Background: an optimization exercise with open tools, aiming at small area. Do not read the settings as production practice.
Where RTL was checked, it was by simulation tests only, not by an equivalence proof against the original.
The series may have gaps, and a smaller design here may also do less where the tests do not look.
Only the layout flow was run in run 5; the RTL was not checked for function there.

<file path="flow/config.mk">
export PLATFORM = sky130hd
export DESIGN_NAME = project
export DESIGN_NICKNAME = project
export VERILOG_FILES = /design/flow/design.v
export SDC_FILE = /design/flow/constraint.sdc
export NUM_CORES = 4
export LEC_CHECK = 0
export CAP_MARGIN = 20
export CORE_MARGIN = 2
export CORE_UTILIZATION = 40
export SLEW_MARGIN = 20
</file>
<file path="flow/constraint.sdc">
create_clock -name core_clock -period 10.0 [get_ports {CLOCK_50}]
set_input_delay 2.0000 -clock core_clock [delete_from_list [all_inputs] [get_ports {CLOCK_50}]]
set_output_delay 2.0000 -clock core_clock [all_outputs]
set_load 0.01 [all_outputs]
</file>
<file path="flow/design.v">
module project(
		CLOCK_50,						 
      KEY,
      SW,
		plot,
		x,
		y,
		colour,
		HEX0,
		HEX1,
		HEX2
	   );
	input			CLOCK_50;				 
	input   [9:0]   SW;
	input   [3:0]   KEY;
	output			plot;
	output	[7:0]	x;
	output	[6:0]	y;
	output	[2:0]	colour;
	output [6:0]HEX0, HEX1, HEX2;
	wire resetn;
	assign resetn = KEY[0];
	reg [2:0] colour;
	reg [7:0] x;
	reg [6:0] y;
	reg writeEn;
	assign plot = writeEn;
    wire [2:0] colourBg, colour1, colour2, colour3, colour4,colour5,colour6,colour7,colour8,colour9,colour10,colour11,colour12, colourp, coloure,colourm, colourClear,colourentrance,colourcrush;
	 wire [7:0]x0, x1,x2, x3, x4,x5,x6,x7,x8,x9,x10,x11,x12, xp, xm, xc,xe,xentrance,xcrush;
	 wire [6:0]y0, y1,y2, y3, y4,y5,y6,y7,y8,y9,y10,y11,y12, yp, ym, yc,ye,yentrance,ycrush;
	 wire finish_F0, finish_F1, finish_F2, finish_F3, finish_F4,finish_F5,finish_F6,finish_F7,finish_F8,finish_F9,finish_F10,finish_F11,finish_F12, finish_p, finish_e,finish_m, finish_c,finish_entrance,finish_crush;
	 wire writeEnBc, writeEn1, writeEn2, writeEn3, writeEn4,writeEn5,writeEn6,writeEn7,writeEn8,writeEn9,writeEn10,writeEn11,writeEn12, writeEnp, writeEnm, writeEnc,writeEne,writeEnentrance,writeEncrush;
	 wire ENbc, EN1,EN2, EN3, EN4,EN5,EN6,EN7,EN8,EN9,EN10,EN11,EN12, ENp, ENm, ENc,ENe,ENentrance,ENcrush;
	 wire resetCar;
	 wire [4:0] mux;
	 reg ENcount;
	 counter count0(
	 .CLOCK_50(CLOCK_50), 
	 .resetn(resetCar), 
	 .HEX0(HEX0), 
	 .HEX1(HEX1), 
	 .HEX2(HEX2),
	 .EN(ENcount));
	 always@(posedge CLOCK_50)
	 begin
		if(~resetCar)ENcount <= 0;
		else if(x_ori_h == 8'd26 && y_ori_h == 8'd21) ENcount <= 1;
		else if((endgame)||(crushed))ENcount <= 0;
	 end
	entrance entrance0(
		.resetn(resetCar),.clock(CLOCK_50), .EN(ENentrance),
		.plot(writeEnentrance),.finish(finish_entrance),
		.x(xentrance),
		.y(yentrance),
		.colour_out(colourentrance));
	 background b0(
		.resetn(resetCar),
		.clock(CLOCK_50),
		.EN(ENbc),
		.plot(writeEnBc),
		.finish(finish_F0),
		.x(x0),
		.y(y0),
		.colour_out(colourBg));
	menu m0(
	.resetn(resetCar), 
	.clock(CLOCK_50), 
	.EN(ENm),
	.plot(writeEnm), 
	.finish(finish_m), 
	.x(xm),
	.y(ym),
	.colour_out(colourm));
	crush crush0(
	.resetn(resetCar), 
	.clock(CLOCK_50), 
	.EN(ENcrush),
	.plot(writeEncrush), 
	.finish(finish_crush), 
	.x(xcrush),
	.y(ycrush),
	.colour_out(colourcrush));
	endgame e0(
	.resetn(resetCar), 
	.clock(CLOCK_50), 
	.EN(ENe),
	.plot(writeEne), 
	.finish(finish_e), 
	.x(xe),
	.y(ye),
	.colour_out(coloure));
	clearAll clear0 (
	.resetn(resetCar), 
	.clock(CLOCK_50), 
	.enable(ENc), 
	.finish_draw(finish_c), 
	.plot(writeEnc), 
	.output_x(xc), 
	.output_y(yc), 
	.colour_out(colourClear));
	 wire [7:0]x_ori_c1,x_ori_c2,x_ori_c3,x_ori_c4,x_ori_c5,x_ori_c6,x_ori_c7,x_ori_c8,x_ori_c9, x_ori_c10,x_ori_c11,x_ori_c12;
	 wire [6:0]y_ori_c9, y_ori_c10;
	 wire right, down,right1,down1;
      	car1 c1(
			.colour(3'b001),
			.resetn(resetCar),
			.clk(CLOCK_50),
			.EN(EN1),
			.plot(writeEn1),
			.finish_F1(finish_F1),
			.x(x1),
			.y(y1),
		   .colour_out(colour1),
			.x_ori(x_ori_c1));
	   	car2 c2(
			.colour(3'b010),
			.resetn(resetCar),
			.clk(CLOCK_50),
			.EN(EN2),
			.plot(writeEn2),
			.finish_F2(finish_F2),
			.x(x2),
			.y(y2),
		   .colour_out(colour2),
			.x_ori(x_ori_c2));
	   	car3 c3(
			.colour(3'b011),
			.resetn(resetCar),
			.clk(CLOCK_50),
			.EN(EN3),
			.plot(writeEn3),
			.finish_F3(finish_F3),
			.x(x3),
			.y(y3),
		   .colour_out(colour3),
			.x_ori(x_ori_c3));
			car4 c4(
			.colour(3'b100),
			.resetn(resetCar),
			.clk(CLOCK_50),
			.EN(EN4),
			.plot(writeEn4),
			.finish_F4(finish_F4),
			.x(x4),
			.y(y4),
		   .colour_out(colour4),
			.x_ori(x_ori_c4));
      	car5 c5(
			.colour(3'b101),
			.resetn(resetCar),
			.clk(CLOCK_50),
			.EN(EN5),
			.plot(writeEn5),
			.finish_F1(finish_F5),
			.x(x5),
			.y(y5),
		   .colour_out(colour5),
			.x_ori(x_ori_c5));
	   	car6 c6(
			.colour(3'b110),
			.resetn(resetCar),
			.clk(CLOCK_50),
			.EN(EN6),
			.plot(writeEn6),
			.finish_F2(finish_F6),
			.x(x6),
			.y(y6),
		   .colour_out(colour6),
			.x_ori(x_ori_c6));
	   	car7 c7(
			.colour(3'b111),
			.resetn(resetCar),
			.clk(CLOCK_50),
			.EN(EN7),
			.plot(writeEn7),
			.finish_F3(finish_F7),
			.x(x7),
			.y(y7),
		   .colour_out(colour7),
			.x_ori(x_ori_c7));
	   	car8 c8(
			.colour(3'b001),
			.resetn(resetCar),
			.clk(CLOCK_50),
			.EN(EN8),
			.plot(writeEn8),
			.finish_F3(finish_F8),
			.x(x8),
			.y(y8),
		   .colour_out(colour8),
			.x_ori(x_ori_c8));
		motocar9 c9(
		.colour(3'b110),
		.resetn(resetCar),
		.clk(CLOCK_50),
		.EN(EN9),
		.right(right), 
		.down(down),
		.plot(writeEn9),
		.finish_F1(finish_F9),
		.x(x9),
		.y(y9),
		.colour_out(colour9),
		.x_ori(x_ori_c9),
		.y_ori(y_ori_c9)
		);
		motocar10 c10(
		.colour(3'b110),
		.resetn(resetCar),
		.clk(CLOCK_50),
		.EN(EN10),
		.right(right1), 
		.down(down1),
		.plot(writeEn10),
		.finish_F1(finish_F10),
		.x(x10),
		.y(y10),
		.colour_out(colour10),
		.x_ori(x_ori_c10),
		.y_ori(y_ori_c10)
		);
      	car11 c11(
			.colour(3'b001),
			.resetn(resetCar),
			.clk(CLOCK_50),
			.EN(EN11),
			.plot(writeEn11),
			.finish_F1(finish_F11),
			.x(x11),
			.y(y11),
		   .colour_out(colour11),
			.x_ori(x_ori_c11));
	   	car12 c12(
			.colour(3'b011),
			.resetn(resetCar),
			.clk(CLOCK_50),
			.EN(EN12),
			.plot(writeEn12),
			.finish_F3(finish_F12),
			.x(x12),
			.y(y12),
		   .colour_out(colour12),
			.x_ori(x_ori_c12));
		wire [7:0] x_ori_h;
		wire [6:0] y_ori_h;
		human h1(
		.colour(SW[6:4]),
		.resetn(resetCar),
		.clk(CLOCK_50),
		.EN(ENp), 
		.left(SW[3]), 
		.right(SW[2]), 
		.up(SW[1]), 
		.down(SW[0]),
		.plot(writeEnp),
		.finish_P(finish_p),
		.x(xp),
		.y(yp),
		.x_ori(x_ori_h),
		.y_ori(y_ori_h),
		.colour_out(colourp));
		wire crushed, enCompare,level_up,endgame;
		comparator cmp0(
		.resetn(resetCar), 
		.clock(CLOCK_50), 
		.human_x(x_ori_h), 
		.car1_x(x_ori_c1),
		.car2_x(x_ori_c2),
		.car3_x(x_ori_c3),
		.car4_x(x_ori_c4),
		.car5_x(x_ori_c5),
		.car6_x(x_ori_c6),
		.car7_x(x_ori_c7),
		.car8_x(x_ori_c8),
		.car9_x(x_ori_c9),
		.car9_y(y_ori_c9),
		.right(right),
		.down(down),
		.car10_x(x_ori_c10),
		.car10_y(y_ori_c10),
		.car11_x(x_ori_c11),
		.car12_x(x_ori_c12),
		.right1(right1),
		.down1(down1),
		.human_y(y_ori_h), 
		.crushed(crushed),
		.enable(enCompare),
		.level_up(level_up),
		.endgame(endgame));
		BIGFSM F1(
		.finish_bc(finish_F0),
		.finish_F1(finish_F1), 
		.finish_F2(finish_F2),
		.finish_F3(finish_F3),
		.finish_F4(finish_F4),
		.finish_F5(finish_F5),
		.finish_F6(finish_F6),
		.finish_F7(finish_F7),
		.finish_F8(finish_F8),
		.finish_F9(finish_F9),
		.finish_F10(finish_F10),
		.finish_F11(finish_F11),
		.finish_F12(finish_F12),
		.finish_p(finish_p),
		.finish_m(finish_m),
		.finish_c(finish_c),
		.finish_e(finish_e),
		.finish_entrance(finish_entrance),
		.finish_crush(finish_crush),
		.clk(CLOCK_50),
		.resetn(resetn),
		.start(KEY[1]),
		.crushed(crushed),
		.level_up(level_up),
		.ENbc(ENbc),
		.EN1(EN1), 
		.EN2(EN2),
		.EN3(EN3),
		.EN4(EN4),
		.EN5(EN5),
		.EN6(EN6),
		.EN7(EN7),
		.EN8(EN8),
		.EN9(EN9),
		.EN10(EN10),
		.EN11(EN11),
		.EN12(EN12),
		.ENp(ENp),
		.ENm(ENm),
		.ENc(ENc),
		.ENe(ENe),
		.ENentrance(ENentrance),
		.ENcrush(ENcrush),
		.ENcompare(enCompare),
		.resetCar(resetCar),
		.mux(mux),
		.endgame(endgame));
			always @(*)
			begin
			   if (mux == 5'b00000)begin
					writeEn <= writeEnBc;
					x <= x0;
					y <= y0;
					colour <= colourBg;
					end
				else if (mux == 5'b00010)begin
					writeEn <= writeEn2;
					x <= x2;
					y <= y2;
					colour <= colour2;
					end
				else if (mux == 5'b00001)begin
					writeEn <= writeEn1;
					x <= x1;
					y <= y1;
					colour <= colour1;
					end
				else if (mux == 5'b00011)begin
					writeEn <= writeEn3;
					x <= x3;
					y <= y3;
					colour <= colour3;
					end
				else if (mux == 5'b00100)begin
					writeEn <= writeEn4;
					x <= x4;
					y <= y4;
					colour <= colour4;
					end
				else if (mux == 5'b00101)begin
					writeEn <= writeEnp;
					x <= xp;
					y <= yp;
					colour <= colourp;
					end
				else if (mux == 5'b00110)begin
					writeEn <= writeEnm;
					x <= xm;
					y <= ym;
					colour <= colourm;
					end
				else if (mux == 5'b00111)begin
					writeEn <= writeEnc;
					x <= xc;
					y <= yc;
					colour <= colourClear;
					end
				else if (mux == 5'b01000)begin
					writeEn <= writeEn5;
					x <= x5;
					y <= y5;
					colour <= colour5;
					end
				else if (mux == 5'b01001)begin
					writeEn <= writeEn6;
					x <= x6;
					y <= y6;
					colour <= colour6;
					end
				else if (mux == 5'b01010)begin
					writeEn <= writeEn7;
					x <= x7;
					y <= y7;
					colour <= colour7;
					end
				else if (mux == 5'b01011)begin
					writeEn <= writeEn8;
					x <= x8;
					y <= y8;
					colour <= colour8;
					end
				else if (mux == 5'b01100)begin
					writeEn <= writeEn9;
					x <= x9;
					y <= y9;
					colour <= colour9;
					end
				else if (mux == 5'b01101)begin
					writeEn <= writeEn10;
					x <= x10;
					y <= y10;
					colour <= colour10;
					end
				else if (mux == 5'b01110)begin
					writeEn <= writeEne;
					x <= xe;
					y <= ye;
					colour <= coloure;
					end
				else if (mux == 5'b01111)begin
					writeEn <= writeEnentrance;
					x <= xentrance;
					y <= yentrance;
					colour <= colourentrance;
					end
				else if (mux == 5'b10000)begin
					writeEn <= writeEn11;
					x <= x11;
					y <= y11;
					colour <= colour11;
					end
				else if (mux == 5'b10001)begin
					writeEn <= writeEn12;
					x <= x12;
					y <= y12;
					colour <= colour12;
					end
				else if (mux == 5'b10010)begin
					writeEn <= writeEncrush;
					x <= xcrush;
					y <= ycrush;
					colour <= colourcrush;
					end
				else begin
				   writeEn <= 0;
					x <= 0;
					y <= 0;
					colour <= 3'b000;
					end
			end
endmodule
module BIGFSM (
		input finish_bc, finish_F1, finish_F2, finish_F3, finish_F4,finish_F5,finish_F6,finish_F7,finish_F8,finish_F9,finish_F10,finish_F11,finish_F12, finish_p, finish_m,finish_c,finish_e,finish_entrance, finish_crush, 
		clk,resetn, start,crushed,level_up,endgame,
		output reg ENbc, EN1, EN2, EN3, EN4,EN5,EN6,EN7,EN8,EN9,EN10,EN11,EN12, ENp,ENm, ENc,ENe,ENentrance,ENcrush,ENcompare, resetCar,	
		output reg [4:0] mux);
		reg [4:0]current_state,next_state;
	localparam  Initiate   = 32'd0,
					Menu       = 32'd1,
					BackGround = 32'd2,
	            CAR1       = 32'd3,
			      CAR2       = 32'd4,
					CAR21       = 32'd19,
					CAR3       = 32'd5,
					CAR4       = 32'd6,
					CAR5       = 32'd10,
					CAR6       = 32'd11,
					CAR61       = 32'd20,
					CAR7       = 32'd12,
					CAR8       = 32'd13,
					CAR9       = 32'd14,
					CAR91       = 32'd15,
					CAR10       = 32'd16,
					CAR11       = 32'd21,
					CAR12       = 32'd22,
					END        = 32'd17,
					Human1     = 32'd7,
					Clear      = 32'd8,
					Crushed    = 32'd9,
					ENTRANCE   = 32'd18,
					Crush    = 32'd23;
	always @(*)
	begin: state_table
		case (current_state)
		   Initiate:       next_state = Menu;
			Menu:     		next_state = finish_m&~start ?  Clear : Menu;
			Clear:     		next_state = finish_c ?  ENTRANCE : Clear;
			ENTRANCE:      next_state = finish_entrance? BackGround : ENTRANCE;
			BackGround:     next_state = finish_bc ?  CAR1 : BackGround;
			CAR1:           next_state = finish_F1 ?  CAR2 : CAR1;
			CAR2:           next_state = finish_F2 ?  CAR21 : CAR2;
			CAR21:           next_state = finish_F2 ?  CAR3 : CAR21;
			CAR3:           next_state = finish_F3 ?  CAR4 : CAR3;
			CAR4:           next_state = finish_F4 ?  CAR5 : CAR4;
			CAR5:           next_state = finish_F5 ?  CAR6 : CAR5;
			CAR6:           next_state = finish_F6 ?  CAR61 : CAR6;
			CAR61:           next_state = finish_F6 ?  CAR7 : CAR61;
			CAR7:           next_state = finish_F7 ?  CAR8 : CAR7;
			CAR8:           next_state = finish_F8 ? CAR9 : CAR8;
			CAR9:          begin
								if (level_up)
									next_state = finish_F9 ? CAR91 : CAR9;
								else
									next_state = CAR91;
								end
			CAR91:         begin
								if (level_up)
									next_state = finish_F9 ? CAR10 : CAR91;
								else
									next_state = CAR10;
								end
			CAR10:         begin
								if (level_up)
									next_state = finish_F10 ? CAR11 : CAR10;
								else
									next_state = CAR11;
								end
			CAR11:          begin
								if (level_up)
									next_state = finish_F11 ? CAR12 : CAR11;
								else
									next_state = CAR12;
								end
			CAR12:          begin
								if (level_up)
									next_state = finish_F12 ? Human1 : CAR12;
								else
									next_state = Human1;
								end
			Human1:         next_state = finish_p?   Crush : Human1;
			Crush:            begin
									if (crushed)
										next_state = Crush;
									else
										next_state = END;
								end
			END:            begin
									if (endgame)
										next_state = END;
									else
										next_state = BackGround;
								end
			default: next_state = BackGround;
		endcase
	end
	always @(*)
	begin: signals
	  ENbc = 1'b0;
		EN1 = 1'b0;
		EN2 = 1'b0;
		EN3 = 1'b0;
		EN4 = 1'b0;
		EN5 = 1'b0;
		EN6 = 1'b0;
		EN7 = 1'b0;
		EN8 = 1'b0;
		EN9 = 1'b0;
		EN10 = 1'b0;
		EN11 = 1'b0;
		EN12 = 1'b0;
		ENp = 1'b0;
		ENm = 1'b0;
		ENc = 1'b0;
		ENe = 1'b0;
		ENentrance = 1'b0;
		mux = 5'b00000;
		ENcompare = 1'b0;
		ENcrush = 1'b0;
		resetCar = resetn;
		case (current_state)
		Initiate: begin
			resetCar = 1'b0;
			end
		ENTRANCE: begin
			ENentrance = 1'b1;
			mux = 5'b01111;
			end
		BackGround: begin
			ENbc = 1'b1;
			mux = 5'b00000;
			end
		CAR1: begin
			EN1 = 1'b1;
			mux = 5'b00001;
			end
		CAR2: begin
			EN2 = 1'b1;
			mux = 5'b00010;
			end
		CAR21: begin
			EN2 = 1'b1;
			mux = 5'b00010;
			end
		CAR3: begin
			EN3 = 1'b1;
			mux = 5'b00011;
			end
		CAR4: begin
			EN4 = 1'b1;
			mux = 5'b00100;
			end
		CAR5: begin
			EN5 = 1'b1;
			mux = 5'b01000;
			end
		CAR6: begin
			EN6 = 1'b1;
			mux = 5'b01001;
			end
		CAR61: begin
			EN6 = 1'b1;
			mux = 5'b01001;
			end
		CAR7: begin
			EN7 = 1'b1;
			mux = 5'b01010;
			end
		CAR8: begin
			EN8 = 1'b1;
			mux = 5'b01011;
			end
		CAR9:
		begin
		if(level_up)
			begin
			EN9 = 1'b1;
			mux = 5'b01100;
			end
		end
		CAR91: 
		begin
		if(level_up)
			begin
			EN9 = 1'b1;
			mux = 5'b01100;
			end
		end
		CAR10: 
		begin
		if(level_up)
			begin
			EN10 = 1'b1;
			mux = 5'b01101;
			end
		end
		CAR11: 
		begin
		if(level_up)
			begin
			EN11 = 1'b1;
			mux = 5'b10000;
			end
		end
		CAR12: 
		begin
		if(level_up)
			begin
			EN12 = 1'b1;
			mux = 5'b10001;
			end
		end
		Human1: 
		begin
			ENp = 1'b1;
			mux = 5'b00101;
		end
		Menu: begin
			ENm = 1'b1;
			mux = 5'b00110;
			end
		Clear: begin
			ENc = 1'b1;
			mux = 5'b00111;
			end
		END: begin
			if(endgame)begin
				ENe = 1'b1;
				mux = 5'b01110;
				end
			end
		Crush: begin
			if(crushed)begin
				ENcrush = 1'b1;
				mux = 5'b10010;
				end
			end
		endcase
	end
always@(posedge clk)
    begin: state_FFs
        if(!resetn)
            current_state <= Clear;
        else
            current_state <= next_state;
    end  
endmodule
module clearAll(resetn, clock, enable, finish_draw, plot, output_x, output_y, colour_out);
	input resetn, clock, enable; 
	output reg finish_draw, plot;
	output reg [7:0] output_x;
	output reg [6:0] output_y;
	output reg [2:0] colour_out;
	reg [7:0] input_x;
	reg [6:0] input_y; 
	always @(posedge clock)
	begin: load_register
		if (!resetn) begin
			colour_out <= 3'b000;
			input_x <= 0;
			input_y <= 0;
			end
		else 
			begin
			colour_out <= 3'b000;
			end
	end
	reg [7:0] q; 
	reg [6:0] p; 
	always @(posedge clock)
	begin: counter_draw
		if (!resetn) begin
			finish_draw <= 1'b0;
			q <= 0;
			p <= 0;
			plot <= 1'b0;
			end
		else if (enable)
			begin
				if(p == 120 && q == 160)begin
					finish_draw <= 1'b1;
					q <= 0;
					p <= 0;
				end
				else if (q == 160) begin
					q <= 0;
					p <= p + 1'b1;
					plot <= 1'b1;
					end
				else begin
					finish_draw <= 1'b0;
					q <= q + 1'b1;
					plot <= 1'b1;
					end
			end
	end
	always @(*)
	begin
		output_x = 0;   
		output_y = 0;
		if (!resetn) begin
			output_x = input_x;
			output_y = input_y;
		end
		else if(enable)
			begin
				output_x = input_x + q;
				output_y = input_y + p;
			end
	end
endmodule
module counter(CLOCK_50, resetn, HEX0, HEX1, HEX2, EN);
input CLOCK_50;
input resetn, EN;
output [6:0]HEX0, HEX1, HEX2;
wire [11:0]toHex;
theCounter t0 (.clock(CLOCK_50), .out(toHex), .resetn(resetn), .EN(EN));
seven_seg_decoder s0(.LED(HEX0[6:0]), .c(toHex[3:0]));
seven_seg_decoder s1(.LED(HEX1[6:0]), .c(toHex[7:4]));
seven_seg_decoder s2(.LED(HEX2[6:0]), .c(toHex[11:8]));
endmodule
module seven_seg_decoder (LED, c);
	input [3:0] c;
	output [6:0] LED;
	assign LED[0] = ~c[3] & ~c[2] & ~c[1] & c[0] | ~c[3] & c[2] & ~c[1] & ~c[0] | c[3] & ~c[2] & c[1] & c[0] | c[3] & c[2] & ~c[1] & c[0];
	assign LED[1] = ~c[3] & c[2] & ~c[1] & c[0] | c[3] & c[2] & ~c[0] | c[3] & c[1] & c[0] | c[2] & c[1] & ~c[0];
	assign LED[2] = c[3] & c[2] & ~c[0] | c[3] & c[2] & c[1] | ~c[3] & ~c[2] & c[1] & ~c[0];
	assign LED[3] = ~c[3] & c[2] & ~c[1] & ~c[0] | ~c[3] & ~c[2] & ~c[1] & c[0] | c[2] & c[1] & c[0] | c[3] & ~c[2] & c[1] & ~c[0];
	assign LED[4] = ~c[3] & c[2] & ~c[1] | ~c[3] & c[0] | ~c[2] & ~c[1] & c[0];
	assign LED[5] = ~c[3] & ~c[2] & c[0] | ~c[3] & c[1] & c[0] | ~c[3] & ~c[2] & c[1] | c[3] & c[2] & ~c[1] & c[0];
	assign LED[6] = ~c[3] & ~c[2] & ~c[1] | c[3] & c[2] & ~c[1] & ~c[0] | ~c[3] & c[2] & c[1] & c[0];
endmodule
module theCounter(clock, out, resetn, EN);
input clock, resetn, EN;
output [11:0]out;
wire [27:0]rateDriveOut;
wire enable;
RateDivider r0(.d(5*10**4-1), .clock(clock),.resetn(resetn),.enable(EN),.q(rateDriveOut), .parload(~enable));
assign enable = (rateDriveOut == 0) ? 1 : 0;
DisplayCounter d0(.clock(clock),.resetn(resetn), .enable(enable), .q(out[3:0]), .q2(out[7:4]), .q3(out[11:8]));
endmodule
module RateDivider(d,clock,resetn,enable, q, parload);
input clock, parload;
input resetn;
input enable;
input [27:0]d;
output reg [27:0]q;
	always @(posedge clock)  
	begin
		if (resetn == 1'b0 )  
			q <= d;  
		else if (parload == 1'b0)  
			q <= d;  
		else if ( enable == 1'b1 )  
			q <= q - 1'b1;  
	end
endmodule
module DisplayCounter(clock,resetn, enable, q, q2, q3);
input clock;
input resetn;
input enable;
output reg [3:0]q, q2, q3;
	always @(posedge clock)  
	begin
		if (resetn == 1'b0 )  
		begin
			q <= 0;  
			q2<= 0;
			q3 <= 0;
		end
		else if ( q == 4'b1010 )
		begin
			q <= 4'b0;  
			q2 <= q2 + 1'b1;  
		end
		else if ( q2 == 4'b1010 )
		begin
			q2 <= 4'b0;  
			q3 <= q3 + 1'b1;  
		end
		else if ( enable == 1'b1 )  
			q <= q + 1'b1;  
	end
endmodule
module car1(
		input [2:0] colour,
		input resetn,
		input clk,
		input EN,
		output plot,
		output finish_F1,
		output [7:0]x,
		output [6:0]y,
		output [2:0]colour_out,
		output [7:0]x_ori
		);
	wire draw;
	wire en_xy, en_delay, erase_colour, finish_draw, finish_erase, right;
	datapath1 D1(
			.colour(colour),
			.clk(clk),
			.resetn(resetn),
			.en_xy(en_xy), 
			.en_delay(en_delay),
			.erase_colour(erase_colour), 
			.draw(draw), 
			.right(right),
			.finish_draw(finish_draw),
			.finish_erase(finish_erase),
			.x(x),
			.y(y),
			.colour_out(colour_out),
			.x_ori(x_ori));
	FSM1 F1(
			.clk(clk), 
			.resetn(resetn),
			.finish_draw(finish_draw),
			.finish_erase(finish_erase),
			.EN(EN),
			.en_xy(en_xy), 
			.en_delay(en_delay), 
			.erase_colour(erase_colour), 
			.draw(draw), 
			.right(right),
			.finish_F1(finish_F1),
			.plot(plot),
			.x(x),
			.y(y));
endmodule
module datapath1(
			input [2:0]colour,
			input clk,
			input resetn,
			input en_xy, en_delay,erase_colour, draw, right,
			output finish_draw,
			output reg finish_erase,
			output reg [7:0]x,
			output reg [6:0]y,
			output reg [2:0]colour_out,
			output [7:0]x_ori);
			always @(*)
			begin
				if (resetn == 1'b0)
					colour_out <= 3'b000;
				else
				begin
					if (erase_colour == 1'b1)
						colour_out <= 3'b000;
					else
						colour_out <= colour;
				end
			end
			reg [19:0]q;
			always @(posedge clk)
			begin
				if (resetn == 1'b0)
					q <= 20'd0;
				else if (q == 20'd83)
					q <= 20'd0;
				else 
				begin
					if (en_delay == 1'b1)
						q <= q + 1'b1;
				end
			end
			wire en_frame;
			assign en_frame = (q == 20'd83)? 1:0;
			reg [3:0]frame;
			always @(posedge clk)
			begin
				if (resetn == 1'b0)
					frame <= 4'b0000;
				else if (frame == 4'd2)
					frame <= 4'b0000;
				else
				begin
					if (en_frame == 1'b1)
						frame <= frame + 1'b1;
				end
			end
			assign finish_draw = (frame == 4'd2)? 1:0;
			reg [7:0]x_original;
			reg [6:0]y_original;
			assign x_ori = x_original;
			always @(posedge clk)
			begin
				if (resetn == 1'b0)begin
					x_original <= 8'd27;
					y_original <= 7'd27;
					end
				else if (en_xy == 1'b1)
				begin
					if (x_original == 8'd127)
						x_original <= 8'd26;
					else
						x_original <= x_original + 1'b1;
				end
			end
			reg [4:0]q2;
			always @(posedge clk)
			begin
				if (resetn == 1'b0)begin
					q2 <= 5'b00000;
					finish_erase <= 1'b0;
					end
				else if (finish_draw)
					q2 <= 5'b00000;
				else if (draw)
				begin
					if (q2 == 5'b11111)begin
						q2 <= 5'b00000;
						finish_erase <= 1'b1;
						end
					else begin
						q2 <= q2 + 1'b1;
						finish_erase <= 1'b0;
						end
				end
			end
			always @(*)
			begin
				x = 0;   
				y = 0;
				if (!resetn) begin
					x = x_original;
					y = y_original;
				end
				else if(draw)
				begin
					x = x_original + q2[2:0];
					y = y_original + q2[4:3];
				end
			end
endmodule
module FSM1(
			input clk, resetn,finish_draw,finish_erase,EN,
			output reg en_xy, en_delay, erase_colour, draw, right,finish_F1,plot,
			input [7:0]x,
			input [6:0]y);
			reg [2:0] current_state, next_state;
			localparam  ERASE= 3'd0,
							NEW_XY = 3'd1,
							DRAW = 3'd2,
							WAIT = 3'd3;
			always @(*)
			begin: state_table
				case (current_state)
					WAIT: next_state = EN ? ERASE : WAIT;
					ERASE: next_state = finish_erase ? NEW_XY : ERASE;
					NEW_XY: next_state = DRAW;
					DRAW: next_state = finish_draw ?  WAIT: DRAW;
					default: next_state = WAIT;
				endcase
			end
			always @(*)
			begin: signals
				en_xy = 1'b0; 
				en_delay = 1'b0;
				erase_colour = 1'b0;
				draw = 1'b0;
				plot = 1'b0;
				finish_F1 = finish_draw;
				case (current_state)
					DRAW: begin
					en_delay = 1'b1;
					erase_colour = 1'b0;
					draw = 1'b1;
					plot = 1'b1;
						end
					ERASE: begin
					erase_colour = 1'b1;
					draw = 1'b1;
					plot = 1'b1;
					end
					NEW_XY :
					begin
					en_xy = 1'b1;
					end
					WAIT :
					begin
					end
				endcase
			end
			always@(posedge clk)
			begin: state_FFs
				if(!resetn)
					current_state <= WAIT;
				else
					current_state <= next_state;
			end  
endmodule
module car2(
		input [2:0] colour,
		input resetn,
		input clk,
		input EN,
		output plot,
		output finish_F2,
		output [7:0]x,
		output [6:0]y,
		output [2:0]colour_out,
		output [7:0]x_ori);
	wire draw;
	wire en_xy, en_delay, erase_colour, finish_draw, finish_erase, right;
	datapath D1(
			.colour(colour),
			.clk(clk),
			.resetn(resetn),
			.en_xy(en_xy), 
			.en_delay(en_delay),
			.erase_colour(erase_colour), 
			.draw(draw), 
			.right(right),
			.finish_draw(finish_draw),
			.finish_erase(finish_erase),
			.x(x),
			.y(y),
			.colour_out(colour_out),
			.x_ori(x_ori));
	FSM F1(
			.clk(clk), 
			.resetn(resetn),
			.finish_draw(finish_draw),
			.finish_erase(finish_erase),
			.EN(EN),
			.en_xy(en_xy), 
			.en_delay(en_delay), 
			.erase_colour(erase_colour), 
			.draw(draw), 
			.right(right),
			.finish_F1(finish_F2),
			.plot(plot),
			.x(x),
			.y(y));
endmodule
module datapath(
			input [2:0]colour,
			input clk,
			input resetn,
			input en_xy, en_delay,erase_colour, draw, right,
			output finish_draw,
			output reg finish_erase,
			output reg [7:0]x,
			output reg [6:0]y,
			output reg [2:0]colour_out,
			output [7:0]x_ori);
			always @(*)
			begin
				if (resetn == 1'b0)
					colour_out <= 3'b000;
				else
				begin
					if (erase_colour == 1'b1)
						colour_out <= 3'b000;
					else
						colour_out <= colour;
				end
			end
			reg [19:0]q;
			always @(posedge clk)
			begin
				if (resetn == 1'b0)
					q <= 20'd0;
				else if (q == 20'd83)
					q <= 20'd0;
				else 
				begin
					if (en_delay == 1'b1)
						q <= q + 1'b1;
				end
			end
			wire en_frame;
			assign en_frame = (q == 20'd83)? 1:0;
			reg [3:0]frame;
			always @(posedge clk)
			begin
				if (resetn == 1'b0)
					frame <= 4'b0000;
				else if (frame == 4'd5)
					frame <= 4'b0000;
				else
				begin
					if (en_frame == 1'b1)
						frame <= frame + 1'b1;
				end
			end
			assign finish_draw = (frame == 4'd5)? 1:0;
			reg [7:0]x_original;
			reg [6:0]y_original;
			assign x_ori = x_original;
			always @(posedge clk)
			begin
				if (resetn == 1'b0)begin
					x_original <= 8'd27;
					y_original <= 7'd60;
					end
				else if (en_xy == 1'b1)
				begin
					if (right == 1'b1)
						x_original <= x_original + 1'b1;
					else
						x_original <= x_original - 1'b1;
				end
			end
			reg [5:0]q2;
			always @(posedge clk)
			begin
				if (resetn == 1'b0)begin
					q2 <= 6'b000000;
					finish_erase <= 1'b0;
					end
				else if (finish_draw)
					q2 <= 6'b000000;
				else if (draw)
				begin
					if (q2 == 6'b111111)begin
						q2 <= 6'b000000;
						finish_erase <= 1'b1;
						end
					else begin
						q2 <= q2 + 1'b1;
						finish_erase <= 1'b0;
						end
				end
			end
			always @(*)
			begin
				x = 0;   
				y = 0;
				if (!resetn) begin
					x = x_original;
					y = y_original;
				end
				else if(draw)
				begin
					x = x_original + q2[3:0];
					y = y_original + q2[5:4];
				end
			end
endmodule
module FSM(
			input clk, resetn,finish_draw,finish_erase,EN,
			output reg en_xy, en_delay, erase_colour, draw, right,finish_F1,plot,
			input [7:0]x,
			input [6:0]y);
			reg [2:0] current_state, next_state;
			localparam  ERASE= 3'd0,
							NEW_XY = 3'd1,
							DRAW = 3'd2,
							WAIT = 3'd3;
			always @(*)
			begin: state_table
				case (current_state)
					WAIT: next_state = EN? ERASE: WAIT;
					ERASE: next_state = finish_erase ? NEW_XY : ERASE;
					NEW_XY: next_state = DRAW;
					DRAW: next_state = finish_draw ?  WAIT: DRAW;
					default: next_state = WAIT;
				endcase
			end
			always @(*)
			begin: signals
				en_xy = 1'b0; 
				en_delay = 1'b0;
				erase_colour = 1'b0;
				draw = 1'b0;
				plot = 1'b0;
				finish_F1 = finish_draw;
				case (current_state)
					DRAW: begin
					en_delay = 1'b1;
					erase_colour = 1'b0;
					draw = 1'b1;
					plot = 1'b1;
						end
					ERASE: begin
					erase_colour = 1'b1;
					draw = 1'b1;
					plot = 1'b1;
					end
					NEW_XY :
					begin
					en_xy = 1'b1;
					end
					WAIT :
					begin
					end
				endcase
			end
			always @(posedge clk)
			begin
				if(!resetn)
					right <= 1'b1;
				else
				begin
					if (x == 8'd26)
						right <= 1'b1;
					if (x == 8'd80)
						right <= 1'b0;
				end	
			end
			always@(posedge clk)
			begin: state_FFs
				if(!resetn)
					current_state <= ERASE;
				else
					current_state <= next_state;
			end  
endmodule
module car3(
		input [2:0] colour,
		input resetn,
		input clk,
		input EN,
		output plot,
		output finish_F3,
		output [7:0]x,
		output [6:0]y,
		output [2:0]colour_out,
		output [7:0]x_ori);
	wire draw;
	wire en_xy, en_delay, erase_colour, finish_draw, finish_erase, right;
	datapath2 D1(
			.colour(colour),
			.clk(clk),
			.resetn(resetn),
			.en_xy(en_xy), 
			.en_delay(en_delay),
			.erase_colour(erase_colour), 
			.draw(draw), 
			.right(right),
			.finish_draw(finish_draw),
			.finish_erase(finish_erase),
			.x(x),
			.y(y),
			.colour_out(colour_out),
			.x_ori(x_ori));
	FSM2 F1(
			.clk(clk), 
			.resetn(resetn),
			.finish_draw(finish_draw),
			.finish_erase(finish_erase),
			.EN(EN),
			.en_xy(en_xy), 
			.en_delay(en_delay), 
			.erase_colour(erase_colour), 
			.draw(draw), 
			.right(right),
			.finish_F1(finish_F3),
			.plot(plot),
			.x(x),
			.y(y));
endmodule
module datapath2(
			input [2:0]colour,
			input clk,
			input resetn,
			input en_xy, en_delay,erase_colour, draw, right,
			output finish_draw,
			output reg finish_erase,
			output reg [7:0]x,
			output reg [6:0]y,
			output reg [2:0]colour_out,
			output [7:0]x_ori);
			always @(*)
			begin
				if (resetn == 1'b0)
					colour_out <= 3'b000;
				else
				begin
					if (erase_colour == 1'b1)
						colour_out <= 3'b000;
					else
						colour_out <= colour;
				end
			end
			reg [19:0]q;
			always @(posedge clk)
			begin
				if (resetn == 1'b0)
					q <= 20'd0;
				else if (q == 20'd83)
					q <= 20'd0;
				else 
				begin
					if (en_delay == 1'b1)
						q <= q + 1'b1;
				end
			end
			wire en_frame;
			assign en_frame = (q == 20'd83)? 1:0;
			reg [3:0]frame;
			always @(posedge clk)
			begin
				if (resetn == 1'b0)
					frame <= 4'b0000;
				else if (frame == 4'd5)
					frame <= 4'b0000;
				else
				begin
					if (en_frame == 1'b1)
						frame <= frame + 1'b1;
				end
			end
			assign finish_draw = (frame == 4'd5)? 1:0;
			reg [7:0]x_original;
			reg [6:0]y_original;
			assign x_ori = x_original;
			always @(posedge clk)
			begin
				if (resetn == 1'b0)begin
					x_original <= 8'd47;
					y_original <= 7'd90;
					end
				else if (en_xy == 1'b1)
				begin
					if (x_original == 8'd127)
						x_original <= 8'd26;
					else
						x_original <= x_original + 1'b1;
				end
			end
			reg [4:0]q2;
			always @(posedge clk)
			begin
				if (resetn == 1'b0)begin
					q2 <= 5'b00000;
					finish_erase <= 1'b0;
					end
				else if (finish_draw)
					q2 <= 5'b00000;
				else if (draw)
				begin
					if (q2 == 5'b11111)begin
						q2 <= 5'b00000;
						finish_erase <= 1'b1;
						end
					else begin
						q2 <= q2 + 1'b1;
						finish_erase <= 1'b0;
						end
				end
			end
			always @(*)
			begin
				x = 0;   
				y = 0;
				if (!resetn) begin
					x = x_original;
					y = y_original;
				end
				else if(draw)
				begin
					x = x_original + q2[2:0];
					y = y_original + q2[4:3];
				end
			end
endmodule
module FSM2(
			input clk, resetn,finish_draw,finish_erase,EN,
			output reg en_xy, en_delay, erase_colour, draw, right,finish_F1,plot,
			input [7:0]x,
			input [6:0]y);
			reg [2:0] current_state, next_state;
			localparam  ERASE= 3'd0,
							NEW_XY = 3'd1,
							DRAW = 3'd2,
							WAIT = 3'd3;
			always @(*)
			begin: state_table
				case (current_state)
					WAIT: next_state = EN? ERASE: WAIT;
					ERASE: next_state = finish_erase ? NEW_XY : ERASE;
					NEW_XY: next_state = DRAW;
					DRAW: next_state = finish_draw ?  WAIT: DRAW;
					default: next_state = WAIT;
				endcase
			end
			always @(*)
			begin: signals
				en_xy = 1'b0; 
				en_delay = 1'b0;
				erase_colour = 1'b0;
				draw = 1'b0;
				plot = 1'b0;
				finish_F1 = finish_draw;
				case (current_state)
					DRAW: begin
					en_delay = 1'b1;
					erase_colour = 1'b0;
					draw = 1'b1;
					plot = 1'b1;
						end
					ERASE: begin
					erase_colour = 1'b1;
					draw = 1'b1;
					plot = 1'b1;
					end
					NEW_XY :
					begin
					en_xy = 1'b1;
					end
					WAIT :
					begin
					end
				endcase
			end
			always@(posedge clk)
			begin: state_FFs
				if(!resetn)
					current_state <= WAIT;
				else
					current_state <= next_state;
			end  
endmodule
module car4(
		input [2:0] colour,
		input resetn,
		input clk,
		input EN,
		output plot,
		output finish_F4,
		output [7:0]x,
		output [6:0]y,
		output [2:0]colour_out,
		output [7:0]x_ori);
	wire draw;
	wire en_xy, en_delay, erase_colour, finish_draw, finish_erase, right;
	datapath4 D1(
			.colour(colour),
			.clk(clk),
			.resetn(resetn),
			.en_xy(en_xy), 
			.en_delay(en_delay),
			.erase_colour(erase_colour), 
			.draw(draw), 
			.right(right),
			.finish_draw(finish_draw),
			.finish_erase(finish_erase),
			.x(x),
			.y(y),
			.colour_out(colour_out),
			.x_ori(x_ori));
	FSM4 F1(
			.clk(clk), 
			.resetn(resetn),
			.finish_draw(finish_draw),
			.finish_erase(finish_erase),
			.EN(EN),
			.en_xy(en_xy), 
			.en_delay(en_delay), 
			.erase_colour(erase_colour), 
			.draw(draw), 
			.right(right),
			.finish_F1(finish_F4),
			.plot(plot),
			.x(x),
			.y(y));
endmodule
module datapath4(
			input [2:0]colour,
			input clk,
			input resetn,
			input en_xy, en_delay,erase_colour, draw, right,
			output finish_draw,
			output reg finish_erase,
			output reg [7:0]x,
			output reg [6:0]y,
			output reg [2:0]colour_out,
			output [7:0]x_ori);
			always @(*)
			begin
				if (resetn == 1'b0)
					colour_out <= 3'b000;
				else
				begin
					if (erase_colour == 1'b1)
						colour_out <= 3'b000;
					else
						colour_out <= colour;
				end
			end
			reg [19:0]q;
			always @(posedge clk)
			begin
				if (resetn == 1'b0)
					q <= 20'd0;
				else if (q == 20'd83)
					q <= 20'd0;
				else 
				begin
					if (en_delay == 1'b1)
						q <= q + 1'b1;
				end
			end
			wire en_frame;
			assign en_frame = (q == 20'd83)? 1:0;
			reg [3:0]frame;
			always @(posedge clk)
			begin
				if (resetn == 1'b0)
					frame <= 4'b0000;
				else if (frame == 4'd1)
					frame <= 4'b0000;
				else
				begin
					if (en_frame == 1'b1)
						frame <= frame + 1'b1;
				end
			end
			assign finish_draw = (frame == 4'd1)? 1:0;
			reg [7:0]x_original;
			reg [6:0]y_original;
			assign x_ori = x_original;
			always @(posedge clk)
			begin
				if (resetn == 1'b0)begin
					x_original <= 8'd64;
					y_original <= 7'd27;
					end
				else if (en_xy == 1'b1)
				begin
					if (x_original == 8'd127)
						x_original <= 8'd26;
					else
						x_original <= x_original + 1'b1;
				end
			end
			reg [4:0]q2;
			always @(posedge clk)
			begin
				if (resetn == 1'b0)begin
					q2 <= 5'd0;
					finish_erase <= 1'b0;
					end
				else if (finish_draw)
					q2 <= 5'd0;
				else if (draw)
				begin
					if (q2 == 5'b11111)begin
						q2 <= 6'd0;
						finish_erase <= 1'b1;
						end
					else begin
						q2 <= q2 + 1'b1;
						finish_erase <= 1'b0;
						end
				end
			end
			always @(*)
			begin
				x = 0;   
				y = 0;
				if (!resetn) begin
					x = x_original;
					y = y_original;
				end
				else if(draw)
				begin
					x = x_original + q2[2:0];
					y = y_original + q2[4:3];
				end
			end
endmodule
module FSM4(
			input clk, resetn,finish_draw,finish_erase,EN,
			output reg en_xy, en_delay, erase_colour, draw, right,finish_F1,plot,
			input [7:0]x,
			input [6:0]y);
			reg [2:0] current_state, next_state;
			localparam  ERASE= 3'd0,
							NEW_XY = 3'd1,
							DRAW = 3'd2,
							WAIT = 3'd3;
			always @(*)
			begin: state_table
				case (current_state)
					WAIT: next_state = EN ? ERASE : WAIT;
					ERASE: next_state = finish_erase ? NEW_XY : ERASE;
					NEW_XY: next_state = DRAW;
					DRAW: next_state = finish_draw ?  WAIT: DRAW;
					default: next_state = WAIT;
				endcase
			end
			always @(*)
			begin: signals
				en_xy = 1'b0; 
				en_delay = 1'b0;
				erase_colour = 1'b0;
				draw = 1'b0;
				plot = 1'b0;
				finish_F1 = finish_draw;
				case (current_state)
					DRAW: begin
					en_delay = 1'b1;
					erase_colour = 1'b0;
					draw = 1'b1;
					plot = 1'b1;
						end
					ERASE: begin
					erase_colour = 1'b1;
					draw = 1'b1;
					plot = 1'b1;
					end
					NEW_XY :
					begin
					en_xy = 1'b1;
					end
					WAIT :
					begin
					end
				endcase
			end
			always@(posedge clk)
			begin: state_FFs
				if(!resetn)
					current_state <= WAIT;
				else
					current_state <= next_state;
			end  
endmodule
module car5(
		input [2:0] colour,
		input resetn,
		input clk,
		input EN,
		output plot,
		output finish_F1,
		output [7:0]x,
		output [6:0]y,
		output [2:0]colour_out,
		output [7:0]x_ori
		);
	wire draw;
	wire en_xy, en_delay, erase_colour, finish_draw, finish_erase, right;
	datapathcar5 D1(
			.colour(colour),
			.clk(clk),
			.resetn(resetn),
			.en_xy(en_xy), 
			.en_delay(en_delay),
			.erase_colour(erase_colour), 
			.draw(draw), 
			.right(right),
			.finish_draw(finish_draw),
			.finish_erase(finish_erase),
			.x(x),
			.y(y),
			.colour_out(colour_out),
			.x_ori(x_ori));
	FSMcar5 F1(
			.clk(clk), 
			.resetn(resetn),
			.finish_draw(finish_draw),
			.finish_erase(finish_erase),
			.EN(EN),
			.en_xy(en_xy), 
			.en_delay(en_delay), 
			.erase_colour(erase_colour), 
			.draw(draw), 
			.right(right),
			.finish_F1(finish_F1),
			.plot(plot),
			.x(x),
			.y(y));
endmodule
module datapathcar5(
			input [2:0]colour,
			input clk,
			input resetn,
			input en_xy, en_delay,erase_colour, draw, right,
			output finish_draw,
			output reg finish_erase,
			output reg [7:0]x,
			output reg [6:0]y,
			output reg [2:0]colour_out,
			output [7:0]x_ori);
			always @(*)
			begin
				if (resetn == 1'b0)
					colour_out <= 3'b000;
				else
				begin
					if (erase_colour == 1'b1)
						colour_out <= 3'b000;
					else
						colour_out <= colour;
				end
			end
			reg [19:0]q;
			always @(posedge clk)
			begin
				if (resetn == 1'b0)
					q <= 20'd0;
				else if (q == 20'd83)
					q <= 20'd0;
				else 
				begin
					if (en_delay == 1'b1)
						q <= q + 1'b1;
				end
			end
			wire en_frame;
			assign en_frame = (q == 20'd83)? 1:0;
			reg [3:0]frame;
			always @(posedge clk)
			begin
				if (resetn == 1'b0)
					frame <= 4'b0000;
				else if (frame == 4'd2)
					frame <= 4'b0000;
				else
				begin
					if (en_frame == 1'b1)
						frame <= frame + 1'b1;
				end
			end
			assign finish_draw = (frame == 4'd2)? 1:0;
			reg [7:0]x_original;
			reg [6:0]y_original;
			assign x_ori = x_original;
			always @(posedge clk)
			begin
				if (resetn == 1'b0)begin
					x_original <= 8'd102;
					y_original <= 7'd27;
					end
				else if (en_xy == 1'b1)
				begin
					if (x_original == 8'd127)
						x_original <= 8'd26;
					else
						x_original <= x_original + 1'b1;
				end
			end
			reg [4:0]q2;
			always @(posedge clk)
			begin
				if (resetn == 1'b0)begin
					q2 <= 5'b00000;
					finish_erase <= 1'b0;
					end
				else if (finish_draw)
					q2 <= 5'b00000;
				else if (draw)
				begin
					if (q2 == 5'b11111)begin
						q2 <= 5'b00000;
						finish_erase <= 1'b1;
						end
					else begin
						q2 <= q2 + 1'b1;
						finish_erase <= 1'b0;
						end
				end
			end
			always @(*)
			begin
				x = 0;   
				y = 0;
				if (!resetn) begin
					x = x_original;
					y = y_original;
				end
				else if(draw)
				begin
					x = x_original + q2[2:0];
					y = y_original + q2[4:3];
				end
			end
endmodule
module FSMcar5(
			input clk, resetn,finish_draw,finish_erase,EN,
			output reg en_xy, en_delay, erase_colour, draw, right,finish_F1,plot,
			input [7:0]x,
			input [6:0]y);
			reg [2:0] current_state, next_state;
			localparam  ERASE= 3'd0,
							NEW_XY = 3'd1,
							DRAW = 3'd2,
							WAIT = 3'd3;
			always @(*)
			begin: state_table
				case (current_state)
					WAIT: next_state = EN ? ERASE : WAIT;
					ERASE: next_state = finish_erase ? NEW_XY : ERASE;
					NEW_XY: next_state = DRAW;
					DRAW: next_state = finish_draw ?  WAIT: DRAW;
					default: next_state = WAIT;
				endcase
			end
			always @(*)
			begin: signals
				en_xy = 1'b0; 
				en_delay = 1'b0;
				erase_colour = 1'b0;
				draw = 1'b0;
				plot = 1'b0;
				finish_F1 = finish_draw;
				case (current_state)
					DRAW: begin
					en_delay = 1'b1;
					erase_colour = 1'b0;
					draw = 1'b1;
					plot = 1'b1;
						end
					ERASE: begin
					erase_colour = 1'b1;
					draw = 1'b1;
					plot = 1'b1;
					end
					NEW_XY :
					begin
					en_xy = 1'b1;
					end
					WAIT :
					begin
					end
				endcase
			end
			always@(posedge clk)
			begin: state_FFs
				if(!resetn)
					current_state <= WAIT;
				else
					current_state <= next_state;
			end  
endmodule
module car6(
		input [2:0] colour,
		input resetn,
		input clk,
		input EN,
		output plot,
		output finish_F2,
		output [7:0]x,
		output [6:0]y,
		output [2:0]colour_out,
		output [7:0]x_ori);
	wire draw;
	wire en_xy, en_delay, erase_colour, finish_draw, finish_erase, right;
	datapathcar6 D1(
			.colour(colour),
			.clk(clk),
			.resetn(resetn),
			.en_xy(en_xy), 
			.en_delay(en_delay),
			.erase_colour(erase_colour), 
			.draw(draw), 
			.right(right),
			.finish_draw(finish_draw),
			.finish_erase(finish_erase),
			.x(x),
			.y(y),
			.colour_out(colour_out),
			.x_ori(x_ori));
	FSMcar6 F1(
			.clk(clk), 
			.resetn(resetn),
			.finish_draw(finish_draw),
			.finish_erase(finish_erase),
			.EN(EN),
			.en_xy(en_xy), 
			.en_delay(en_delay), 
			.erase_colour(erase_colour), 
			.draw(draw), 
			.right(right),
			.finish_F1(finish_F2),
			.plot(plot),
			.x(x),
			.y(y));
endmodule
module datapathcar6(
			input [2:0]colour,
			input clk,
			input resetn,
			input en_xy, en_delay,erase_colour, draw, right,
			output finish_draw,
			output reg finish_erase,
			output reg [7:0]x,
			output reg [6:0]y,
			output reg [2:0]colour_out,
			output [7:0]x_ori);
			always @(*)
			begin
				if (resetn == 1'b0)
					colour_out <= 3'b000;
				else
				begin
					if (erase_colour == 1'b1)
						colour_out <= 3'b000;
					else
						colour_out <= colour;
				end
			end
			reg [19:0]q;
			always @(posedge clk)
			begin
				if (resetn == 1'b0)
					q <= 20'd0;
				else if (q == 20'd83)
					q <= 20'd0;
				else 
				begin
					if (en_delay == 1'b1)
						q <= q + 1'b1;
				end
			end
			wire en_frame;
			assign en_frame = (q == 20'd83)? 1:0;
			reg [3:0]frame;
			always @(posedge clk)
			begin
				if (resetn == 1'b0)
					frame <= 4'b0000;
				else if (frame == 4'd5)
					frame <= 4'b0000;
				else
				begin
					if (en_frame == 1'b1)
						frame <= frame + 1'b1;
				end
			end
			assign finish_draw = (frame == 4'd5)? 1:0;
			reg [7:0]x_original;
			reg [6:0]y_original;
			assign x_ori = x_original;
			always @(posedge clk)
			begin
				if (resetn == 1'b0)begin
					x_original <= 8'd105;
					y_original <= 7'd60;
					end
				else if (en_xy == 1'b1)
				begin
					if (right == 1'b1)
						x_original <= x_original + 1'b1;
					else
						x_original <= x_original - 1'b1;
				end
			end
			reg [5:0]q2;
			always @(posedge clk)
			begin
				if (resetn == 1'b0)begin
					q2 <= 6'b000000;
					finish_erase <= 1'b0;
					end
				else if (finish_draw)
					q2 <= 6'b000000;
				else if (draw)
				begin
					if (q2 == 6'b111111)begin
						q2 <= 6'b000000;
						finish_erase <= 1'b1;
						end
					else begin
						q2 <= q2 + 1'b1;
						finish_erase <= 1'b0;
						end
				end
			end
			always @(*)
			begin
				x = 0;   
				y = 0;
				if (!resetn) begin
					x = x_original;
					y = y_original;
				end
				else if(draw)
				begin
					x = x_original + q2[3:0];
					y = y_original + q2[5:4];
				end
			end
endmodule
module FSMcar6(
			input clk, resetn,finish_draw,finish_erase,EN,
			output reg en_xy, en_delay, erase_colour, draw, right,finish_F1,plot,
			input [7:0]x,
			input [6:0]y);
			reg [2:0] current_state, next_state;
			localparam  ERASE= 3'd0,
							NEW_XY = 3'd1,
							DRAW = 3'd2,
							WAIT = 3'd3;
			always @(*)
			begin: state_table
				case (current_state)
					WAIT: next_state = EN? ERASE: WAIT;
					ERASE: next_state = finish_erase ? NEW_XY : ERASE;
					NEW_XY: next_state = DRAW;
					DRAW: next_state = finish_draw ?  WAIT: DRAW;
					default: next_state = WAIT;
				endcase
			end
			always @(*)
			begin: signals
				en_xy = 1'b0; 
				en_delay = 1'b0;
				erase_colour = 1'b0;
				draw = 1'b0;
				plot = 1'b0;
				finish_F1 = finish_draw;
				case (current_state)
					DRAW: begin
					en_delay = 1'b1;
					erase_colour = 1'b0;
					draw = 1'b1;
					plot = 1'b1;
						end
					ERASE: begin
					erase_colour = 1'b1;
					draw = 1'b1;
					plot = 1'b1;
					end
					NEW_XY :
					begin
					en_xy = 1'b1;
					end
					WAIT :
					begin
					end
				endcase
			end
			always @(posedge clk)
			begin
				if(!resetn)
					right <= 1'b1;
				else
				begin
					if (x == 8'd80)
						right <= 1'b1;
					if (x == 8'd134)
						right <= 1'b0;
				end	
			end
			always@(posedge clk)
			begin: state_FFs
				if(!resetn)
					current_state <= ERASE;
				else
					current_state <= next_state;
			end  
endmodule
module car7(
		input [2:0] colour,
		input resetn,
		input clk,
		input EN,
		output plot,
		output finish_F3,
		output [7:0]x,
		output [6:0]y,
		output [2:0]colour_out,
		output [7:0]x_ori);
	wire draw;
	wire en_xy, en_delay, erase_colour, finish_draw, finish_erase, right;
	datapathcar7 D1(
			.colour(colour),
			.clk(clk),
			.resetn(resetn),
			.en_xy(en_xy), 
			.en_delay(en_delay),
			.erase_colour(erase_colour), 
			.draw(draw), 
			.right(right),
			.finish_draw(finish_draw),
			.finish_erase(finish_erase),
			.x(x),
			.y(y),
			.colour_out(colour_out),
			.x_ori(x_ori));
	FSMcar7 F1(
			.clk(clk), 
			.resetn(resetn),
			.finish_draw(finish_draw),
			.finish_erase(finish_erase),
			.EN(EN),
			.en_xy(en_xy), 
			.en_delay(en_delay), 
			.erase_colour(erase_colour), 
			.draw(draw), 
			.right(right),
			.finish_F1(finish_F3),
			.plot(plot),
			.x(x),
			.y(y));
endmodule
module datapathcar7(
			input [2:0]colour,
			input clk,
			input resetn,
			input en_xy, en_delay,erase_colour, draw, right,
			output finish_draw,
			output reg finish_erase,
			output reg [7:0]x,
			output reg [6:0]y,
			output reg [2:0]colour_out,
			output [7:0]x_ori);
			always @(*)
			begin
				if (resetn == 1'b0)
					colour_out <= 3'b000;
				else
				begin
					if (erase_colour == 1'b1)
						colour_out <= 3'b000;
					else
						colour_out <= colour;
				end
			end
			reg [19:0]q;
			always @(posedge clk)
			begin
				if (resetn == 1'b0)
					q <= 20'd0;
				else if (q == 20'd83)
					q <= 20'd0;
				else 
				begin
					if (en_delay == 1'b1)
						q <= q + 1'b1;
				end
			end
			wire en_frame;
			assign en_frame = (q == 20'd83)? 1:0;
			reg [3:0]frame;
			always @(posedge clk)
			begin
				if (resetn == 1'b0)
					frame <= 4'b0000;
				else if (frame == 4'd5)
					frame <= 4'b0000;
				else
				begin
					if (en_frame == 1'b1)
						frame <= frame + 1'b1;
				end
			end
			assign finish_draw = (frame == 4'd5)? 1:0;
			reg [7:0]x_original;
			reg [6:0]y_original;
			assign x_ori = x_original;
			always @(posedge clk)
			begin
				if (resetn == 1'b0)begin
					x_original <= 8'd87;
					y_original <= 7'd90;
					end
				else if (en_xy == 1'b1)
				begin
					if (x_original == 8'd127)
						x_original <= 8'd26;
					else
						x_original <= x_original + 1'b1;
				end
			end
			reg [4:0]q2;
			always @(posedge clk)
			begin
				if (resetn == 1'b0)begin
					q2 <= 5'b00000;
					finish_erase <= 1'b0;
					end
				else if (finish_draw)
					q2 <= 5'b00000;
				else if (draw)
				begin
					if (q2 == 5'b11111)begin
						q2 <= 5'b00000;
						finish_erase <= 1'b1;
						end
					else begin
						q2 <= q2 + 1'b1;
						finish_erase <= 1'b0;
						end
				end
			end
			always @(*)
			begin
				x = 0;   
				y = 0;
				if (!resetn) begin
					x = x_original;
					y = y_original;
				end
				else if(draw)
				begin
					x = x_original + q2[2:0];
					y = y_original + q2[4:3];
				end
			end
endmodule
module FSMcar7(
			input clk, resetn,finish_draw,finish_erase,EN,
			output reg en_xy, en_delay, erase_colour, draw, right,finish_F1,plot,
			input [7:0]x,
			input [6:0]y);
			reg [2:0] current_state, next_state;
			localparam  ERASE= 3'd0,
							NEW_XY = 3'd1,
							DRAW = 3'd2,
							WAIT = 3'd3;
			always @(*)
			begin: state_table
				case (current_state)
					WAIT: next_state = EN? ERASE: WAIT;
					ERASE: next_state = finish_erase ? NEW_XY : ERASE;
					NEW_XY: next_state = DRAW;
					DRAW: next_state = finish_draw ?  WAIT: DRAW;
					default: next_state = WAIT;
				endcase
			end
			always @(*)
			begin: signals
				en_xy = 1'b0; 
				en_delay = 1'b0;
				erase_colour = 1'b0;
				draw = 1'b0;
				plot = 1'b0;
				finish_F1 = finish_draw;
				case (current_state)
					DRAW: begin
					en_delay = 1'b1;
					erase_colour = 1'b0;
					draw = 1'b1;
					plot = 1'b1;
						end
					ERASE: begin
					erase_colour = 1'b1;
					draw = 1'b1;
					plot = 1'b1;
					end
					NEW_XY :
					begin
					en_xy = 1'b1;
					end
					WAIT :
					begin
					end
				endcase
			end
			always@(posedge clk)
			begin: state_FFs
				if(!resetn)
					current_state <= WAIT;
				else
					current_state <= next_state;
			end  
endmodule
module car8(
		input [2:0] colour,
		input resetn,
		input clk,
		input EN,
		output plot,
		output finish_F3,
		output [7:0]x,
		output [6:0]y,
		output [2:0]colour_out,
		output [7:0]x_ori);
	wire draw;
	wire en_xy, en_delay, erase_colour, finish_draw, finish_erase, right;
	datapathcar8 D1(
			.colour(colour),
			.clk(clk),
			.resetn(resetn),
			.en_xy(en_xy), 
			.en_delay(en_delay),
			.erase_colour(erase_colour), 
			.draw(draw), 
			.right(right),
			.finish_draw(finish_draw),
			.finish_erase(finish_erase),
			.x(x),
			.y(y),
			.colour_out(colour_out),
			.x_ori(x_ori));
	FSMcar8 F1(
			.clk(clk), 
			.resetn(resetn),
			.finish_draw(finish_draw),
			.finish_erase(finish_erase),
			.EN(EN),
			.en_xy(en_xy), 
			.en_delay(en_delay), 
			.erase_colour(erase_colour), 
			.draw(draw), 
			.right(right),
			.finish_F1(finish_F3),
			.plot(plot),
			.x(x),
			.y(y));
endmodule
module datapathcar8(
			input [2:0]colour,
			input clk,
			input resetn,
			input en_xy, en_delay,erase_colour, draw, right,
			output finish_draw,
			output reg finish_erase,
			output reg [7:0]x,
			output reg [6:0]y,
			output reg [2:0]colour_out,
			output [7:0]x_ori);
			always @(*)
			begin
				if (resetn == 1'b0)
					colour_out <= 3'b000;
				else
				begin
					if (erase_colour == 1'b1)
						colour_out <= 3'b000;
					else
						colour_out <= colour;
				end
			end
			reg [19:0]q;
			always @(posedge clk)
			begin
				if (resetn == 1'b0)
					q <= 20'd0;
				else if (q == 20'd833)
					q <= 20'd0;
				else 
				begin
					if (en_delay == 1'b1)
						q <= q + 1'b1;
				end
			end
			wire en_frame;
			assign en_frame = (q == 20'd833)? 1:0;
			reg [3:0]frame;
			always @(posedge clk)
			begin
				if (resetn == 1'b0)
					frame <= 4'b0000;
				else if (frame == 4'd5)
					frame <= 4'b0000;
				else
				begin
					if (en_frame == 1'b1)
						frame <= frame + 1'b1;
				end
			end
			assign finish_draw = (frame == 4'd5)? 1:0;
			reg [7:0]x_original;
			reg [6:0]y_original;
			assign x_ori = x_original;
			always @(posedge clk)
			begin
				if (resetn == 1'b0)begin
					x_original <= 8'd107;
					y_original <= 7'd90;
					end
				else if (en_xy == 1'b1)
				begin
					if (x_original == 8'd127)
						x_original <= 8'd26;
					else
						x_original <= x_original + 1'b1;
				end
			end
			reg [4:0]q2;
			always @(posedge clk)
			begin
				if (resetn == 1'b0)begin
					q2 <= 5'd0;
					finish_erase <= 1'b0;
					end
				else if (finish_draw)
					q2 <= 5'd0;
				else if (draw)
				begin
					if (q2 == 5'b11111)begin
						q2 <= 5'd0;
						finish_erase <= 1'b1;
						end
					else begin
						q2 <= q2 + 1'b1;
						finish_erase <= 1'b0;
						end
				end
			end
			always @(*)
			begin
				x = 0;   
				y = 0;
				if (!resetn) begin
					x = x_original;
					y = y_original;
				end
				else if(draw)
				begin
					x = x_original + q2[2:0];
					y = y_original + q2[4:3];
				end
			end
endmodule
module FSMcar8(
			input clk, resetn,finish_draw,finish_erase,EN,
			output reg en_xy, en_delay, erase_colour, draw, right,finish_F1,plot,
			input [7:0]x,
			input [6:0]y);
			reg [2:0] current_state, next_state;
			localparam  ERASE= 3'd0,
							NEW_XY = 3'd1,
							DRAW = 3'd2,
							WAIT = 3'd3;
			always @(*)
			begin: state_table
				case (current_state)
					WAIT: next_state = EN? ERASE: WAIT;
					ERASE: next_state = finish_erase ? NEW_XY : ERASE;
					NEW_XY: next_state = DRAW;
					DRAW: next_state = finish_draw ?  WAIT: DRAW;
					default: next_state = WAIT;
				endcase
			end
			always @(*)
			begin: signals
				en_xy = 1'b0; 
				en_delay = 1'b0;
				erase_colour = 1'b0;
				draw = 1'b0;
				plot = 1'b0;
				finish_F1 = finish_draw;
				case (current_state)
					DRAW: begin
					en_delay = 1'b1;
					erase_colour = 1'b0;
					draw = 1'b1;
					plot = 1'b1;
						end
					ERASE: begin
					erase_colour = 1'b1;
					draw = 1'b1;
					plot = 1'b1;
					end
					NEW_XY :
					begin
					en_xy = 1'b1;
					end
					WAIT :
					begin
					end
				endcase
			end
			always@(posedge clk)
			begin: state_FFs
				if(!resetn)
					current_state <= WAIT;
				else
					current_state <= next_state;
			end  
endmodule
module car11(
		input [2:0] colour,
		input resetn,
		input clk,
		input EN,
		output plot,
		output finish_F1,
		output [7:0]x,
		output [6:0]y,
		output [2:0]colour_out,
		output [7:0]x_ori
		);
	wire draw;
	wire en_xy, en_delay, erase_colour, finish_draw, finish_erase, right;
	datapath11 D1(
			.colour(colour),
			.clk(clk),
			.resetn(resetn),
			.en_xy(en_xy), 
			.en_delay(en_delay),
			.erase_colour(erase_colour), 
			.draw(draw), 
			.right(right),
			.finish_draw(finish_draw),
			.finish_erase(finish_erase),
			.x(x),
			.y(y),
			.colour_out(colour_out),
			.x_ori(x_ori));
	FSM11 F1(
			.clk(clk), 
			.resetn(resetn),
			.finish_draw(finish_draw),
			.finish_erase(finish_erase),
			.EN(EN),
			.en_xy(en_xy), 
			.en_delay(en_delay), 
			.erase_colour(erase_colour), 
			.draw(draw), 
			.right(right),
			.finish_F1(finish_F1),
			.plot(plot),
			.x(x),
			.y(y));
endmodule
module datapath11(
			input [2:0]colour,
			input clk,
			input resetn,
			input en_xy, en_delay,erase_colour, draw, right,
			output finish_draw,
			output reg finish_erase,
			output reg [7:0]x,
			output reg [6:0]y,
			output reg [2:0]colour_out,
			output [7:0]x_ori);
			always @(*)
			begin
				if (resetn == 1'b0)
					colour_out <= 3'b000;
				else
				begin
					if (erase_colour == 1'b1)
						colour_out <= 3'b000;
					else
						colour_out <= colour;
				end
			end
			reg [19:0]q;
			always @(posedge clk)
			begin
				if (resetn == 1'b0)
					q <= 20'd0;
				else if (q == 20'd8)
					q <= 20'd0;
				else 
				begin
					if (en_delay == 1'b1)
						q <= q + 1'b1;
				end
			end
			wire en_frame;
			assign en_frame = (q == 20'd8)? 1:0;
			reg [3:0]frame;
			always @(posedge clk)
			begin
				if (resetn == 1'b0)
					frame <= 4'b0000;
				else if (frame == 4'd2)
					frame <= 4'b0000;
				else
				begin
					if (en_frame == 1'b1)
						frame <= frame + 1'b1;
				end
			end
			assign finish_draw = (frame == 4'd2)? 1:0;
			reg [7:0]x_original;
			reg [6:0]y_original;
			assign x_ori = x_original;
			always @(posedge clk)
			begin
				if (resetn == 1'b0)begin
					x_original <= 8'd45;
					y_original <= 7'd45;
					end
				else if (en_xy == 1'b1)
				begin
					if (x_original == 8'd127)
						x_original <= 8'd26;
					else
						x_original <= x_original + 1'b1;
				end
			end
			reg [4:0]q2;
			always @(posedge clk)
			begin
				if (resetn == 1'b0)begin
					q2 <= 5'b00000;
					finish_erase <= 1'b0;
					end
				else if (finish_draw)
					q2 <= 5'b00000;
				else if (draw)
				begin
					if (q2 == 5'b11111)begin
						q2 <= 5'b00000;
						finish_erase <= 1'b1;
						end
					else begin
						q2 <= q2 + 1'b1;
						finish_erase <= 1'b0;
						end
				end
			end
			always @(*)
			begin
				x = 0;   
				y = 0;
				if (!resetn) begin
					x = x_original;
					y = y_original;
				end
				else if(draw)
				begin
					x = x_original + q2[2:0];
					y = y_original + q2[4:3];
				end
			end
endmodule
module FSM11(
			input clk, resetn,finish_draw,finish_erase,EN,
			output reg en_xy, en_delay, erase_colour, draw, right,finish_F1,plot,
			input [7:0]x,
			input [6:0]y);
			reg [2:0] current_state, next_state;
			localparam  ERASE= 3'd0,
							NEW_XY = 3'd1,
							DRAW = 3'd2,
							WAIT = 3'd3;
			always @(*)
			begin: state_table
				case (current_state)
					WAIT: next_state = EN ? ERASE : WAIT;
					ERASE: next_state = finish_erase ? NEW_XY : ERASE;
					NEW_XY: next_state = DRAW;
					DRAW: next_state = finish_draw ?  WAIT: DRAW;
					default: next_state = WAIT;
				endcase
			end
			always @(*)
			begin: signals
				en_xy = 1'b0; 
				en_delay = 1'b0;
				erase_colour = 1'b0;
				draw = 1'b0;
				plot = 1'b0;
				finish_F1 = finish_draw;
				case (current_state)
					DRAW: begin
					en_delay = 1'b1;
					erase_colour = 1'b0;
					draw = 1'b1;
					plot = 1'b1;
						end
					ERASE: begin
					erase_colour = 1'b1;
					draw = 1'b1;
					plot = 1'b1;
					end
					NEW_XY :
					begin
					en_xy = 1'b1;
					end
					WAIT :
					begin
					end
				endcase
			end
			always@(posedge clk)
			begin: state_FFs
				if(!resetn)
					current_state <= WAIT;
				else
					current_state <= next_state;
			end  
endmodule
module car12(
		input [2:0] colour,
		input resetn,
		input clk,
		input EN,
		output plot,
		output finish_F3,
		output [7:0]x,
		output [6:0]y,
		output [2:0]colour_out,
		output [7:0]x_ori);
	wire draw;
	wire en_xy, en_delay, erase_colour, finish_draw, finish_erase, right;
	datapath12 D1(
			.colour(colour),
			.clk(clk),
			.resetn(resetn),
			.en_xy(en_xy), 
			.en_delay(en_delay),
			.erase_colour(erase_colour), 
			.draw(draw), 
			.right(right),
			.finish_draw(finish_draw),
			.finish_erase(finish_erase),
			.x(x),
			.y(y),
			.colour_out(colour_out),
			.x_ori(x_ori));
	FSM12 F1(
			.clk(clk), 
			.resetn(resetn),
			.finish_draw(finish_draw),
			.finish_erase(finish_erase),
			.EN(EN),
			.en_xy(en_xy), 
			.en_delay(en_delay), 
			.erase_colour(erase_colour), 
			.draw(draw), 
			.right(right),
			.finish_F1(finish_F3),
			.plot(plot),
			.x(x),
			.y(y));
endmodule
module datapath12(
			input [2:0]colour,
			input clk,
			input resetn,
			input en_xy, en_delay,erase_colour, draw, right,
			output finish_draw,
			output reg finish_erase,
			output reg [7:0]x,
			output reg [6:0]y,
			output reg [2:0]colour_out,
			output [7:0]x_ori);
			always @(*)
			begin
				if (resetn == 1'b0)
					colour_out <= 3'b000;
				else
				begin
					if (erase_colour == 1'b1)
						colour_out <= 3'b000;
					else
						colour_out <= colour;
				end
			end
			reg [19:0]q;
			always @(posedge clk)
			begin
				if (resetn == 1'b0)
					q <= 20'd0;
				else if (q == 20'd8)
					q <= 20'd0;
				else 
				begin
					if (en_delay == 1'b1)
						q <= q + 1'b1;
				end
			end
			wire en_frame;
			assign en_frame = (q == 20'd8)? 1:0;
			reg [3:0]frame;
			always @(posedge clk)
			begin
				if (resetn == 1'b0)
					frame <= 4'b0000;
				else if (frame == 4'd5)
					frame <= 4'b0000;
				else
				begin
					if (en_frame == 1'b1)
						frame <= frame + 1'b1;
				end
			end
			assign finish_draw = (frame == 4'd5)? 1:0;
			reg [7:0]x_original;
			reg [6:0]y_original;
			assign x_ori = x_original;
			always @(posedge clk)
			begin
				if (resetn == 1'b0)begin
					x_original <= 8'd62;
					y_original <= 7'd75;
					end
				else if (en_xy == 1'b1)
				begin
					if (x_original == 8'd127)
						x_original <= 8'd26;
					else
						x_original <= x_original + 1'b1;
				end
			end
			reg [4:0]q2;
			always @(posedge clk)
			begin
				if (resetn == 1'b0)begin
					q2 <= 5'b00000;
					finish_erase <= 1'b0;
					end
				else if (finish_draw)
					q2 <= 5'b00000;
				else if (draw)
				begin
					if (q2 == 5'b11111)begin
						q2 <= 5'b00000;
						finish_erase <= 1'b1;
						end
					else begin
						q2 <= q2 + 1'b1;
						finish_erase <= 1'b0;
						end
				end
			end
			always @(*)
			begin
				x = 0;   
				y = 0;
				if (!resetn) begin
					x = x_original;
					y = y_original;
				end
				else if(draw)
				begin
					x = x_original + q2[2:0];
					y = y_original + q2[4:3];
				end
			end
endmodule
module FSM12(
			input clk, resetn,finish_draw,finish_erase,EN,
			output reg en_xy, en_delay, erase_colour, draw, right,finish_F1,plot,
			input [7:0]x,
			input [6:0]y);
			reg [2:0] current_state, next_state;
			localparam  ERASE= 3'd0,
							NEW_XY = 3'd1,
							DRAW = 3'd2,
							WAIT = 3'd3;
			always @(*)
			begin: state_table
				case (current_state)
					WAIT: next_state = EN? ERASE: WAIT;
					ERASE: next_state = finish_erase ? NEW_XY : ERASE;
					NEW_XY: next_state = DRAW;
					DRAW: next_state = finish_draw ?  WAIT: DRAW;
					default: next_state = WAIT;
				endcase
			end
			always @(*)
			begin: signals
				en_xy = 1'b0; 
				en_delay = 1'b0;
				erase_colour = 1'b0;
				draw = 1'b0;
				plot = 1'b0;
				finish_F1 = finish_draw;
				case (current_state)
					DRAW: begin
					en_delay = 1'b1;
					erase_colour = 1'b0;
					draw = 1'b1;
					plot = 1'b1;
						end
					ERASE: begin
					erase_colour = 1'b1;
					draw = 1'b1;
					plot = 1'b1;
					end
					NEW_XY :
					begin
					en_xy = 1'b1;
					end
					WAIT :
					begin
					end
				endcase
			end
			always@(posedge clk)
			begin: state_FFs
				if(!resetn)
					current_state <= WAIT;
				else
					current_state <= next_state;
			end  
endmodule
module motocar9(
		input [2:0] colour,
		input resetn,
		input clk,
		input EN,
		input right, down,
		output plot,
		output finish_F1,
		output [7:0]x,
		output [6:0]y,
		output [2:0]colour_out,
		output [7:0]x_ori,
		output [6:0]y_ori
		);
	wire draw;
	wire en_xy, en_delay, erase_colour, finish_draw, finish_erase;
	datapathcar9 D1(
			.colour(colour),
			.clk(clk),
			.resetn(resetn),
			.en_xy(en_xy), 
			.en_delay(en_delay),
			.erase_colour(erase_colour), 
			.draw(draw), 
			.right(right),
			.down(down),
			.finish_draw(finish_draw),
			.finish_erase(finish_erase),
			.x(x),
			.y(y),
			.colour_out(colour_out),
			.x_ori(x_ori),
			.y_ori(y_ori));
	FSMcar9 F1(
			.clk(clk), 
			.resetn(resetn),
			.finish_draw(finish_draw),
			.finish_erase(finish_erase),
			.EN(EN),
			.en_xy(en_xy), 
			.en_delay(en_delay), 
			.erase_colour(erase_colour), 
			.draw(draw),
			.finish_F1(finish_F1),
			.plot(plot),
			.x(x),
			.y(y));
endmodule
module datapathcar9(
			input [2:0]colour,
			input clk,
			input resetn,
			input en_xy, en_delay,erase_colour, draw, right,down,
			output finish_draw,
			output reg finish_erase,
			output reg [7:0]x,
			output reg [6:0]y,
			output reg [2:0]colour_out,
			output [7:0]x_ori,
			output [6:0]y_ori);
			always @(*)
			begin
				if (resetn == 1'b0)
					colour_out <= 3'b000;
				else
				begin
					if (erase_colour == 1'b1)
						colour_out <= 3'b000;
					else
						colour_out <= colour;
				end
			end
			reg [19:0]q;
			always @(posedge clk)
			begin
				if (resetn == 1'b0)
					q <= 20'd0;
				else if (q == 20'd83)
					q <= 20'd0;
				else 
				begin
					if (en_delay == 1'b1)
						q <= q + 1'b1;
				end
			end
			wire en_frame;
			assign en_frame = (q == 20'd83)? 1:0;
			reg [3:0]frame;
			always @(posedge clk)
			begin
				if (resetn == 1'b0)
					frame <= 4'b0000;
				else if (frame == 4'd2)
					frame <= 4'b0000;
				else
				begin
					if (en_frame == 1'b1)
						frame <= frame + 1'b1;
				end
			end
			assign finish_draw = (frame == 4'd2)? 1:0;
			reg [7:0]x_original;
			reg [6:0]y_original;
			assign x_ori = x_original;
			assign y_ori = y_original;
			always @(posedge clk)
			begin
				if (resetn == 1'b0)begin
					x_original <= 8'd30;
					y_original <= 7'd28;
					end
				else if (en_xy == 1'b1)
				begin
					if (right && down)begin
						x_original <= x_original + 1'b1;
						y_original <= y_original + 1'b1;
						end
					else if (!right && down)begin
						x_original <= x_original - 1'b1;
						y_original <= y_original + 1'b1;
						end
					else if (right && !down)begin
						x_original <= x_original + 1'b1;
						y_original <= y_original - 1'b1;
						end
					else begin
						x_original <= x_original - 1'b1;
						y_original <= y_original - 1'b1;
						end
				end
			end
			reg [1:0]q2;
			always @(posedge clk)
			begin
				if (resetn == 1'b0)begin
					q2 <= 2'd0;
					finish_erase <= 1'b0;
					end
				else if (finish_draw)
					q2 <= 2'd0;
				else if (draw)
				begin
					if (q2 == 2'b11)begin
						q2 <= 2'd0;
						finish_erase <= 1'b1;
						end
					else begin
						q2 <= q2 + 1'b1;
						finish_erase <= 1'b0;
						end
				end
				else
					q2 <= 2'd0;
			end
			always @(*)
			begin
				x = 0;   
				y = 0;
				if (!resetn) begin
					x = x_original;
					y = y_original;
				end
				else if(draw)
				begin
					x = x_original + q2[1:0];
					y = y_original;
				end
			end
endmodule
module FSMcar9(
			input clk, resetn,finish_draw,finish_erase,EN,
			output reg en_xy, en_delay, erase_colour, draw,finish_F1,plot,
			input [7:0]x,
			input [6:0]y);
			reg [2:0] current_state, next_state;
			localparam  ERASE= 3'd0,
							NEW_XY = 3'd1,
							DRAW = 3'd2,
							WAIT = 3'd3;
			always @(*)
			begin: state_table
				case (current_state)
					WAIT: next_state = EN ? ERASE : WAIT;
					ERASE: next_state = finish_erase ? NEW_XY : ERASE;
					NEW_XY: next_state = DRAW;
					DRAW: next_state = finish_draw ?  WAIT: DRAW;
					default: next_state = WAIT;
				endcase
			end
			always @(*)
			begin: signals
				en_xy = 1'b0; 
				en_delay = 1'b0;
				erase_colour = 1'b0;
				draw = 1'b0;
				plot = 1'b0;
				finish_F1 = finish_draw;
				case (current_state)
					DRAW: begin
					en_delay = 1'b1;
					erase_colour = 1'b0;
					draw = 1'b1;
					plot = 1'b1;
						end
					ERASE: begin
					erase_colour = 1'b1;
					draw = 1'b1;
					plot = 1'b1;
					end
					NEW_XY :
					begin
					en_xy = 1'b1;
					end
					WAIT :
					begin
					end
				endcase
			end
			always@(posedge clk)
			begin: state_FFs
				if(!resetn)
					current_state <= WAIT;
				else
					current_state <= next_state;
			end  
endmodule
module motocar10(
		input [2:0] colour,
		input resetn,
		input clk,
		input EN,
		input right, down,
		output plot,
		output finish_F1,
		output [7:0]x,
		output [6:0]y,
		output [2:0]colour_out,
		output [7:0]x_ori,
		output [6:0]y_ori
		);
	wire draw;
	wire en_xy, en_delay, erase_colour, finish_draw, finish_erase;
	datapathcar10 D1(
			.colour(colour),
			.clk(clk),
			.resetn(resetn),
			.en_xy(en_xy), 
			.en_delay(en_delay),
			.erase_colour(erase_colour), 
			.draw(draw), 
			.right(right),
			.down(down),
			.finish_draw(finish_draw),
			.finish_erase(finish_erase),
			.x(x),
			.y(y),
			.colour_out(colour_out),
			.x_ori(x_ori),
			.y_ori(y_ori));
	FSMcar10 F1(
			.clk(clk), 
			.resetn(resetn),
			.finish_draw(finish_draw),
			.finish_erase(finish_erase),
			.EN(EN),
			.en_xy(en_xy), 
			.en_delay(en_delay), 
			.erase_colour(erase_colour), 
			.draw(draw),
			.finish_F1(finish_F1),
			.plot(plot),
			.x(x),
			.y(y));
endmodule
module datapathcar10(
			input [2:0]colour,
			input clk,
			input resetn,
			input en_xy, en_delay,erase_colour, draw, right,down,
			output finish_draw,
			output reg finish_erase,
			output reg [7:0]x,
			output reg [6:0]y,
			output reg [2:0]colour_out,
			output [7:0]x_ori,
			output [6:0]y_ori);
			always @(*)
			begin
				if (resetn == 1'b0)
					colour_out <= 3'b000;
				else
				begin
					if (erase_colour == 1'b1)
						colour_out <= 3'b000;
					else
						colour_out <= colour;
				end
			end
			reg [19:0]q;
			always @(posedge clk)
			begin
				if (resetn == 1'b0)
					q <= 20'd0;
				else if (q == 20'd83)
					q <= 20'd0;
				else 
				begin
					if (en_delay == 1'b1)
						q <= q + 1'b1;
				end
			end
			wire en_frame;
			assign en_frame = (q == 20'd83)? 1:0;
			reg [3:0]frame;
			always @(posedge clk)
			begin
				if (resetn == 1'b0)
					frame <= 4'b0000;
				else if (frame == 4'd2)
					frame <= 4'b0000;
				else
				begin
					if (en_frame == 1'b1)
						frame <= frame + 1'b1;
				end
			end
			assign finish_draw = (frame == 4'd2)? 1:0;
			reg [7:0]x_original;
			reg [6:0]y_original;
			assign x_ori = x_original;
			assign y_ori = y_original;
			always @(posedge clk)
			begin
				if (resetn == 1'b0)begin
					x_original <= 8'd60;
					y_original <= 7'd91;
					end
				else if (en_xy == 1'b1)
				begin
					if (right && down)begin
						x_original <= x_original + 1'b1;
						y_original <= y_original + 1'b1;
						end
					else if (!right && down)begin
						x_original <= x_original - 1'b1;
						y_original <= y_original + 1'b1;
						end
					else if (right && !down)begin
						x_original <= x_original + 1'b1;
						y_original <= y_original - 1'b1;
						end
					else begin
						x_original <= x_original - 1'b1;
						y_original <= y_original - 1'b1;
						end
				end
			end
			reg [1:0]q2;
			always @(posedge clk)
			begin
				if (resetn == 1'b0)begin
					q2 <= 2'd0;
					finish_erase <= 1'b0;
					end
				else if (finish_draw)
					q2 <= 2'd0;
				else if (draw)
				begin
					if (q2 == 2'b11)begin
						q2 <= 2'd0;
						finish_erase <= 1'b1;
						end
					else begin
						q2 <= q2 + 1'b1;
						finish_erase <= 1'b0;
						end
				end
				else
					q2 <= 2'd0;
			end
			always @(*)
			begin
				x = 0;   
				y = 0;
				if (!resetn) begin
					x = x_original;
					y = y_original;
				end
				else if(draw)
				begin
					x = x_original + q2[1:0];
					y = y_original;
				end
			end
endmodule
module FSMcar10(
			input clk, resetn,finish_draw,finish_erase,EN,
			output reg en_xy, en_delay, erase_colour, draw,finish_F1,plot,
			input [7:0]x,
			input [6:0]y);
			reg [2:0] current_state, next_state;
			localparam  ERASE= 3'd0,
							NEW_XY = 3'd1,
							DRAW = 3'd2,
							WAIT = 3'd3;
			always @(*)
			begin: state_table
				case (current_state)
					WAIT: next_state = EN ? ERASE : WAIT;
					ERASE: next_state = finish_erase ? NEW_XY : ERASE;
					NEW_XY: next_state = DRAW;
					DRAW: next_state = finish_draw ?  WAIT: DRAW;
					default: next_state = WAIT;
				endcase
			end
			always @(*)
			begin: signals
				en_xy = 1'b0; 
				en_delay = 1'b0;
				erase_colour = 1'b0;
				draw = 1'b0;
				plot = 1'b0;
				finish_F1 = finish_draw;
				case (current_state)
					DRAW: begin
					en_delay = 1'b1;
					erase_colour = 1'b0;
					draw = 1'b1;
					plot = 1'b1;
						end
					ERASE: begin
					erase_colour = 1'b1;
					draw = 1'b1;
					plot = 1'b1;
					end
					NEW_XY :
					begin
					en_xy = 1'b1;
					end
					WAIT :
					begin
					end
				endcase
			end
			always@(posedge clk)
			begin: state_FFs
				if(!resetn)
					current_state <= WAIT;
				else
					current_state <= next_state;
			end  
endmodule
module human(
		input [2:0] colour,
		input resetn,
		input clk,
		input EN, left, right, up, down,
		output plot,
		output finish_P,
		output [7:0] x,
		output [6:0] y,
		output [7:0] x_ori,
		output [6:0] y_ori,
		output [2:0] colour_out);
	wire draw;
	wire en_xy, erase_colour, finish_draw, finish_erase;
	locationCounter l1(.resetn(resetn), 
						.clock(clk), 
						.en_move(en_xy), 
						.left(left), 
						.right(right), 
						.up(up), 
						.down(down), 
						.x_out(x_ori), 
						.y_out(y_ori));
	drawPeople d1(.clock(clk), 
					.resetn(resetn), 
					.enable(draw), 
					.erase(erase_colour), 
					.input_x(x_ori), 
					.input_y(y_ori), 
					.colour(colour),  
					.output_x(x), 
					.output_y(y), 
					.colour_out(colour_out), 
					.finish_draw(finish_draw),
					.finish_erase(finish_erase),
					.plot(plot));
	FSMPeople f1(.clk(clk), 
				.resetn(resetn),
				.finish_draw(finish_draw), 
				.finish_erase(finish_erase),
				.EN(EN), 
				.en_xy(en_xy), 
				.erase_colour(erase_colour), 
				.en_draw(draw), 
				.finish_Fp(finish_P));
endmodule
module locationCounter(resetn, clock, en_move, left, right, up, down, x_out, y_out);
	input resetn, clock, en_move, left, right, up, down;
	output reg [7:0] x_out;
	output reg [6:0] y_out;
	always@(posedge clock)
	begin 
		if(!resetn)
			x_out <= 8'd5;
		else if(en_move)
		begin
			if(x_out == 8'd133) 
			begin
				if(left)
					x_out <= x_out - 1'b1;
				else
					x_out <= x_out;
			end
			else if(x_out == 8'd26) 
			begin
				if(right)
					x_out <= x_out + 1'b1;
				else
					x_out <= x_out;
			end
			else
			begin
				if(left)
					x_out <= x_out - 1'b1;
				else if(right)
					x_out <= x_out + 1'b1;
				else
					x_out <= x_out;
			end
		end
		if(!resetn)
			y_out <= 7'd7;
		else if(en_move)
		begin
			if(y_out == 8'd9 || y_out == 8'd5 || x_out == 8'd9 || x_out == 8'd4) 
				begin
					x_out <= 8'd26;
					y_out <= 8'd21;
				end
			else if(y_out == 8'd102) 
			begin
				if(up)
					y_out <= y_out - 1'b1;
				else
					y_out <= y_out;
			end
			else if(y_out == 8'd21) 
			begin
				if(down)
					y_out <= y_out + 1'b1;
				else
					y_out <= y_out;
			end
			else
			begin
				if(up)
					y_out <= y_out - 1'b1;
				else if(down)
					y_out <= y_out + 1'b1;
				else
					y_out <= y_out;
			end
		end
	end
endmodule
module drawPeople(clock, resetn, enable, erase, input_x, input_y, colour,  output_x, output_y, colour_out, finish_draw, finish_erase, plot);
	input resetn, clock, enable, erase;
	input [7:0] input_x;
	input [6:0] input_y;
	input [2:0] colour;
	output reg finish_draw, finish_erase, plot;
	output reg [7:0] output_x;
	output reg [6:0] output_y;
	output reg [2:0] colour_out;
	always @(posedge clock)
	begin: load_register
		if (!resetn) begin
			colour_out <= 3'b000;
			end
		else 
			begin
				if (erase)
					colour_out <= 3'b000;
				else
					colour_out <= colour;
			end
	end
	reg [2:0] q2;
	always @(posedge clock)
	begin: counter
		if (!resetn) begin
			q2 <= 3'b000;
			finish_draw <= 1'b0;
			finish_erase <= 1'b0;
			plot <= 1'b0;
			end
		else if (enable)
			begin
				if (q2 == 3'b111) begin
					q2 <= 3'b000;
					finish_draw <= 1'b1;
					finish_erase <= 1'b1 & erase;
					plot <= 1'b0;
					end
				else begin
					q2<= q2 + 1'b1;
					finish_draw <= 1'b0;
					finish_erase <= 1'b0;
					plot <= 1'b1;
					end
			end
	end
	reg [1:0] q;
	always @(posedge clock)
	begin: counter_draw
		if (!resetn) begin
			q <= 2'b00;
			end
		else if (enable)
			begin
				if (q == 2'b11) begin
					q <= 2'b00;
					end
				else begin
					q <= q + 1'b1;
					end
			end
	end
	reg [7:0] hold_x;
	reg [6:0] hold_y;
	always @(posedge clock)
	begin: hold_register
		if (!resetn || enable) begin
			hold_x <= output_x;
			hold_y <= output_y;
		end
	end
	always @(*)
	begin
		output_x = hold_x;
		output_y = hold_y;
		if (!resetn) begin
			output_x = input_x;
			output_y = input_y;
		end
		else if(enable)
			begin
				output_x = input_x + q[0];
				output_y = input_y + q[1];
			end
	end
endmodule
module FSMPeople(
			input clk, resetn,finish_draw, finish_erase, EN,
			output reg en_xy, erase_colour, en_draw, finish_Fp);
			reg [2:0] current_state, next_state;
			localparam  ERASE= 3'd0,
							NEW_XY = 3'd1,
							DRAW = 3'd2,
							WAIT = 3'd3;
			always @(*)
			begin: state_table
				case (current_state)
					WAIT: next_state = EN ? ERASE : WAIT;
					ERASE: next_state = finish_erase ? NEW_XY : ERASE;
					NEW_XY: next_state = DRAW;
					DRAW: next_state = finish_draw ?  WAIT: DRAW;
					default: next_state = WAIT;
				endcase
			end
			always @(*)
			begin: signals
				en_xy = 1'b0;
				erase_colour = 1'b0;
				en_draw = 1'b0;
				finish_Fp = finish_draw & ~finish_erase;
				case (current_state)
					DRAW: begin
					en_draw = 1'b1;
						end
					ERASE: begin
					erase_colour = 1'b1;
					en_draw = 1'b1;
					end
					NEW_XY :
					begin
					en_xy = 1'b1;
					end
					WAIT :
					begin
					end
				endcase
			end
			always@(posedge clk)
			begin: state_FFs
				if(!resetn)
					current_state <= ERASE;
				else
					current_state <= next_state;
			end  
endmodule
module comparator(resetn, clock, 
						human_x, car1_x,car2_x,car3_x, car4_x, car5_x,car6_x,car7_x,car8_x,car9_x,car9_y,car10_x,car10_y,car11_x,car12_x,
						right,down,right1,down1,
						human_y, crushed, enable,level_up,endgame);
	input resetn, clock, enable;
	input [7:0]human_x, car1_x,car2_x,car3_x,car4_x,car5_x,car6_x,car7_x,car8_x,car9_x,car10_x,car11_x,car12_x;
	input [6:0]car9_y,car10_y;
	input [6:0]human_y;
	output reg crushed, endgame;
	output reg level_up;
	output reg right, down,right1,down1;
	always@(posedge clock)
	begin
		if (!resetn) begin
			right <= 1'b1;
			down <= 1'b1;
		end
		else begin
		if (car9_x <= 8'd26)
			right <= 1'b1;
		if (car9_x >= 8'd130)
			right <= 1'b0;
		if ((car9_y >= 7'd27)&& (car9_y <= 7'd31))begin	 
			if (car9_x == car1_x + 7'd8)begin
				right <= 1'b1;
				end
			if (car9_x + 2'd3 == car1_x)begin
				right <= 1'b0;
				end
			if (car9_x == car4_x + 7'd8)begin
				right <= 1'b1;
				end
			if (car9_x + 2'd3 == car4_x)begin
				right <= 1'b0;
				end
			if (car9_x == car5_x + 7'd8)begin
				right <= 1'b1;
				end
			if (car9_x + 2'd3 == car5_x)begin
				right <= 1'b0;
				end
		end
		if ((car9_y >= 7'd45)&&(car9_y <= 7'd49))begin
			if ((car9_x == car11_x + 7'd8))begin
				right <= 1'b1;
				end
			if (car9_x + 2'd3 == car11_x)begin
				right <= 1'b0;
				end
		end
		if((car9_y >= 7'd60) && (car9_y <= 7'd64))begin 
			if (car9_x == car2_x + 7'd16)begin
				right <= 1'b1;
				end
			if (car9_x + 2'd3 == car2_x)begin
				right <= 1'b0;
				end
			if (car9_x == car6_x + 7'd16)begin
				right <= 1'b1;
				end
			if (car9_x + 2'd3 == car6_x)begin
				right <= 1'b0;
				end
		end
		if ((car9_y >= 7'd75)&&(car9_y <= 7'd79))begin
			if ((car9_x == car12_x + 7'd8))begin
				right <= 1'b1;
				end
			if (car9_x + 2'd3 == car12_x)begin
				right <= 1'b0;
				end
			end
		if((car9_y >= 7'd90) && (car9_y <= 7'd94))begin 
			if (car9_x == car3_x + 7'd8)begin
				right <= 1'b1;
				end
			if (car9_x + 2'd3 == car3_x)begin
				right <= 1'b0;
				end
			if (car9_x == car7_x + 7'd8)begin
				right <= 1'b1;
				end
			if (car9_x + 2'd3 == car7_x)begin
				right <= 1'b0;
				end
			if (car9_x == car8_x + 7'd8)begin
				right <= 1'b1;
				end
			if (car9_x +2'd3 == car8_x)begin
				right <= 1'b0;
				end
		end
		if (car9_y == 7'd24)
			down <= 1'b1;
		if (car9_y == 7'd26)begin
			if (((car9_x >= car1_x) && (car9_x <= car1_x + 8))||((car9_x >= car4_x)&&(car9_x <= car4_x+8))||((car9_x >= car5_x)&&(car9_x <= car5_x+8)))
				down <= 1'b0;
		end
		if (car9_y == 7'd32)begin
			if (((car9_x >= car1_x) && (car9_x <= car1_x + 8))||((car9_x >= car4_x)&&(car9_x <= car4_x+8))||((car9_x >= car5_x)&&(car9_x <= car5_x+8)))
				down <= 1'b1;
		end
		if (car9_y == 7'd45)begin
			if ((car9_x >= car11_x)&&(car9_x <= car11_x + 8))
				down <= 1'b0;
		end
		if (car9_y == 7'd49)begin
			if ((car9_x >= car11_x)&&(car9_x <= car11_x + 8))
				down <= 1'b1;
		end
		if (car9_y == 7'd59)begin
			if (((car9_x >= car2_x)&&(car9_x <= car2_x+16))||((car9_x >= car6_x)&&(car9_x <= car6_x + 16)))
				down <= 1'b0;
		end
		if (car9_y == 7'd65)begin
			if (((car9_x >= car2_x)&&(car9_x <= car2_x+16))||((car9_x >= car6_x)&&(car9_x <= car6_x + 16)))
				down <= 1'b1;
		end
		if (car9_y == 7'd75)begin
			if ((car9_x >= car12_x)&&(car9_x <= car12_x + 8))
				down <= 1'b0;
		end
		if (car9_y == 7'd79)begin
			if ((car9_x >= car12_x)&&(car9_x <= car12_x + 8))
				down <= 1'b1;
		end
		if (car9_y == 7'd89)begin
			if (((car9_x >= car3_x) && (car9_x <= car3_x + 8))||((car9_x >= car7_x)&&(car9_x <= car7_x+8))||((car9_x >= car8_x)&&(car9_x <= car8_x+8)))
				down <= 1'b0;
		end
		if (car9_y == 7'd95)begin
			if (((car9_x >= car3_x) && (car9_x <= car3_x + 8))||((car9_x >= car7_x)&&(car9_x <= car7_x+8))||((car9_x >= car8_x)&&(car9_x <= car8_x+8)))
				down <= 1'b1;
		end
		if (car9_y == 7'd103)begin
			down <= 1'b0;
		end
		end
	end
	always@(posedge clock)
	begin
		if (!resetn) begin
			right1 <= 1'b1;
			down1 <= 1'b1;
		end
		else begin
		if (car10_x <= 8'd26)
			right1 <= 1'b1;
		if (car10_x >= 8'd130)
			right1 <= 1'b0;
		if ((car10_y >= 7'd27)&& (car10_y <= 7'd31))begin	 
			if (car10_x == car1_x + 7'd8)begin
				right1 <= 1'b1;
				end
			if (car10_x + 2'd3 == car1_x)begin
				right1 <= 1'b0;
				end
			if (car10_x == car4_x + 7'd8)begin
				right1 <= 1'b1;
				end
			if (car10_x + 2'd3 == car4_x)begin
				right1 <= 1'b0;
				end
			if (car10_x == car5_x + 7'd8)begin
				right1 <= 1'b1;
				end
			if (car10_x + 2'd3 == car5_x)begin
				right1 <= 1'b0;
				end
		end
		if ((car10_y >= 7'd45)&&(car10_y <= 7'd49))begin
			if ((car10_x == car11_x + 7'd8))begin
				right1 <= 1'b1;
				end
			if (car10_x + 2'd3 == car11_x)begin
				right1 <= 1'b0;
				end
		end
		if((car10_y >= 7'd60) && (car10_y <= 7'd64))begin 
			if (car10_x == car2_x + 7'd16)begin
				right1 <= 1'b1;
				end
			if (car10_x + 2'd3 == car2_x)begin
				right1 <= 1'b0;
				end
			if (car10_x == car6_x + 7'd16)begin
				right1 <= 1'b1;
				end
			if (car10_x + 2'd3 == car6_x)begin
				right1 <= 1'b0;
				end
		end
		if ((car10_y >= 7'd75)&&(car10_y <= 7'd79))begin
			if ((car10_x == car12_x + 7'd8))begin
				right1 <= 1'b1;
				end
			if (car10_x + 2'd3 == car12_x)begin
				right1 <= 1'b0;
				end
		end
		if((car10_y >= 7'd90) && (car10_y <= 7'd94))begin 
			if (car10_x == car3_x + 7'd8)begin
				right1 <= 1'b1;
				end
			if (car10_x + 2'd3 == car3_x)begin
				right1 <= 1'b0;
				end
			if (car10_x == car7_x + 7'd8)begin
				right1 <= 1'b1;
				end
			if (car10_x + 2'd3 == car7_x)begin
				right1 <= 1'b0;
				end
			if (car10_x == car8_x + 7'd8)begin
				right1 <= 1'b1;
				end
			if (car10_x +2'd3 == car8_x)begin
				right1 <= 1'b0;
				end
		end
		if (car10_y == 7'd24)
			down1 <= 1'b1;
		if (car10_y == 7'd26)begin
			if (((car10_x >= car1_x) && (car10_x <= car1_x + 8))||((car10_x >= car4_x)&&(car10_x <= car4_x+8))||((car10_x >= car5_x)&&(car10_x <= car5_x+8)))
				down1 <= 1'b0;
		end
		if (car10_y == 7'd32)begin
			if (((car10_x >= car1_x) && (car10_x <= car1_x + 8))||((car10_x >= car4_x)&&(car10_x <= car4_x+8))||((car10_x >= car5_x)&&(car10_x <= car5_x+8)))
				down1 <= 1'b1;
		end
		if (car10_y == 7'd45)begin
			if ((car10_x >= car11_x)&&(car10_x <= car11_x + 8))
				down1 <= 1'b0;
		end
		if (car10_y == 7'd49)begin
			if ((car10_x >= car11_x)&&(car10_x <= car11_x + 8))
				down1 <= 1'b1;
		end
		if (car10_y == 7'd59)begin
			if (((car10_x >= car2_x)&&(car10_x <= car2_x+16))||((car10_x >= car6_x)&&(car10_x <= car6_x + 16)))
				down1 <= 1'b0;
		end
		if (car10_y == 7'd65)begin
			if (((car10_x >= car2_x)&&(car10_x <= car2_x+16))||((car10_x >= car6_x)&&(car10_x <= car6_x + 16)))
				down1 <= 1'b1;
		end
		if (car10_y == 7'd75)begin
			if ((car10_x >= car12_x)&&(car10_x <= car12_x + 8))
				down1 <= 1'b0;
		end
		if (car10_y == 7'd79)begin
			if ((car10_x >= car12_x)&&(car10_x <= car12_x + 8))
				down1 <= 1'b1;
		end
		if (car10_y == 7'd89)begin
			if (((car10_x >= car3_x) && (car10_x <= car3_x + 8))||((car10_x >= car7_x)&&(car10_x <= car7_x+8))||((car10_x >= car8_x)&&(car10_x <= car8_x+8)))
				down1 <= 1'b0;
		end
		if (car10_y == 7'd95)begin
			if (((car10_x >= car3_x) && (car10_x <= car3_x + 8))||((car10_x >= car7_x)&&(car10_x <= car7_x+8))||((car10_x >= car8_x)&&(car10_x <= car8_x+8)))
				down1 <= 1'b1;
		end
		if (car10_y == 7'd103)begin
			down1 <= 1'b0;
		end
		end
	end
	always@(posedge clock)
	begin
		if(!resetn)
			level_up<= 1'b0;
		else if((human_x == 8'd133) && (human_y == 7'd102))
			level_up <= 1'b1;
	end
	always@(posedge clock)
	begin
	if(!resetn)begin 
		crushed <= 1'b0;
		endgame <= 1'b0;
		end
	else 
		begin
		if((human_y >= 7'd27) && (human_y <= 7'd31)) 
			begin
			if((human_x <= car1_x + 7'd8) && (human_x >= car1_x))
				crushed <= 1'b1;
			else if ((human_x <= car5_x + 7'd8) && (human_x >= car5_x))
				crushed <= 1'b1;
			else if ((human_x <= car4_x + 7'd8) && (human_x >= car4_x))
				crushed <= 1'b1;
			end
		if (level_up)begin
			if ((human_y >= 7'd45)&&(human_y <= 7'd49))begin
				if ((human_x <= car11_x + 7'd8)&&(human_x >= car11_x))
					crushed <= 1'b1;
			end
			else if ((human_y >= 7'd75)&&(human_y <= 7'd79))begin
				if ((human_x >= car12_x)&&(human_x <= car12_x + 8'd8))
					crushed <= 1'b1;
			end
			else if ((human_y == car9_y)||(human_y + 1'b1 == car9_y))
			begin
				if  ((human_x >= car9_x) && (human_x <= car9_x + 1'd4))
					crushed <= 1'b1;
				if ((human_x + 1'b1 >= car9_x) && (human_x + 1'b1 <= car9_x + 1'd4))
					crushed <= 1'b1;
			end
			else if ((human_y == car10_y)||(human_y + 1'b1 == car10_y))
			begin
				if  ((human_x >= car10_x) && (human_x <= car10_x + 1'd4))
					crushed <= 1'b1;
				if ((human_x + 1'b1 >= car10_x) && (human_x + 1'b1 <= car10_x + 1'd4))
					crushed <= 1'b1;
			end
			else if ((human_x == 8'd133)&&(human_y == 7'd21))
				endgame <= 1'b1;
		end
		if((human_y >= 7'd60) && (human_y <= 7'd64)) 
			begin
			if((human_x <= car2_x + 7'd16) && (human_x >= car2_x))
				crushed <= 1'b1;
			else if((human_x <= car6_x + 7'd16) && (human_x >= car6_x))
				crushed <= 1'b1;
			end
		if((human_y >= 7'd90) && (human_y <= 7'd94)) 
			begin
			if((human_x <= car3_x + 7'd8) && (human_x >= car3_x))
				crushed <= 1'b1;
			else if((human_x <= car7_x + 7'd8) && (human_x >= car7_x))
				crushed <= 1'b1;
			else if((human_x <= car8_x + 7'd8) && (human_x >= car8_x))
				crushed <= 1'b1;
			end
		end
	end
endmodule
module background(
		input resetn,clock, EN,
		output plot,finish,
		output reg [7:0]x,
		output reg [6:0]y,
		output [2:0]colour_out);
	wire h1,h2,v1,v2,b1;
	wire [7:0]x_h1, x_h2, x_v1, x_v2,x1;
	wire [6:0]y_h1, y_h2, y_v1, y_v2,y1;
	wire finish_draw_h1, finish_draw_h2, finish_draw_v1,finish_draw_v2,finish_draw1;
	datapath3 d0(
	.resetn(resetn), 
	.clock(clock),
	.h1(h1),.h2(h2),.v1(v1),.v2(v2),.b1(b1),
	.x_h1(x_h1),.x_h2(x_h2),.x_v1(x_v1),.x_v2(x_v2),.x1(x1),
	.y_h1(y_h1), .y_h2(y_h2), .y_v1(y_v1),.y_v2(y_v2),.y1(y1),
	.colour_out(colour_out),.finish_draw_h1(finish_draw_h1), .finish_draw_h2(finish_draw_h2), 
	.finish_draw_v1(finish_draw_v1),.finish_draw_v2(finish_draw_v2),.finish_draw1(finish_draw1));
	wire enh1,enh2,env1,env2,enb1;
	FSM3 f0(
	.clock(clock), .resetn(resetn), .EN(EN),
	.enh1(enh1), .enh2(enh2),.env1(env1),.env2(env2),.enb1(enb1),.h1(h1),.h2(h2),
	.v1(v1),.v2(v2),.b1(b1), .plot(plot), .finish(finish),
	.finish_draw_h1(finish_draw_h1),.finish_draw_h2(finish_draw_h2),
	.finish_draw_v1(finish_draw_v1),.finish_draw_v2(finish_draw_v2),.finish_draw1(finish_draw1));
	always @(*)
	begin
		x = 0;   
		y = 0;
		if (enh1 == 1'b1)begin
			x = x_h1;
			y = y_h1;
			end
		else if (enh2 == 1'b1)begin
			x = x_h2;
			y = y_h2;
			end
		else if (env1 == 1'b1)begin
			x = x_v1;
			y = y_v1;
				end
		else if (env2 == 1'b1)begin
			x = x_v2;
			y = y_v2;
			end
		else if (b1)begin
			x = x1;
			y = y1;
			end
	end
endmodule
module datapath3(
	input resetn, clock,
	input  h1,h2,v1,v2,b1,
	output reg [7:0]x_h1,x_h2,x_v1,x_v2,
	output reg [6:0]y_h1, y_h2, y_v1,y_v2,
	output [7:0]x1,
	output [6:0]y1,
	output reg [2:0] colour_out,
	output finish_draw_h1, finish_draw_h2, finish_draw_v1,finish_draw_v2,finish_draw1);
	always @(posedge clock)
	begin
		if (resetn == 1'b0)
			colour_out <= 3'b000;
		else if (b1)
			colour_out <= 3'b100;
		else
			colour_out <= 3'b100;
	end
	always @(posedge clock)
	begin
		if (!resetn)begin
			x_h1 <= 8'd25;
			y_h1 <= 7'd20;
			end
		else if (x_h1 == 8'd135)
			x_h1 <= 8'd25;
		else 
		begin
			if (h1 == 1'b1)
				x_h1 <= x_h1 + 1'b1;
		end
	end
	assign finish_draw_h1 = (x_h1 == 8'd135)? 1 : 0;
	always @(posedge clock)
	begin
		if (!resetn)begin
			x_h2 <= 8'd25;
			y_h2 <= 7'd104;
			end
		else if (x_h2 == 8'd135)
			x_h2 <= 8'd25;
		else 
		begin
			if (h2 == 1'b1)
				x_h2 <= x_h2 + 1'b1;
		end
	end
	assign finish_draw_h2 = (x_h2 == 8'd135)? 1 : 0;
	always @(posedge clock)
	begin
		if (!resetn)begin
			x_v1 <= 8'd25;
			y_v1 <= 7'd20;
			end
		else if (y_v1 == 7'd104)
			y_v1 <= 8'd20;
		else 
		begin
			if (v1 == 1'b1)
				y_v1 <= y_v1 + 1'b1;
		end
	end
	assign finish_draw_v1 = (y_v1 == 7'd104)? 1:0;
	always @(posedge clock)
	begin
		if (!resetn)begin
			x_v2 <= 8'd135;
			y_v2 <= 7'd20;
			end
		else if (y_v2 == 7'd104)
			y_v2 <= 7'd20;
		else 
		begin
			if (v2 == 1'b1)
				y_v2 <= y_v2 + 1'b1;
		end
	end
	assign finish_draw_v2 = (y_v2 == 7'd104)? 1:0;
	reg [1:0]q1;
	always@(posedge clock)
	begin
		if (!resetn)begin
			q1 <= 2'd0;
			end
		else if (q1 == 2'b11)
			q1 <= 2'd0;
		else if (b1)
			q1 <= q1 + 1'b1;
		else
			q1 <= 2'd0;
	end
	assign x1 = 8'd133 + q1[0];
	assign y1 = 7'd21 + q1[1];
	assign finish_draw1 = (q1 == 2'b11)? 1:0;
endmodule
module FSM3 (
	input clock, resetn,finish_draw_h1,finish_draw_h2,finish_draw_v1,finish_draw_v2,finish_draw1, EN,
	output reg enh1, enh2,env1,env2,enb1, h1,h2,v1,v2,b1, plot, finish);
reg [3:0] current_state, next_state;
	localparam 
				Begin   = 4'd0,
				DRAW_h1 = 4'd1,
				DRAW_h2 = 4'd2,
				DRAW_v1 = 4'd3,
				DRAW_v2 = 4'd4,
				DRAW_b1 = 4'd6,
				WAIT    = 4'd5;
	always @(*)
	begin: state_table
		case (current_state)
			Begin: next_state = EN? DRAW_h1 : Begin;
			DRAW_h1: next_state = finish_draw_h1? DRAW_h2 : DRAW_h1;
			DRAW_h2: next_state = finish_draw_h2? DRAW_v1 : DRAW_h2;
			DRAW_v1: next_state = finish_draw_v1? DRAW_v2 : DRAW_v1;
			DRAW_v2: next_state = finish_draw_v2? DRAW_b1 : DRAW_v2;
			DRAW_b1: next_state = finish_draw1? WAIT : DRAW_b1;
			WAIT: next_state = Begin;
			default: next_state = Begin;
		endcase
	end
	always @(*)
	begin: signals
		plot = 1'b0;
		enh1 = 1'b0;
		enh2 = 1'b0;
		env1 = 1'b0;
		env2 = 1'b0;
		enb1 = 1'b0;
		h1 = 1'b0;
		h2 = 1'b0;
		v1 = 1'b0;
		v2 = 1'b0;
		b1 = 1'b0;
		finish = 1'b0;
		case (current_state)
		Begin:begin
		end
		DRAW_h1:begin
			h1 = 1'b1;
			enh1 = 1'b1;
			plot = 1'b1;
		end
		DRAW_h2:begin
			h2 = 1'b1;
			enh2 = 1'b1;
			plot = 1'b1;
		end
		DRAW_v1:begin
			v1 = 1'b1;
			env1 = 1'b1;
			plot = 1'b1;
		end
		DRAW_v2:begin
			v2 = 1'b1;
			env2 = 1'b1;
			plot = 1'b1;
		end
		DRAW_b1:begin
			b1 = 1'b1;
			enb1 = 1'b1;
			plot = 1'b1;
		end
		WAIT:begin
			finish = 1'b1;
		end
		endcase
	end
always@(posedge clock)
    begin: state_FFs
        if(!resetn)
            current_state <= Begin;
        else
            current_state <= next_state;
    end  
endmodule
module menu(
	input resetn, clock, EN,
	output plot, finish, 
	output [7:0]x,
	output [6:0]y,
	output [2:0]colour_out);
	wire b1,b2,b3,b4,b5,b6,b7;
	wire reset_data;
	wire finish_draw_b1,finish_draw_b2,finish_draw_b3,finish_draw_b4,finish_draw_b5,finish_draw_b6,finish_draw_b7;
	datapathm dm(
		.b1(b1),.b2(b2),.b3(b3),.b4(b4),.b5(b5),.b6(b6),.b7(b7),
		.clock(clock), .reset_data(reset_data),
		.x(x),
		.y(y),
		.colour_out(colour_out),
		.finish_draw_b1(finish_draw_b1),.finish_draw_b2(finish_draw_b2),.finish_draw_b3(finish_draw_b3),
		.finish_draw_b4(finish_draw_b4),.finish_draw_b5(finish_draw_b5),.finish_draw_b6(finish_draw_b6),
		.finish_draw_b7(finish_draw_b7));
	FSMm Fm(
		.clock(clock), .resetn(resetn),.EN(EN),
		.finish_draw_b1(finish_draw_b1),.finish_draw_b2(finish_draw_b2),
		.finish_draw_b3(finish_draw_b3),.finish_draw_b4(finish_draw_b4),
		.finish_draw_b5(finish_draw_b5),
		.finish_draw_b6(finish_draw_b6),.finish_draw_b7(finish_draw_b7),
		.b1(b1),.b2(b2),.b3(b3),.b4(b4),.b5(b5),.b6(b6),.b7(b7), 
		.plot(plot),.finish_draw(finish),.reset_data(reset_data));
endmodule
module datapathm(
		input b1,b2,b3,b4,b5,b6,b7,
		input clock, reset_data,
		output reg [7:0]x,
		output reg [6:0]y,
		output reg [2:0] colour_out,
		output finish_draw_b1,finish_draw_b2,finish_draw_b3,finish_draw_b4,finish_draw_b5,finish_draw_b6,finish_draw_b7);
	always @(posedge clock)
	begin
		if (!reset_data)
			colour_out <= 3'b000;
		else
			colour_out <= 3'b011;
	end
	reg [7:0]x1,x2,x3,x4,x5,x6,x7;
	reg [6:0]y1,y2,y3,y4,y5,y6,y7;
	always @(posedge clock)
	begin
		if (!reset_data)begin
			x1 <= 8'd0;
			end
		else if (x1 == 8'd10)
			x1 <= 8'd0;
		else if (b1 == 1'b1)begin
			x1 <= x1 + 1'b1;
			end
		else
			x1 <= 8'd0;
	end
	wire eny1;
	assign eny1 = (x1 == 10)? 1:0;
	always @(posedge clock)
	begin
		if (!reset_data)begin
			y1 <= 7'd0;
			end
		else if (y1 == 7'd20)
			y1 <= 7'd0;
		else if (eny1 == 1'b1)begin
			y1 <= y1 + 1'b1;
			end
		else if (eny1 == 1'b0)begin 
			y1 <= y1;
			end
		else
			y1 <= 7'd0;	
	end
	assign finish_draw_b1 = (y1 == 7'd20)? 1:0;
	always @(posedge clock)
	begin
		if (!reset_data)begin
			x2 <= 8'd0;
			end
		else if (x2 == 8'd20)
			x2 <= 8'd0;
		else if (b2 == 1'b1)begin
			x2 <= x2 + 1'b1;
			end
		else
			x2 <= 8'd0;
	end
	wire eny2;
	assign eny2 = (x2 == 20)? 1:0;
	always @(posedge clock)
	begin
		if (!reset_data)begin
			y2 <= 7'd0;
			end
		else if (y2 == 7'd30)
			y2 <= 7'd0;
		else if (eny2 == 1'b1)begin
			y2 <= y2 + 1'b1;
			end
		else if (eny2 == 1'b0)begin 
			y2 <= y2;
			end
		else
			y2 <= 7'd0;	
	end
	assign finish_draw_b2 = (y2 == 7'd30)? 1:0;
	always @(posedge clock)
	begin
		if (!reset_data)begin
			x3 <= 8'd0;
			end
		else if (x3 == 8'd3)
			x3 <= 8'd0;
		else if (b3 == 1'b1)begin
			x3 <= x3 + 1'b1;
			end
		else
			x3 <= 8'd0;
	end
	wire eny3;
	assign eny3 = (x3 == 3)? 1:0;
	always @(posedge clock)
	begin
		if (!reset_data)begin
			y3 <= 7'd0;
			end
		else if (y3 == 7'd10)
			y3 <= 7'd0;
		else if (eny3 == 1'b1)begin
			y3 <= y3 + 1'b1;
			end
		else if (eny3 == 1'b0)begin 
			y3 <= y3;
			end
		else
			y3 <= 7'd0;	
	end
	assign finish_draw_b3 = (y3 == 7'd10)? 1:0;
	always @(posedge clock)
	begin
		if (!reset_data)begin
			x5 <= 8'd0;
			end
		else if (x5 == 8'd60)
			x5 <= 8'd0;
		else if (b5 == 1'b1)begin
			x5 <= x5 + 1'b1;
			end
		else
			x5 <= 8'd0;
	end
	wire eny5;
	assign eny5 = (x5 == 8'd60)? 1:0;
	always @(posedge clock)
	begin
		if (!reset_data)begin
			y5 <= 7'd0;
			end
		else if (y5 == 7'd35)
			y5 <= 7'd0;
		else if (eny5 == 1'b1)begin
			y5 <= y5 + 1'b1;
			end
		else if (eny5 == 1'b0)begin 
			y5 <= y5;
			end
		else
			y5 <= 7'd0;	
	end
	assign finish_draw_b5 = (y5 == 7'd35)? 1:0;
	always @(posedge clock)
	begin
		if (!reset_data)begin
			x7 <= 8'd0;
			end
		else if (x7 == 8'd7)
			x7 <= 8'd0;
		else if (b7 == 1'b1)begin
			x7 <= x7 + 1'b1;
			end
		else
			x7 <= 8'd0;
	end
	wire eny7;
	assign eny7 = (x7 == 7)? 1:0;
	always @(posedge clock)
	begin
		if (!reset_data)begin
			y7 <= 7'd0;
			end
		else if (y7 == 7'd3)
			y7 <= 7'd0;
		else if (eny7 == 1'b1)begin
			y7 <= y7 + 1'b1;
			end
		else if (eny7 == 1'b0)begin 
			y7 <= y7;
			end
		else
			y7 <= 7'd0;	
	end
	assign finish_draw_b7 = (y7 == 7'd3)? 1:0;
	reg [5:0]q;
	reg [5:0]q1;
	always @(posedge clock)
	begin
		if (!reset_data)
			q <= 6'b0000000;
		else if (q == 6'b100111)
			q <= 6'b000000;
		else if (b4 == 1'b1)
			q <= q + 1;
	end
	always @(posedge clock)
	begin
		if (!reset_data)
			q1 <= 6'b0000000;
		else if (q == 6'b100111)
			q1 <= 6'b000000;
		else if (b6 == 1'b1)
			q1 <= q1 + 1;
	end
	assign finish_draw_b4 = (q == 6'b100111)? 1:0;
	assign finish_draw_b6 = (q1 == 6'b100111)? 1:0;
	always @(*)
	begin
		x = 0;   
		y = 0;
		if (b1)begin
			x = 8'd80 + x1;
			y = 7'd50 + y1;
			end
		else if (b2)begin
			x = 8'd90 + x2;
			y = 7'd40 + y2;
			end
		else if (b3)begin
			x = 8'd110 + x3;
			y = 7'd55 + y3;
			end
		else if (b4)begin
			x = 8'd87 + q[2:0];
			y = 7'd70 + q[5:3];
			end
		else if (b5)begin
			x = 8'd113 + x5;
			y = 7'd35 + y5;
			end
		else if (b6)begin
			x = 8'd120 + q1[2:0];
			y = 7'd70 + q1[5:3];
			end
		else if (b7)begin
			x = 8'd83 + x7;
			y = 7'd47 + y7;
			end
	end
endmodule
module FSMm (
	input clock, resetn,EN,finish_draw_b1,finish_draw_b2,finish_draw_b3,finish_draw_b4,finish_draw_b5,finish_draw_b6,finish_draw_b7,
	output reg enb1, enb2,enb3,enb4,enb5,enb6, enb7, b1,b2,b3,b4,b5,b6,b7, plot, finish_draw,reset_data);
	reg [4:0] current_state, next_state;
	localparam DRAW_b1 = 5'd0,
				DRAW_b2 = 5'd1,
				DRAW_b3 = 5'd2,
				DRAW_b4 = 5'd3,
				DRAW_b5 = 5'd4,
				DRAW_b6 = 5'd5,
				DRAW_b7 = 5'd6,
				WAIT = 5'd7,
				RESET = 5'd8;
	always @(*)
	begin: state_table
		case (current_state)
			RESET: next_state = EN? DRAW_b1: RESET;
			DRAW_b1: next_state = finish_draw_b1? DRAW_b2 : DRAW_b1;
			DRAW_b2: next_state = finish_draw_b2? DRAW_b3 : DRAW_b2;
			DRAW_b3: next_state = finish_draw_b3? DRAW_b4 : DRAW_b3;
			DRAW_b4: next_state = finish_draw_b4? DRAW_b5 : DRAW_b4;
			DRAW_b5: next_state = finish_draw_b5? DRAW_b6 : DRAW_b5;
			DRAW_b6: next_state = finish_draw_b6? DRAW_b7 : DRAW_b6;
			DRAW_b7: next_state = finish_draw_b7? WAIT : DRAW_b7;
			WAIT: next_state = WAIT;
			default: next_state = RESET;
		endcase
	end
	always @(*)
	begin: signals
		plot = 1'b0;
		enb1 = 1'b0;
		enb2 = 1'b0;
		enb3 = 1'b0;
		enb4 = 1'b0;
		enb5 = 1'b0;
		enb6 = 1'b0;
		enb7 = 1'b0;
		b1 = 1'b0;
		b2 = 1'b0;
		b3 = 1'b0;
		b4 = 1'b0;
		b5 = 1'b0;
		b6 = 1'b0;
		b7 = 1'b0;
		reset_data = resetn;
		finish_draw = 1'b0;
		case (current_state)
		RESET:begin
			reset_data = 1'b0;
			end
		DRAW_b1:begin
			b1 = 1'b1;
			enb1 = 1'b1;
			plot = 1'b1;
		end
		DRAW_b2:begin
			b2 = 1'b1;
			enb2 = 1'b1;
			plot = 1'b1;
		end
		DRAW_b3:begin
			b3 = 1'b1;
			enb3 = 1'b1;
			plot = 1'b1;
		end
		DRAW_b4:begin
			b4 = 1'b1;
			enb4 = 1'b1;
			plot = 1'b1;
		end
		DRAW_b5:begin
			b5 = 1'b1;
			enb5 = 1'b1;
			plot = 1'b1;
		end
		DRAW_b6:begin
			b6 = 1'b1;
			enb6 = 1'b1;
			plot = 1'b1;
		end
		DRAW_b7:begin
			b7 = 1'b1;
			enb7 = 1'b1;
			plot = 1'b1;
		end
		WAIT:begin
			finish_draw = 1'b1;
		end
		endcase
	end
	always@(posedge clock)
    begin: state_FFs
        if(!resetn)
            current_state <= RESET;
        else
            current_state <= next_state;
    end  
endmodule
module crush(
	input resetn, clock, EN,
	output plot, finish, 
	output [7:0]x,
	output [6:0]y,
	output [2:0]colour_out);
	wire b1,b2,b3,b4,b5,b6,b7;
	wire reset_data;
	wire finish_draw_b1,finish_draw_b2,finish_draw_b3,finish_draw_b4,finish_draw_b5,finish_draw_b6,finish_draw_b7;
	datapathcrush dm(
		.b1(b1),.b2(b2),.b3(b3),.b4(b4),.b5(b5),.b6(b6),.b7(b7),
		.clock(clock), .reset_data(reset_data),
		.x(x),
		.y(y),
		.colour_out(colour_out),
		.finish_draw_b1(finish_draw_b1),.finish_draw_b2(finish_draw_b2),.finish_draw_b3(finish_draw_b3),
		.finish_draw_b4(finish_draw_b4),.finish_draw_b5(finish_draw_b5),.finish_draw_b6(finish_draw_b6),
		.finish_draw_b7(finish_draw_b7));
	FSMcrush Fm(
		.clock(clock), .resetn(resetn),.EN(EN),
		.finish_draw_b1(finish_draw_b1),.finish_draw_b2(finish_draw_b2),
		.finish_draw_b3(finish_draw_b3),.finish_draw_b4(finish_draw_b4),
		.finish_draw_b5(finish_draw_b5),
		.finish_draw_b6(finish_draw_b6),.finish_draw_b7(finish_draw_b7),
		.b1(b1),.b2(b2),.b3(b3),.b4(b4),.b5(b5),.b6(b6),.b7(b7), 
		.plot(plot),.finish_draw(finish),.reset_data(reset_data));
endmodule
module datapathcrush(
		input b1,b2,b3,b4,b5,b6,b7,
		input clock, reset_data,
		output reg [7:0]x,
		output reg [6:0]y,
		output reg [2:0] colour_out,
		output finish_draw_b1,finish_draw_b2,finish_draw_b3,finish_draw_b4,finish_draw_b5,finish_draw_b6,finish_draw_b7);
	always @(posedge clock)
	begin
		if (!reset_data)
			colour_out <= 3'b000;
		else
			colour_out <= 3'b011;
	end
	reg [7:0]x1,x2,x3,x4,x5,x6,x7;
	reg [6:0]y1,y2,y3,y4,y5,y6,y7;
	always @(posedge clock)
	begin
		if (!reset_data)begin
			x1 <= 8'd0;
			end
		else if (x1 == 8'd10)
			x1 <= 8'd0;
		else if (b1 == 1'b1)begin
			x1 <= x1 + 1'b1;
			end
		else
			x1 <= 8'd0;
	end
	wire eny1;
	assign eny1 = (x1 == 10)? 1:0;
	always @(posedge clock)
	begin
		if (!reset_data)begin
			y1 <= 7'd0;
			end
		else if (y1 == 7'd20)
			y1 <= 7'd0;
		else if (eny1 == 1'b1)begin
			y1 <= y1 + 1'b1;
			end
		else if (eny1 == 1'b0)begin 
			y1 <= y1;
			end
		else
			y1 <= 7'd0;	
	end
	assign finish_draw_b1 = (y1 == 7'd20)? 1:0;
	always @(posedge clock)
	begin
		if (!reset_data)begin
			x2 <= 8'd0;
			end
		else if (x2 == 8'd20)
			x2 <= 8'd0;
		else if (b2 == 1'b1)begin
			x2 <= x2 + 1'b1;
			end
		else
			x2 <= 8'd0;
	end
	wire eny2;
	assign eny2 = (x2 == 20)? 1:0;
	always @(posedge clock)
	begin
		if (!reset_data)begin
			y2 <= 7'd0;
			end
		else if (y2 == 7'd30)
			y2 <= 7'd0;
		else if (eny2 == 1'b1)begin
			y2 <= y2 + 1'b1;
			end
		else if (eny2 == 1'b0)begin 
			y2 <= y2;
			end
		else
			y2 <= 7'd0;	
	end
	assign finish_draw_b2 = (y2 == 7'd30)? 1:0;
	always @(posedge clock)
	begin
		if (!reset_data)begin
			x3 <= 8'd0;
			end
		else if (x3 == 8'd3)
			x3 <= 8'd0;
		else if (b3 == 1'b1)begin
			x3 <= x3 + 1'b1;
			end
		else
			x3 <= 8'd0;
	end
	wire eny3;
	assign eny3 = (x3 == 3)? 1:0;
	always @(posedge clock)
	begin
		if (!reset_data)begin
			y3 <= 7'd0;
			end
		else if (y3 == 7'd10)
			y3 <= 7'd0;
		else if (eny3 == 1'b1)begin
			y3 <= y3 + 1'b1;
			end
		else if (eny3 == 1'b0)begin 
			y3 <= y3;
			end
		else
			y3 <= 7'd0;	
	end
	assign finish_draw_b3 = (y3 == 7'd10)? 1:0;
	always @(posedge clock)
	begin
		if (!reset_data)begin
			x5 <= 8'd0;
			end
		else if (x5 == 8'd60)
			x5 <= 8'd0;
		else if (b5 == 1'b1)begin
			x5 <= x5 + 1'b1;
			end
		else
			x5 <= 8'd0;
	end
	wire eny5;
	assign eny5 = (x5 == 8'd60)? 1:0;
	always @(posedge clock)
	begin
		if (!reset_data)begin
			y5 <= 7'd0;
			end
		else if (y5 == 7'd35)
			y5 <= 7'd0;
		else if (eny5 == 1'b1)begin
			y5 <= y5 + 1'b1;
			end
		else if (eny5 == 1'b0)begin 
			y5 <= y5;
			end
		else
			y5 <= 7'd0;	
	end
	assign finish_draw_b5 = (y5 == 7'd35)? 1:0;
	always @(posedge clock)
	begin
		if (!reset_data)begin
			x7 <= 8'd0;
			end
		else if (x7 == 8'd7)
			x7 <= 8'd0;
		else if (b7 == 1'b1)begin
			x7 <= x7 + 1'b1;
			end
		else
			x7 <= 8'd0;
	end
	wire eny7;
	assign eny7 = (x7 == 7)? 1:0;
	always @(posedge clock)
	begin
		if (!reset_data)begin
			y7 <= 7'd0;
			end
		else if (y7 == 7'd3)
			y7 <= 7'd0;
		else if (eny7 == 1'b1)begin
			y7 <= y7 + 1'b1;
			end
		else if (eny7 == 1'b0)begin 
			y7 <= y7;
			end
		else
			y7 <= 7'd0;	
	end
	assign finish_draw_b7 = (y7 == 7'd3)? 1:0;
	reg [5:0]q;
	reg [5:0]q1;
	always @(posedge clock)
	begin
		if (!reset_data)
			q <= 6'b0000000;
		else if (q == 6'b100111)
			q <= 6'b000000;
		else if (b4 == 1'b1)
			q <= q + 1;
	end
	always @(posedge clock)
	begin
		if (!reset_data)
			q1 <= 6'b0000000;
		else if (q == 6'b100111)
			q1 <= 6'b000000;
		else if (b6 == 1'b1)
			q1 <= q1 + 1;
	end
	assign finish_draw_b4 = (q == 6'b100111)? 1:0;
	assign finish_draw_b6 = (q1 == 6'b100111)? 1:0;
	always @(*)
	begin
		x = 0;   
		y = 0;
		if (b1)begin
			x = 8'd80 + x1;
			y = 7'd50 + y1;
			end
		else if (b2)begin
			x = 8'd90 + x2;
			y = 7'd40 + y2;
			end
		else if (b3)begin
			x = 8'd110 + x3;
			y = 7'd55 + y3;
			end
		else if (b4)begin
			x = 8'd87 + q[2:0];
			y = 7'd70 + q[5:3];
			end
		else if (b5)begin
			x = 8'd113 + x5;
			y = 7'd35 + y5;
			end
		else if (b6)begin
			x = 8'd120 + q1[2:0];
			y = 7'd70 + q1[5:3];
			end
		else if (b7)begin
			x = 8'd83 + x7;
			y = 7'd47 + y7;
			end
	end
endmodule
module FSMcrush (
	input clock, resetn,EN,finish_draw_b1,finish_draw_b2,finish_draw_b3,finish_draw_b4,finish_draw_b5,finish_draw_b6,finish_draw_b7,
	output reg enb1, enb2,enb3,enb4,enb5,enb6, enb7, b1,b2,b3,b4,b5,b6,b7, plot, finish_draw,reset_data);
	reg [4:0] current_state, next_state;
	localparam DRAW_b1 = 5'd0,
				DRAW_b2 = 5'd1,
				DRAW_b3 = 5'd2,
				DRAW_b4 = 5'd3,
				DRAW_b5 = 5'd4,
				DRAW_b6 = 5'd5,
				DRAW_b7 = 5'd6,
				WAIT = 5'd7,
				RESET = 5'd8;
	always @(*)
	begin: state_table
		case (current_state)
			RESET: next_state = EN? DRAW_b1: RESET;
			DRAW_b1: next_state = finish_draw_b1? DRAW_b2 : DRAW_b1;
			DRAW_b2: next_state = finish_draw_b2? DRAW_b3 : DRAW_b2;
			DRAW_b3: next_state = finish_draw_b3? DRAW_b4 : DRAW_b3;
			DRAW_b4: next_state = finish_draw_b4? DRAW_b5 : DRAW_b4;
			DRAW_b5: next_state = finish_draw_b5? DRAW_b6 : DRAW_b5;
			DRAW_b6: next_state = finish_draw_b6? DRAW_b7 : DRAW_b6;
			DRAW_b7: next_state = finish_draw_b7? WAIT : DRAW_b7;
			WAIT: next_state = WAIT;
			default: next_state = RESET;
		endcase
	end
	always @(*)
	begin: signals
		plot = 1'b0;
		enb1 = 1'b0;
		enb2 = 1'b0;
		enb3 = 1'b0;
		enb4 = 1'b0;
		enb5 = 1'b0;
		enb6 = 1'b0;
		enb7 = 1'b0;
		b1 = 1'b0;
		b2 = 1'b0;
		b3 = 1'b0;
		b4 = 1'b0;
		b5 = 1'b0;
		b6 = 1'b0;
		b7 = 1'b0;
		reset_data = resetn;
		finish_draw = 1'b0;
		case (current_state)
		RESET:begin
			reset_data = 1'b0;
			end
		DRAW_b1:begin
			b1 = 1'b1;
			enb1 = 1'b1;
			plot = 1'b1;
		end
		DRAW_b2:begin
			b2 = 1'b1;
			enb2 = 1'b1;
			plot = 1'b1;
		end
		DRAW_b3:begin
			b3 = 1'b1;
			enb3 = 1'b1;
			plot = 1'b1;
		end
		DRAW_b4:begin
			b4 = 1'b1;
			enb4 = 1'b1;
			plot = 1'b1;
		end
		DRAW_b5:begin
			b5 = 1'b1;
			enb5 = 1'b1;
			plot = 1'b1;
		end
		DRAW_b6:begin
			b6 = 1'b1;
			enb6 = 1'b1;
			plot = 1'b1;
		end
		DRAW_b7:begin
			b7 = 1'b1;
			enb7 = 1'b1;
			plot = 1'b1;
		end
		WAIT:begin
			finish_draw = 1'b1;
		end
		endcase
	end
	always@(posedge clock)
    begin: state_FFs
        if(!resetn)
            current_state <= RESET;
        else
            current_state <= next_state;
    end  
endmodule
module endgame(
	input resetn, clock, EN,
	output plot, finish, 
	output [7:0]x,
	output [6:0]y,
	output [2:0]colour_out);
	wire b1,b2,b3,b4,b5,b6,b7,b8,b9,b10,b11;
	wire reset_data;
	wire finish_draw_b1,finish_draw_b2,finish_draw_b3,finish_draw_b4,finish_draw_b5,finish_draw_b6,finish_draw_b7,finish_draw_b8,finish_draw_b9,finish_draw_b10,finish_draw_b11;
	datapathe de(
		.b1(b1),.b2(b2),.b3(b3),.b4(b4),.b5(b5),.b6(b6),.b7(b7),.b8(b8),.b9(b9),.b10(b10),.b11(b11),
		.clock(clock), .reset_data(reset_data),
		.x(x),
		.y(y),
		.colour_out(colour_out),
		.finish_draw_b1(finish_draw_b1),.finish_draw_b2(finish_draw_b2),.finish_draw_b3(finish_draw_b3),
		.finish_draw_b4(finish_draw_b4),.finish_draw_b5(finish_draw_b5),.finish_draw_b6(finish_draw_b6),
		.finish_draw_b7(finish_draw_b7),.finish_draw_b8(finish_draw_b8),.finish_draw_b9(finish_draw_b9),
		.finish_draw_b10(finish_draw_b10),.finish_draw_b11(finish_draw_b11));
	FSMe Fe(
		.clock(clock), .resetn(resetn),.EN(EN),
		.finish_draw_b1(finish_draw_b1),.finish_draw_b2(finish_draw_b2),
		.finish_draw_b3(finish_draw_b3),.finish_draw_b4(finish_draw_b4),
		.finish_draw_b5(finish_draw_b5),
		.finish_draw_b6(finish_draw_b6),.finish_draw_b7(finish_draw_b7),
		.finish_draw_b8(finish_draw_b8),.finish_draw_b9(finish_draw_b9),
		.finish_draw_b10(finish_draw_b10),.finish_draw_b11(finish_draw_b11),
		.b1(b1),.b2(b2),.b3(b3),.b4(b4),.b5(b5),.b6(b6),.b7(b7),.b8(b8),.b9(b9),.b10(b10),.b11(b11), 
		.plot(plot),.finish_draw(finish),.reset_data(reset_data));
endmodule
module datapathe(
		input b1,b2,b3,b4,b5,b6,b7,b8,b9,b10,b11,
		input clock, reset_data,
		output reg [7:0]x,
		output reg [6:0]y,
		output reg [2:0] colour_out,
		output finish_draw_b1,finish_draw_b2,finish_draw_b3,finish_draw_b4,finish_draw_b5,finish_draw_b6,finish_draw_b7,finish_draw_b8,finish_draw_b9,finish_draw_b10,finish_draw_b11);
	always @(posedge clock)
	begin
		if (!reset_data)
			colour_out <= 3'b000;
		else
			colour_out <= 3'b011;
	end
	reg [7:0]x1,x2,x3,x4,x5,x6,x7,x8,x9,x10,x11;
	reg [6:0]y1,y2,y3,y4,y5,y6,y7,y8,y9,y10,y11;
	reg [7:0]q1,q2,q3,q4,q5,q7,q8,q9,q10,q11;
	reg [8:0]q6;
	always @(posedge clock)
	begin
		if (!reset_data)
			q1 <= 8'd0;
		else if (q1 == 8'b01100111)
			q1 <= 8'd0;
		else if (b1 == 1'b1)
			q1 <= q1 + 1;
	end
	assign finish_draw_b1 = (q1 == 8'b01100111)? 1:0;
	always @(posedge clock)
	begin
		if (!reset_data)
			q2 <= 8'd0;
		else if (q2 == 8'b01010011)
			q2 <= 8'd0;
		else if (b2 == 1'b1)
			q2 <= q2 + 1;
	end
	assign finish_draw_b2 = (q2 == 8'b01010011)? 1:0;
	always @(posedge clock)
	begin
		if (!reset_data)
			q3 <= 8'd0;
		else if (q3 == 8'b00111111)
			q3<= 8'd0;
		else if (b3 == 1'b1)
			q3 <= q3 + 1;
	end
	assign finish_draw_b3 = (q3 == 8'b00111111)? 1:0;
	always @(posedge clock)
	begin
		if (!reset_data)
			q4 <= 8'd0;
		else if (q4 == 8'd01010011)
			q4 <= 8'd0;
		else if (b4 == 1'b1)
			q4 <= q4 + 1;
	end
	assign finish_draw_b4 = (q4 == 8'd01010011)? 1:0;
	always @(posedge clock)
	begin
		if (!reset_data)
			q5 <= 8'd0;
		else if (q5 == 8'b01100111)
			q5 <= 8'd0;
		else if (b5 == 1'b1)
			q5 <= q5 + 1;
	end
	assign finish_draw_b5 = (q5 == 8'b01100111)? 1:0;
	always @(posedge clock)
	begin
		if (!reset_data)
			q6 <= 9'd0;
		else if (q6 == 9'b101000111)
			q6 <= 9'd0;
		else if (b6 == 1'b1)
			q6 <= q6 + 1;
	end
	assign finish_draw_b6 = (q6 == 9'b101000111)? 1:0;
	always @(posedge clock)
	begin
		if (!reset_data)
			q7 <= 8'd0;
		else if (q7 == 8'b10100011)
			q7 <= 8'd0;
		else if (b7 == 1'b1)
			q7 <= q7 + 1;
	end
	assign finish_draw_b7 = (q7 == 8'b10100011)? 1:0;
	always @(posedge clock)
	begin
		if (!reset_data)
			q8 <= 8'd0;
		else if (q8 == 8'b01010011)
			q8 <= 8'd0;
		else if (b8 == 1'b1)
			q8 <= q8 + 1;
	end
	assign finish_draw_b8 = (q8 == 8'b01010011)? 1:0;
	always @(posedge clock)
	begin
		if (!reset_data)
			q9 <= 8'd0;
		else if (q9 == 8'b01010011)
			q9 <= 8'd0;
		else if (b9 == 1'b1)
			q9 <= q9 + 1;
	end
	assign finish_draw_b9 = (q9 == 8'b01010011)? 1:0;
	always @(posedge clock)
	begin
		if (!reset_data)
			q10 <= 8'd0;
		else if (q10 == 8'b01010011)
			q10 <= 8'd0;
		else if (b10 == 1'b1)
			q10 <= q10 + 1;
	end
	assign finish_draw_b10 = (q10 == 8'b01010011)? 1:0;
	always @(posedge clock)
	begin
		if (!reset_data)
			q11 <= 8'd0;
		else if (q7 == 8'b10100011)
			q11 <= 8'd0;
		else if (b11 == 1'b1)
			q11 <= q11 + 1;
	end
	assign finish_draw_b11 = (q11 == 8'b10100011)? 1:0;
	always @(*)
	begin
		x = 0;   
		y = 0;
		if (b1)begin
			x = 8'd40 + q1[1:0];
			y = 7'd40 + q1[7:2];
			end
		else if (b2)begin
			x = 8'd44 + q2[1:0];
			y = 7'd60 + q2[7:2];
			end
		else if (b3)begin
			x = 8'd48 + q3[1:0];
			y = 7'd50 + q3[7:2];
			end
		else if (b4)begin
			x = 8'd52 + q4[1:0];
			y = 7'd60 + q4[7:2];
			end
		else if (b5)begin
			x = 8'd56 + q5[1:0];
			y = 7'd40 + q5[7:2];
			end
		else if (b6)begin
			x = 8'd70 + q6[2:0];
			y = 7'd40 + q6[8:3];
			end
		else if (b7)begin
			x = 8'd88 + q7[1:0];
			y = 7'd40 + q7[7:2];
			end
		else if (b8)begin
			x = 8'd92 + q8[1:0];
			y = 7'd40 + q8[7:2];
			end
		else if (b9)begin
			x = 8'd96 + q9[1:0];
			y = 7'd50 + q9[7:2];
			end
		else if (b10)begin
			x = 8'd100 + q10[1:0];
			y = 7'd60 + q10[7:2];
			end
		else if (b11)begin
			x = 8'd104 + q11[1:0];
			y = 7'd40 + q11[7:2];
			end
	end
endmodule
module FSMe (
	input clock, resetn,EN,finish_draw_b1,finish_draw_b2,finish_draw_b3,finish_draw_b4,finish_draw_b5,finish_draw_b6,finish_draw_b7,finish_draw_b8,finish_draw_b9,finish_draw_b10,finish_draw_b11,
	output reg enb1, enb2,enb3,enb4,enb5,enb6, enb7,enb8,enb9,enb10,enb11, b1,b2,b3,b4,b5,b6,b7,b8,b9,b10,b11, plot, finish_draw,reset_data);
	reg [4:0] current_state, next_state;
	localparam DRAW_b1 = 5'd0,
				DRAW_b2 = 5'd1,
				DRAW_b3 = 5'd2,
				DRAW_b4 = 5'd3,
				DRAW_b5 = 5'd4,
				DRAW_b6 = 5'd5,
				DRAW_b7 = 5'd6,
				DRAW_b8 = 5'd7,
				DRAW_b9 = 5'd8,
				DRAW_b10 = 5'd9,
				DRAW_b11 = 5'd10,
				WAIT = 5'd11,
				Begin = 5'd12;
	always @(*)
	begin: state_table
		case (current_state)
			Begin: next_state = EN? DRAW_b1 : Begin;
			DRAW_b1: next_state = finish_draw_b1? DRAW_b2 : DRAW_b1;
			DRAW_b2: next_state = finish_draw_b2? DRAW_b3 : DRAW_b2;
			DRAW_b3: next_state = finish_draw_b3? DRAW_b4 : DRAW_b3;
			DRAW_b4: next_state = finish_draw_b4? DRAW_b5 : DRAW_b4;
			DRAW_b5: next_state = finish_draw_b5? DRAW_b6 : DRAW_b5;
			DRAW_b6: next_state = finish_draw_b6? DRAW_b7 : DRAW_b6;
			DRAW_b7: next_state = finish_draw_b7? DRAW_b8 : DRAW_b7;
			DRAW_b8: next_state = finish_draw_b8? DRAW_b9 : DRAW_b8;
			DRAW_b9: next_state = finish_draw_b9? DRAW_b10 : DRAW_b9;
			DRAW_b10: next_state = finish_draw_b10? DRAW_b11 : DRAW_b10;
			DRAW_b11: next_state = finish_draw_b11? WAIT : DRAW_b11;
			WAIT: next_state = WAIT;
			default: next_state = Begin;
		endcase
	end
	always @(*)
	begin: signals
		plot = 1'b0;
		enb1 = 1'b0;
		enb2 = 1'b0;
		enb3 = 1'b0;
		enb4 = 1'b0;
		enb5 = 1'b0;
		enb6 = 1'b0;
		enb7 = 1'b0;
		enb8 = 1'b0;
		enb9 = 1'b0;
		enb10 = 1'b0;
		enb11 = 1'b0;
		b1 = 1'b0;
		b2 = 1'b0;
		b3 = 1'b0;
		b4 = 1'b0;
		b5 = 1'b0;
		b6 = 1'b0;
		b7 = 1'b0;
		b8 = 1'b0;
		b9 = 1'b0;
		b10 = 1'b0;
		b11 = 1'b0;
		reset_data = resetn;
		finish_draw = 1'b0;
		case (current_state)
		Begin:begin
			end
		DRAW_b1:begin
			b1 = 1'b1;
			enb1 = 1'b1;
			plot = 1'b1;
		end
		DRAW_b2:begin
			b2 = 1'b1;
			enb2 = 1'b1;
			plot = 1'b1;
		end
		DRAW_b3:begin
			b3 = 1'b1;
			enb3 = 1'b1;
			plot = 1'b1;
		end
		DRAW_b4:begin
			b4 = 1'b1;
			enb4 = 1'b1;
			plot = 1'b1;
		end
		DRAW_b5:begin
			b5 = 1'b1;
			enb5 = 1'b1;
			plot = 1'b1;
		end
		DRAW_b6:begin
			b6 = 1'b1;
			enb6 = 1'b1;
			plot = 1'b1;
		end
		DRAW_b7:begin
			b7 = 1'b1;
			enb7 = 1'b1;
			plot = 1'b1;
		end
		DRAW_b8:begin
			b8 = 1'b1;
			enb8 = 1'b1;
			plot = 1'b1;
		end
		DRAW_b9:begin
			b9 = 1'b1;
			enb9 = 1'b1;
			plot = 1'b1;
		end
		DRAW_b10:begin
			b10 = 1'b1;
			enb10 = 1'b1;
			plot = 1'b1;
		end
		DRAW_b11:begin
			b11 = 1'b1;
			enb11 = 1'b1;
			plot = 1'b1;
		end
		WAIT:begin
			finish_draw = 1'b1;
		end
		endcase
	end
	always@(posedge clock)
    begin: state_FFs
        if(!resetn)
            current_state <= Begin;
        else
            current_state <= next_state;
    end  
endmodule
module entrance(
		input resetn,clock, EN,
		output plot,finish,
		output reg [7:0]x,
		output reg [6:0]y,
		output [2:0]colour_out);
	wire b1,b2,b3,b4;
	wire [7:0]x1,x2,x3,x4;
	wire [6:0]y1,y2,y3,y4;
	wire finish_draw_b1,finish_draw_b2, finish_draw_b3,finish_draw_b4;
	datapathentrance d0(
	.resetn(resetn), 
	.clock(clock),
	.b1(b1),.b2(b2),.b3(b3),.b4(b4),
	.x1(x1),.x2(x2),.x3(x3),.x4(x4),
	.y1(y1),.y2(y2),.y3(y3),.y4(y4),
	.colour_out(colour_out),
	.finish_draw_b1(finish_draw_b1),.finish_draw_b2(finish_draw_b2),
	.finish_draw_b3(finish_draw_b3),.finish_draw_b4(finish_draw_b4));
	wire enb1,enb2, enb3,enb4;
	FSMentrance f0(
	.clock(clock), .resetn(resetn), .EN(EN),
	.enb1(enb1),.enb2(enb2),.enb3(enb3),.enb4(enb4),
	.b1(b1),.b2(b2),.b3(b3),.b4(b4), .plot(plot), .finish(finish),
	.finish_draw_b1(finish_draw_b1),.finish_draw_b2(finish_draw_b2),
	.finish_draw_b3(finish_draw_b3),.finish_draw_b4(finish_draw_b4));
	always @(*)
	begin
		x = 0;   
		y = 0;
		if (enb1 == 1'b1)begin
			x = x1;
			y = y1;
			end
		else if (enb2 == 1'b1)begin
			x = x2;
			y = y2;
			end
		else if (enb3 == 1'b1)begin
			x = x3;
			y = y3;
			end
		else if (enb4 == 1'b1)begin
			x = x4;
			y = y4;
			end
	end
endmodule
module datapathentrance(
	input resetn, clock,
	input  b1,b2,b3,b4,
	output [7:0]x1,x2,x3,x4,
	output [6:0]y1,y2,y3,y4,
	output reg [2:0] colour_out,
	output finish_draw_b1,finish_draw_b2,finish_draw_b3,finish_draw_b4);
	always @(posedge clock)
	begin
		if (resetn == 1'b0)
			colour_out <= 3'b000;
		else if (b1)
			colour_out <= 3'b100;
		else if (b2)begin
			if (q1 <= 6'b000110)
				colour_out <= 3'b100;
			else
				colour_out <= 3'b000;
		end
		else if (b3)begin
			if (q3 == 2'b11)
				colour_out <= 3'b010;
			else
				colour_out <= 3'b110;
			end
		else if (b4)
			colour_out <= 3'b010;
		else
			colour_out <= 3'b100;
	end
	reg [7:0]q;
	reg [5:0]q1;
	always @(posedge clock)
	begin
		if (!resetn)
			q <= 8'd0;
		else if (q == 8'b11111111)
			q <= 8'd0;
		else if (b1 == 1'b1)
			q <= q + 1;
		else
			q <= 6'd0;
	end
	always @(posedge clock)
	begin
		if (!resetn)
			q1 <= 6'd0;
		else if (q1 == 6'b111111)
			q1 <= 6'd0;
		else if (b2 == 1'b1)
			q1 <= q1 + 1;
		else
			q1 <= 6'd0;
	end
	assign x1 = q[3:0];
	assign y1 = q[7:4];
	assign x2 = 4 + q1[2:0];
	assign y2 = 4 + q1[5:3];
	assign finish_draw_b1 = (q == 8'b11111111)? 1:0;
	assign finish_draw_b2 = (q1 == 6'b111111)? 1:0;
	reg [1:0]q3,q4;
	always @(posedge clock)
	begin
		if (!resetn)
			q3 <= 2'd0;
		else if (q1 == 2'b11)
			q3 <= 2'd0;
		else if (b3 == 1'b1)
			q3 <= q3 + 1;
		else
			q3 <= 2'd0;
	end
	always @(posedge clock)
	begin
		if (!resetn)
			q4 <= 2'd0;
		else if (q4 == 2'b11)
			q4 <= 2'd0;
		else if (b4 == 1'b1)
			q4 <= q4 + 1;
		else
			q4 <= 2'd0;
	end
	assign x3 = 8'd133 + q3[0];
	assign y3 = 8'd102 + q3[1];
	assign x4 = 8'd133 + q4[0];
	assign y4 = 8'd21 + q4[1];
	assign finish_draw_b3 = (q3 == 2'b11)? 1:0;
	assign finish_draw_b4 = (q4 == 2'b11)? 1:0;
endmodule
module FSMentrance (
	input clock, resetn,finish_draw_b1,finish_draw_b2,finish_draw_b3,finish_draw_b4, EN,
	output reg enb1, enb2,enb3, enb4, b1, b2,b3, b4, plot, finish);
reg [3:0] current_state, next_state;
	localparam 
				Begin   = 4'd0,
				WAIT    = 4'd1,
				DRAW_B1 = 4'd2,
				DRAW_B2 = 4'd3,
				DRAW_B3 = 4'd4,
				DRAW_B4 = 4'd5;
	always @(*)
	begin: state_table
		case (current_state)
			Begin: next_state = EN? DRAW_B1 : Begin;
			DRAW_B1: next_state = finish_draw_b1? DRAW_B2 : DRAW_B1;
			DRAW_B2: next_state = finish_draw_b2? DRAW_B3 : DRAW_B2;
			DRAW_B3: next_state = finish_draw_b3? DRAW_B4 : DRAW_B3;
			DRAW_B4: next_state = finish_draw_b4? WAIT : DRAW_B4;
			WAIT: next_state = Begin;
			default: next_state = Begin;
		endcase
	end
	always @(*)
	begin: signals
		plot = 1'b0;
		enb1 = 1'b0;
		enb2 = 1'b0;
		enb3 = 1'b0;
		enb4 = 1'b0;
		b1 = 1'b0;
		b2 = 1'b0;
		b3 = 1'b0;
		b4 = 1'b0;
		finish = 1'b0;
		case (current_state)
		Begin:begin
		end
		DRAW_B1:begin
			b1 = 1'b1;
			enb1 = 1'b1;
			plot = 1'b1;
		end
		DRAW_B2:begin
			b2 = 1'b1;
			enb2 = 1'b1;
			plot = 1'b1;
		end
		DRAW_B3:begin
			b3 = 1'b1;
			enb3 = 1'b1;
			plot = 1'b1;
		end
		DRAW_B4:begin
			b4 = 1'b1;
			enb4 = 1'b1;
			plot = 1'b1;
		end
		WAIT:begin
			finish = 1'b1;
		end
		endcase
	end
always@(posedge clock)
    begin: state_FFs
        if(!resetn)
            current_state <= Begin;
        else
            current_state <= next_state;
    end  
endmodule
</file>
<file path="flow/run.sh">
#!/bin/bash
# synth_recipe.tcl (not shown) runs the flow's synth.tcl, then flattens the netlist and writes it again
# the make line also repeats each setting of config.mk as NAME=value (left out here)
make -C /OpenROAD-flow-scripts/flow DESIGN_CONFIG=/design/flow/config.mk WORK_HOME=/design/flow/orfs CLKGATE_MAP_FILE= SYNTH_SCRIPT=/design/flow/synth_recipe.tcl finish
</file>
==> notes.md, run 1 <==
GR Util met1 a little over a third; Placed Cells incl. Taps 10700; initial antenna violation count 8; HP Class reg2reg; Pins Over Slew Limit 0; pre-CTS setup slack 1480 ps; asr flop ratio synth 0%; first drt pass iteration count 9; drt wl/cell 21.5 um; met3 usage about 4.2%; critical path type in2out; XOR/XNOR Fraction of Synth Area 12.8%; Clock Path Buffers 3; M2 GR Usage 40.6%; DR iter-0 viols 6033; fmax 115 MHz; dominant kind of cell by area multi-input combinational cells; DRC Markers 0; fraction of area in multi-input gates between 60% and 70%; EDFF count, synth 15; maxcap violations 0; WL met2 101000 um; sequential cell count 953; Post-synth top cells nor2_1 (1169), dfxtp_1 (938), nand2_1 (725), ha_1 (718), xnor2_1 (554); Diodes inserted 2; Synth area leaders dfxtp_1 (27%), ha_1 (13%), xnor2_1 (7.1%); RSZ-0062 raised after global routing false; Filler cells 16800; Top reg by flops count0.t0.r0.q; routed wire length roughly 230000 um; global-route usage over all layers approximately a quarter; TritonCTS clock tree yes; setup bufs post-CTS 0; Detail Route Antenna Nets 0; total clock sinks 953; fraction of layout cells with a size suffix above 1 4.55%; most frequent cells in the layout nor2_1 (1167), dfxtp_1 (930), nand2_1 (725); largest area contributor in the netlist dfxtp_1; Multi-Input Combinational about 7000; fin crit period about 8700 ps; post-synthesis mux area share 1.23%; most common cell after layout, fill and taps aside nor2_1; TAP cells around 2200; Area after DPL 71100 um2; main combinational cell family by area after synthesis simple AND/OR/NAND/NOR gates; Largest register FFs 28; Hold-fix buffers, CTS 0; clk tree area frac 5.05%; Crit-path slowest cell a311oi_1; area delta synth->final 9.31%; met3 wire length 18500 um; share of the synthesized area in the top cell type 27.4%; maximum fanout along the worst path 88; Worst Path Required 8000 ps; final setup TNS 0 ps; Max stage delay on crit path 880 ps; net count after synthesis 9451; setup ws final 1340 ps; H-tree Lvls 3; Clk Latency, worst-skew pair between 700 and 800 ps; clock skew 38.4 ps; Layout clock buffers ~150; Worst slew margin roughly 15%; Root Buffer clkbuf_16; Final nets 9317; Syn. warnings 52; synthesized area between 60000 and 70000 um2; Critical Path Source Type input port; port bufs 49; routed via count 63500; ys flop type dfxtp_1; Synth Area in Simple Gates roughly a quarter; total gr overflow 0; Seq cells post-synth 953; largest net degree at the start of global routing between 100 and 150; register area 19200 um2; clk slew on worst S/H paths 60 ps; multi-input logic area 46200 um2; Fin Hold WS 450 ps; vias per cell 5.84; Mean Syn Cell Area between 7 and 8 um2; post_cts resized 0; final hold violations 0; most frequent cell after synthesis nor2_1; WP data arrival 6660 ps; hpwl dp approximately 170000 um; worst path cell trace clkdlybuf4s50_1, o21ai_4, inv_8, buf_4, o211ai_1, o211ai_1, a21oi_1, a311oi_1, o21ai_0, a221o_1, clkdlybuf4s50_1; WP buf/inv 4; Repair and plain buffers 171; Initial Util 40.4%; routability congestion estimate from global placement 1.03; status complete, no violations; Post-Synthesis Cells ~8700; GRT busiest layer met2; Compound-Gate Fraction of Synth Area around 16%; post-synthesis sequential area ratio 28.1%; Worst-Margin Slew 1270 ps; Final non-clock buffer share 1.91%; Setup Viol. Count Final 0; adder-cell share of the synthesized area between 10% and 20%
-- run 1: worst reg2reg max path: stages (launching register included) --
cell and delay [ps]:
dfxtp_1 780, ha_1 510, nand3_1 370, xnor2_1 530, ha_1 340, and4_1 190, a211oi_1 360, and4b_1 230
nor3b_1 260, nand2_1 90, a22oi_1 390, o221ai_1 190, o21ai_0 150, o2111a_1 230, a41oi_1 50
-- run 1: final timing paths --
| check | start | endpoint | slack [ps] | cells past startpoint |
|---|---|---|---|---|
| setup / recovery | KEY[0] | y[0] | 1340 | 11 |
| hold / removal | entrance0.d0.q3[0]$_SDFF_PP0_ | entrance0.d0.q3[0]$_SDFF_PP0_ | 450 | 1 |
| setup reg to reg | c5.D1.x_original[3]$_SDFFE_PN0N_ | cmp0.right$_SDFF_PN1_ | 5180 | 14 |
| hold reg to reg | entrance0.d0.q3[0]$_SDFF_PP0_ | entrance0.d0.q3[0]$_SDFF_PP0_ | 450 | 1 |
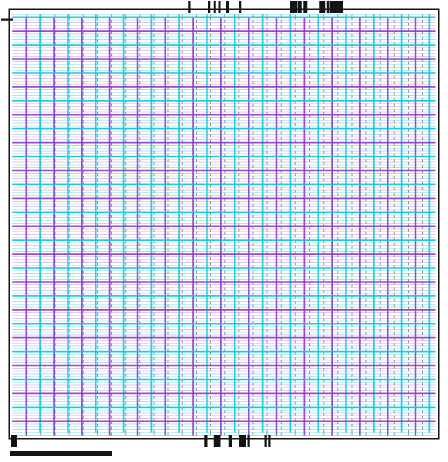
(run_1/power_grid.png)
Bar = 100 um. Pins as bars on the die edge. Tap cells in grey.
legend:
  purple:
    net: VSS
  cyan:
    net: VDD
met4 straps: 30
rows: 151
tap cells: 2218
CORE AREA: 170000 um2
Die Y: 418 um
Die X: 418 um

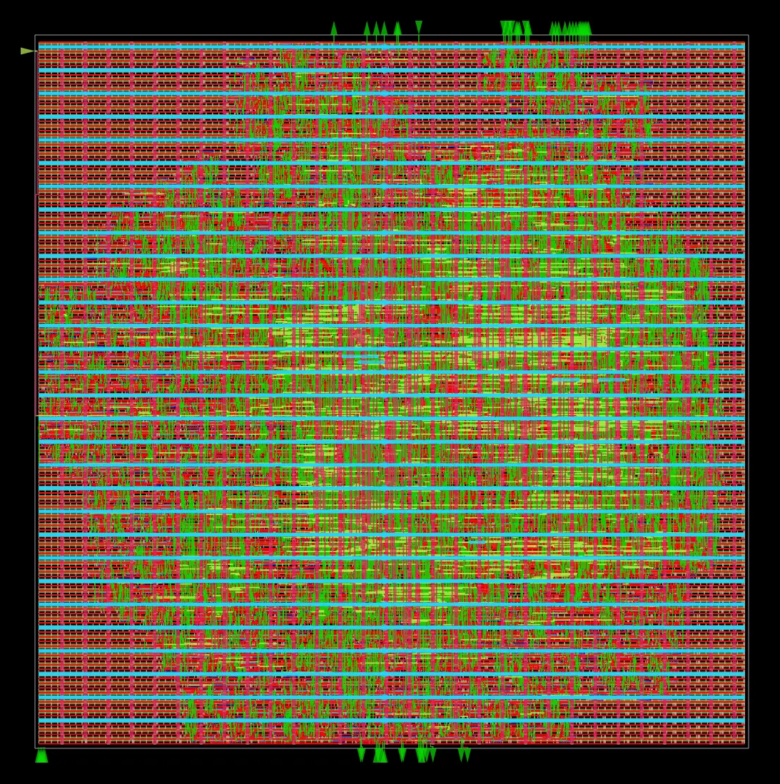
(run_1/chip.png)
Util after Layout: 44.1%
I/O pin total: 55
die area: 175000 um2
non-filler cells, final: 10900

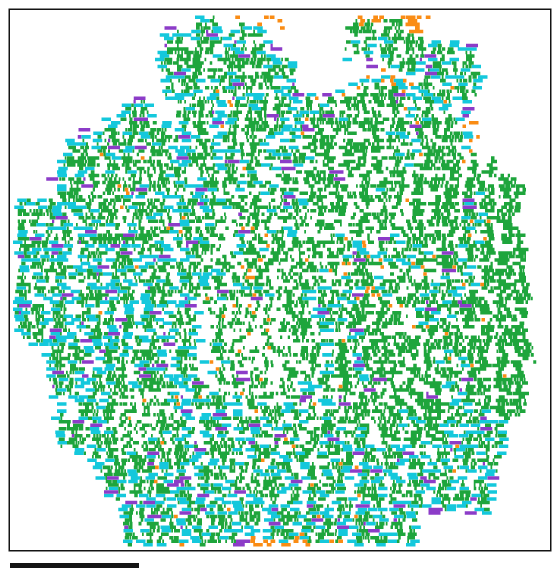
(run_1/placement_by_type.png)
Bar = 100 um.
legend:
  orange:
    class: remaining buffers and delay cells
    cells: 171
    share_of_their_area: 2.0%
  cyan:
    class: sequential cells
    cells: 953
    share_of_their_area: 27%
  green:
    class: combinational and other logic
    cells: 7335
    share_of_their_area: 66%
  purple:
    class: clock drivers and dummy loads
    cells: 203
    share_of_their_area: 5.2%
final instance area: 74900 um2
row count: 151
Seq area share: 25.7%

--- run 2 (changed files replaced; the others as in run 1) ---
==> flow/design.v <==
module project(
	CLOCK_50,
	KEY,
	SW,
	plot,
	x,
	y,
	colour,
	HEX0,
	HEX1,
	HEX2
	);
	input          CLOCK_50;
	input  [9:0]   SW;
	input  [3:0]   KEY;
	output reg     plot;
	output [7:0]   x;
	output [6:0]   y;
	output reg [2:0] colour;
	output [6:0]   HEX0, HEX1, HEX2;
	wire clk = CLOCK_50;
	wire rn  = KEY[0];
	localparam S_CLR = 5'd0,  S_ENT = 5'd1,  S_BG  = 5'd2,
	           S_C1  = 5'd3,  S_C2  = 5'd4,  S_C21 = 5'd5,  S_C3  = 5'd6,
	           S_C4  = 5'd7,  S_C5  = 5'd8,  S_C6  = 5'd9,  S_C61 = 5'd10,
	           S_C7  = 5'd11, S_C8  = 5'd12, S_C9  = 5'd13, S_C91 = 5'd14,
	           S_C10 = 5'd15, S_C11 = 5'd16, S_C12 = 5'd17, S_HUM = 5'd18,
	           S_CRU = 5'd19, S_END = 5'd20;
	reg [4:0] st;
	reg [3:0] ph;
	reg [7:0] u;
	reg [6:0] v;
	reg [6:0] x1, x2, x3, x4, x5, x6, x7, x8, x11, x12;
	reg r2, r6;                   
	reg [7:0] x9, x10;            
	reg [6:0] y9, y10;
	reg [7:0] hx;                 
	reg [6:0] hy;
	reg [1:0] hq;                 
	reg [2:0] hcol;               
	reg fr1, frL, fe10;           
	reg level_up, crushed, endgame;
	reg right, down, right1, down1;
	wire iscar = (st >= S_C1) && (st <= S_C12);
	wire ismoto = (st == S_C9) || (st == S_C91) || (st == S_C10);
	wire iswide = (st == S_C2) || (st == S_C21) || (st == S_C6) || (st == S_C61);
	wire active = iscar && ((st < S_C9) || level_up);
	reg [7:0] cx;
	reg [6:0] cy;
	reg [2:0] ccol;
	reg [12:0] lterm;
	reg first;
	always @(*) begin
		cx = 8'd0; cy = 7'd0; ccol = 3'd0; lterm = 13'd0;
		first = 1'b0;
		case (st)
		S_C1:  begin cx = {1'b0,x1};  cy = 7'd27; ccol = 3'b001; lterm = 13'd168;  first = fr1; end
		S_C2,
		S_C21: begin cx = {1'b0,x2};  cy = 7'd60; ccol = 3'b010; lterm = 13'd420; end
		S_C3:  begin cx = {1'b0,x3};  cy = 7'd90; ccol = 3'b011; lterm = 13'd420;  first = fr1; end
		S_C4:  begin cx = {1'b0,x4};  cy = 7'd27; ccol = 3'b100; lterm = 13'd84;   first = fr1; end
		S_C5:  begin cx = {1'b0,x5};  cy = 7'd27; ccol = 3'b101; lterm = 13'd168;  first = fr1; end
		S_C6,
		S_C61: begin cx = {1'b0,x6};  cy = 7'd60; ccol = 3'b110; lterm = 13'd420; end
		S_C7:  begin cx = {1'b0,x7};  cy = 7'd90; ccol = 3'b111; lterm = 13'd420;  first = fr1; end
		S_C8:  begin cx = {1'b0,x8};  cy = 7'd90; ccol = 3'b001; lterm = 13'd4170; first = fr1; end
		S_C9:  begin cx = x9;  cy = y9;  ccol = 3'b110; lterm = 13'd167; first = frL; end
		S_C91: begin cx = x9;  cy = y9;  ccol = 3'b110; lterm = 13'd167; end
		S_C10: begin cx = x10; cy = y10; ccol = 3'b110; lterm = 13'd167; first = frL; end
		S_C11: begin cx = {1'b0,x11}; cy = 7'd45; ccol = 3'b001; lterm = 13'd18;  first = frL; end
		S_C12: begin cx = {1'b0,x12}; cy = 7'd75; ccol = 3'b011; lterm = 13'd45;  first = frL; end
		default: ;
		endcase
	end
	wire [12:0] R = {v[4:0], u};
	wire [12:0] lend = lterm + first;
	wire mfe = ((st == S_C91) && frL) || ((st == S_C10) && fe10);
	wire erase_done = ismoto ? (mfe ? (R == 13'd0) : (R == 13'd4)) :
	                  iswide ? (R == 13'd64) : (R == 13'd32);
	wire draw_done = (R == lend);
	reg [7:0] nhx;
	reg [6:0] nhy;
	always @(*) begin
		nhx = hx; nhy = hy;
		if (hx == 8'd133) begin
			if (SW[3]) nhx = hx - 1'b1;
		end else if (hx == 8'd26) begin
			if (SW[2]) nhx = hx + 1'b1;
		end else begin
			if (SW[3]) nhx = hx - 1'b1;
			else if (SW[2]) nhx = hx + 1'b1;
		end
		if (hy == 7'd9 || hy == 7'd5 || hx == 8'd9 || hx == 8'd4) begin
			nhx = 8'd26; nhy = 7'd21;
		end else if (hy == 7'd102) begin
			if (SW[1]) nhy = hy - 1'b1;
		end else if (hy == 7'd21) begin
			if (SW[0]) nhy = hy + 1'b1;
		end else begin
			if (SW[1]) nhy = hy - 1'b1;
			else if (SW[0]) nhy = hy + 1'b1;
		end
	end
	wire hmove = ((st == S_HUM) && (u == 8'd9)) ||
	             ((st == S_CLR) && (ph == 4'd1) && (v == 7'd0) && (u == 8'd9));
	wire newxy = active && (ph == 4'd2);
	always @(posedge clk) begin
		if (!rn) begin
			st <= S_CLR; ph <= 4'd0; u <= 8'd0; v <= 7'd0;
			fr1 <= 1'b1; frL <= 1'b1; fe10 <= 1'b0;
		end else begin
			case (st)
			S_CLR: begin
				if (ph == 4'd0) begin
					ph <= 4'd1; u <= u + 1'b1;
				end else if (ph == 4'd1) begin
					if (u == 8'd160) begin
						u <= 8'd0;
						if (v == 7'd120) begin v <= 7'd0; ph <= 4'd2; end
						else v <= v + 1'b1;
					end else u <= u + 1'b1;
				end else begin
					st <= S_ENT; ph <= 4'd0; u <= 8'd0; v <= 7'd0;
				end
			end
			S_ENT: begin
				if (ph == 4'd0) ph <= 4'd1;
				else if (ph == 4'd5) begin st <= S_BG; ph <= 4'd0; end
				else begin
					if ((ph == 4'd1 && u == 8'd15 && v == 7'd15) ||
					    (ph == 4'd2 && u == 8'd7 && v == 7'd7) ||
					    (ph >= 4'd3 && u == 8'd1 && v == 7'd1)) begin
						ph <= ph + 1'b1; u <= 8'd0; v <= 7'd0;
					end else if ((ph == 4'd1 && u == 8'd15) ||
					             (ph == 4'd2 && u == 8'd7) ||
					             (ph >= 4'd3 && u == 8'd1)) begin
						u <= 8'd0; v <= v + 1'b1;
					end else u <= u + 1'b1;
				end
			end
			S_BG: begin
				if (ph == 4'd0) ph <= 4'd1;
				else if (ph == 4'd6) begin st <= S_C1; ph <= 4'd0; end
				else if (ph == 4'd5) begin
					if (u == 8'd1 && v == 7'd1) begin ph <= 4'd6; u <= 8'd0; v <= 7'd0; end
					else if (u == 8'd1) begin u <= 8'd0; v <= v + 1'b1; end
					else u <= u + 1'b1;
				end else begin
					if (((ph == 4'd1 || ph == 4'd2) && u == 8'd110) ||
					    ((ph == 4'd3 || ph == 4'd4) && u == 8'd84)) begin
						ph <= ph + 1'b1; u <= 8'd0;
					end else u <= u + 1'b1;
				end
			end
			S_HUM: begin
				if (u == 8'd17) begin st <= S_CRU; u <= 8'd0; end
				else u <= u + 1'b1;
			end
			S_CRU: begin
				if (!crushed && ph == 4'd0) st <= S_END;
				else if (ph == 4'd0) ph <= 4'd1;
				else if (ph != 4'd8) begin
					if ((ph == 4'd1 && v == 7'd20) ||
					    (ph == 4'd2 && v == 7'd30) ||
					    (ph == 4'd3 && v == 7'd10) ||
					    (ph == 4'd4 && v == 7'd4 && u == 8'd7) ||
					    (ph == 4'd5 && v == 7'd35) ||
					    (ph == 4'd6 && v == 7'd4 && u == 8'd7) ||
					    (ph == 4'd7 && v == 7'd3)) begin
						ph <= ph + 1'b1; u <= 8'd0; v <= 7'd0;
					end else if ((ph == 4'd1 && u == 8'd10) ||
					             (ph == 4'd2 && u == 8'd20) ||
					             (ph == 4'd3 && u == 8'd3) ||
					             (ph == 4'd4 && u == 8'd7) ||
					             (ph == 4'd5 && u == 8'd60) ||
					             (ph == 4'd6 && u == 8'd7) ||
					             (ph == 4'd7 && u == 8'd7)) begin
						u <= 8'd0; v <= v + 1'b1;
					end else u <= u + 1'b1;
				end
			end
			S_END: begin
				if (!endgame && ph == 4'd0) st <= S_BG;
				else if (ph == 4'd0) ph <= 4'd1;
				else if (ph != 4'd12) begin
					if ((ph == 4'd1 && v == 7'd25 && u == 8'd3) ||
					    (ph == 4'd2 && v == 7'd20 && u == 8'd3) ||
					    (ph == 4'd3 && v == 7'd15 && u == 8'd3) ||
					    (ph == 4'd4 && v == 7'd22 && u == 8'd3) ||
					    (ph == 4'd5 && v == 7'd25 && u == 8'd3) ||
					    (ph == 4'd6 && v == 7'd40 && u == 8'd7) ||
					    (ph == 4'd7 && v == 7'd40 && u == 8'd3) ||
					    (ph == 4'd8 && v == 7'd20 && u == 8'd3) ||
					    (ph == 4'd9 && v == 7'd20 && u == 8'd3) ||
					    (ph == 4'd10 && v == 7'd20 && u == 8'd3) ||
					    (ph == 4'd11 && v == 7'd40 && u == 8'd3)) begin
						ph <= ph + 1'b1; u <= 8'd0; v <= 7'd0;
					end else if ((ph == 4'd6 && u == 8'd7) || (ph != 4'd6 && u == 8'd3)) begin
						u <= 8'd0; v <= v + 1'b1;
					end else u <= u + 1'b1;
				end
			end
			default: begin  
				if (!active) st <= st + 1'b1;
				else case (ph)
				4'd0: ph <= 4'd1;
				4'd1: begin
					if (erase_done) ph <= 4'd2;
					{v[4:0], u} <= R + 1'b1;
				end
				4'd2: begin
					ph <= 4'd3;
					u <= ismoto ? 8'd0 : 8'd1; v <= 7'd0;
				end
				default: begin
					if (draw_done) begin
						st <= st + 1'b1; ph <= 4'd0; u <= 8'd0; v <= 7'd0;
						if (st == S_C8) fr1 <= 1'b0;
						if (st == S_C12) frL <= 1'b0;
						if (st == S_C10) fe10 <= frL;
					end else {v[4:0], u} <= R + 1'b1;
				end
				endcase
			end
			endcase
		end
	end
	always @(posedge clk) begin
		if (!rn) begin
			x1 <= 7'd27; x2 <= 7'd28; x3 <= 7'd47; x4 <= 7'd64; x5 <= 7'd102;
			x6 <= 7'd106; x7 <= 7'd87; x8 <= 7'd107; x11 <= 7'd45; x12 <= 7'd62;
			r2 <= 1'b1; r6 <= 1'b1;
			x9 <= 8'd30; y9 <= 7'd28; x10 <= 8'd60; y10 <= 7'd91;
			hx <= 8'd5; hy <= 7'd7;
			hq <= 2'd1;
		end else begin
			if (newxy) begin
				case (st)
				S_C1:  x1 <= (x1 == 7'd127) ? 7'd26 : x1 + 1'b1;
				S_C3:  x3 <= (x3 == 7'd127) ? 7'd26 : x3 + 1'b1;
				S_C4:  x4 <= (x4 == 7'd127) ? 7'd26 : x4 + 1'b1;
				S_C5:  x5 <= (x5 == 7'd127) ? 7'd26 : x5 + 1'b1;
				S_C7:  x7 <= (x7 == 7'd127) ? 7'd26 : x7 + 1'b1;
				S_C8:  x8 <= (x8 == 7'd127) ? 7'd26 : x8 + 1'b1;
				S_C11: x11 <= (x11 == 7'd127) ? 7'd26 : x11 + 1'b1;
				S_C12: x12 <= (x12 == 7'd127) ? 7'd26 : x12 + 1'b1;
				S_C2, S_C21: begin
					x2 <= r2 ? x2 + 1'b1 : x2 - 1'b1;
					if (r2 && x2 == 7'd64) r2 <= 1'b0;
					else if (!r2 && x2 == 7'd27) r2 <= 1'b1;
				end
				S_C6, S_C61: begin
					x6 <= r6 ? x6 + 1'b1 : x6 - 1'b1;
					if (r6 && x6 == 7'd118) r6 <= 1'b0;
					else if (!r6 && x6 == 7'd81) r6 <= 1'b1;
				end
				S_C9, S_C91: begin
					x9 <= right ? x9 + 1'b1 : x9 - 1'b1;
					y9 <= down ? y9 + 1'b1 : y9 - 1'b1;
				end
				S_C10: begin
					x10 <= right1 ? x10 + 1'b1 : x10 - 1'b1;
					y10 <= down1 ? y10 + 1'b1 : y10 - 1'b1;
				end
				default: ;
				endcase
			end
			if (hmove) begin hx <= nhx; hy <= nhy; end
			if (st == S_HUM && u != 8'd0 && u != 8'd9) hq <= hq + 1'b1;
		end
	end
	always @(posedge clk) begin
		if (!rn) hcol <= 3'b000;
		else if (st == S_HUM && u >= 8'd1 && u <= 8'd8) hcol <= 3'b000;
		else hcol <= SW[6:4];
	end
	wire [7:0] human_x = hx;
	wire [6:0] human_y = hy;
	wire [7:0] car1_x = {1'b0,x1}, car2_x = {1'b0,x2}, car3_x = {1'b0,x3}, car4_x = {1'b0,x4};
	wire [7:0] car5_x = {1'b0,x5}, car6_x = {1'b0,x6}, car7_x = {1'b0,x7}, car8_x = {1'b0,x8};
	wire [7:0] car11_x = {1'b0,x11}, car12_x = {1'b0,x12};
	wire [7:0] car9_x = x9, car10_x = x10;
	wire [6:0] car9_y = y9, car10_y = y10;
	always@(posedge clk)
	begin
		if (!rn) begin
			right <= 1'b1;
			down <= 1'b1;
		end
		else begin
		if (car9_x <= 8'd26)
			right <= 1'b1;
		if (car9_x >= 8'd130)
			right <= 1'b0;
		if ((car9_y >= 7'd27)&& (car9_y <= 7'd31))begin
			if (car9_x == car1_x + 7'd8) right <= 1'b1;
			if (car9_x + 2'd3 == car1_x) right <= 1'b0;
			if (car9_x == car4_x + 7'd8) right <= 1'b1;
			if (car9_x + 2'd3 == car4_x) right <= 1'b0;
			if (car9_x == car5_x + 7'd8) right <= 1'b1;
			if (car9_x + 2'd3 == car5_x) right <= 1'b0;
		end
		if ((car9_y >= 7'd45)&&(car9_y <= 7'd49))begin
			if ((car9_x == car11_x + 7'd8)) right <= 1'b1;
			if (car9_x + 2'd3 == car11_x) right <= 1'b0;
		end
		if((car9_y >= 7'd60) && (car9_y <= 7'd64))begin
			if (car9_x == car2_x + 7'd16) right <= 1'b1;
			if (car9_x + 2'd3 == car2_x) right <= 1'b0;
			if (car9_x == car6_x + 7'd16) right <= 1'b1;
			if (car9_x + 2'd3 == car6_x) right <= 1'b0;
		end
		if ((car9_y >= 7'd75)&&(car9_y <= 7'd79))begin
			if ((car9_x == car12_x + 7'd8)) right <= 1'b1;
			if (car9_x + 2'd3 == car12_x) right <= 1'b0;
		end
		if((car9_y >= 7'd90) && (car9_y <= 7'd94))begin
			if (car9_x == car3_x + 7'd8) right <= 1'b1;
			if (car9_x + 2'd3 == car3_x) right <= 1'b0;
			if (car9_x == car7_x + 7'd8) right <= 1'b1;
			if (car9_x + 2'd3 == car7_x) right <= 1'b0;
			if (car9_x == car8_x + 7'd8) right <= 1'b1;
			if (car9_x +2'd3 == car8_x) right <= 1'b0;
		end
		if (car9_y == 7'd24)
			down <= 1'b1;
		if (car9_y == 7'd26)begin
			if (((car9_x >= car1_x) && (car9_x <= car1_x + 8))||((car9_x >= car4_x)&&(car9_x <= car4_x+8))||((car9_x >= car5_x)&&(car9_x <= car5_x+8)))
				down <= 1'b0;
		end
		if (car9_y == 7'd32)begin
			if (((car9_x >= car1_x) && (car9_x <= car1_x + 8))||((car9_x >= car4_x)&&(car9_x <= car4_x+8))||((car9_x >= car5_x)&&(car9_x <= car5_x+8)))
				down <= 1'b1;
		end
		if (car9_y == 7'd45)begin
			if ((car9_x >= car11_x)&&(car9_x <= car11_x + 8))
				down <= 1'b0;
		end
		if (car9_y == 7'd49)begin
			if ((car9_x >= car11_x)&&(car9_x <= car11_x + 8))
				down <= 1'b1;
		end
		if (car9_y == 7'd59)begin
			if (((car9_x >= car2_x)&&(car9_x <= car2_x+16))||((car9_x >= car6_x)&&(car9_x <= car6_x + 16)))
				down <= 1'b0;
		end
		if (car9_y == 7'd65)begin
			if (((car9_x >= car2_x)&&(car9_x <= car2_x+16))||((car9_x >= car6_x)&&(car9_x <= car6_x + 16)))
				down <= 1'b1;
		end
		if (car9_y == 7'd75)begin
			if ((car9_x >= car12_x)&&(car9_x <= car12_x + 8))
				down <= 1'b0;
		end
		if (car9_y == 7'd79)begin
			if ((car9_x >= car12_x)&&(car9_x <= car12_x + 8))
				down <= 1'b1;
		end
		if (car9_y == 7'd89)begin
			if (((car9_x >= car3_x) && (car9_x <= car3_x + 8))||((car9_x >= car7_x)&&(car9_x <= car7_x+8))||((car9_x >= car8_x)&&(car9_x <= car8_x+8)))
				down <= 1'b0;
		end
		if (car9_y == 7'd95)begin
			if (((car9_x >= car3_x) && (car9_x <= car3_x + 8))||((car9_x >= car7_x)&&(car9_x <= car7_x+8))||((car9_x >= car8_x)&&(car9_x <= car8_x+8)))
				down <= 1'b1;
		end
		if (car9_y == 7'd103)begin
			down <= 1'b0;
		end
		end
	end
	always@(posedge clk)
	begin
		if (!rn) begin
			right1 <= 1'b1;
			down1 <= 1'b1;
		end
		else begin
		if (car10_x <= 8'd26)
			right1 <= 1'b1;
		if (car10_x >= 8'd130)
			right1 <= 1'b0;
		if ((car10_y >= 7'd27)&& (car10_y <= 7'd31))begin
			if (car10_x == car1_x + 7'd8) right1 <= 1'b1;
			if (car10_x + 2'd3 == car1_x) right1 <= 1'b0;
			if (car10_x == car4_x + 7'd8) right1 <= 1'b1;
			if (car10_x + 2'd3 == car4_x) right1 <= 1'b0;
			if (car10_x == car5_x + 7'd8) right1 <= 1'b1;
			if (car10_x + 2'd3 == car5_x) right1 <= 1'b0;
		end
		if ((car10_y >= 7'd45)&&(car10_y <= 7'd49))begin
			if ((car10_x == car11_x + 7'd8)) right1 <= 1'b1;
			if (car10_x + 2'd3 == car11_x) right1 <= 1'b0;
		end
		if((car10_y >= 7'd60) && (car10_y <= 7'd64))begin
			if (car10_x == car2_x + 7'd16) right1 <= 1'b1;
			if (car10_x + 2'd3 == car2_x) right1 <= 1'b0;
			if (car10_x == car6_x + 7'd16) right1 <= 1'b1;
			if (car10_x + 2'd3 == car6_x) right1 <= 1'b0;
		end
		if ((car10_y >= 7'd75)&&(car10_y <= 7'd79))begin
			if ((car10_x == car12_x + 7'd8)) right1 <= 1'b1;
			if (car10_x + 2'd3 == car12_x) right1 <= 1'b0;
		end
		if((car10_y >= 7'd90) && (car10_y <= 7'd94))begin
			if (car10_x == car3_x + 7'd8) right1 <= 1'b1;
			if (car10_x + 2'd3 == car3_x) right1 <= 1'b0;
			if (car10_x == car7_x + 7'd8) right1 <= 1'b1;
			if (car10_x + 2'd3 == car7_x) right1 <= 1'b0;
			if (car10_x == car8_x + 7'd8) right1 <= 1'b1;
			if (car10_x +2'd3 == car8_x) right1 <= 1'b0;
		end
		if (car10_y == 7'd24)
			down1 <= 1'b1;
		if (car10_y == 7'd26)begin
			if (((car10_x >= car1_x) && (car10_x <= car1_x + 8))||((car10_x >= car4_x)&&(car10_x <= car4_x+8))||((car10_x >= car5_x)&&(car10_x <= car5_x+8)))
				down1 <= 1'b0;
		end
		if (car10_y == 7'd32)begin
			if (((car10_x >= car1_x) && (car10_x <= car1_x + 8))||((car10_x >= car4_x)&&(car10_x <= car4_x+8))||((car10_x >= car5_x)&&(car10_x <= car5_x+8)))
				down1 <= 1'b1;
		end
		if (car10_y == 7'd45)begin
			if ((car10_x >= car11_x)&&(car10_x <= car11_x + 8))
				down1 <= 1'b0;
		end
		if (car10_y == 7'd49)begin
			if ((car10_x >= car11_x)&&(car10_x <= car11_x + 8))
				down1 <= 1'b1;
		end
		if (car10_y == 7'd59)begin
			if (((car10_x >= car2_x)&&(car10_x <= car2_x+16))||((car10_x >= car6_x)&&(car10_x <= car6_x + 16)))
				down1 <= 1'b0;
		end
		if (car10_y == 7'd65)begin
			if (((car10_x >= car2_x)&&(car10_x <= car2_x+16))||((car10_x >= car6_x)&&(car10_x <= car6_x + 16)))
				down1 <= 1'b1;
		end
		if (car10_y == 7'd75)begin
			if ((car10_x >= car12_x)&&(car10_x <= car12_x + 8))
				down1 <= 1'b0;
		end
		if (car10_y == 7'd79)begin
			if ((car10_x >= car12_x)&&(car10_x <= car12_x + 8))
				down1 <= 1'b1;
		end
		if (car10_y == 7'd89)begin
			if (((car10_x >= car3_x) && (car10_x <= car3_x + 8))||((car10_x >= car7_x)&&(car10_x <= car7_x+8))||((car10_x >= car8_x)&&(car10_x <= car8_x+8)))
				down1 <= 1'b0;
		end
		if (car10_y == 7'd95)begin
			if (((car10_x >= car3_x) && (car10_x <= car3_x + 8))||((car10_x >= car7_x)&&(car10_x <= car7_x+8))||((car10_x >= car8_x)&&(car10_x <= car8_x+8)))
				down1 <= 1'b1;
		end
		if (car10_y == 7'd103)begin
			down1 <= 1'b0;
		end
		end
	end
	always@(posedge clk)
	begin
		if(!rn)
			level_up<= 1'b0;
		else if((human_x == 8'd133) && (human_y == 7'd102))
			level_up <= 1'b1;
	end
	always@(posedge clk)
	begin
	if(!rn)begin
		crushed <= 1'b0;
		endgame <= 1'b0;
		end
	else
		begin
		if((human_y >= 7'd27) && (human_y <= 7'd31))
			begin
			if((human_x <= car1_x + 7'd8) && (human_x >= car1_x))
				crushed <= 1'b1;
			else if ((human_x <= car5_x + 7'd8) && (human_x >= car5_x))
				crushed <= 1'b1;
			else if ((human_x <= car4_x + 7'd8) && (human_x >= car4_x))
				crushed <= 1'b1;
			end
		if (level_up)begin
			if ((human_y >= 7'd45)&&(human_y <= 7'd49))begin
				if ((human_x <= car11_x + 7'd8)&&(human_x >= car11_x))
					crushed <= 1'b1;
			end
			else if ((human_y >= 7'd75)&&(human_y <= 7'd79))begin
				if ((human_x >= car12_x)&&(human_x <= car12_x + 8'd8))
					crushed <= 1'b1;
			end
			else if ((human_y == car9_y)||(human_y + 1'b1 == car9_y))
			begin
				if  ((human_x >= car9_x) && (human_x <= car9_x + 1'd4))
					crushed <= 1'b1;
				if ((human_x + 1'b1 >= car9_x) && (human_x + 1'b1 <= car9_x + 1'd4))
					crushed <= 1'b1;
			end
			else if ((human_y == car10_y)||(human_y + 1'b1 == car10_y))
			begin
				if  ((human_x >= car10_x) && (human_x <= car10_x + 1'd4))
					crushed <= 1'b1;
				if ((human_x + 1'b1 >= car10_x) && (human_x + 1'b1 <= car10_x + 1'd4))
					crushed <= 1'b1;
			end
			else if ((human_x == 8'd133)&&(human_y == 7'd21))
				endgame <= 1'b1;
		end
		if((human_y >= 7'd60) && (human_y <= 7'd64))
			begin
			if((human_x <= car2_x + 7'd16) && (human_x >= car2_x))
				crushed <= 1'b1;
			else if((human_x <= car6_x + 7'd16) && (human_x >= car6_x))
				crushed <= 1'b1;
			end
		if((human_y >= 7'd90) && (human_y <= 7'd94))
			begin
			if((human_x <= car3_x + 7'd8) && (human_x >= car3_x))
				crushed <= 1'b1;
			else if((human_x <= car7_x + 7'd8) && (human_x >= car7_x))
				crushed <= 1'b1;
			else if((human_x <= car8_x + 7'd8) && (human_x >= car8_x))
				crushed <= 1'b1;
			end
		end
	end
	reg ENcount;
	always @(posedge clk) begin
		if (!rn) ENcount <= 1'b0;
		else if (hx == 8'd26 && hy == 7'd21) ENcount <= 1'b1;
		else if (endgame || crushed) ENcount <= 1'b0;
	end
	reg [15:0] rdiv;
	reg [3:0] d0, d1, d2;
	wire tick = (rdiv == 16'd0);
	always @(posedge clk) begin
		if (!rn) rdiv <= 16'd49999;
		else if (tick) rdiv <= 16'd49999;
		else if (ENcount) rdiv <= rdiv - 1'b1;
	end
	always @(posedge clk) begin
		if (!rn) begin d0 <= 4'd0; d1 <= 4'd0; d2 <= 4'd0; end
		else if (d0 == 4'd10) begin d0 <= 4'd0; d1 <= d1 + 1'b1; end
		else if (d1 == 4'd10) begin d1 <= 4'd0; d2 <= d2 + 1'b1; end
		else if (tick) d0 <= d0 + 1'b1;
	end
	seg7 s0(.c(d0), .LED(HEX0));
	seg7 s1(.c(d1), .LED(HEX1));
	seg7 s2(.c(d2), .LED(HEX2));
	reg [7:0] bx, ox;
	reg [6:0] by, oy;
	reg offen;
	wire [1:0] hqm = hq - 1'b1;
	always @(*) begin
		plot = 1'b0; bx = 8'd0; by = 7'd0; ox = 8'd0; oy = 7'd0; colour = 3'b000;
		offen = 1'b1;
		case (st)
		S_CLR: begin
			plot = (ph != 4'd0); ox = u; oy = v; offen = rn;
		end
		S_ENT: begin
			case (ph)
			4'd1: begin plot = 1'b1; ox = u; oy = v; colour = 3'b100; end
			4'd2: begin plot = 1'b1; bx = 8'd4; by = 7'd4; ox = u; oy = v;
			            colour = (v == 7'd0) ? 3'b100 : 3'b000; end
			4'd3: begin plot = 1'b1; bx = 8'd133; by = 7'd102; ox = u; oy = v;
			            colour = (u == 8'd0 && v == 7'd0) ? 3'b000 : 3'b110; end
			4'd4: begin plot = 1'b1; bx = 8'd133; by = 7'd21; ox = u; oy = v; colour = 3'b010; end
			default: ;
			endcase
		end
		S_BG: begin
			colour = 3'b100;
			case (ph)
			4'd1: begin plot = 1'b1; bx = 8'd25; by = 7'd20; ox = u; end
			4'd2: begin plot = 1'b1; bx = 8'd25; by = 7'd104; ox = u; end
			4'd3: begin plot = 1'b1; bx = 8'd25; by = 7'd20; oy = u[6:0]; end
			4'd4: begin plot = 1'b1; bx = 8'd135; by = 7'd20; oy = u[6:0]; end
			4'd5: begin plot = 1'b1; bx = 8'd133; by = 7'd21; ox = u; oy = v; end
			default: ;
			endcase
		end
		S_HUM: begin
			plot = (u != 8'd8) && (u != 8'd17);
			bx = hx; by = hy; colour = hcol; offen = rn;
			if (u == 8'd0 || u == 8'd9) begin ox = {7'd0, hqm[0]}; oy = {6'd0, hqm[1]}; end
			else begin ox = {7'd0, hq[0]}; oy = {6'd0, hq[1]}; end
		end
		S_CRU: begin
			colour = (ph == 4'd1 && u == 8'd0 && v == 7'd0) ? 3'b000 : 3'b011;
			ox = u; oy = v;
			plot = (ph != 4'd0) && (ph != 4'd8);
			case (ph)
			4'd1: begin bx = 8'd80;  by = 7'd50; end
			4'd2: begin bx = 8'd90;  by = 7'd40; end
			4'd3: begin bx = 8'd110; by = 7'd55; end
			4'd4: begin bx = 8'd87;  by = 7'd70; end
			4'd5: begin bx = 8'd113; by = 7'd35; end
			4'd6: begin bx = 8'd120; by = 7'd70; end
			4'd7: begin bx = 8'd83;  by = 7'd47; end
			default: ;
			endcase
		end
		S_END: begin
			colour = 3'b011;
			ox = u; oy = v;
			plot = (ph != 4'd0) && (ph != 4'd12);
			case (ph)
			4'd1:  begin bx = 8'd40;  by = 7'd40; end
			4'd2:  begin bx = 8'd44;  by = 7'd60; end
			4'd3:  begin bx = 8'd48;  by = 7'd50; end
			4'd4:  begin bx = 8'd52;  by = 7'd60; end
			4'd5:  begin bx = 8'd56;  by = 7'd40; end
			4'd6:  begin bx = 8'd70;  by = 7'd40; end
			4'd7:  begin bx = 8'd88;  by = 7'd40; end
			4'd8:  begin bx = 8'd92;  by = 7'd40; end
			4'd9:  begin bx = 8'd96;  by = 7'd50; end
			4'd10: begin bx = 8'd100; by = 7'd60; end
			4'd11: begin bx = 8'd104; by = 7'd40; end
			default: ;
			endcase
		end
		default: begin  
			if (active) begin
				plot = (ph == 4'd1) || (ph == 4'd3);
				bx = cx; by = cy; offen = rn;
				colour = (ph == 4'd3 && rn) ? ccol : 3'b000;
				if (ismoto) ox = {6'd0, u[1:0]};
				else if (iswide) begin ox = {4'd0, u[3:0]}; oy = {5'd0, u[5:4]}; end
				else begin ox = {5'd0, u[2:0]}; oy = {5'd0, u[4:3]}; end
			end
		end
		endcase
	end
	assign x = bx + (offen ? ox : 8'd0);
	assign y = by + (offen ? oy : 7'd0);
endmodule
module seg7 (LED, c);
	input [3:0] c;
	output [6:0] LED;
	assign LED[0] = ~c[3] & ~c[2] & ~c[1] & c[0] | ~c[3] & c[2] & ~c[1] & ~c[0] | c[3] & ~c[2] & c[1] & c[0] | c[3] & c[2] & ~c[1] & c[0];
	assign LED[1] = ~c[3] & c[2] & ~c[1] & c[0] | c[3] & c[2] & ~c[0] | c[3] & c[1] & c[0] | c[2] & c[1] & ~c[0];
	assign LED[2] = c[3] & c[2] & ~c[0] | c[3] & c[2] & c[1] | ~c[3] & ~c[2] & c[1] & ~c[0];
	assign LED[3] = ~c[3] & c[2] & ~c[1] & ~c[0] | ~c[3] & ~c[2] & ~c[1] & c[0] | c[2] & c[1] & c[0] | c[3] & ~c[2] & c[1] & ~c[0];
	assign LED[4] = ~c[3] & c[2] & ~c[1] | ~c[3] & c[0] | ~c[2] & ~c[1] & c[0];
	assign LED[5] = ~c[3] & ~c[2] & c[0] | ~c[3] & c[1] & c[0] | ~c[3] & ~c[2] & c[1] | c[3] & c[2] & ~c[1] & c[0];
	assign LED[6] = ~c[3] & ~c[2] & ~c[1] | c[3] & c[2] & ~c[1] & ~c[0] | ~c[3] & c[2] & c[1] & c[0];
endmodule
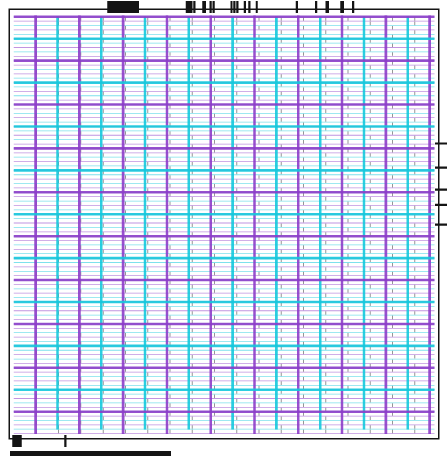
(run_2/power_grid.png)
Bar = 100 um. Pins as bars on the die edge. Tap cells in grey.
legend:
  purple:
    net: VSS
  cyan:
    net: VDD
signal pins: 55
rows: 95
Die Y: 265 um
Die X: 265 um

==> run 2 against run 1 <==
  * Cell area fell by 61%
  * Sequential share of layout area fell by 12 points
  * Clock skew fell by 25 ps
  * Die area fell by 60%
  * Flip-flop and latch count fell by 757
  * Register-to-register slack got worse by 1600 ps
==> notes.md, run 2 <==
status complete, no violations; worst path cell trace nand3b_1, nor3_1, a221oi_1, nand2_1, nand2_1, nand2_1, nand2_1, o22ai_1, ha_1, fa_1, a21oi_1, nor2_1, nor2_1, o21bai_1, a21oi_1, xor2_1, xnor2_1, clkdlybuf4s50_1; Largest register FFs 16 (-43%); HP Class reg2reg; non-filler cells, final 4472 (-59%); Initial Util 40.5% (+0.17 points); die area 70400 um2 (-60%); Post-Synthesis Cells 3643 (-58%); Post-synth top cells ha_1 (485), a21oi_1 (288), nor2_1 (287), nand2_1 (279), xnor2_1 (248); Synth area leaders ha_1 (22%), dfxtp_1 (14%), xnor2_1 (8.0%); Critical Path Source Type register; routability congestion estimate from global placement 0.998 (-2.7%); WP buf/inv 1 (-3); Worst path depth 18 (+7); Critical path destination y[6]; most common cell after layout, fill and taps aside ha_1; Setup Viol. Count Final 0 (unchanged); I/O pin total 55 (unchanged); met3 usage 5.03% (+0.83 points); H-tree Lvls 4 (+1); Mean Syn Cell Area 7.50 um2 (-4.7%); main combinational cell family by area after synthesis compound AO/OA/AOI/OAI gates; asr flop ratio synth 0% (unchanged); EDFF count, synth 0 (-15); Final nets 4094 (-56%); Placed Cells incl. Taps 4440 (-58%); post-synthesis sequential area ratio 14.4% (-14 points); global-route usage over all layers 29.0% (+3.0 points); clock skew 13.6 ps (-24.8 ps); TritonCTS clock tree yes; Synth Area in Simple Gates 23.1% (-0.68 points); most frequent cells in the layout ha_1 (485), a21oi_1 (288), nor2_1 (286); WL met2 42800 um (-58%); synthesized area 27300 um2 (-60%); maxcap violations 0 (unchanged); Area after DPL 28700 um2 (-60%); DRC Markers 0 (unchanged); first drt pass iteration count 6 (-3); final setup TNS 0 ps (unchanged); Worst slew margin 23.9% (+8.9 points); WP data arrival 6080 ps (-580 ps); Crit-path slowest cell dfxtp_1; fin crit period 8080 ps (-586 ps); critical path type reg2out
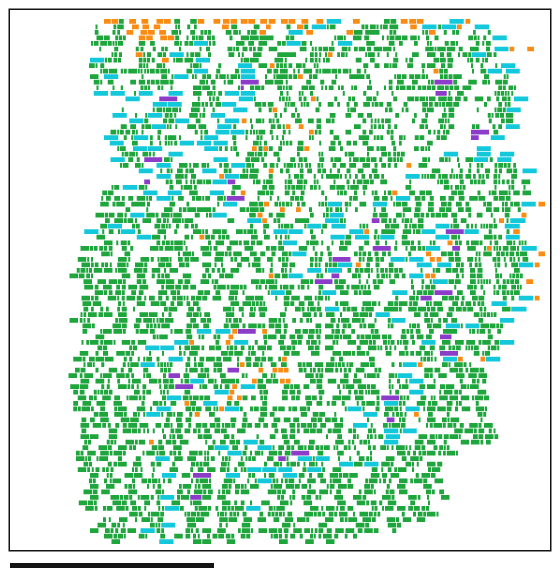
(run_2/placement_by_type.png)
Bar = 100 um.
Util after Layout: 43.5%
Seq area share: 13.4%

## run 2: worst min-delay path by stage
stage | slack, ps | start | endpoint
detailed placement | 460 | rdiv[6]$_SDFFE_PP1P_ | rdiv[6]$_SDFFE_PP1P_
floorplan | 440 | fr1$_SDFFE_PN1P_ | fr1$_SDFFE_PN1P_
global placement | 460 | rdiv[6]$_SDFFE_PP1P_ | rdiv[6]$_SDFFE_PP1P_
global route | 500 | fr1$_SDFFE_PN1P_ | fr1$_SDFFE_PN1P_
CTS | 480 | fr1$_SDFFE_PN1P_ | fr1$_SDFFE_PN1P_
finish | 490 | fe10$_SDFFE_PN0P_ | fe10$_SDFFE_PN0P_
## run 2: area by class of cell
cell class              count  area share [%]
repair buffers            115            3.35
flip-flops and latches    196            13.4
multi-input cells        3068            75.0
clock buffers              17            1.45
clock inverters            15           0.649
well taps                 873            3.73
inverters                 188            2.42
--- run 3 (changed files replaced; the others as in run 2) ---
==> flow/design.v <==
module project(
	CLOCK_50,
	KEY,
	SW,
	plot,
	x,
	y,
	colour,
	HEX0,
	HEX1,
	HEX2
	);
	input          CLOCK_50;
	input  [9:0]   SW;
	input  [3:0]   KEY;
	output reg     plot;
	output [7:0]   x;
	output [6:0]   y;
	output reg [2:0] colour;
	output [6:0]   HEX0, HEX1, HEX2;
	wire clk = CLOCK_50;
	wire rn  = KEY[0];
	localparam S_CLR = 5'd0,  S_ENT = 5'd1,  S_BG  = 5'd2,
	           S_C1  = 5'd3,  S_C2  = 5'd4,  S_C21 = 5'd5,  S_C3  = 5'd6,
	           S_C4  = 5'd7,  S_C5  = 5'd8,  S_C6  = 5'd9,  S_C61 = 5'd10,
	           S_C7  = 5'd11, S_C8  = 5'd12, S_C9  = 5'd13, S_C91 = 5'd14,
	           S_C10 = 5'd15, S_C11 = 5'd16, S_C12 = 5'd17, S_HUM = 5'd18,
	           S_CRU = 5'd19, S_END = 5'd20;
	reg [4:0] st;
	reg [3:0] ph;
	reg [7:0] u;
	reg [6:0] v;
	reg [6:0] x1, x2, x3, x4, x5, x6, x7, x8, x11, x12;
	reg r2, r6;                   
	reg [7:0] x9, x10;            
	reg [6:0] y9, y10;
	reg [7:0] hx;                 
	reg [6:0] hy;
	reg [1:0] hq;                 
	reg [2:0] hcol;               
	reg fr1, frL, fe10;           
	reg level_up, crushed, endgame;
	reg right, down, right1, down1;
	reg [7:0] cxr;                
	wire iscar = (st >= S_C1) && (st <= S_C12);
	wire ismoto = (st == S_C9) || (st == S_C91) || (st == S_C10);
	wire iswide = (st == S_C2) || (st == S_C21) || (st == S_C6) || (st == S_C61);
	wire active = iscar && ((st < S_C9) || level_up);
	reg [6:0] cy;
	reg [2:0] ccol;
	reg [12:0] lterm;
	reg first;
	always @(*) begin
		cy = 7'd0; ccol = 3'd0; lterm = 13'd0;
		first = 1'b0;
		case (st)
		S_C1:  begin cy = 7'd27; ccol = 3'b001; lterm = 13'd168;  first = fr1; end
		S_C2,
		S_C21: begin cy = 7'd60; ccol = 3'b010; lterm = 13'd420; end
		S_C3:  begin cy = 7'd90; ccol = 3'b011; lterm = 13'd420;  first = fr1; end
		S_C4:  begin cy = 7'd27; ccol = 3'b100; lterm = 13'd84;   first = fr1; end
		S_C5:  begin cy = 7'd27; ccol = 3'b101; lterm = 13'd168;  first = fr1; end
		S_C6,
		S_C61: begin cy = 7'd60; ccol = 3'b110; lterm = 13'd420; end
		S_C7:  begin cy = 7'd90; ccol = 3'b111; lterm = 13'd420;  first = fr1; end
		S_C8:  begin cy = 7'd90; ccol = 3'b001; lterm = 13'd4170; first = fr1; end
		S_C9:  begin cy = y9;  ccol = 3'b110; lterm = 13'd167; first = frL; end
		S_C91: begin cy = y9;  ccol = 3'b110; lterm = 13'd167; end
		S_C10: begin cy = y10; ccol = 3'b110; lterm = 13'd167; first = frL; end
		S_C11: begin cy = 7'd45; ccol = 3'b001; lterm = 13'd18;  first = frL; end
		S_C12: begin cy = 7'd75; ccol = 3'b011; lterm = 13'd45;  first = frL; end
		default: ;
		endcase
	end
	reg cdir, cdy;
	always @(*) begin
		cdir = 1'b1; cdy = 1'b1;
		case (st)
		S_C2, S_C21: cdir = r2;
		S_C6, S_C61: cdir = r6;
		S_C9, S_C91: begin cdir = right; cdy = down; end
		S_C10: begin cdir = right1; cdy = down1; end
		default: ;
		endcase
	end
	wire wrapcar = !ismoto && !iswide;
	wire [7:0] nx = (wrapcar && cx == 8'd127) ? 8'd26 : (cdir ? cx + 1'b1 : cx - 1'b1);
	wire [6:0] ny = cdy ? cy + 1'b1 : cy - 1'b1;
	wire [7:0] cx = cxr;
	wire [12:0] R = {v[4:0], u};
	wire [12:0] lend = lterm + first;
	wire mfe = ((st == S_C91) && frL) || ((st == S_C10) && fe10);
	wire erase_done = ismoto ? (mfe ? (R == 13'd0) : (R == 13'd4)) :
	                  iswide ? (R == 13'd64) : (R == 13'd32);
	wire draw_done = (R == lend);
	wire mvl = SW[3] && (hx != 8'd26);
	wire mvr = SW[2] && (hx != 8'd133) && ((hx == 8'd26) || !SW[3]);
	wire mvu = SW[1] && (hy != 7'd21);
	wire mvd = SW[0] && (hy != 7'd102) && ((hy == 7'd21) || !SW[1]);
	wire jump = (hy == 7'd9) || (hy == 7'd5) || (hx == 8'd9) || (hx == 8'd4);
	wire [7:0] nhx = jump ? 8'd26 : hx + {{7{mvl}}, mvl | mvr};
	wire [6:0] nhy = jump ? 7'd21 : hy + {{6{mvu}}, mvu | mvd};
	wire hmove = ((st == S_HUM) && (u == 8'd9)) ||
	             ((st == S_CLR) && (ph == 4'd1) && (v == 7'd0) && (u == 8'd9));
	wire newxy = active && (ph == 4'd2);
	always @(posedge clk) begin
		if (!rn) begin
			st <= S_CLR; ph <= 4'd0; u <= 8'd0; v <= 7'd0;
			fr1 <= 1'b1; frL <= 1'b1; fe10 <= 1'b0;
		end else begin
			case (st)
			S_CLR: begin
				if (ph == 4'd0) begin
					ph <= 4'd1; u <= u + 1'b1;
				end else if (ph == 4'd1) begin
					if (u == 8'd160) begin
						u <= 8'd0;
						if (v == 7'd120) begin v <= 7'd0; ph <= 4'd2; end
						else v <= v + 1'b1;
					end else u <= u + 1'b1;
				end else begin
					st <= S_ENT; ph <= 4'd0; u <= 8'd0; v <= 7'd0;
				end
			end
			S_ENT: begin
				if (ph == 4'd0) ph <= 4'd1;
				else if (ph == 4'd5) begin st <= S_BG; ph <= 4'd0; end
				else begin
					if ((ph == 4'd1 && u == 8'd15 && v == 7'd15) ||
					    (ph == 4'd2 && u == 8'd7 && v == 7'd7) ||
					    (ph >= 4'd3 && u == 8'd1 && v == 7'd1)) begin
						ph <= ph + 1'b1; u <= 8'd0; v <= 7'd0;
					end else if ((ph == 4'd1 && u == 8'd15) ||
					             (ph == 4'd2 && u == 8'd7) ||
					             (ph >= 4'd3 && u == 8'd1)) begin
						u <= 8'd0; v <= v + 1'b1;
					end else u <= u + 1'b1;
				end
			end
			S_BG: begin
				if (ph == 4'd0) ph <= 4'd1;
				else if (ph == 4'd6) begin st <= S_C1; ph <= 4'd0; end
				else if (ph == 4'd5) begin
					if (u == 8'd1 && v == 7'd1) begin ph <= 4'd6; u <= 8'd0; v <= 7'd0; end
					else if (u == 8'd1) begin u <= 8'd0; v <= v + 1'b1; end
					else u <= u + 1'b1;
				end else begin
					if (((ph == 4'd1 || ph == 4'd2) && u == 8'd110) ||
					    ((ph == 4'd3 || ph == 4'd4) && u == 8'd84)) begin
						ph <= ph + 1'b1; u <= 8'd0;
					end else u <= u + 1'b1;
				end
			end
			S_HUM: begin
				if (u == 8'd17) begin st <= S_CRU; u <= 8'd0; end
				else u <= u + 1'b1;
			end
			S_CRU: begin
				if (!crushed && ph == 4'd0) st <= S_END;
				else if (ph == 4'd0) ph <= 4'd1;
				else if (ph != 4'd8) begin
					if ((ph == 4'd1 && v == 7'd20) ||
					    (ph == 4'd2 && v == 7'd30) ||
					    (ph == 4'd3 && v == 7'd10) ||
					    (ph == 4'd4 && v == 7'd4 && u == 8'd7) ||
					    (ph == 4'd5 && v == 7'd35) ||
					    (ph == 4'd6 && v == 7'd4 && u == 8'd7) ||
					    (ph == 4'd7 && v == 7'd3)) begin
						ph <= ph + 1'b1; u <= 8'd0; v <= 7'd0;
					end else if ((ph == 4'd1 && u == 8'd10) ||
					             (ph == 4'd2 && u == 8'd20) ||
					             (ph == 4'd3 && u == 8'd3) ||
					             (ph == 4'd4 && u == 8'd7) ||
					             (ph == 4'd5 && u == 8'd60) ||
					             (ph == 4'd6 && u == 8'd7) ||
					             (ph == 4'd7 && u == 8'd7)) begin
						u <= 8'd0; v <= v + 1'b1;
					end else u <= u + 1'b1;
				end
			end
			S_END: begin
				if (!endgame && ph == 4'd0) st <= S_BG;
				else if (ph == 4'd0) ph <= 4'd1;
				else if (ph != 4'd12) begin
					if ((ph == 4'd1 && v == 7'd25 && u == 8'd3) ||
					    (ph == 4'd2 && v == 7'd20 && u == 8'd3) ||
					    (ph == 4'd3 && v == 7'd15 && u == 8'd3) ||
					    (ph == 4'd4 && v == 7'd22 && u == 8'd3) ||
					    (ph == 4'd5 && v == 7'd25 && u == 8'd3) ||
					    (ph == 4'd6 && v == 7'd40 && u == 8'd7) ||
					    (ph == 4'd7 && v == 7'd40 && u == 8'd3) ||
					    (ph == 4'd8 && v == 7'd20 && u == 8'd3) ||
					    (ph == 4'd9 && v == 7'd20 && u == 8'd3) ||
					    (ph == 4'd10 && v == 7'd20 && u == 8'd3) ||
					    (ph == 4'd11 && v == 7'd40 && u == 8'd3)) begin
						ph <= ph + 1'b1; u <= 8'd0; v <= 7'd0;
					end else if ((ph == 4'd6 && u == 8'd7) || (ph != 4'd6 && u == 8'd3)) begin
						u <= 8'd0; v <= v + 1'b1;
					end else u <= u + 1'b1;
				end
			end
			default: begin  
				if (!active) st <= st + 1'b1;
				else case (ph)
				4'd0: ph <= 4'd1;
				4'd1: begin
					if (erase_done) ph <= 4'd2;
					{v[4:0], u} <= R + 1'b1;
				end
				4'd2: begin
					ph <= 4'd3;
					u <= ismoto ? 8'd0 : 8'd1; v <= 7'd0;
				end
				default: begin
					if (draw_done) begin
						st <= st + 1'b1; ph <= 4'd0; u <= 8'd0; v <= 7'd0;
						if (st == S_C8) fr1 <= 1'b0;
						if (st == S_C12) frL <= 1'b0;
						if (st == S_C10) fe10 <= frL;
					end else {v[4:0], u} <= R + 1'b1;
				end
				endcase
			end
			endcase
		end
	end
	always @(posedge clk) begin
		if (!rn) begin
			x1 <= 7'd27; x2 <= 7'd28; x3 <= 7'd47; x4 <= 7'd64; x5 <= 7'd102;
			x6 <= 7'd106; x7 <= 7'd87; x8 <= 7'd107; x11 <= 7'd45; x12 <= 7'd62;
			r2 <= 1'b1; r6 <= 1'b1;
			x9 <= 8'd30; y9 <= 7'd28; x10 <= 8'd60; y10 <= 7'd91;
			hx <= 8'd5; hy <= 7'd7;
			hq <= 2'd1;
		end else begin
			if (newxy) begin
				case (st)
				S_C1:  x1 <= nx[6:0];
				S_C2, S_C21: begin
					x2 <= nx[6:0];
					if (nx[6:0] == 7'd65) r2 <= 1'b0;
					else if (nx[6:0] == 7'd26) r2 <= 1'b1;
				end
				S_C3:  x3 <= nx[6:0];
				S_C4:  x4 <= nx[6:0];
				S_C5:  x5 <= nx[6:0];
				S_C6, S_C61: begin
					x6 <= nx[6:0];
					if (nx[6:0] == 7'd119) r6 <= 1'b0;
					else if (nx[6:0] == 7'd80) r6 <= 1'b1;
				end
				S_C7:  x7 <= nx[6:0];
				S_C8:  x8 <= nx[6:0];
				S_C9, S_C91: begin x9 <= nx; y9 <= ny; end
				S_C10: begin x10 <= nx; y10 <= ny; end
				S_C11: x11 <= nx[6:0];
				S_C12: x12 <= nx[6:0];
				default: ;
				endcase
			end
			if (hmove) begin hx <= nhx; hy <= nhy; end
			if (st == S_HUM && u != 8'd0 && u != 8'd9) hq <= hq + 1'b1;
		end
	end
	always @(posedge clk) begin
		if (iscar && ph == 4'd0) cxr <= pmux;
		else if (newxy) cxr <= nx;
	end
	always @(posedge clk) begin
		if (!rn) hcol <= 3'b000;
		else if (st == S_HUM && u >= 8'd1 && u <= 8'd8) hcol <= 3'b000;
		else hcol <= SW[6:4];
	end
	reg [4:0] sc;           
	reg pv, pr, pdv, pd;    
	reg [2:0] hf;           
	reg phit;
	reg [3:0] cidx;
	always @(*) begin
		case (st)
		S_C1: cidx = 4'd0;
		S_C4: cidx = 4'd1;
		S_C5: cidx = 4'd2;
		S_C11: cidx = 4'd3;
		S_C2, S_C21: cidx = 4'd4;
		S_C6, S_C61: cidx = 4'd5;
		S_C12: cidx = 4'd6;
		S_C3: cidx = 4'd7;
		S_C7: cidx = 4'd8;
		S_C8: cidx = 4'd9;
		S_C9, S_C91: cidx = 4'd10;
		default: cidx = 4'd11;
		endcase
	end
	wire crstep = (sc == 5'd10);
	wire hstep = (st == S_HUM) && (u <= 8'd9);
	wire hsub = crstep || hstep;
	wire sm = sc[4];
	wire [3:0] sk = sc[3:0];
	wire [3:0] msel = (iscar && (ph == 4'd0 || crstep)) ? cidx : hstep ? u[3:0] : sk;
	reg [7:0] pmux;
	always @(*) begin
		case (msel)
		4'd0: pmux = {1'b0, x1};
		4'd1: pmux = {1'b0, x4};
		4'd2: pmux = {1'b0, x5};
		4'd3: pmux = {1'b0, x11};
		4'd4: pmux = {1'b0, x2};
		4'd5: pmux = {1'b0, x6};
		4'd6: pmux = {1'b0, x12};
		4'd7: pmux = {1'b0, x3};
		4'd8: pmux = {1'b0, x7};
		4'd9: pmux = {1'b0, x8};
		4'd10: pmux = x9;
		default: pmux = x10;
		endcase
	end
	wire [7:0] sx = hsub ? hx : (sm ? x10 : x9);
	wire [6:0] sy = hsub ? hy : (sm ? y10 : y9);
	wire g1  = (msel <= 4'd2);
	wire g11 = (msel == 4'd3);
	wire g2  = (msel == 4'd4) || (msel == 4'd5);
	wire g12 = (msel == 4'd6);
	wire g3  = (msel >= 4'd7) && (msel <= 4'd9);
	wire srl = g1  ? (sy >= 7'd27 && sy <= 7'd31) :
	           g11 ? (sy >= 7'd45 && sy <= 7'd49) :
	           g2  ? (sy >= 7'd60 && sy <= 7'd64) :
	           g12 ? (sy >= 7'd75 && sy <= 7'd79) :
	           g3  ? (sy >= 7'd90 && sy <= 7'd94) : 1'b0;
	wire slw = g1  ? (sy >= 7'd26 && sy <= 7'd32) :
	           g11 ? (sy >= 7'd44 && sy <= 7'd50) :
	           g2  ? (sy >= 7'd59 && sy <= 7'd65) :
	           g12 ? (sy >= 7'd74 && sy <= 7'd80) :
	           g3  ? (sy >= 7'd89 && sy <= 7'd95) : 1'b0;
	wire sdtop = g1 ? (sy == 7'd26) : g11 ? (sy == 7'd45) : g2 ? (sy == 7'd59) :
	             g12 ? (sy == 7'd75) : g3 ? (sy == 7'd89) : 1'b0;
	wire sdbot = g1 ? (sy == 7'd32) : g11 ? (sy == 7'd49) : g2 ? (sy == 7'd65) :
	             g12 ? (sy == 7'd79) : g3 ? (sy == 7'd95) : 1'b0;
	wire gok = !(g11 || g12) || level_up;
	wire [8:0] sd = {1'b0, sx} - {1'b0, pmux};
	wire sneg = sd[8];
	wire [7:0] sdl = sd[7:0];
	wire in0 = !sneg && (g2 ? (sdl <= 8'd16) : (sdl <= 8'd8));
	wire inm = !sneg && (sdl != 8'd0) && (g2 ? (sdl <= 8'd17) : (sdl <= 8'd9));
	wire inp = (sd == 9'h1FF) || (!sneg && (g2 ? (sdl <= 8'd15) : (sdl <= 8'd7)));
	wire eqw = !sneg && (g2 ? (sdl == 8'd16) : (sdl == 8'd8));
	wire eqm3 = (sd == 9'h1FD);
	wire sf1 = srl && eqw;
	wire sf0 = srl && eqm3;
	wire sdt = sdtop && in0;
	wire sdb = sdbot && in0;
	wire first_step = (sk == 4'd0);
	wire pv0  = first_step ? ((sx <= 8'd26) || (sx >= 8'd130)) : pv;
	wire pr0  = first_step ? (sx <= 8'd26) : pr;
	wire pdv0 = first_step ? ((sy == 7'd24) || (sy == 7'd103)) : pdv;
	wire pd0  = first_step ? (sy == 7'd24) : pd;
	wire pv1  = pv0 || sf1 || sf0;
	wire pr1  = sf1 ? 1'b1 : sf0 ? 1'b0 : pr0;
	wire pdv1 = pdv0 || sdt || sdb;
	wire pd1  = sdt ? 1'b0 : sdb ? 1'b1 : pd0;
	wire scan_on = (sc != 5'd31) && !crstep;
	always @(posedge clk) begin
		if (!rn) begin
			sc <= 5'd31;
			right <= 1'b1; down <= 1'b1; right1 <= 1'b1; down1 <= 1'b1;
		end else if (newxy) begin
			sc <= 5'd10;
		end else if (crstep) begin
			sc <= 5'd0;
		end else if (scan_on) begin
			pv <= pv1; pr <= pr1; pdv <= pdv1; pd <= pd1;
			if (sk == 4'd9) begin
				sc <= sm ? 5'd31 : 5'd16;
				if (sm) begin
					if (pv1) right1 <= pr1;
					if (pdv1) down1 <= pd1;
				end else begin
					if (pv1) right <= pr1;
					if (pdv1) down <= pd1;
				end
			end else sc <= sc + 1'b1;
		end
	end
	wire hvalid = slw && gok;
	wire [2:0] hf1 = (u == 8'd0 ? 3'b000 : hf) | {3{hvalid}} & {inp, in0, inm};
	wire nlane = (nhy >= 7'd27 && nhy <= 7'd31) || (nhy >= 7'd45 && nhy <= 7'd49) ||
	             (nhy >= 7'd60 && nhy <= 7'd64) || (nhy >= 7'd75 && nhy <= 7'd79) ||
	             (nhy >= 7'd90 && nhy <= 7'd94);
	always @(posedge clk) begin
		if (hstep) hf <= hf1;
		if (hstep && u == 8'd9)
			phit <= !jump && nlane && (mvl ? hf1[0] : mvr ? hf1[2] : hf1[1]);
		else
			phit <= 1'b0;
	end
	wire crhit = crstep && iscar && srl && in0 && gok;
	wire L11 = (hy >= 7'd45) && (hy <= 7'd49);
	wire L12 = (hy >= 7'd75) && (hy <= 7'd79);
	wire [6:0] hy1 = hy + 1'b1;
	wire [7:0] hx1 = hx + 1'b1;
	wire m9y  = (hy == y9)  || (hy1 == y9);
	wire m10y = (hy == y10) || (hy1 == y10);
	wire hit9  = (hx == x9)  || (hx1 == x9);
	wire hit10 = (hx == x10) || (hx1 == x10);
	wire mhit = level_up && !L11 && !L12 && (m9y ? hit9 : (m10y && hit10));
	wire egame = level_up && !L11 && !L12 && !m9y && !m10y && (hx == 8'd133) && (hy == 7'd21);
	always@(posedge clk)
	begin
		if(!rn)
			level_up<= 1'b0;
		else if((hx == 8'd133) && (hy == 7'd102))
			level_up <= 1'b1;
	end
	always @(posedge clk) begin
		if (!rn) begin
			crushed <= 1'b0;
			endgame <= 1'b0;
		end else begin
			if (mhit || crhit || phit) crushed <= 1'b1;
			if (egame) endgame <= 1'b1;
		end
	end
	reg ENcount;
	always @(posedge clk) begin
		if (!rn) ENcount <= 1'b0;
		else if (hx == 8'd26 && hy == 7'd21) ENcount <= 1'b1;
		else if (endgame || crushed) ENcount <= 1'b0;
	end
	reg [15:0] rdiv;
	reg [3:0] d0, d1, d2;
	wire tick = (rdiv == 16'hd887);
	always @(posedge clk) begin
		if (!rn) rdiv <= 16'd1;
		else if (tick) rdiv <= 16'd1;
		else if (ENcount) rdiv <= {rdiv[14:0], rdiv[15] ^ rdiv[13] ^ rdiv[12] ^ rdiv[10]};
	end
	always @(posedge clk) begin
		if (!rn) begin d0 <= 4'd0; d1 <= 4'd0; d2 <= 4'd0; end
		else if (d0 == 4'd10) begin d0 <= 4'd0; d1 <= d1 + 1'b1; end
		else if (d1 == 4'd10) begin d1 <= 4'd0; d2 <= d2 + 1'b1; end
		else if (tick) d0 <= d0 + 1'b1;
	end
	seg7 s0(.c(d0), .LED(HEX0));
	seg7 s1(.c(d1), .LED(HEX1));
	seg7 s2(.c(d2), .LED(HEX2));
	reg [7:0] bx, ox;
	reg [6:0] by, oy;
	reg offen;
	wire [1:0] hqm = hq - 1'b1;
	always @(*) begin
		plot = 1'b0; bx = 8'd0; by = 7'd0; ox = 8'd0; oy = 7'd0; colour = 3'b000;
		offen = 1'b1;
		case (st)
		S_CLR: begin
			plot = (ph != 4'd0); ox = u; oy = v; offen = rn;
		end
		S_ENT: begin
			case (ph)
			4'd1: begin plot = 1'b1; ox = u; oy = v; colour = 3'b100; end
			4'd2: begin plot = 1'b1; bx = 8'd4; by = 7'd4; ox = u; oy = v;
			            colour = (v == 7'd0) ? 3'b100 : 3'b000; end
			4'd3: begin plot = 1'b1; bx = 8'd133; by = 7'd102; ox = u; oy = v;
			            colour = (u == 8'd0 && v == 7'd0) ? 3'b000 : 3'b110; end
			4'd4: begin plot = 1'b1; bx = 8'd133; by = 7'd21; ox = u; oy = v; colour = 3'b010; end
			default: ;
			endcase
		end
		S_BG: begin
			colour = 3'b100;
			case (ph)
			4'd1: begin plot = 1'b1; bx = 8'd25; by = 7'd20; ox = u; end
			4'd2: begin plot = 1'b1; bx = 8'd25; by = 7'd104; ox = u; end
			4'd3: begin plot = 1'b1; bx = 8'd25; by = 7'd20; oy = u[6:0]; end
			4'd4: begin plot = 1'b1; bx = 8'd135; by = 7'd20; oy = u[6:0]; end
			4'd5: begin plot = 1'b1; bx = 8'd133; by = 7'd21; ox = u; oy = v; end
			default: ;
			endcase
		end
		S_HUM: begin
			plot = (u != 8'd8) && (u != 8'd17);
			bx = hx; by = hy; colour = hcol; offen = rn;
			if (u == 8'd0 || u == 8'd9) begin ox = {7'd0, hqm[0]}; oy = {6'd0, hqm[1]}; end
			else begin ox = {7'd0, hq[0]}; oy = {6'd0, hq[1]}; end
		end
		S_CRU: begin
			colour = (ph == 4'd1 && u == 8'd0 && v == 7'd0) ? 3'b000 : 3'b011;
			ox = u; oy = v;
			plot = (ph != 4'd0) && (ph != 4'd8);
			case (ph)
			4'd1: begin bx = 8'd80;  by = 7'd50; end
			4'd2: begin bx = 8'd90;  by = 7'd40; end
			4'd3: begin bx = 8'd110; by = 7'd55; end
			4'd4: begin bx = 8'd87;  by = 7'd70; end
			4'd5: begin bx = 8'd113; by = 7'd35; end
			4'd6: begin bx = 8'd120; by = 7'd70; end
			4'd7: begin bx = 8'd83;  by = 7'd47; end
			default: ;
			endcase
		end
		S_END: begin
			colour = 3'b011;
			ox = u; oy = v;
			plot = (ph != 4'd0) && (ph != 4'd12);
			case (ph)
			4'd1:  begin bx = 8'd40;  by = 7'd40; end
			4'd2:  begin bx = 8'd44;  by = 7'd60; end
			4'd3:  begin bx = 8'd48;  by = 7'd50; end
			4'd4:  begin bx = 8'd52;  by = 7'd60; end
			4'd5:  begin bx = 8'd56;  by = 7'd40; end
			4'd6:  begin bx = 8'd70;  by = 7'd40; end
			4'd7:  begin bx = 8'd88;  by = 7'd40; end
			4'd8:  begin bx = 8'd92;  by = 7'd40; end
			4'd9:  begin bx = 8'd96;  by = 7'd50; end
			4'd10: begin bx = 8'd100; by = 7'd60; end
			4'd11: begin bx = 8'd104; by = 7'd40; end
			default: ;
			endcase
		end
		default: begin  
			if (active) begin
				plot = (ph == 4'd1) || (ph == 4'd3);
				bx = cx; by = cy; offen = rn;
				colour = (ph == 4'd3 && rn) ? ccol : 3'b000;
				if (ismoto) ox = {6'd0, u[1:0]};
				else if (iswide) begin ox = {4'd0, u[3:0]}; oy = {5'd0, u[5:4]}; end
				else begin ox = {5'd0, u[2:0]}; oy = {5'd0, u[4:3]}; end
			end
		end
		endcase
	end
	assign x = bx + (offen ? ox : 8'd0);
	assign y = by + (offen ? oy : 7'd0);
endmodule
module seg7 (LED, c);
	input [3:0] c;
	output [6:0] LED;
	assign LED[0] = ~c[3] & ~c[2] & ~c[1] & c[0] | ~c[3] & c[2] & ~c[1] & ~c[0] | c[3] & ~c[2] & c[1] & c[0] | c[3] & c[2] & ~c[1] & c[0];
	assign LED[1] = ~c[3] & c[2] & ~c[1] & c[0] | c[3] & c[2] & ~c[0] | c[3] & c[1] & c[0] | c[2] & c[1] & ~c[0];
	assign LED[2] = c[3] & c[2] & ~c[0] | c[3] & c[2] & c[1] | ~c[3] & ~c[2] & c[1] & ~c[0];
	assign LED[3] = ~c[3] & c[2] & ~c[1] & ~c[0] | ~c[3] & ~c[2] & ~c[1] & c[0] | c[2] & c[1] & c[0] | c[3] & ~c[2] & c[1] & ~c[0];
	assign LED[4] = ~c[3] & c[2] & ~c[1] | ~c[3] & c[0] | ~c[2] & ~c[1] & c[0];
	assign LED[5] = ~c[3] & ~c[2] & c[0] | ~c[3] & c[1] & c[0] | ~c[3] & ~c[2] & c[1] | c[3] & c[2] & ~c[1] & c[0];
	assign LED[6] = ~c[3] & ~c[2] & ~c[1] | c[3] & c[2] & ~c[1] & ~c[0] | ~c[3] & c[2] & c[1] & c[0];
endmodule
==> flow/config.mk <==
export PLATFORM = sky130hd
export DESIGN_NAME = project
export DESIGN_NICKNAME = project
export VERILOG_FILES = /design/flow/design.v
export SDC_FILE = /design/flow/constraint.sdc
export NUM_CORES = 4
export LEC_CHECK = 0
export ABC_AREA = 1
export CAP_MARGIN = 20
export CORE_MARGIN = 2
export CORE_UTILIZATION = 40
export SLEW_MARGIN = 20
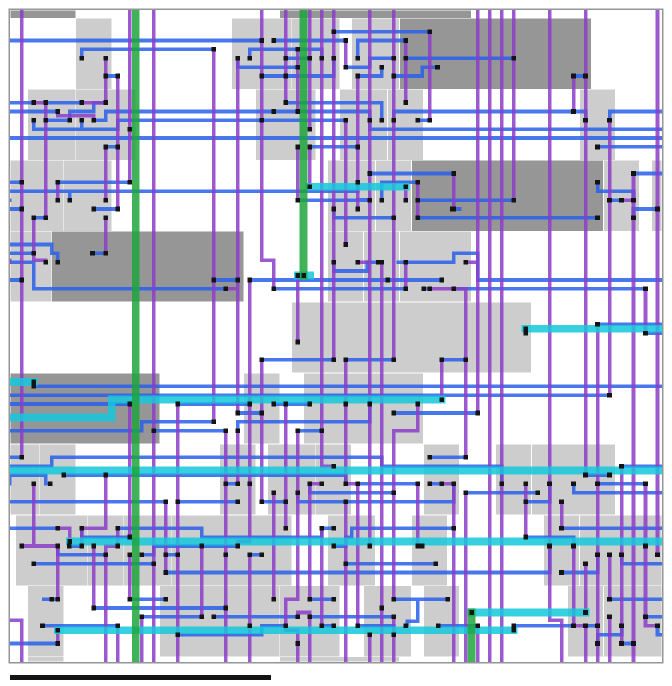
(run_3/detail.png)
Bar = 10 um. Window x 95 to 120, y 95 to 120 um. Cells in grey, sequential cells in the stronger grey; small squares are vias.
legend:
  cyan:
    layer: metal 3
  purple:
    layer: metal 2
  blue:
    layer: metal 1
  green:
    layer: metal 4
most frequent: nand2_1 (11), nand3_1 (9), inv_1 (5)
cells with their middle in the window: 49
sequential cells in the window: 4

==> run 3 against run 2 <==
  * Clock skew increased by 4.2 ps
  * Critical path depth increased by 7
  * Global-route usage decreased by 2.3 points
  * Die area decreased by 35%
  * Utilization increased by 1.0 points
  * Hold slack got worse by 30 ps
  * Synthesized area decreased by 35%
  * Fmax decreased by 8.3%
==> notes.md, run 3 <==
Crit-path slowest cell nor2_2; fin crit period 8810 ps (+732 ps); setup bufs post-CTS 0; adder-cell share of the synthesized area 7.28%; Synth area leaders dfxtp_1 (23%), nand2_1 (11%), inv_1 (7.6%); Final nets 2819 (-31%); Worst-Margin Slew 1030 ps; Area after DPL 18600 um2 (-35%); Die X 215 um (-19%); Critical Path Source Type register; M1 wire length around 29000 um; final setup TNS 0 ps (unchanged); most common cell after layout, fill and taps aside nand2_1; main combinational cell family by area after synthesis simple AND/OR/NAND/NOR gates; H-tree Lvls 1 (-3); Worst slew margin 31.0% (+7.1 points); post-synthesis sequential area ratio 25.8% (+11 points); WL met2 28000 um (-35%); most frequent cells in the layout nand2_1 (507), inv_1 (358), nor2_1 (234); HP Class reg2reg; total gr overflow 0; WP data arrival 6810 ps (+730 ps); critical path type reg2out; Top reg by flops rdiv; status complete, no violations; met3 wire length between 4000 and 5000 um; Mean Syn Cell Area 6.55 um2 (-13%); Largest register FFs 16 (unchanged); Setup Viol. Count Final 0 (unchanged); CORE AREA 43900 um2; first-pass GRT wire length a little under 100000 um; total CTS buffers 28; TritonCTS clock tree yes; Post-Synthesis Cells 2706 (-26%); XOR/XNOR Fraction of Synth Area 4.50%; Util after Layout 44.5% (+1.0 points); Post-synth top cells nand2_1 (507), inv_1 (358), nor2_1 (234), a21oi_1 (220); Max stage delay on crit path 590 ps; Root Buffer clkbuf_16; I/O pin total 55 (unchanged); maxcap violations 0 (unchanged); Die Y 215 um (-19%); global-route usage over all layers 26.7% (-2.3 points); DRC Markers 0 (unchanged); routability congestion estimate from global placement 0.986 (-1.2%); Synth Area in Simple Gates 29.7% (+6.6 points); EDFF count, synth 15 (+15); die area 46000 um2 (-35%); first drt pass iteration count 6 (unchanged); synthesized area 17700 um2 (-35%); RSZ-0062 raised after global routing false; asr flop ratio synth 0% (unchanged); met3 usage 3.16% (-1.9 points); Initial Util 40.4% (-0.18 points)
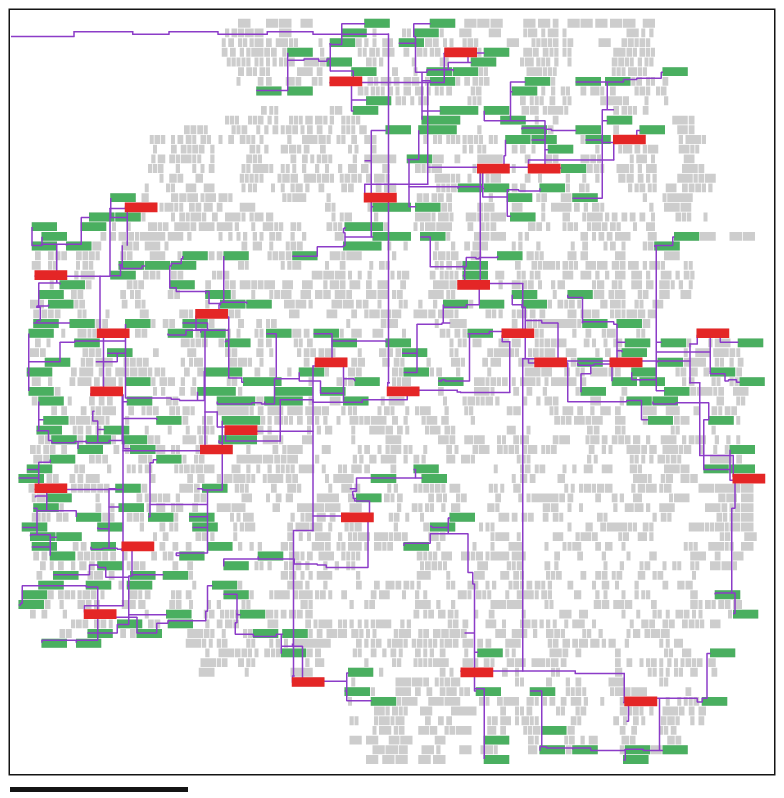
(run_3/clk_routes.png)
Bar = 50 um.
legend:
  green:
    item: flip-flops
    count: 221
  red:
    item: clock drivers
    count: 28
  purple:
    item: clock wires
    length: 3520 um
routed clock nets: 29
clock skew: 17.8 ps
Clk Latency, worst-skew pair: 570 ps

run 3: final cells by class:
type | instances | area share, %
tap | 592 | 3.79
inverter | 405 | 7.79
timing repair buffer | 59 | 2.87
sequential | 221 | 23.4
multi-input combinational | 1990 | 57.4
clock inverter | 9 | 0.525
clock buffer | 42 | 4.23
run 3: worst max-delay path: cells and delay by family, from the launching register on:
kind	cells	cell delay, ps
DFF	1	460
AOI/OAI and AO/OA	5	1090
and+or+nand+nor	8	1800
adders and majority gates	3	960
buffers and inverters	7	1650
xor gates and xnor gates	2	280
run 3: worst paths after layout:
check	depth (start not counted)	slack (ps)	from	to
setup / recovery	25	1190	st[0]$_SDFFE_PN0N_	y[6]
hold / removal	2	460	fr1$_SDFFE_PN1P_	fr1$_SDFFE_PN1P_
setup reg to reg	30	3400	sc[4]$_SDFFE_PN1P_	down1$_SDFFE_PN1P_
hold reg to reg	2	460	fr1$_SDFFE_PN1P_	fr1$_SDFFE_PN1P_
run 3: metrics by stage:
| step | instances | setup WS, ps |
|---|---|---|
| final | 3318 | 1190 |
| after CTS | 3318 | 1430 |
| after detailed placement | 3267 | 2030 |
| after global routing | 3318 | 878 |
| after global placement | 3267 | 2100 |
| after floorplan | 2706 | 3790 |
==> run 4, diff against run 3 <==
--- a/flow/design.v
+++ b/flow/design.v
@@ -31,5 +31,5 @@
 	reg [7:0] u;
 	reg [6:0] v;
-	reg [6:0] x1, x2, x3, x4, x5, x6, x7, x8, x11, x12;
+	reg [6:0] x1, x2, x6, x11;
 	reg r2, r6;                   
 	reg [7:0] x9, x10;            
@@ -227,6 +227,5 @@
 	always @(posedge clk) begin
 		if (!rn) begin
-			x1 <= 7'd27; x2 <= 7'd28; x3 <= 7'd47; x4 <= 7'd64; x5 <= 7'd102;
-			x6 <= 7'd106; x7 <= 7'd87; x8 <= 7'd107; x11 <= 7'd45; x12 <= 7'd62;
+			x1 <= 7'd27; x2 <= 7'd28; x6 <= 7'd106; x11 <= 7'd45;
 			r2 <= 1'b1; r6 <= 1'b1;
 			x9 <= 8'd30; y9 <= 7'd28; x10 <= 8'd60; y10 <= 7'd91;
@@ -242,7 +241,4 @@
 					else if (nx[6:0] == 7'd26) r2 <= 1'b1;
 				end
-				S_C3:  x3 <= nx[6:0];
-				S_C4:  x4 <= nx[6:0];
-				S_C5:  x5 <= nx[6:0];
 				S_C6, S_C61: begin
 					x6 <= nx[6:0];
@@ -250,10 +246,7 @@
 					else if (nx[6:0] == 7'd80) r6 <= 1'b1;
 				end
-				S_C7:  x7 <= nx[6:0];
-				S_C8:  x8 <= nx[6:0];
 				S_C9, S_C91: begin x9 <= nx; y9 <= ny; end
 				S_C10: begin x10 <= nx; y10 <= ny; end
 				S_C11: x11 <= nx[6:0];
-				S_C12: x12 <= nx[6:0];
 				default: ;
 				endcase
@@ -299,19 +292,37 @@
 	wire [3:0] sk = sc[3:0];
 	wire [3:0] msel = (iscar && (ph == 4'd0 || crstep)) ? cidx : hstep ? u[3:0] : sk;
+	wire c1m = (st > S_C1) || (st == S_C1 && ph == 4'd3);
+	wire ny3 = (st < S_C3) || (st == S_C3 && ph != 4'd3);
+	wire ny4 = (st < S_C4) || (st == S_C4 && ph != 4'd3);
+	wire ny5 = (st < S_C5) || (st == S_C5 && ph != 4'd3);
+	wire ny7 = (st < S_C7) || (st == S_C7 && ph != 4'd3);
+	wire ny8 = (st < S_C8) || (st == S_C8 && ph != 4'd3);
+	wire lag12 = level_up && ((st == S_C11 && ph == 4'd3) || (st == S_C12 && ph != 4'd3));
+	reg [7:0] koff;
+	reg rgb;
+	always @(*) begin
+		koff = 8'd0; rgb = 1'b0;
+		case (msel)
+		4'd1: koff = 8'd37 - (c1m && ny4);
+		4'd2: koff = 8'd75 - (c1m && ny5);
+		4'd3: rgb = 1'b1;
+		4'd6: begin rgb = 1'b1;
+		      koff = 8'd17 - lag12; end
+		4'd7: koff = 8'd20 - (c1m && ny3);
+		4'd8: koff = 8'd60 - (c1m && ny7);
+		4'd9: koff = 8'd80 - (c1m && ny8);
+		default: ;
+		endcase
+	end
+	wire [7:0] rp = {1'b0, rgb ? x11 : x1} + koff;
+	wire [7:0] rpos = rp[7] ? rp - 8'd102 : rp;
 	reg [7:0] pmux;
 	always @(*) begin
 		case (msel)
-		4'd0: pmux = {1'b0, x1};
-		4'd1: pmux = {1'b0, x4};
-		4'd2: pmux = {1'b0, x5};
-		4'd3: pmux = {1'b0, x11};
 		4'd4: pmux = {1'b0, x2};
 		4'd5: pmux = {1'b0, x6};
-		4'd6: pmux = {1'b0, x12};
-		4'd7: pmux = {1'b0, x3};
-		4'd8: pmux = {1'b0, x7};
-		4'd9: pmux = {1'b0, x8};
 		4'd10: pmux = x9;
-		default: pmux = x10;
+		4'd11: pmux = x10;
+		default: pmux = rpos;
 		endcase
 	end
@@ -323,18 +334,12 @@
 	wire g12 = (msel == 4'd6);
 	wire g3  = (msel >= 4'd7) && (msel <= 4'd9);
-	wire srl = g1  ? (sy >= 7'd27 && sy <= 7'd31) :
-	           g11 ? (sy >= 7'd45 && sy <= 7'd49) :
-	           g2  ? (sy >= 7'd60 && sy <= 7'd64) :
-	           g12 ? (sy >= 7'd75 && sy <= 7'd79) :
-	           g3  ? (sy >= 7'd90 && sy <= 7'd94) : 1'b0;
-	wire slw = g1  ? (sy >= 7'd26 && sy <= 7'd32) :
-	           g11 ? (sy >= 7'd44 && sy <= 7'd50) :
-	           g2  ? (sy >= 7'd59 && sy <= 7'd65) :
-	           g12 ? (sy >= 7'd74 && sy <= 7'd80) :
-	           g3  ? (sy >= 7'd89 && sy <= 7'd95) : 1'b0;
-	wire sdtop = g1 ? (sy == 7'd26) : g11 ? (sy == 7'd45) : g2 ? (sy == 7'd59) :
-	             g12 ? (sy == 7'd75) : g3 ? (sy == 7'd89) : 1'b0;
-	wire sdbot = g1 ? (sy == 7'd32) : g11 ? (sy == 7'd49) : g2 ? (sy == 7'd65) :
-	             g12 ? (sy == 7'd79) : g3 ? (sy == 7'd95) : 1'b0;
+	wire gany = g1 || g11 || g2 || g12 || g3;
+	wire gsq = g11 || g12;      
+	wire [6:0] ybase = g1 ? 7'd27 : g11 ? 7'd45 : g2 ? 7'd60 : g12 ? 7'd75 : 7'd90;
+	wire [7:0] ydf = {1'b0, sy} - {1'b0, ybase};
+	wire srl = gany && !ydf[7] && (ydf[6:0] <= 7'd4);
+	wire slw = gany && ((ydf == 8'hFF) || (!ydf[7] && (ydf[6:0] <= 7'd5)));
+	wire sdtop = gany && (gsq ? (ydf == 8'd0) : (ydf == 8'hFF));
+	wire sdbot = gany && (gsq ? (ydf == 8'd4) : (ydf == 8'd5));
 	wire gok = !(g11 || g12) || level_up;
 	wire [8:0] sd = {1'b0, sx} - {1'b0, pmux};
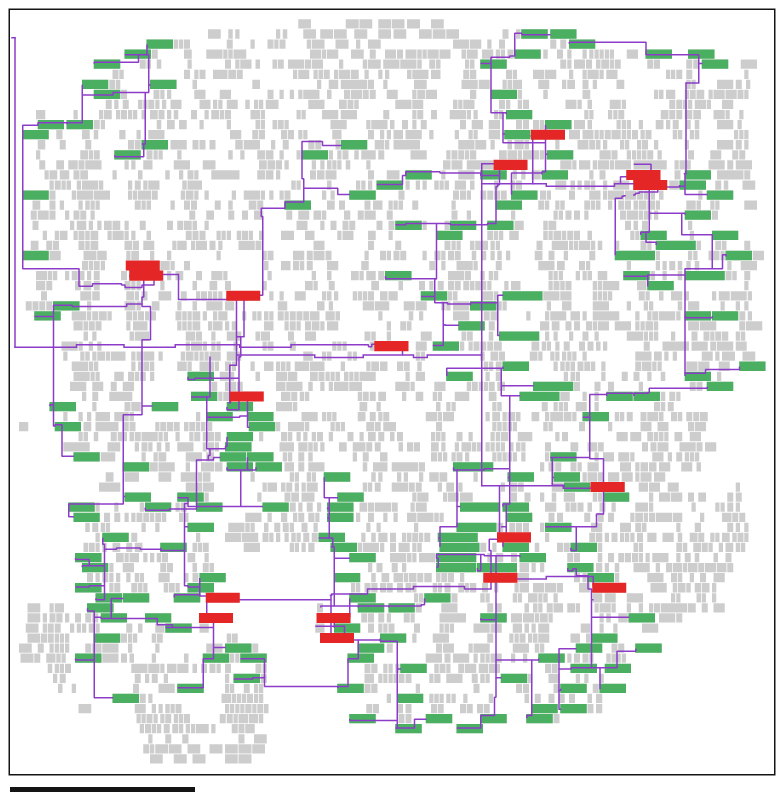
(run_4/clk_routes.png)
Bar = 50 um.
legend:
  green:
    item: flip-flops
    count: 179
  purple:
    item: clock wires
    length: 2830 um
  red:
    item: clock drivers
    count: 17
routed clock nets: 18
Clk Latency, worst-skew pair: 470 ps
clock skew: 15.5 ps

==> run 4 against run 3 <==
  * Still clean on timing, DRC and antenna
  * Cell area fell by 8.6%
  * Critical path type is now reg2reg
  * First-iteration DRC count down 1.4%
==> notes.md, run 4 <==
adder-cell share of the synthesized area 9.19% (+1.9 points); met3 usage 3.64% (+0.48 points); RSZ-0062 raised after global routing false; Root Buffer clkbuf_16; most frequent cell after synthesis nand2_1; fin crit period 8270 ps (-539 ps); Max stage delay on crit path 540 ps (-50 ps); DRC Markers 0 (unchanged); Post-Synthesis Cells 2550 (-5.8%); Setup Viol. Count Final 0 (unchanged); met3 wire length 3510 um (-17%); Util after Layout 43.9% (-0.56 points); total CTS buffers 17 (-39%); WP buf/inv 7 (unchanged); Crit-path slowest cell nand3_1; H-tree Lvls 4 (+3); routability congestion estimate from global placement 0.999 (+1.2%); hold path start right1$_SDFFE_PN1P_; Mean Syn Cell Area 6.43 um2 (-1.9%); WP data arrival 8590 ps (+1780 ps); FF-to-FF setup slack 1730 ps (-1670 ps); most frequent cells in the layout nand2_1 (537), inv_1 (330), nor2_1 (234); CP delay by family, top simple AND/OR/NAND/NOR gates; Cell variety after synth approximately 70; Synth Area in Simple Gates 32.3% (+2.6 points); I/O pin total 55 (unchanged); Worst path depth 46 (+84%); post-synthesis sequential area ratio 22.8% (-3.0 points); Critical path destination down$_SDFFE_PN1P_; Largest register FFs 16 (unchanged); TritonCTS clock tree yes; hold endpoint right1$_SDFFE_PN1P_; setup ws final 1730 ps (+539 ps); maxcap violations 0 (unchanged); Synth area leaders dfxtp_1 (20%), nand2_1 (12%), ha_1 (8.1%); non-filler cells, final 3099 (-6.6%); M1 wire length 25900 um (-9.5%); Top reg by flops rdiv; reg2reg path depth 46 (+53%); largest area contributor in the netlist dfxtp_1; first-pass GRT wire length 90800 um (-8.6%); EDFF count, synth 15 (unchanged); most common cell after layout, fill and taps aside nand2_1; number of global-route vias before repair 16500; Critical Path Source Type register; synthesized area 16400 um2 (-7.6%); XOR/XNOR Fraction of Synth Area 5.56% (+1.1 points); die area 42600 um2 (-7.4%); Area after DPL 17300 um2 (-7.0%); main combinational cell family by area after synthesis simple AND/OR/NAND/NOR gates; Setup crit start st[0]$_SDFFE_PN0P_; RR Endpoint down$_SDFFE_PN1P_; final instance area 17900 um2; r2r startpoint st[0]$_SDFFE_PN0P_; critical path type reg2reg; final setup TNS 0 ps (unchanged); final hold violations 0; asr flop ratio synth 0% (unchanged); drt wl/cell 18.8 um; first drt pass iteration count 6 (unchanged); Pins Over Slew Limit 0; worst hold stages 2 (unchanged); Worst slew margin 26.1% (-4.9 points); global-route usage over all layers 27.3% (+0.58 points); HP Class reg2reg; setup bufs post-CTS 0 (unchanged); status complete, no violations; pre-CTS setup slack 1910 ps (-121 ps); routed wire length 58100 um; Initial Util 40.3% (about the same); Worst-Margin Slew 1100 ps (+66.6 ps); Final nets 2684 (-4.8%); total gr overflow 0 (unchanged); Placed Cells incl. Taps 3067 (-6.1%); Post-synth top cells nand2_1 (537), inv_1 (331), nor2_1 (234), a21oi_1 (187), nand3_1 (182); WL met2 26800 um (-4.4%)
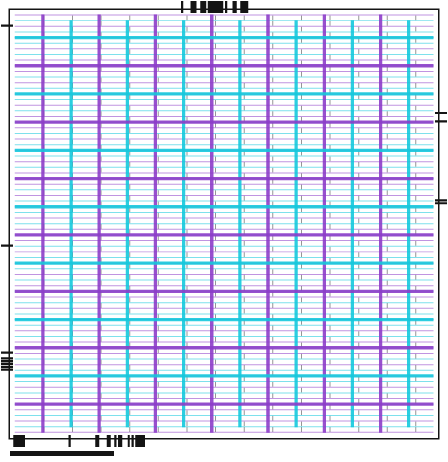
(run_4/power_grid.png)
Bar = 50 um. Pins as bars on the die edge. Tap cells in grey.
Die X: 206 um
Die Y: 206 um
CORE AREA: 40600 um2

## run 4: worst reg2reg max path: cells and delay by family (launching register included)
kind,cells,cell delay (ps)
compound gates,9,1890
fa+ha+maj,3,960
buf+inv,7,710
flops,1,370
simple gates,27,4200
## run 4: cell families (layout without fill, tap and decap cells)
family / after synthesis / count (layout)
AND/OR/NAND/NOR: 1165 / 1165
AO/OA/AOI/OAI: 548 / 548
buffers and inverters: 437 / 454
flip-flops: 179 / 179
adder cells (fa/ha/maj): 115 / 115
XOR/XNOR: 104 / 104
multiplexers: 2 / 2
## run 4: area by class of cell
| cell class | instances | area (um2) |
|---|---|---|
| inverter | 363 | 1370 |
| clock inverter | 13 | 97.6 |
| clock buffer | 19 | 454 |
| tap | 532 | 666 |
| sequential | 179 | 3730 |
| timing repair buffer | 59 | 561 |
| fill | 4300 | 22800 |
| multi-input combinational | 1934 | 11000 |
==> run 5, diff against run 4 <==
--- a/flow/design.v
+++ b/flow/design.v
@@ -103,4 +103,48 @@
 	wire hmove = ((st == S_HUM) && (u == 8'd9)) ||
 	             ((st == S_CLR) && (ph == 4'd1) && (v == 7'd0) && (u == 8'd9));
+	reg [7:0] pbx, pul, pud;
+	reg [6:0] pby, pvd;
+	reg [2:0] pcol;
+	reg pwait;
+	always @(*) begin
+		pbx = 8'd0; pby = 7'd0; pul = 8'd0; pud = 8'd0; pvd = 7'd0; pcol = 3'b000; pwait = 1'b0;
+		case ({st, ph})
+		{S_ENT, 4'd1}:  begin pul = 8'd15; pud = 8'd15; pvd = 7'd15; pcol = 3'b100; end
+		{S_ENT, 4'd2}:  begin pbx = 8'd4; pby = 7'd4; pul = 8'd7; pud = 8'd7; pvd = 7'd7;
+		                      pcol = (v == 7'd0) ? 3'b100 : 3'b000; end
+		{S_ENT, 4'd3}:  begin pbx = 8'd133; pby = 7'd102; pul = 8'd1; pud = 8'd1; pvd = 7'd1;
+		                      pcol = (u == 8'd0 && v == 7'd0) ? 3'b000 : 3'b110; end
+		{S_ENT, 4'd4}:  begin pbx = 8'd133; pby = 7'd21; pul = 8'd1; pud = 8'd1; pvd = 7'd1; pcol = 3'b010; end
+		{S_ENT, 4'd5}:  pwait = 1'b1;
+		{S_BG, 4'd1}:   begin pbx = 8'd25; pby = 7'd20; pul = 8'd110; pud = 8'd110; pvd = 7'd0; pcol = 3'b100; end
+		{S_BG, 4'd2}:   begin pbx = 8'd25; pby = 7'd104; pul = 8'd110; pud = 8'd110; pvd = 7'd0; pcol = 3'b100; end
+		{S_BG, 4'd3}:   begin pbx = 8'd25; pby = 7'd20; pul = 8'd0; pud = 8'd0; pvd = 7'd84; pcol = 3'b100; end
+		{S_BG, 4'd4}:   begin pbx = 8'd135; pby = 7'd20; pul = 8'd0; pud = 8'd0; pvd = 7'd84; pcol = 3'b100; end
+		{S_BG, 4'd5}:   begin pbx = 8'd133; pby = 7'd21; pul = 8'd1; pud = 8'd1; pvd = 7'd1; pcol = 3'b100; end
+		{S_BG, 4'd6}:   pwait = 1'b1;
+		{S_CRU, 4'd1}:  begin pbx = 8'd80;  pby = 7'd50; pul = 8'd10; pud = 8'd0; pvd = 7'd20;
+		                      pcol = (u == 8'd0 && v == 7'd0) ? 3'b000 : 3'b011; end
+		{S_CRU, 4'd2}:  begin pbx = 8'd90;  pby = 7'd40; pul = 8'd20; pud = 8'd0; pvd = 7'd30; pcol = 3'b011; end
+		{S_CRU, 4'd3}:  begin pbx = 8'd110; pby = 7'd55; pul = 8'd3;  pud = 8'd0; pvd = 7'd10; pcol = 3'b011; end
+		{S_CRU, 4'd4}:  begin pbx = 8'd87;  pby = 7'd70; pul = 8'd7;  pud = 8'd7; pvd = 7'd4;  pcol = 3'b011; end
+		{S_CRU, 4'd5}:  begin pbx = 8'd113; pby = 7'd35; pul = 8'd60; pud = 8'd0; pvd = 7'd35; pcol = 3'b011; end
+		{S_CRU, 4'd6}:  begin pbx = 8'd120; pby = 7'd70; pul = 8'd7;  pud = 8'd7; pvd = 7'd4;  pcol = 3'b011; end
+		{S_CRU, 4'd7}:  begin pbx = 8'd83;  pby = 7'd47; pul = 8'd7;  pud = 8'd0; pvd = 7'd3;  pcol = 3'b011; end
+		{S_CRU, 4'd8}:  pwait = 1'b1;
+		{S_END, 4'd1}:  begin pbx = 8'd40;  pby = 7'd40; pul = 8'd3; pud = 8'd3; pvd = 7'd25; pcol = 3'b011; end
+		{S_END, 4'd2}:  begin pbx = 8'd44;  pby = 7'd60; pul = 8'd3; pud = 8'd3; pvd = 7'd20; pcol = 3'b011; end
+		{S_END, 4'd3}:  begin pbx = 8'd48;  pby = 7'd50; pul = 8'd3; pud = 8'd3; pvd = 7'd15; pcol = 3'b011; end
+		{S_END, 4'd4}:  begin pbx = 8'd52;  pby = 7'd60; pul = 8'd3; pud = 8'd3; pvd = 7'd22; pcol = 3'b011; end
+		{S_END, 4'd5}:  begin pbx = 8'd56;  pby = 7'd40; pul = 8'd3; pud = 8'd3; pvd = 7'd25; pcol = 3'b011; end
+		{S_END, 4'd6}:  begin pbx = 8'd70;  pby = 7'd40; pul = 8'd7; pud = 8'd7; pvd = 7'd40; pcol = 3'b011; end
+		{S_END, 4'd7}:  begin pbx = 8'd88;  pby = 7'd40; pul = 8'd3; pud = 8'd3; pvd = 7'd40; pcol = 3'b011; end
+		{S_END, 4'd8}:  begin pbx = 8'd92;  pby = 7'd40; pul = 8'd3; pud = 8'd3; pvd = 7'd20; pcol = 3'b011; end
+		{S_END, 4'd9}:  begin pbx = 8'd96;  pby = 7'd50; pul = 8'd3; pud = 8'd3; pvd = 7'd20; pcol = 3'b011; end
+		{S_END, 4'd10}: begin pbx = 8'd100; pby = 7'd60; pul = 8'd3; pud = 8'd3; pvd = 7'd20; pcol = 3'b011; end
+		{S_END, 4'd11}: begin pbx = 8'd104; pby = 7'd40; pul = 8'd3; pud = 8'd3; pvd = 7'd40; pcol = 3'b011; end
+		{S_END, 4'd12}: pwait = 1'b1;
+		default: ;
+		endcase
+	end
 	wire newxy = active && (ph == 4'd2);
 	always @(posedge clk) begin
@@ -123,32 +167,17 @@
 				end
 			end
-			S_ENT: begin
-				if (ph == 4'd0) ph <= 4'd1;
-				else if (ph == 4'd5) begin st <= S_BG; ph <= 4'd0; end
-				else begin
-					if ((ph == 4'd1 && u == 8'd15 && v == 7'd15) ||
-					    (ph == 4'd2 && u == 8'd7 && v == 7'd7) ||
-					    (ph >= 4'd3 && u == 8'd1 && v == 7'd1)) begin
-						ph <= ph + 1'b1; u <= 8'd0; v <= 7'd0;
-					end else if ((ph == 4'd1 && u == 8'd15) ||
-					             (ph == 4'd2 && u == 8'd7) ||
-					             (ph >= 4'd3 && u == 8'd1)) begin
-						u <= 8'd0; v <= v + 1'b1;
-					end else u <= u + 1'b1;
-				end
-			end
-			S_BG: begin
-				if (ph == 4'd0) ph <= 4'd1;
-				else if (ph == 4'd6) begin st <= S_C1; ph <= 4'd0; end
-				else if (ph == 4'd5) begin
-					if (u == 8'd1 && v == 7'd1) begin ph <= 4'd6; u <= 8'd0; v <= 7'd0; end
-					else if (u == 8'd1) begin u <= 8'd0; v <= v + 1'b1; end
-					else u <= u + 1'b1;
-				end else begin
-					if (((ph == 4'd1 || ph == 4'd2) && u == 8'd110) ||
-					    ((ph == 4'd3 || ph == 4'd4) && u == 8'd84)) begin
-						ph <= ph + 1'b1; u <= 8'd0;
-					end else u <= u + 1'b1;
-				end
+			S_ENT, S_BG, S_CRU, S_END: begin
+				if (ph == 4'd0) begin
+					if (st == S_CRU && !crushed) st <= S_END;
+					else if (st == S_END && !endgame) st <= S_BG;
+					else ph <= 4'd1;
+				end else if (pwait) begin
+					if (st == S_ENT) begin st <= S_BG; ph <= 4'd0; end
+					else if (st == S_BG) begin st <= S_C1; ph <= 4'd0; end
+				end else if (u == pud && v == pvd) begin
+					ph <= ph + 1'b1; u <= 8'd0; v <= 7'd0;
+				end else if (u == pul) begin
+					u <= 8'd0; v <= v + 1'b1;
+				end else u <= u + 1'b1;
 			end
 			S_HUM: begin
@@ -156,48 +185,4 @@
 				else u <= u + 1'b1;
 			end
-			S_CRU: begin
-				if (!crushed && ph == 4'd0) st <= S_END;
-				else if (ph == 4'd0) ph <= 4'd1;
-				else if (ph != 4'd8) begin
-					if ((ph == 4'd1 && v == 7'd20) ||
-					    (ph == 4'd2 && v == 7'd30) ||
-					    (ph == 4'd3 && v == 7'd10) ||
-					    (ph == 4'd4 && v == 7'd4 && u == 8'd7) ||
-					    (ph == 4'd5 && v == 7'd35) ||
-					    (ph == 4'd6 && v == 7'd4 && u == 8'd7) ||
-					    (ph == 4'd7 && v == 7'd3)) begin
-						ph <= ph + 1'b1; u <= 8'd0; v <= 7'd0;
-					end else if ((ph == 4'd1 && u == 8'd10) ||
-					             (ph == 4'd2 && u == 8'd20) ||
-					             (ph == 4'd3 && u == 8'd3) ||
-					             (ph == 4'd4 && u == 8'd7) ||
-					             (ph == 4'd5 && u == 8'd60) ||
-					             (ph == 4'd6 && u == 8'd7) ||
-					             (ph == 4'd7 && u == 8'd7)) begin
-						u <= 8'd0; v <= v + 1'b1;
-					end else u <= u + 1'b1;
-				end
-			end
-			S_END: begin
-				if (!endgame && ph == 4'd0) st <= S_BG;
-				else if (ph == 4'd0) ph <= 4'd1;
-				else if (ph != 4'd12) begin
-					if ((ph == 4'd1 && v == 7'd25 && u == 8'd3) ||
-					    (ph == 4'd2 && v == 7'd20 && u == 8'd3) ||
-					    (ph == 4'd3 && v == 7'd15 && u == 8'd3) ||
-					    (ph == 4'd4 && v == 7'd22 && u == 8'd3) ||
-					    (ph == 4'd5 && v == 7'd25 && u == 8'd3) ||
-					    (ph == 4'd6 && v == 7'd40 && u == 8'd7) ||
-					    (ph == 4'd7 && v == 7'd40 && u == 8'd3) ||
-					    (ph == 4'd8 && v == 7'd20 && u == 8'd3) ||
-					    (ph == 4'd9 && v == 7'd20 && u == 8'd3) ||
-					    (ph == 4'd10 && v == 7'd20 && u == 8'd3) ||
-					    (ph == 4'd11 && v == 7'd40 && u == 8'd3)) begin
-						ph <= ph + 1'b1; u <= 8'd0; v <= 7'd0;
-					end else if ((ph == 4'd6 && u == 8'd7) || (ph != 4'd6 && u == 8'd3)) begin
-						u <= 8'd0; v <= v + 1'b1;
-					end else u <= u + 1'b1;
-				end
-			end
 			default: begin  
 				if (!active) st <= st + 1'b1;
@@ -460,25 +445,7 @@
 			plot = (ph != 4'd0); ox = u; oy = v; offen = rn;
 		end
-		S_ENT: begin
-			case (ph)
-			4'd1: begin plot = 1'b1; ox = u; oy = v; colour = 3'b100; end
-			4'd2: begin plot = 1'b1; bx = 8'd4; by = 7'd4; ox = u; oy = v;
-			            colour = (v == 7'd0) ? 3'b100 : 3'b000; end
-			4'd3: begin plot = 1'b1; bx = 8'd133; by = 7'd102; ox = u; oy = v;
-			            colour = (u == 8'd0 && v == 7'd0) ? 3'b000 : 3'b110; end
-			4'd4: begin plot = 1'b1; bx = 8'd133; by = 7'd21; ox = u; oy = v; colour = 3'b010; end
-			default: ;
-			endcase
-		end
-		S_BG: begin
-			colour = 3'b100;
-			case (ph)
-			4'd1: begin plot = 1'b1; bx = 8'd25; by = 7'd20; ox = u; end
-			4'd2: begin plot = 1'b1; bx = 8'd25; by = 7'd104; ox = u; end
-			4'd3: begin plot = 1'b1; bx = 8'd25; by = 7'd20; oy = u[6:0]; end
-			4'd4: begin plot = 1'b1; bx = 8'd135; by = 7'd20; oy = u[6:0]; end
-			4'd5: begin plot = 1'b1; bx = 8'd133; by = 7'd21; ox = u; oy = v; end
-			default: ;
-			endcase
+		S_ENT, S_BG, S_CRU, S_END: begin
+			plot = (ph != 4'd0) && !pwait;
+			bx = pbx; by = pby; ox = u; oy = v; colour = pcol;
 		end
 		S_HUM: begin
@@ -488,38 +455,4 @@
 			else begin ox = {7'd0, hq[0]}; oy = {6'd0, hq[1]}; end
 		end
-		S_CRU: begin
-			colour = (ph == 4'd1 && u == 8'd0 && v == 7'd0) ? 3'b000 : 3'b011;
-			ox = u; oy = v;
-			plot = (ph != 4'd0) && (ph != 4'd8);
-			case (ph)
-			4'd1: begin bx = 8'd80;  by = 7'd50; end
-			4'd2: begin bx = 8'd90;  by = 7'd40; end
-			4'd3: begin bx = 8'd110; by = 7'd55; end
-			4'd4: begin bx = 8'd87;  by = 7'd70; end
-			4'd5: begin bx = 8'd113; by = 7'd35; end
-			4'd6: begin bx = 8'd120; by = 7'd70; end
-			4'd7: begin bx = 8'd83;  by = 7'd47; end
-			default: ;
-			endcase
-		end
-		S_END: begin
-			colour = 3'b011;
-			ox = u; oy = v;
-			plot = (ph != 4'd0) && (ph != 4'd12);
-			case (ph)
-			4'd1:  begin bx = 8'd40;  by = 7'd40; end
-			4'd2:  begin bx = 8'd44;  by = 7'd60; end
-			4'd3:  begin bx = 8'd48;  by = 7'd50; end
-			4'd4:  begin bx = 8'd52;  by = 7'd60; end
-			4'd5:  begin bx = 8'd56;  by = 7'd40; end
-			4'd6:  begin bx = 8'd70;  by = 7'd40; end
-			4'd7:  begin bx = 8'd88;  by = 7'd40; end
-			4'd8:  begin bx = 8'd92;  by = 7'd40; end
-			4'd9:  begin bx = 8'd96;  by = 7'd50; end
-			4'd10: begin bx = 8'd100; by = 7'd60; end
-			4'd11: begin bx = 8'd104; by = 7'd40; end
-			default: ;
-			endcase
-		end
 		default: begin  
 			if (active) begin
--- a/flow/config.mk
+++ b/flow/config.mk
@@ -10,3 +10,6 @@
 export CORE_MARGIN = 2
 export CORE_UTILIZATION = 40
+export CTS_BUF_LIST = sky130_fd_sc_hd__clkbuf_8
+export CTS_CLUSTER_DIAMETER = 150
+export CTS_CLUSTER_SIZE = 50
 export SLEW_MARGIN = 20
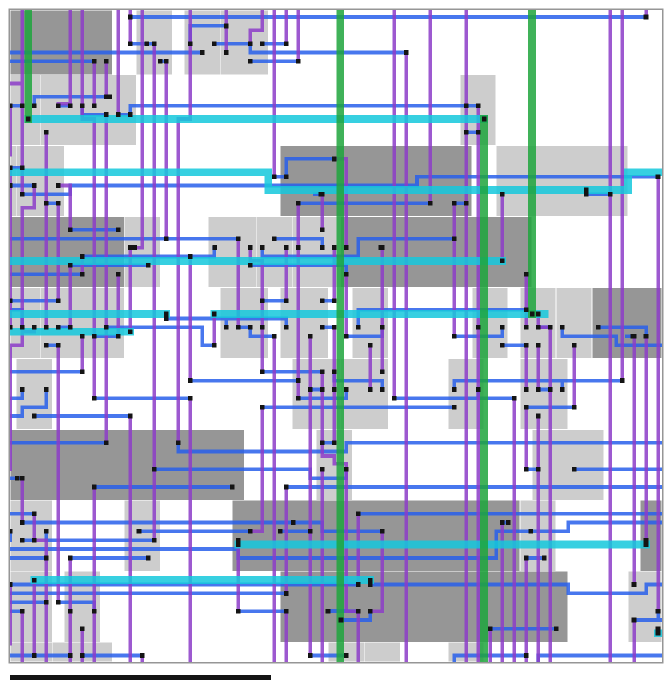
(run_5/detail.png)
Bar = 10 um. Window x 89 to 114, y 89 to 114 um. Cells in grey, sequential cells in the stronger grey; small squares are vias.
legend:
  cyan:
    layer: metal 3
  green:
    layer: metal 4
  blue:
    layer: metal 1
  purple:
    layer: metal 2
most frequent: nand3_1 (8), nand2_1 (6)
sequential cells in the window: 7
cells with their middle in the window: 39

==> run 5 against run 4 <==
  * Non-clock buffer count shrank 3
  * Clock skew grew 6.8 ps
  * Utilization grew 0.13 points
  * Synthesized cell count shrank 3.5%
  * Critical path type is now reg2out
==> notes.md, run 5 <==
Crit-path slowest cell nor2_1; Largest register FFs 16 (unchanged); clk tree area frac 2.59% (-0.50 points); fin crit period 8630 ps (+357 ps); TritonCTS clock tree yes; largest area contributor in the netlist dfxtp_1; DRC Markers 0 (unchanged); global-route usage over all layers 26.8% (-0.56 points); Max stage delay on crit path 650 ps (+110 ps); sequential cell count 168 (-6.1%); synthesized area 15700 um2 (-4.3%); I/O pin total 55 (unchanged); XOR/XNOR Fraction of Synth Area 6.80% (+1.2 points); Worst slew margin 35.2% (+9.1 points); adder-cell share of the synthesized area 8.89% (-0.31 points); Top reg by flops rdiv; routed wire length 55300 um (-4.9%); post-synthesis sequential area ratio 22.4% (-0.38 points); HP Class reg2reg; Post-Synthesis Cells 2462 (-3.5%); Worst-Margin Slew 960 ps (-141 ps); FF-to-FF setup slack 1590 ps (-140 ps); WL met2 25100 um (-6.0%); met3 wire length 4100 um (+17%); invs w/o clock 354 (-2.5%); status complete, no violations; Final non-clock buffer share 3.15% (+0.0058 points); multi-input logic area 10600 um2 (-3.8%); Cell variety after synth 69 (-2.8%); RSZ-0062 raised after global routing false; Pins Over Slew Limit 0 (unchanged); Repair and plain buffers 56 (-5.1%); non-filler cells, final 3003 (-3.1%); Placed Cells incl. Taps 2971 (-3.1%); Final nets 2593 (-3.4%); CORE AREA 38600 um2 (-4.9%); Synth area leaders dfxtp_1 (20%), nand2_1 (13%), ha_1 (7.7%); Filler cells 4109 (-4.4%)
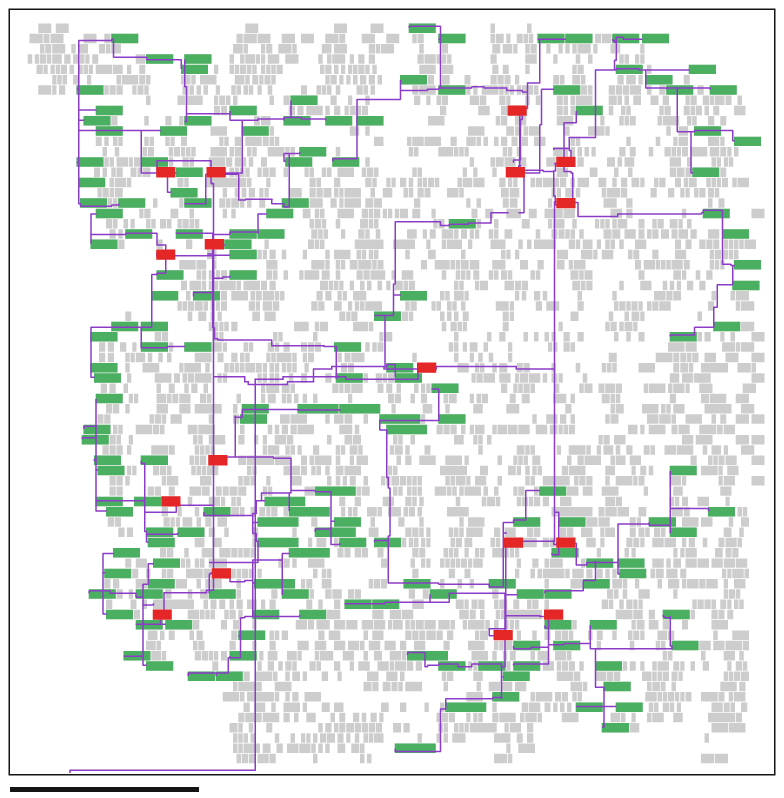
(run_5/clk_routes.png)
Bar = 50 um.
legend:
  purple:
    item: clock wires
    length: 2750 um
  red:
    item: clock drivers
    count: 17
  green:
    item: flip-flops
    count: 168
routed clock nets: 18
flops lie: all over the die
Clk Latency, worst-skew pair: 520 ps
clock skew: 22.3 ps

## run 5: cell count changes in the layout (fill, tap and decap cells not counted), moves of 9 or more
| cell | before | now |
|---|---|---|
| clkbuf_16 | 18 | 0 |
| clkbuf_8 | 0 | 18 |
| dfxtp_1 | 164 | 153 |
| ha_1 | 106 | 97 |
| nand2_1 | 537 | 548 |
| nand3_1 | 182 | 145 |
| nand4_1 | 53 | 44 |
| nor3_1 | 53 | 67 |
| o2111ai_1 | 24 | 10 |
| o211ai_1 | 31 | 40 |
| o21ai_0 | 174 | 154 |
| xor2_1 | 72 | 87 |
## run 5: cell families after synthesis
logic type | count (synthesis)
and+or+nand+nor | 1134
AOI/OAI and AO/OA | 509
buffers and inverters | 419
DFF | 168
xor gates and xnor gates | 121
adders and majority gates | 106
muxes | 5
## run 5: worst paths after layout
check | startpoint | end | cells past startpoint
worst min-delay path | rdiv[7]$_SDFFE_PP0P_ | rdiv[8]$_SDFFE_PP0P_ | 2
worst max-delay path | st[0]$_SDFFE_PN0P_ | x[7] | 21
worst max register to register | st[4]$_SDFFE_PN0P_ | down$_SDFFE_PN1P_ | 46
worst min register to register | rdiv[7]$_SDFFE_PP0P_ | rdiv[8]$_SDFFE_PP0P_ | 2
==> run 6, diff against run 5 <==
--- a/flow/design.v
+++ b/flow/design.v
@@ -379,5 +379,7 @@
 	always @(posedge clk) begin
 		if (hstep) hf <= hf1;
-		if (hstep && u == 8'd9)
+		if (!rn)
+			phit <= 1'b0;
+		else if (hstep && u == 8'd9)
 			phit <= !jump && nlane && (mvl ? hf1[0] : mvr ? hf1[2] : hf1[1]);
 		else
--- a/flow/config.mk
+++ b/flow/config.mk
@@ -11,5 +11,5 @@
 export CORE_UTILIZATION = 40
 export CTS_BUF_LIST = sky130_fd_sc_hd__clkbuf_8
-export CTS_CLUSTER_DIAMETER = 150
-export CTS_CLUSTER_SIZE = 50
+export CTS_CLUSTER_DIAMETER = 200
+export CTS_CLUSTER_SIZE = 40
 export SLEW_MARGIN = 20
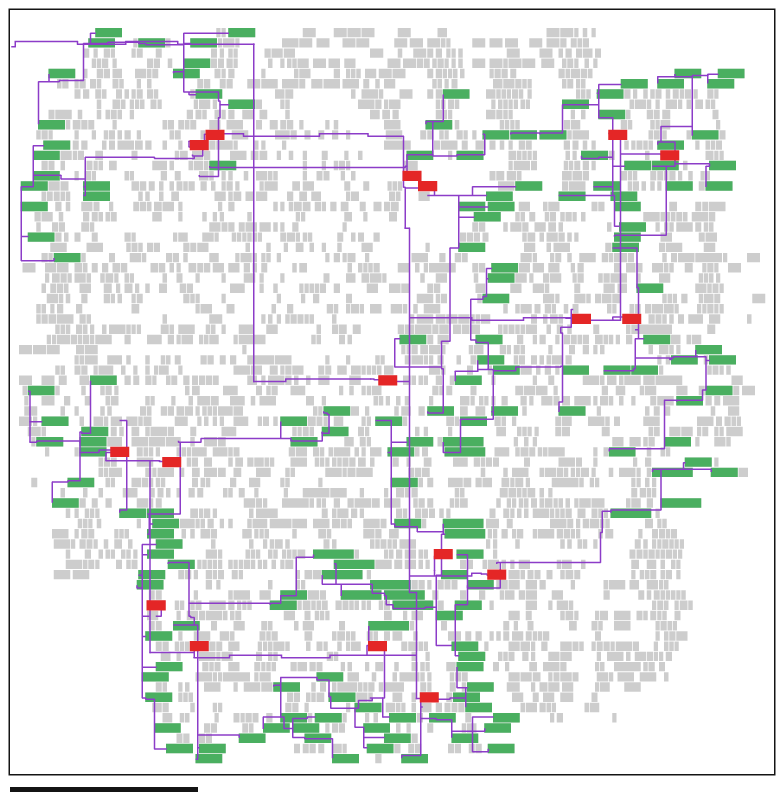
(run_6/clk_routes.png)
Bar = 50 um.
clock skew: 19.1 ps

==> run 6 against run 5 <==
  * Register-to-register slack improved by 200 ps
  * Flip-flop and latch count unchanged
  * First-iteration DRC count grew 5.3%
  * Critical endpoint unchanged
==> notes.md, run 6 <==
top layer in use met5; CP Capture Type primary output; Top reg by flops rdiv; maximum fanout along the worst path 13; Clock Path Buffers 2; WL met2 25300 um (+0.43%); M1 wire length 25000 um; routability congestion estimate from global placement 0.990; maxcap violations 0; RR Endpoint down$_SDFFE_PN1P_; fin crit period 8240 ps (-385 ps); Worst slew margin 26.2% (-9.0 points); most frequent cells in the layout nand2_1 (530), inv_1 (323), nor2_1 (236); FF-to-FF setup slack 1790 ps (+200 ps); initial antenna violation count 0; Setup Viol. Count Final 0; Clk Latency, worst-skew pair 520 ps (about the same); Post-synth top cells nand2_1 (530), inv_1 (323), nor2_1 (237), nand3_1 (187), a21oi_1 (183); most frequent cell after synthesis nand2_1; fraction of layout cells with a size suffix above 1 6.55%; Root Buffer clkbuf_8; row count 72; TritonCTS clock tree yes; routed via count 17000; Synth area leaders dfxtp_1 (19%), nand2_1 (13%), inv_1 (7.6%); DRC Markers 0 (unchanged); GRT busiest layer met2; Util after Layout 44.0%; Area after DPL 16700 um2; reg2reg path depth 49 (+6.5%); I/O pin total 55 (unchanged); Compound-Gate Fraction of Synth Area 18.8%; Mean Syn Cell Area around 6.4 um2; non-filler cells, final 3037 (+1.1%); RSZ-0062 raised after global routing false; XOR/XNOR Fraction of Synth Area 6.23% (-0.57 points); Synth Area in Simple Gates around 34%; Final nets 2626 (+1.3%); met3 wire length 3820 um (-6.7%); hold endpoint fe10$_SDFFE_PN0P_; Hold-fix buffers, CTS 0; post-synthesis sequential area ratio 22.1% (-0.27 points); global-route usage over all layers 26.9% (+0.18 points); first-pass GRT wire length roughly 87000 um; post_cts resized 0; Post-Synthesis Cells 2496 (+1.4%); status complete, no violations; worst hold stages 2 (unchanged); final instance area 17100 um2; critical path type reg2out; port bufs 48; routed wire length 56100 um (+1.5%); worst path cell trace inv_2, nand3_2, inv_1, nor2_1, nand3_2, nor2_2, inv_1, nor2_2, inv_1, a211oi_1, ha_1, nand3_1, nand2_1, a21oi_1, o21bai_1, nand2_1, nand2_1, a21oi_1, xnor2_1, clkdlybuf4s50_1; Crit-path slowest cell dfxtp_1; hold path start fe10$_SDFFE_PN0P_; total CTS buffers 17; Cell variety after synth 69 (unchanged); share of the synthesized area in the top cell type between 15 and 20%; largest area contributor in the netlist dfxtp_1; Worst-Margin Slew 1100 ps (+139 ps); adder-cell share of the synthesized area 8.70% (-0.19 points); Setup crit start st[2]$_SDFFE_PN0P_; Critical path destination x[7]; Worst Path Required roughly 8000 ps; H-tree Lvls 4; r2r startpoint st[0]$_SDFFE_PN0P_; first drt pass iteration count 5; final hold violations 0; asr flop ratio synth 0%; Max stage delay on crit path 720 ps (+70 ps); setup ws final 1760 ps; largest net degree at the start of global routing 58; Fin Hold WS 466 ps; met3 usage ~4.7%; final setup TNS 0 ps; Largest register FFs 16 (unchanged); number of global-route vias before repair around 16000; ys flop type dfxtp_1; Placed Cells incl. Taps 3005 (+1.1%); post-synthesis mux area share 0.126%; GR Util met1 35.7%; HP Class reg2reg; synthesized area 15900 um2 (+1.2%); Pins Over Slew Limit 0 (unchanged)
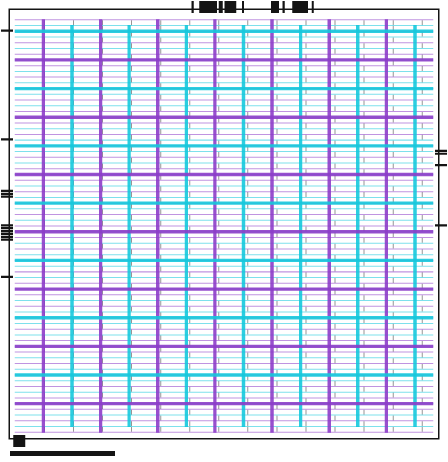
(run_6/power_grid.png)
Bar = 50 um. Pins as bars on the die edge. Tap cells in grey.
legend:
  purple:
    net: VSS
  cyan:
    net: VDD
met5 straps: 14
rows: 72
met4 straps: 14
tap cells: 518
CORE AREA: 38900 um2
Die X: 203 um
Die Y: 203 um

[run 6: changes by cell type after synthesis, sizes merged, moves of 5 or more]
cell / previous run / this run
nand3b: 9 / 3
o22ai: 7 / 13
nand2: 559 / 552
o21ai: 177 / 184
xnor2: 33 / 28
nand3: 154 / 197
nor2: 252 / 275
nor3: 73 / 67
[run 6: layout make-up]
cell class,instances,area [um2]
clock inverters,15,143
clock buffers,17,234
fillers,4179,21800
inverters,359,1350
flip-flops and latches,168,3510
repair buffers,54,524
multi-input cells,1906,10700
well taps,518,648
[run 6: worst max-delay path: cells and delay by family, from the launching register on]
family | cells | cell delay [ps]
adder cells (fa/ha/maj) | 1 | 310
AO/OA/AOI/OAI | 4 | 1140
AND/OR/NAND/NOR | 9 | 1970
XOR/XNOR | 1 | 140
flip-flops | 1 | 720
buffers and inverters | 5 | 1460

==> layout pictures side by side <==
The whole layout, all layers.
image #1
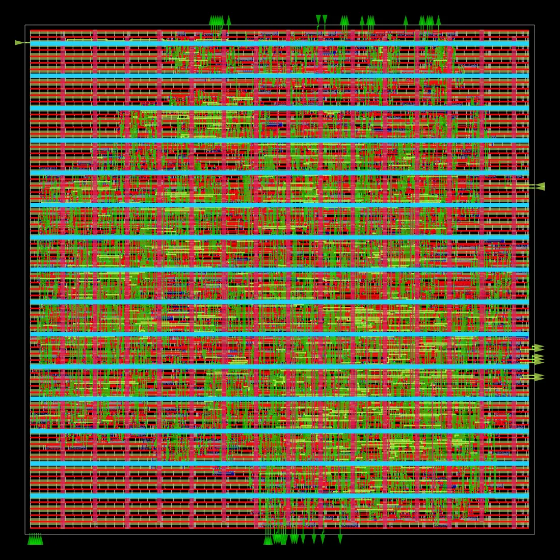
image #2
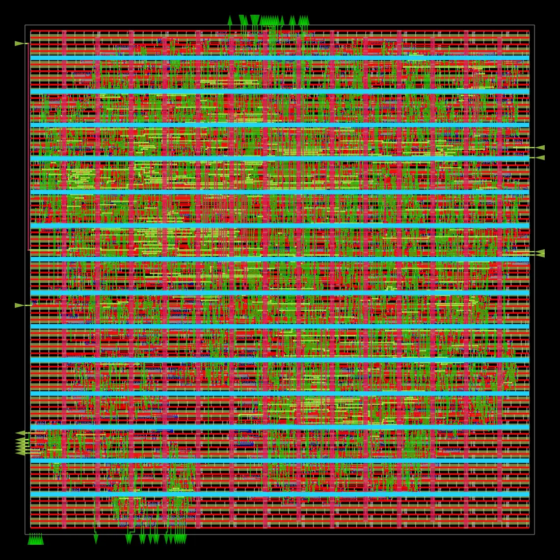
image #3
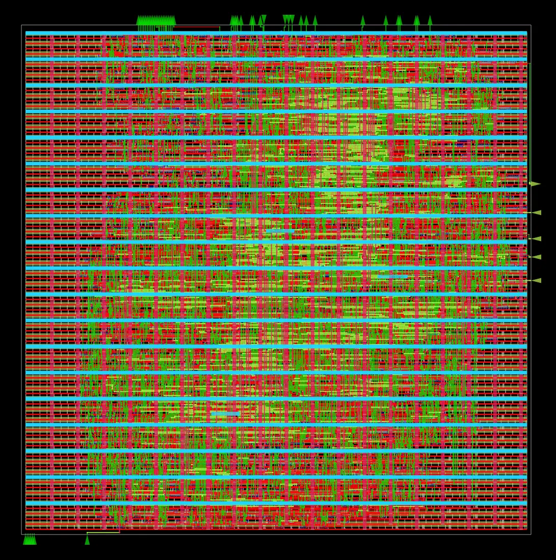
image #4
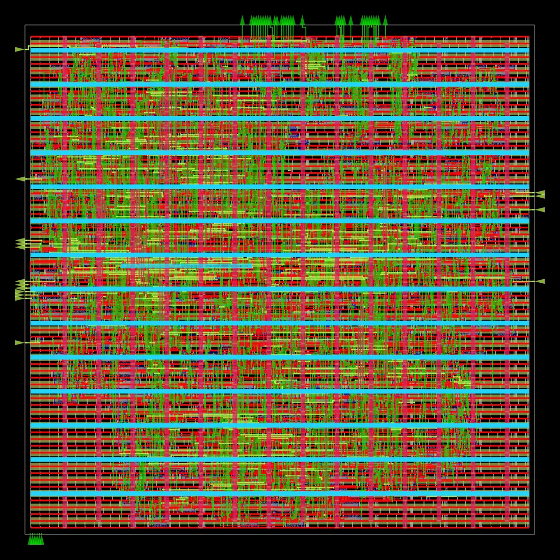
The one with the most wire is image #3.
The one with the most cells is image #3.
| picture | from |
|---|---|
| image #3 | run 2 |
| image #2 | run 4 |
| image #4 | run 6 |
| image #1 | run 3 |


==> layout pictures side by side <==
Close-up of the layout.
shot_01.png
Bar = 10 um. Window x 120 to 145, y 120 to 145 um. Cells in grey, sequential cells in the stronger grey; small squares are vias.
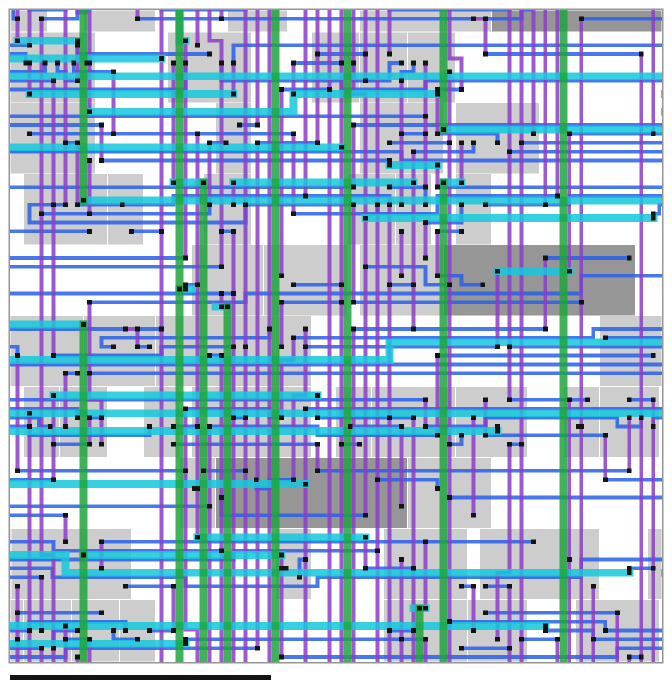
shot_02.png
Bar = 10 um. Window x 89 to 114, y 89 to 114 um. Cells in grey, sequential cells in the stronger grey; small squares are vias.
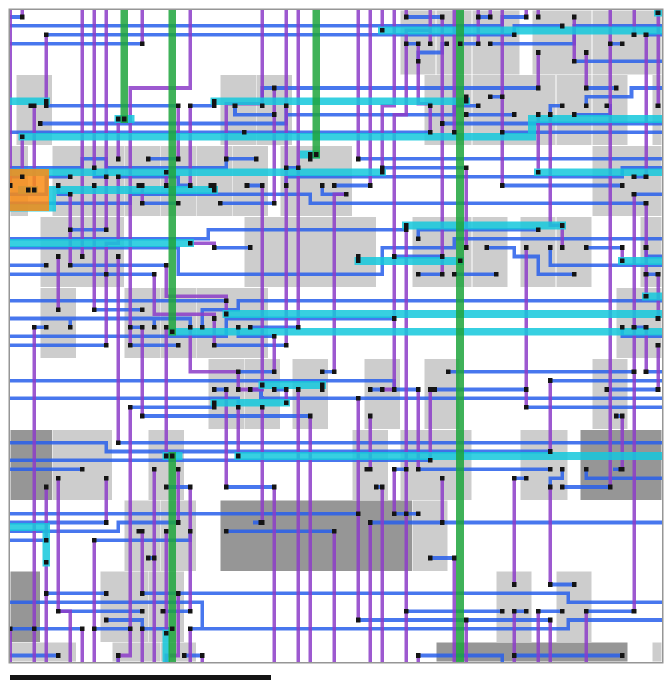
shot_03.png
Bar = 10 um. Window x 91 to 116, y 91 to 116 um. Cells in grey, sequential cells in the stronger grey; small squares are vias.
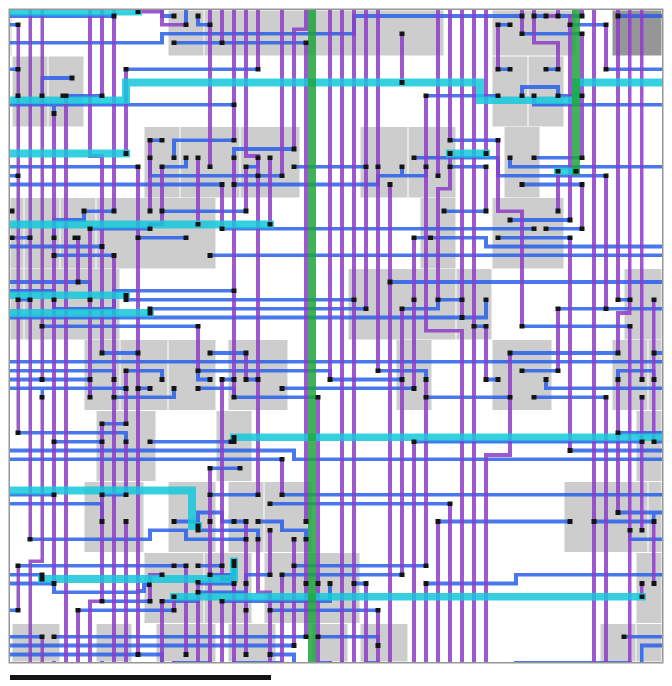
shot_04.png
Bar = 10 um. Window x 196 to 221, y 196 to 221 um. Cells in grey, sequential cells in the stronger grey; small squares are vias.
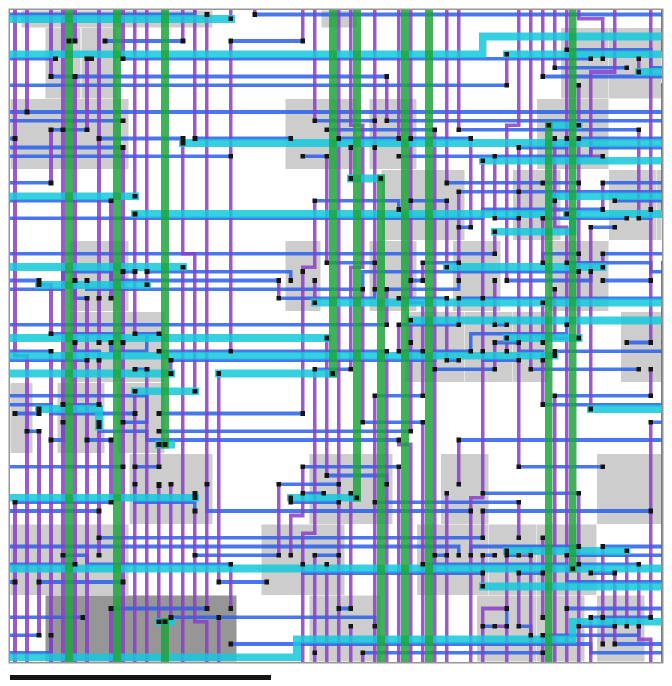
shot_01.png comes from run 2.
shot_02.png comes from run 6.
shot_03.png comes from run 4.
shot_04.png comes from run 1.
The one with the largest die is shot_04.png.

Key to shot_01.png:
legend:
  purple:
    layer: metal 2
  green:
    layer: metal 4
  blue:
    layer: metal 1
  cyan:
    layer: metal 3
sequential cells in the window: 2
netlist names of flops here include: `x12` (2)
cells with their middle in the window: 46
most frequent: xnor2_1 (9), ha_1 (7), inv_1 (6)

afterwards: timing with drivers on the ports:
In the flow no input, the clock included, has a driving cell. The finished layouts below were timed again as built, in two steps.
Step 1 (the two cells are an assumption about what drives the block):
set clk [get_ports {CLOCK_50}]
set_driving_cell -lib_cell sky130_fd_sc_hd__clkbuf_16 $clk
set_driving_cell -lib_cell sky130_fd_sc_hd__buf_2 [delete_from_list [all_inputs] $clk]
Step 2, shift: input delay + t, output delay - t, t = (earliest + latest rising clock arrival at the registers) / 2. This alone moves slack from input paths to output paths.
Slacks: no drivers / after step 1 / after step 2; pairs: no drivers / after step 1.
run	t (ns)	setup WS [ns]	worst hold slack (ns)	worst setup path after step 2	worst register clock-pin slew, ns
run 1	0.830	1.335 / 1.136 / 1.136	0.450 / 0.450 / 0.450	input to output	0.08 / 0.08
run 2	0.579	1.921 / 1.852 / 2.431	0.488 / 0.488 / 0.488	register to output	0.09 / 0.09
run 3	0.614	1.190 / 1.134 / 1.748	0.459 / 0.459 / 0.459	register to output	0.06 / 0.06
run 4	0.510	1.729 / 1.729 / 1.729	0.473 / 0.473 / 0.473	register to register	0.08 / 0.08
run 5	0.564	1.371 / 1.319 / 1.592	0.465 / 0.465 / 0.465	register to register	0.11 / 0.11
run 6	0.565	1.757 / 1.704 / 1.793	0.466 / 0.466 / 0.466	register to register	0.11 / 0.11
After both steps setup and hold are still met in every run listed. For run 1, which loses most, drivers alone change the setup slack by -0.199 ns; drivers and shift together by -0.199 ns.
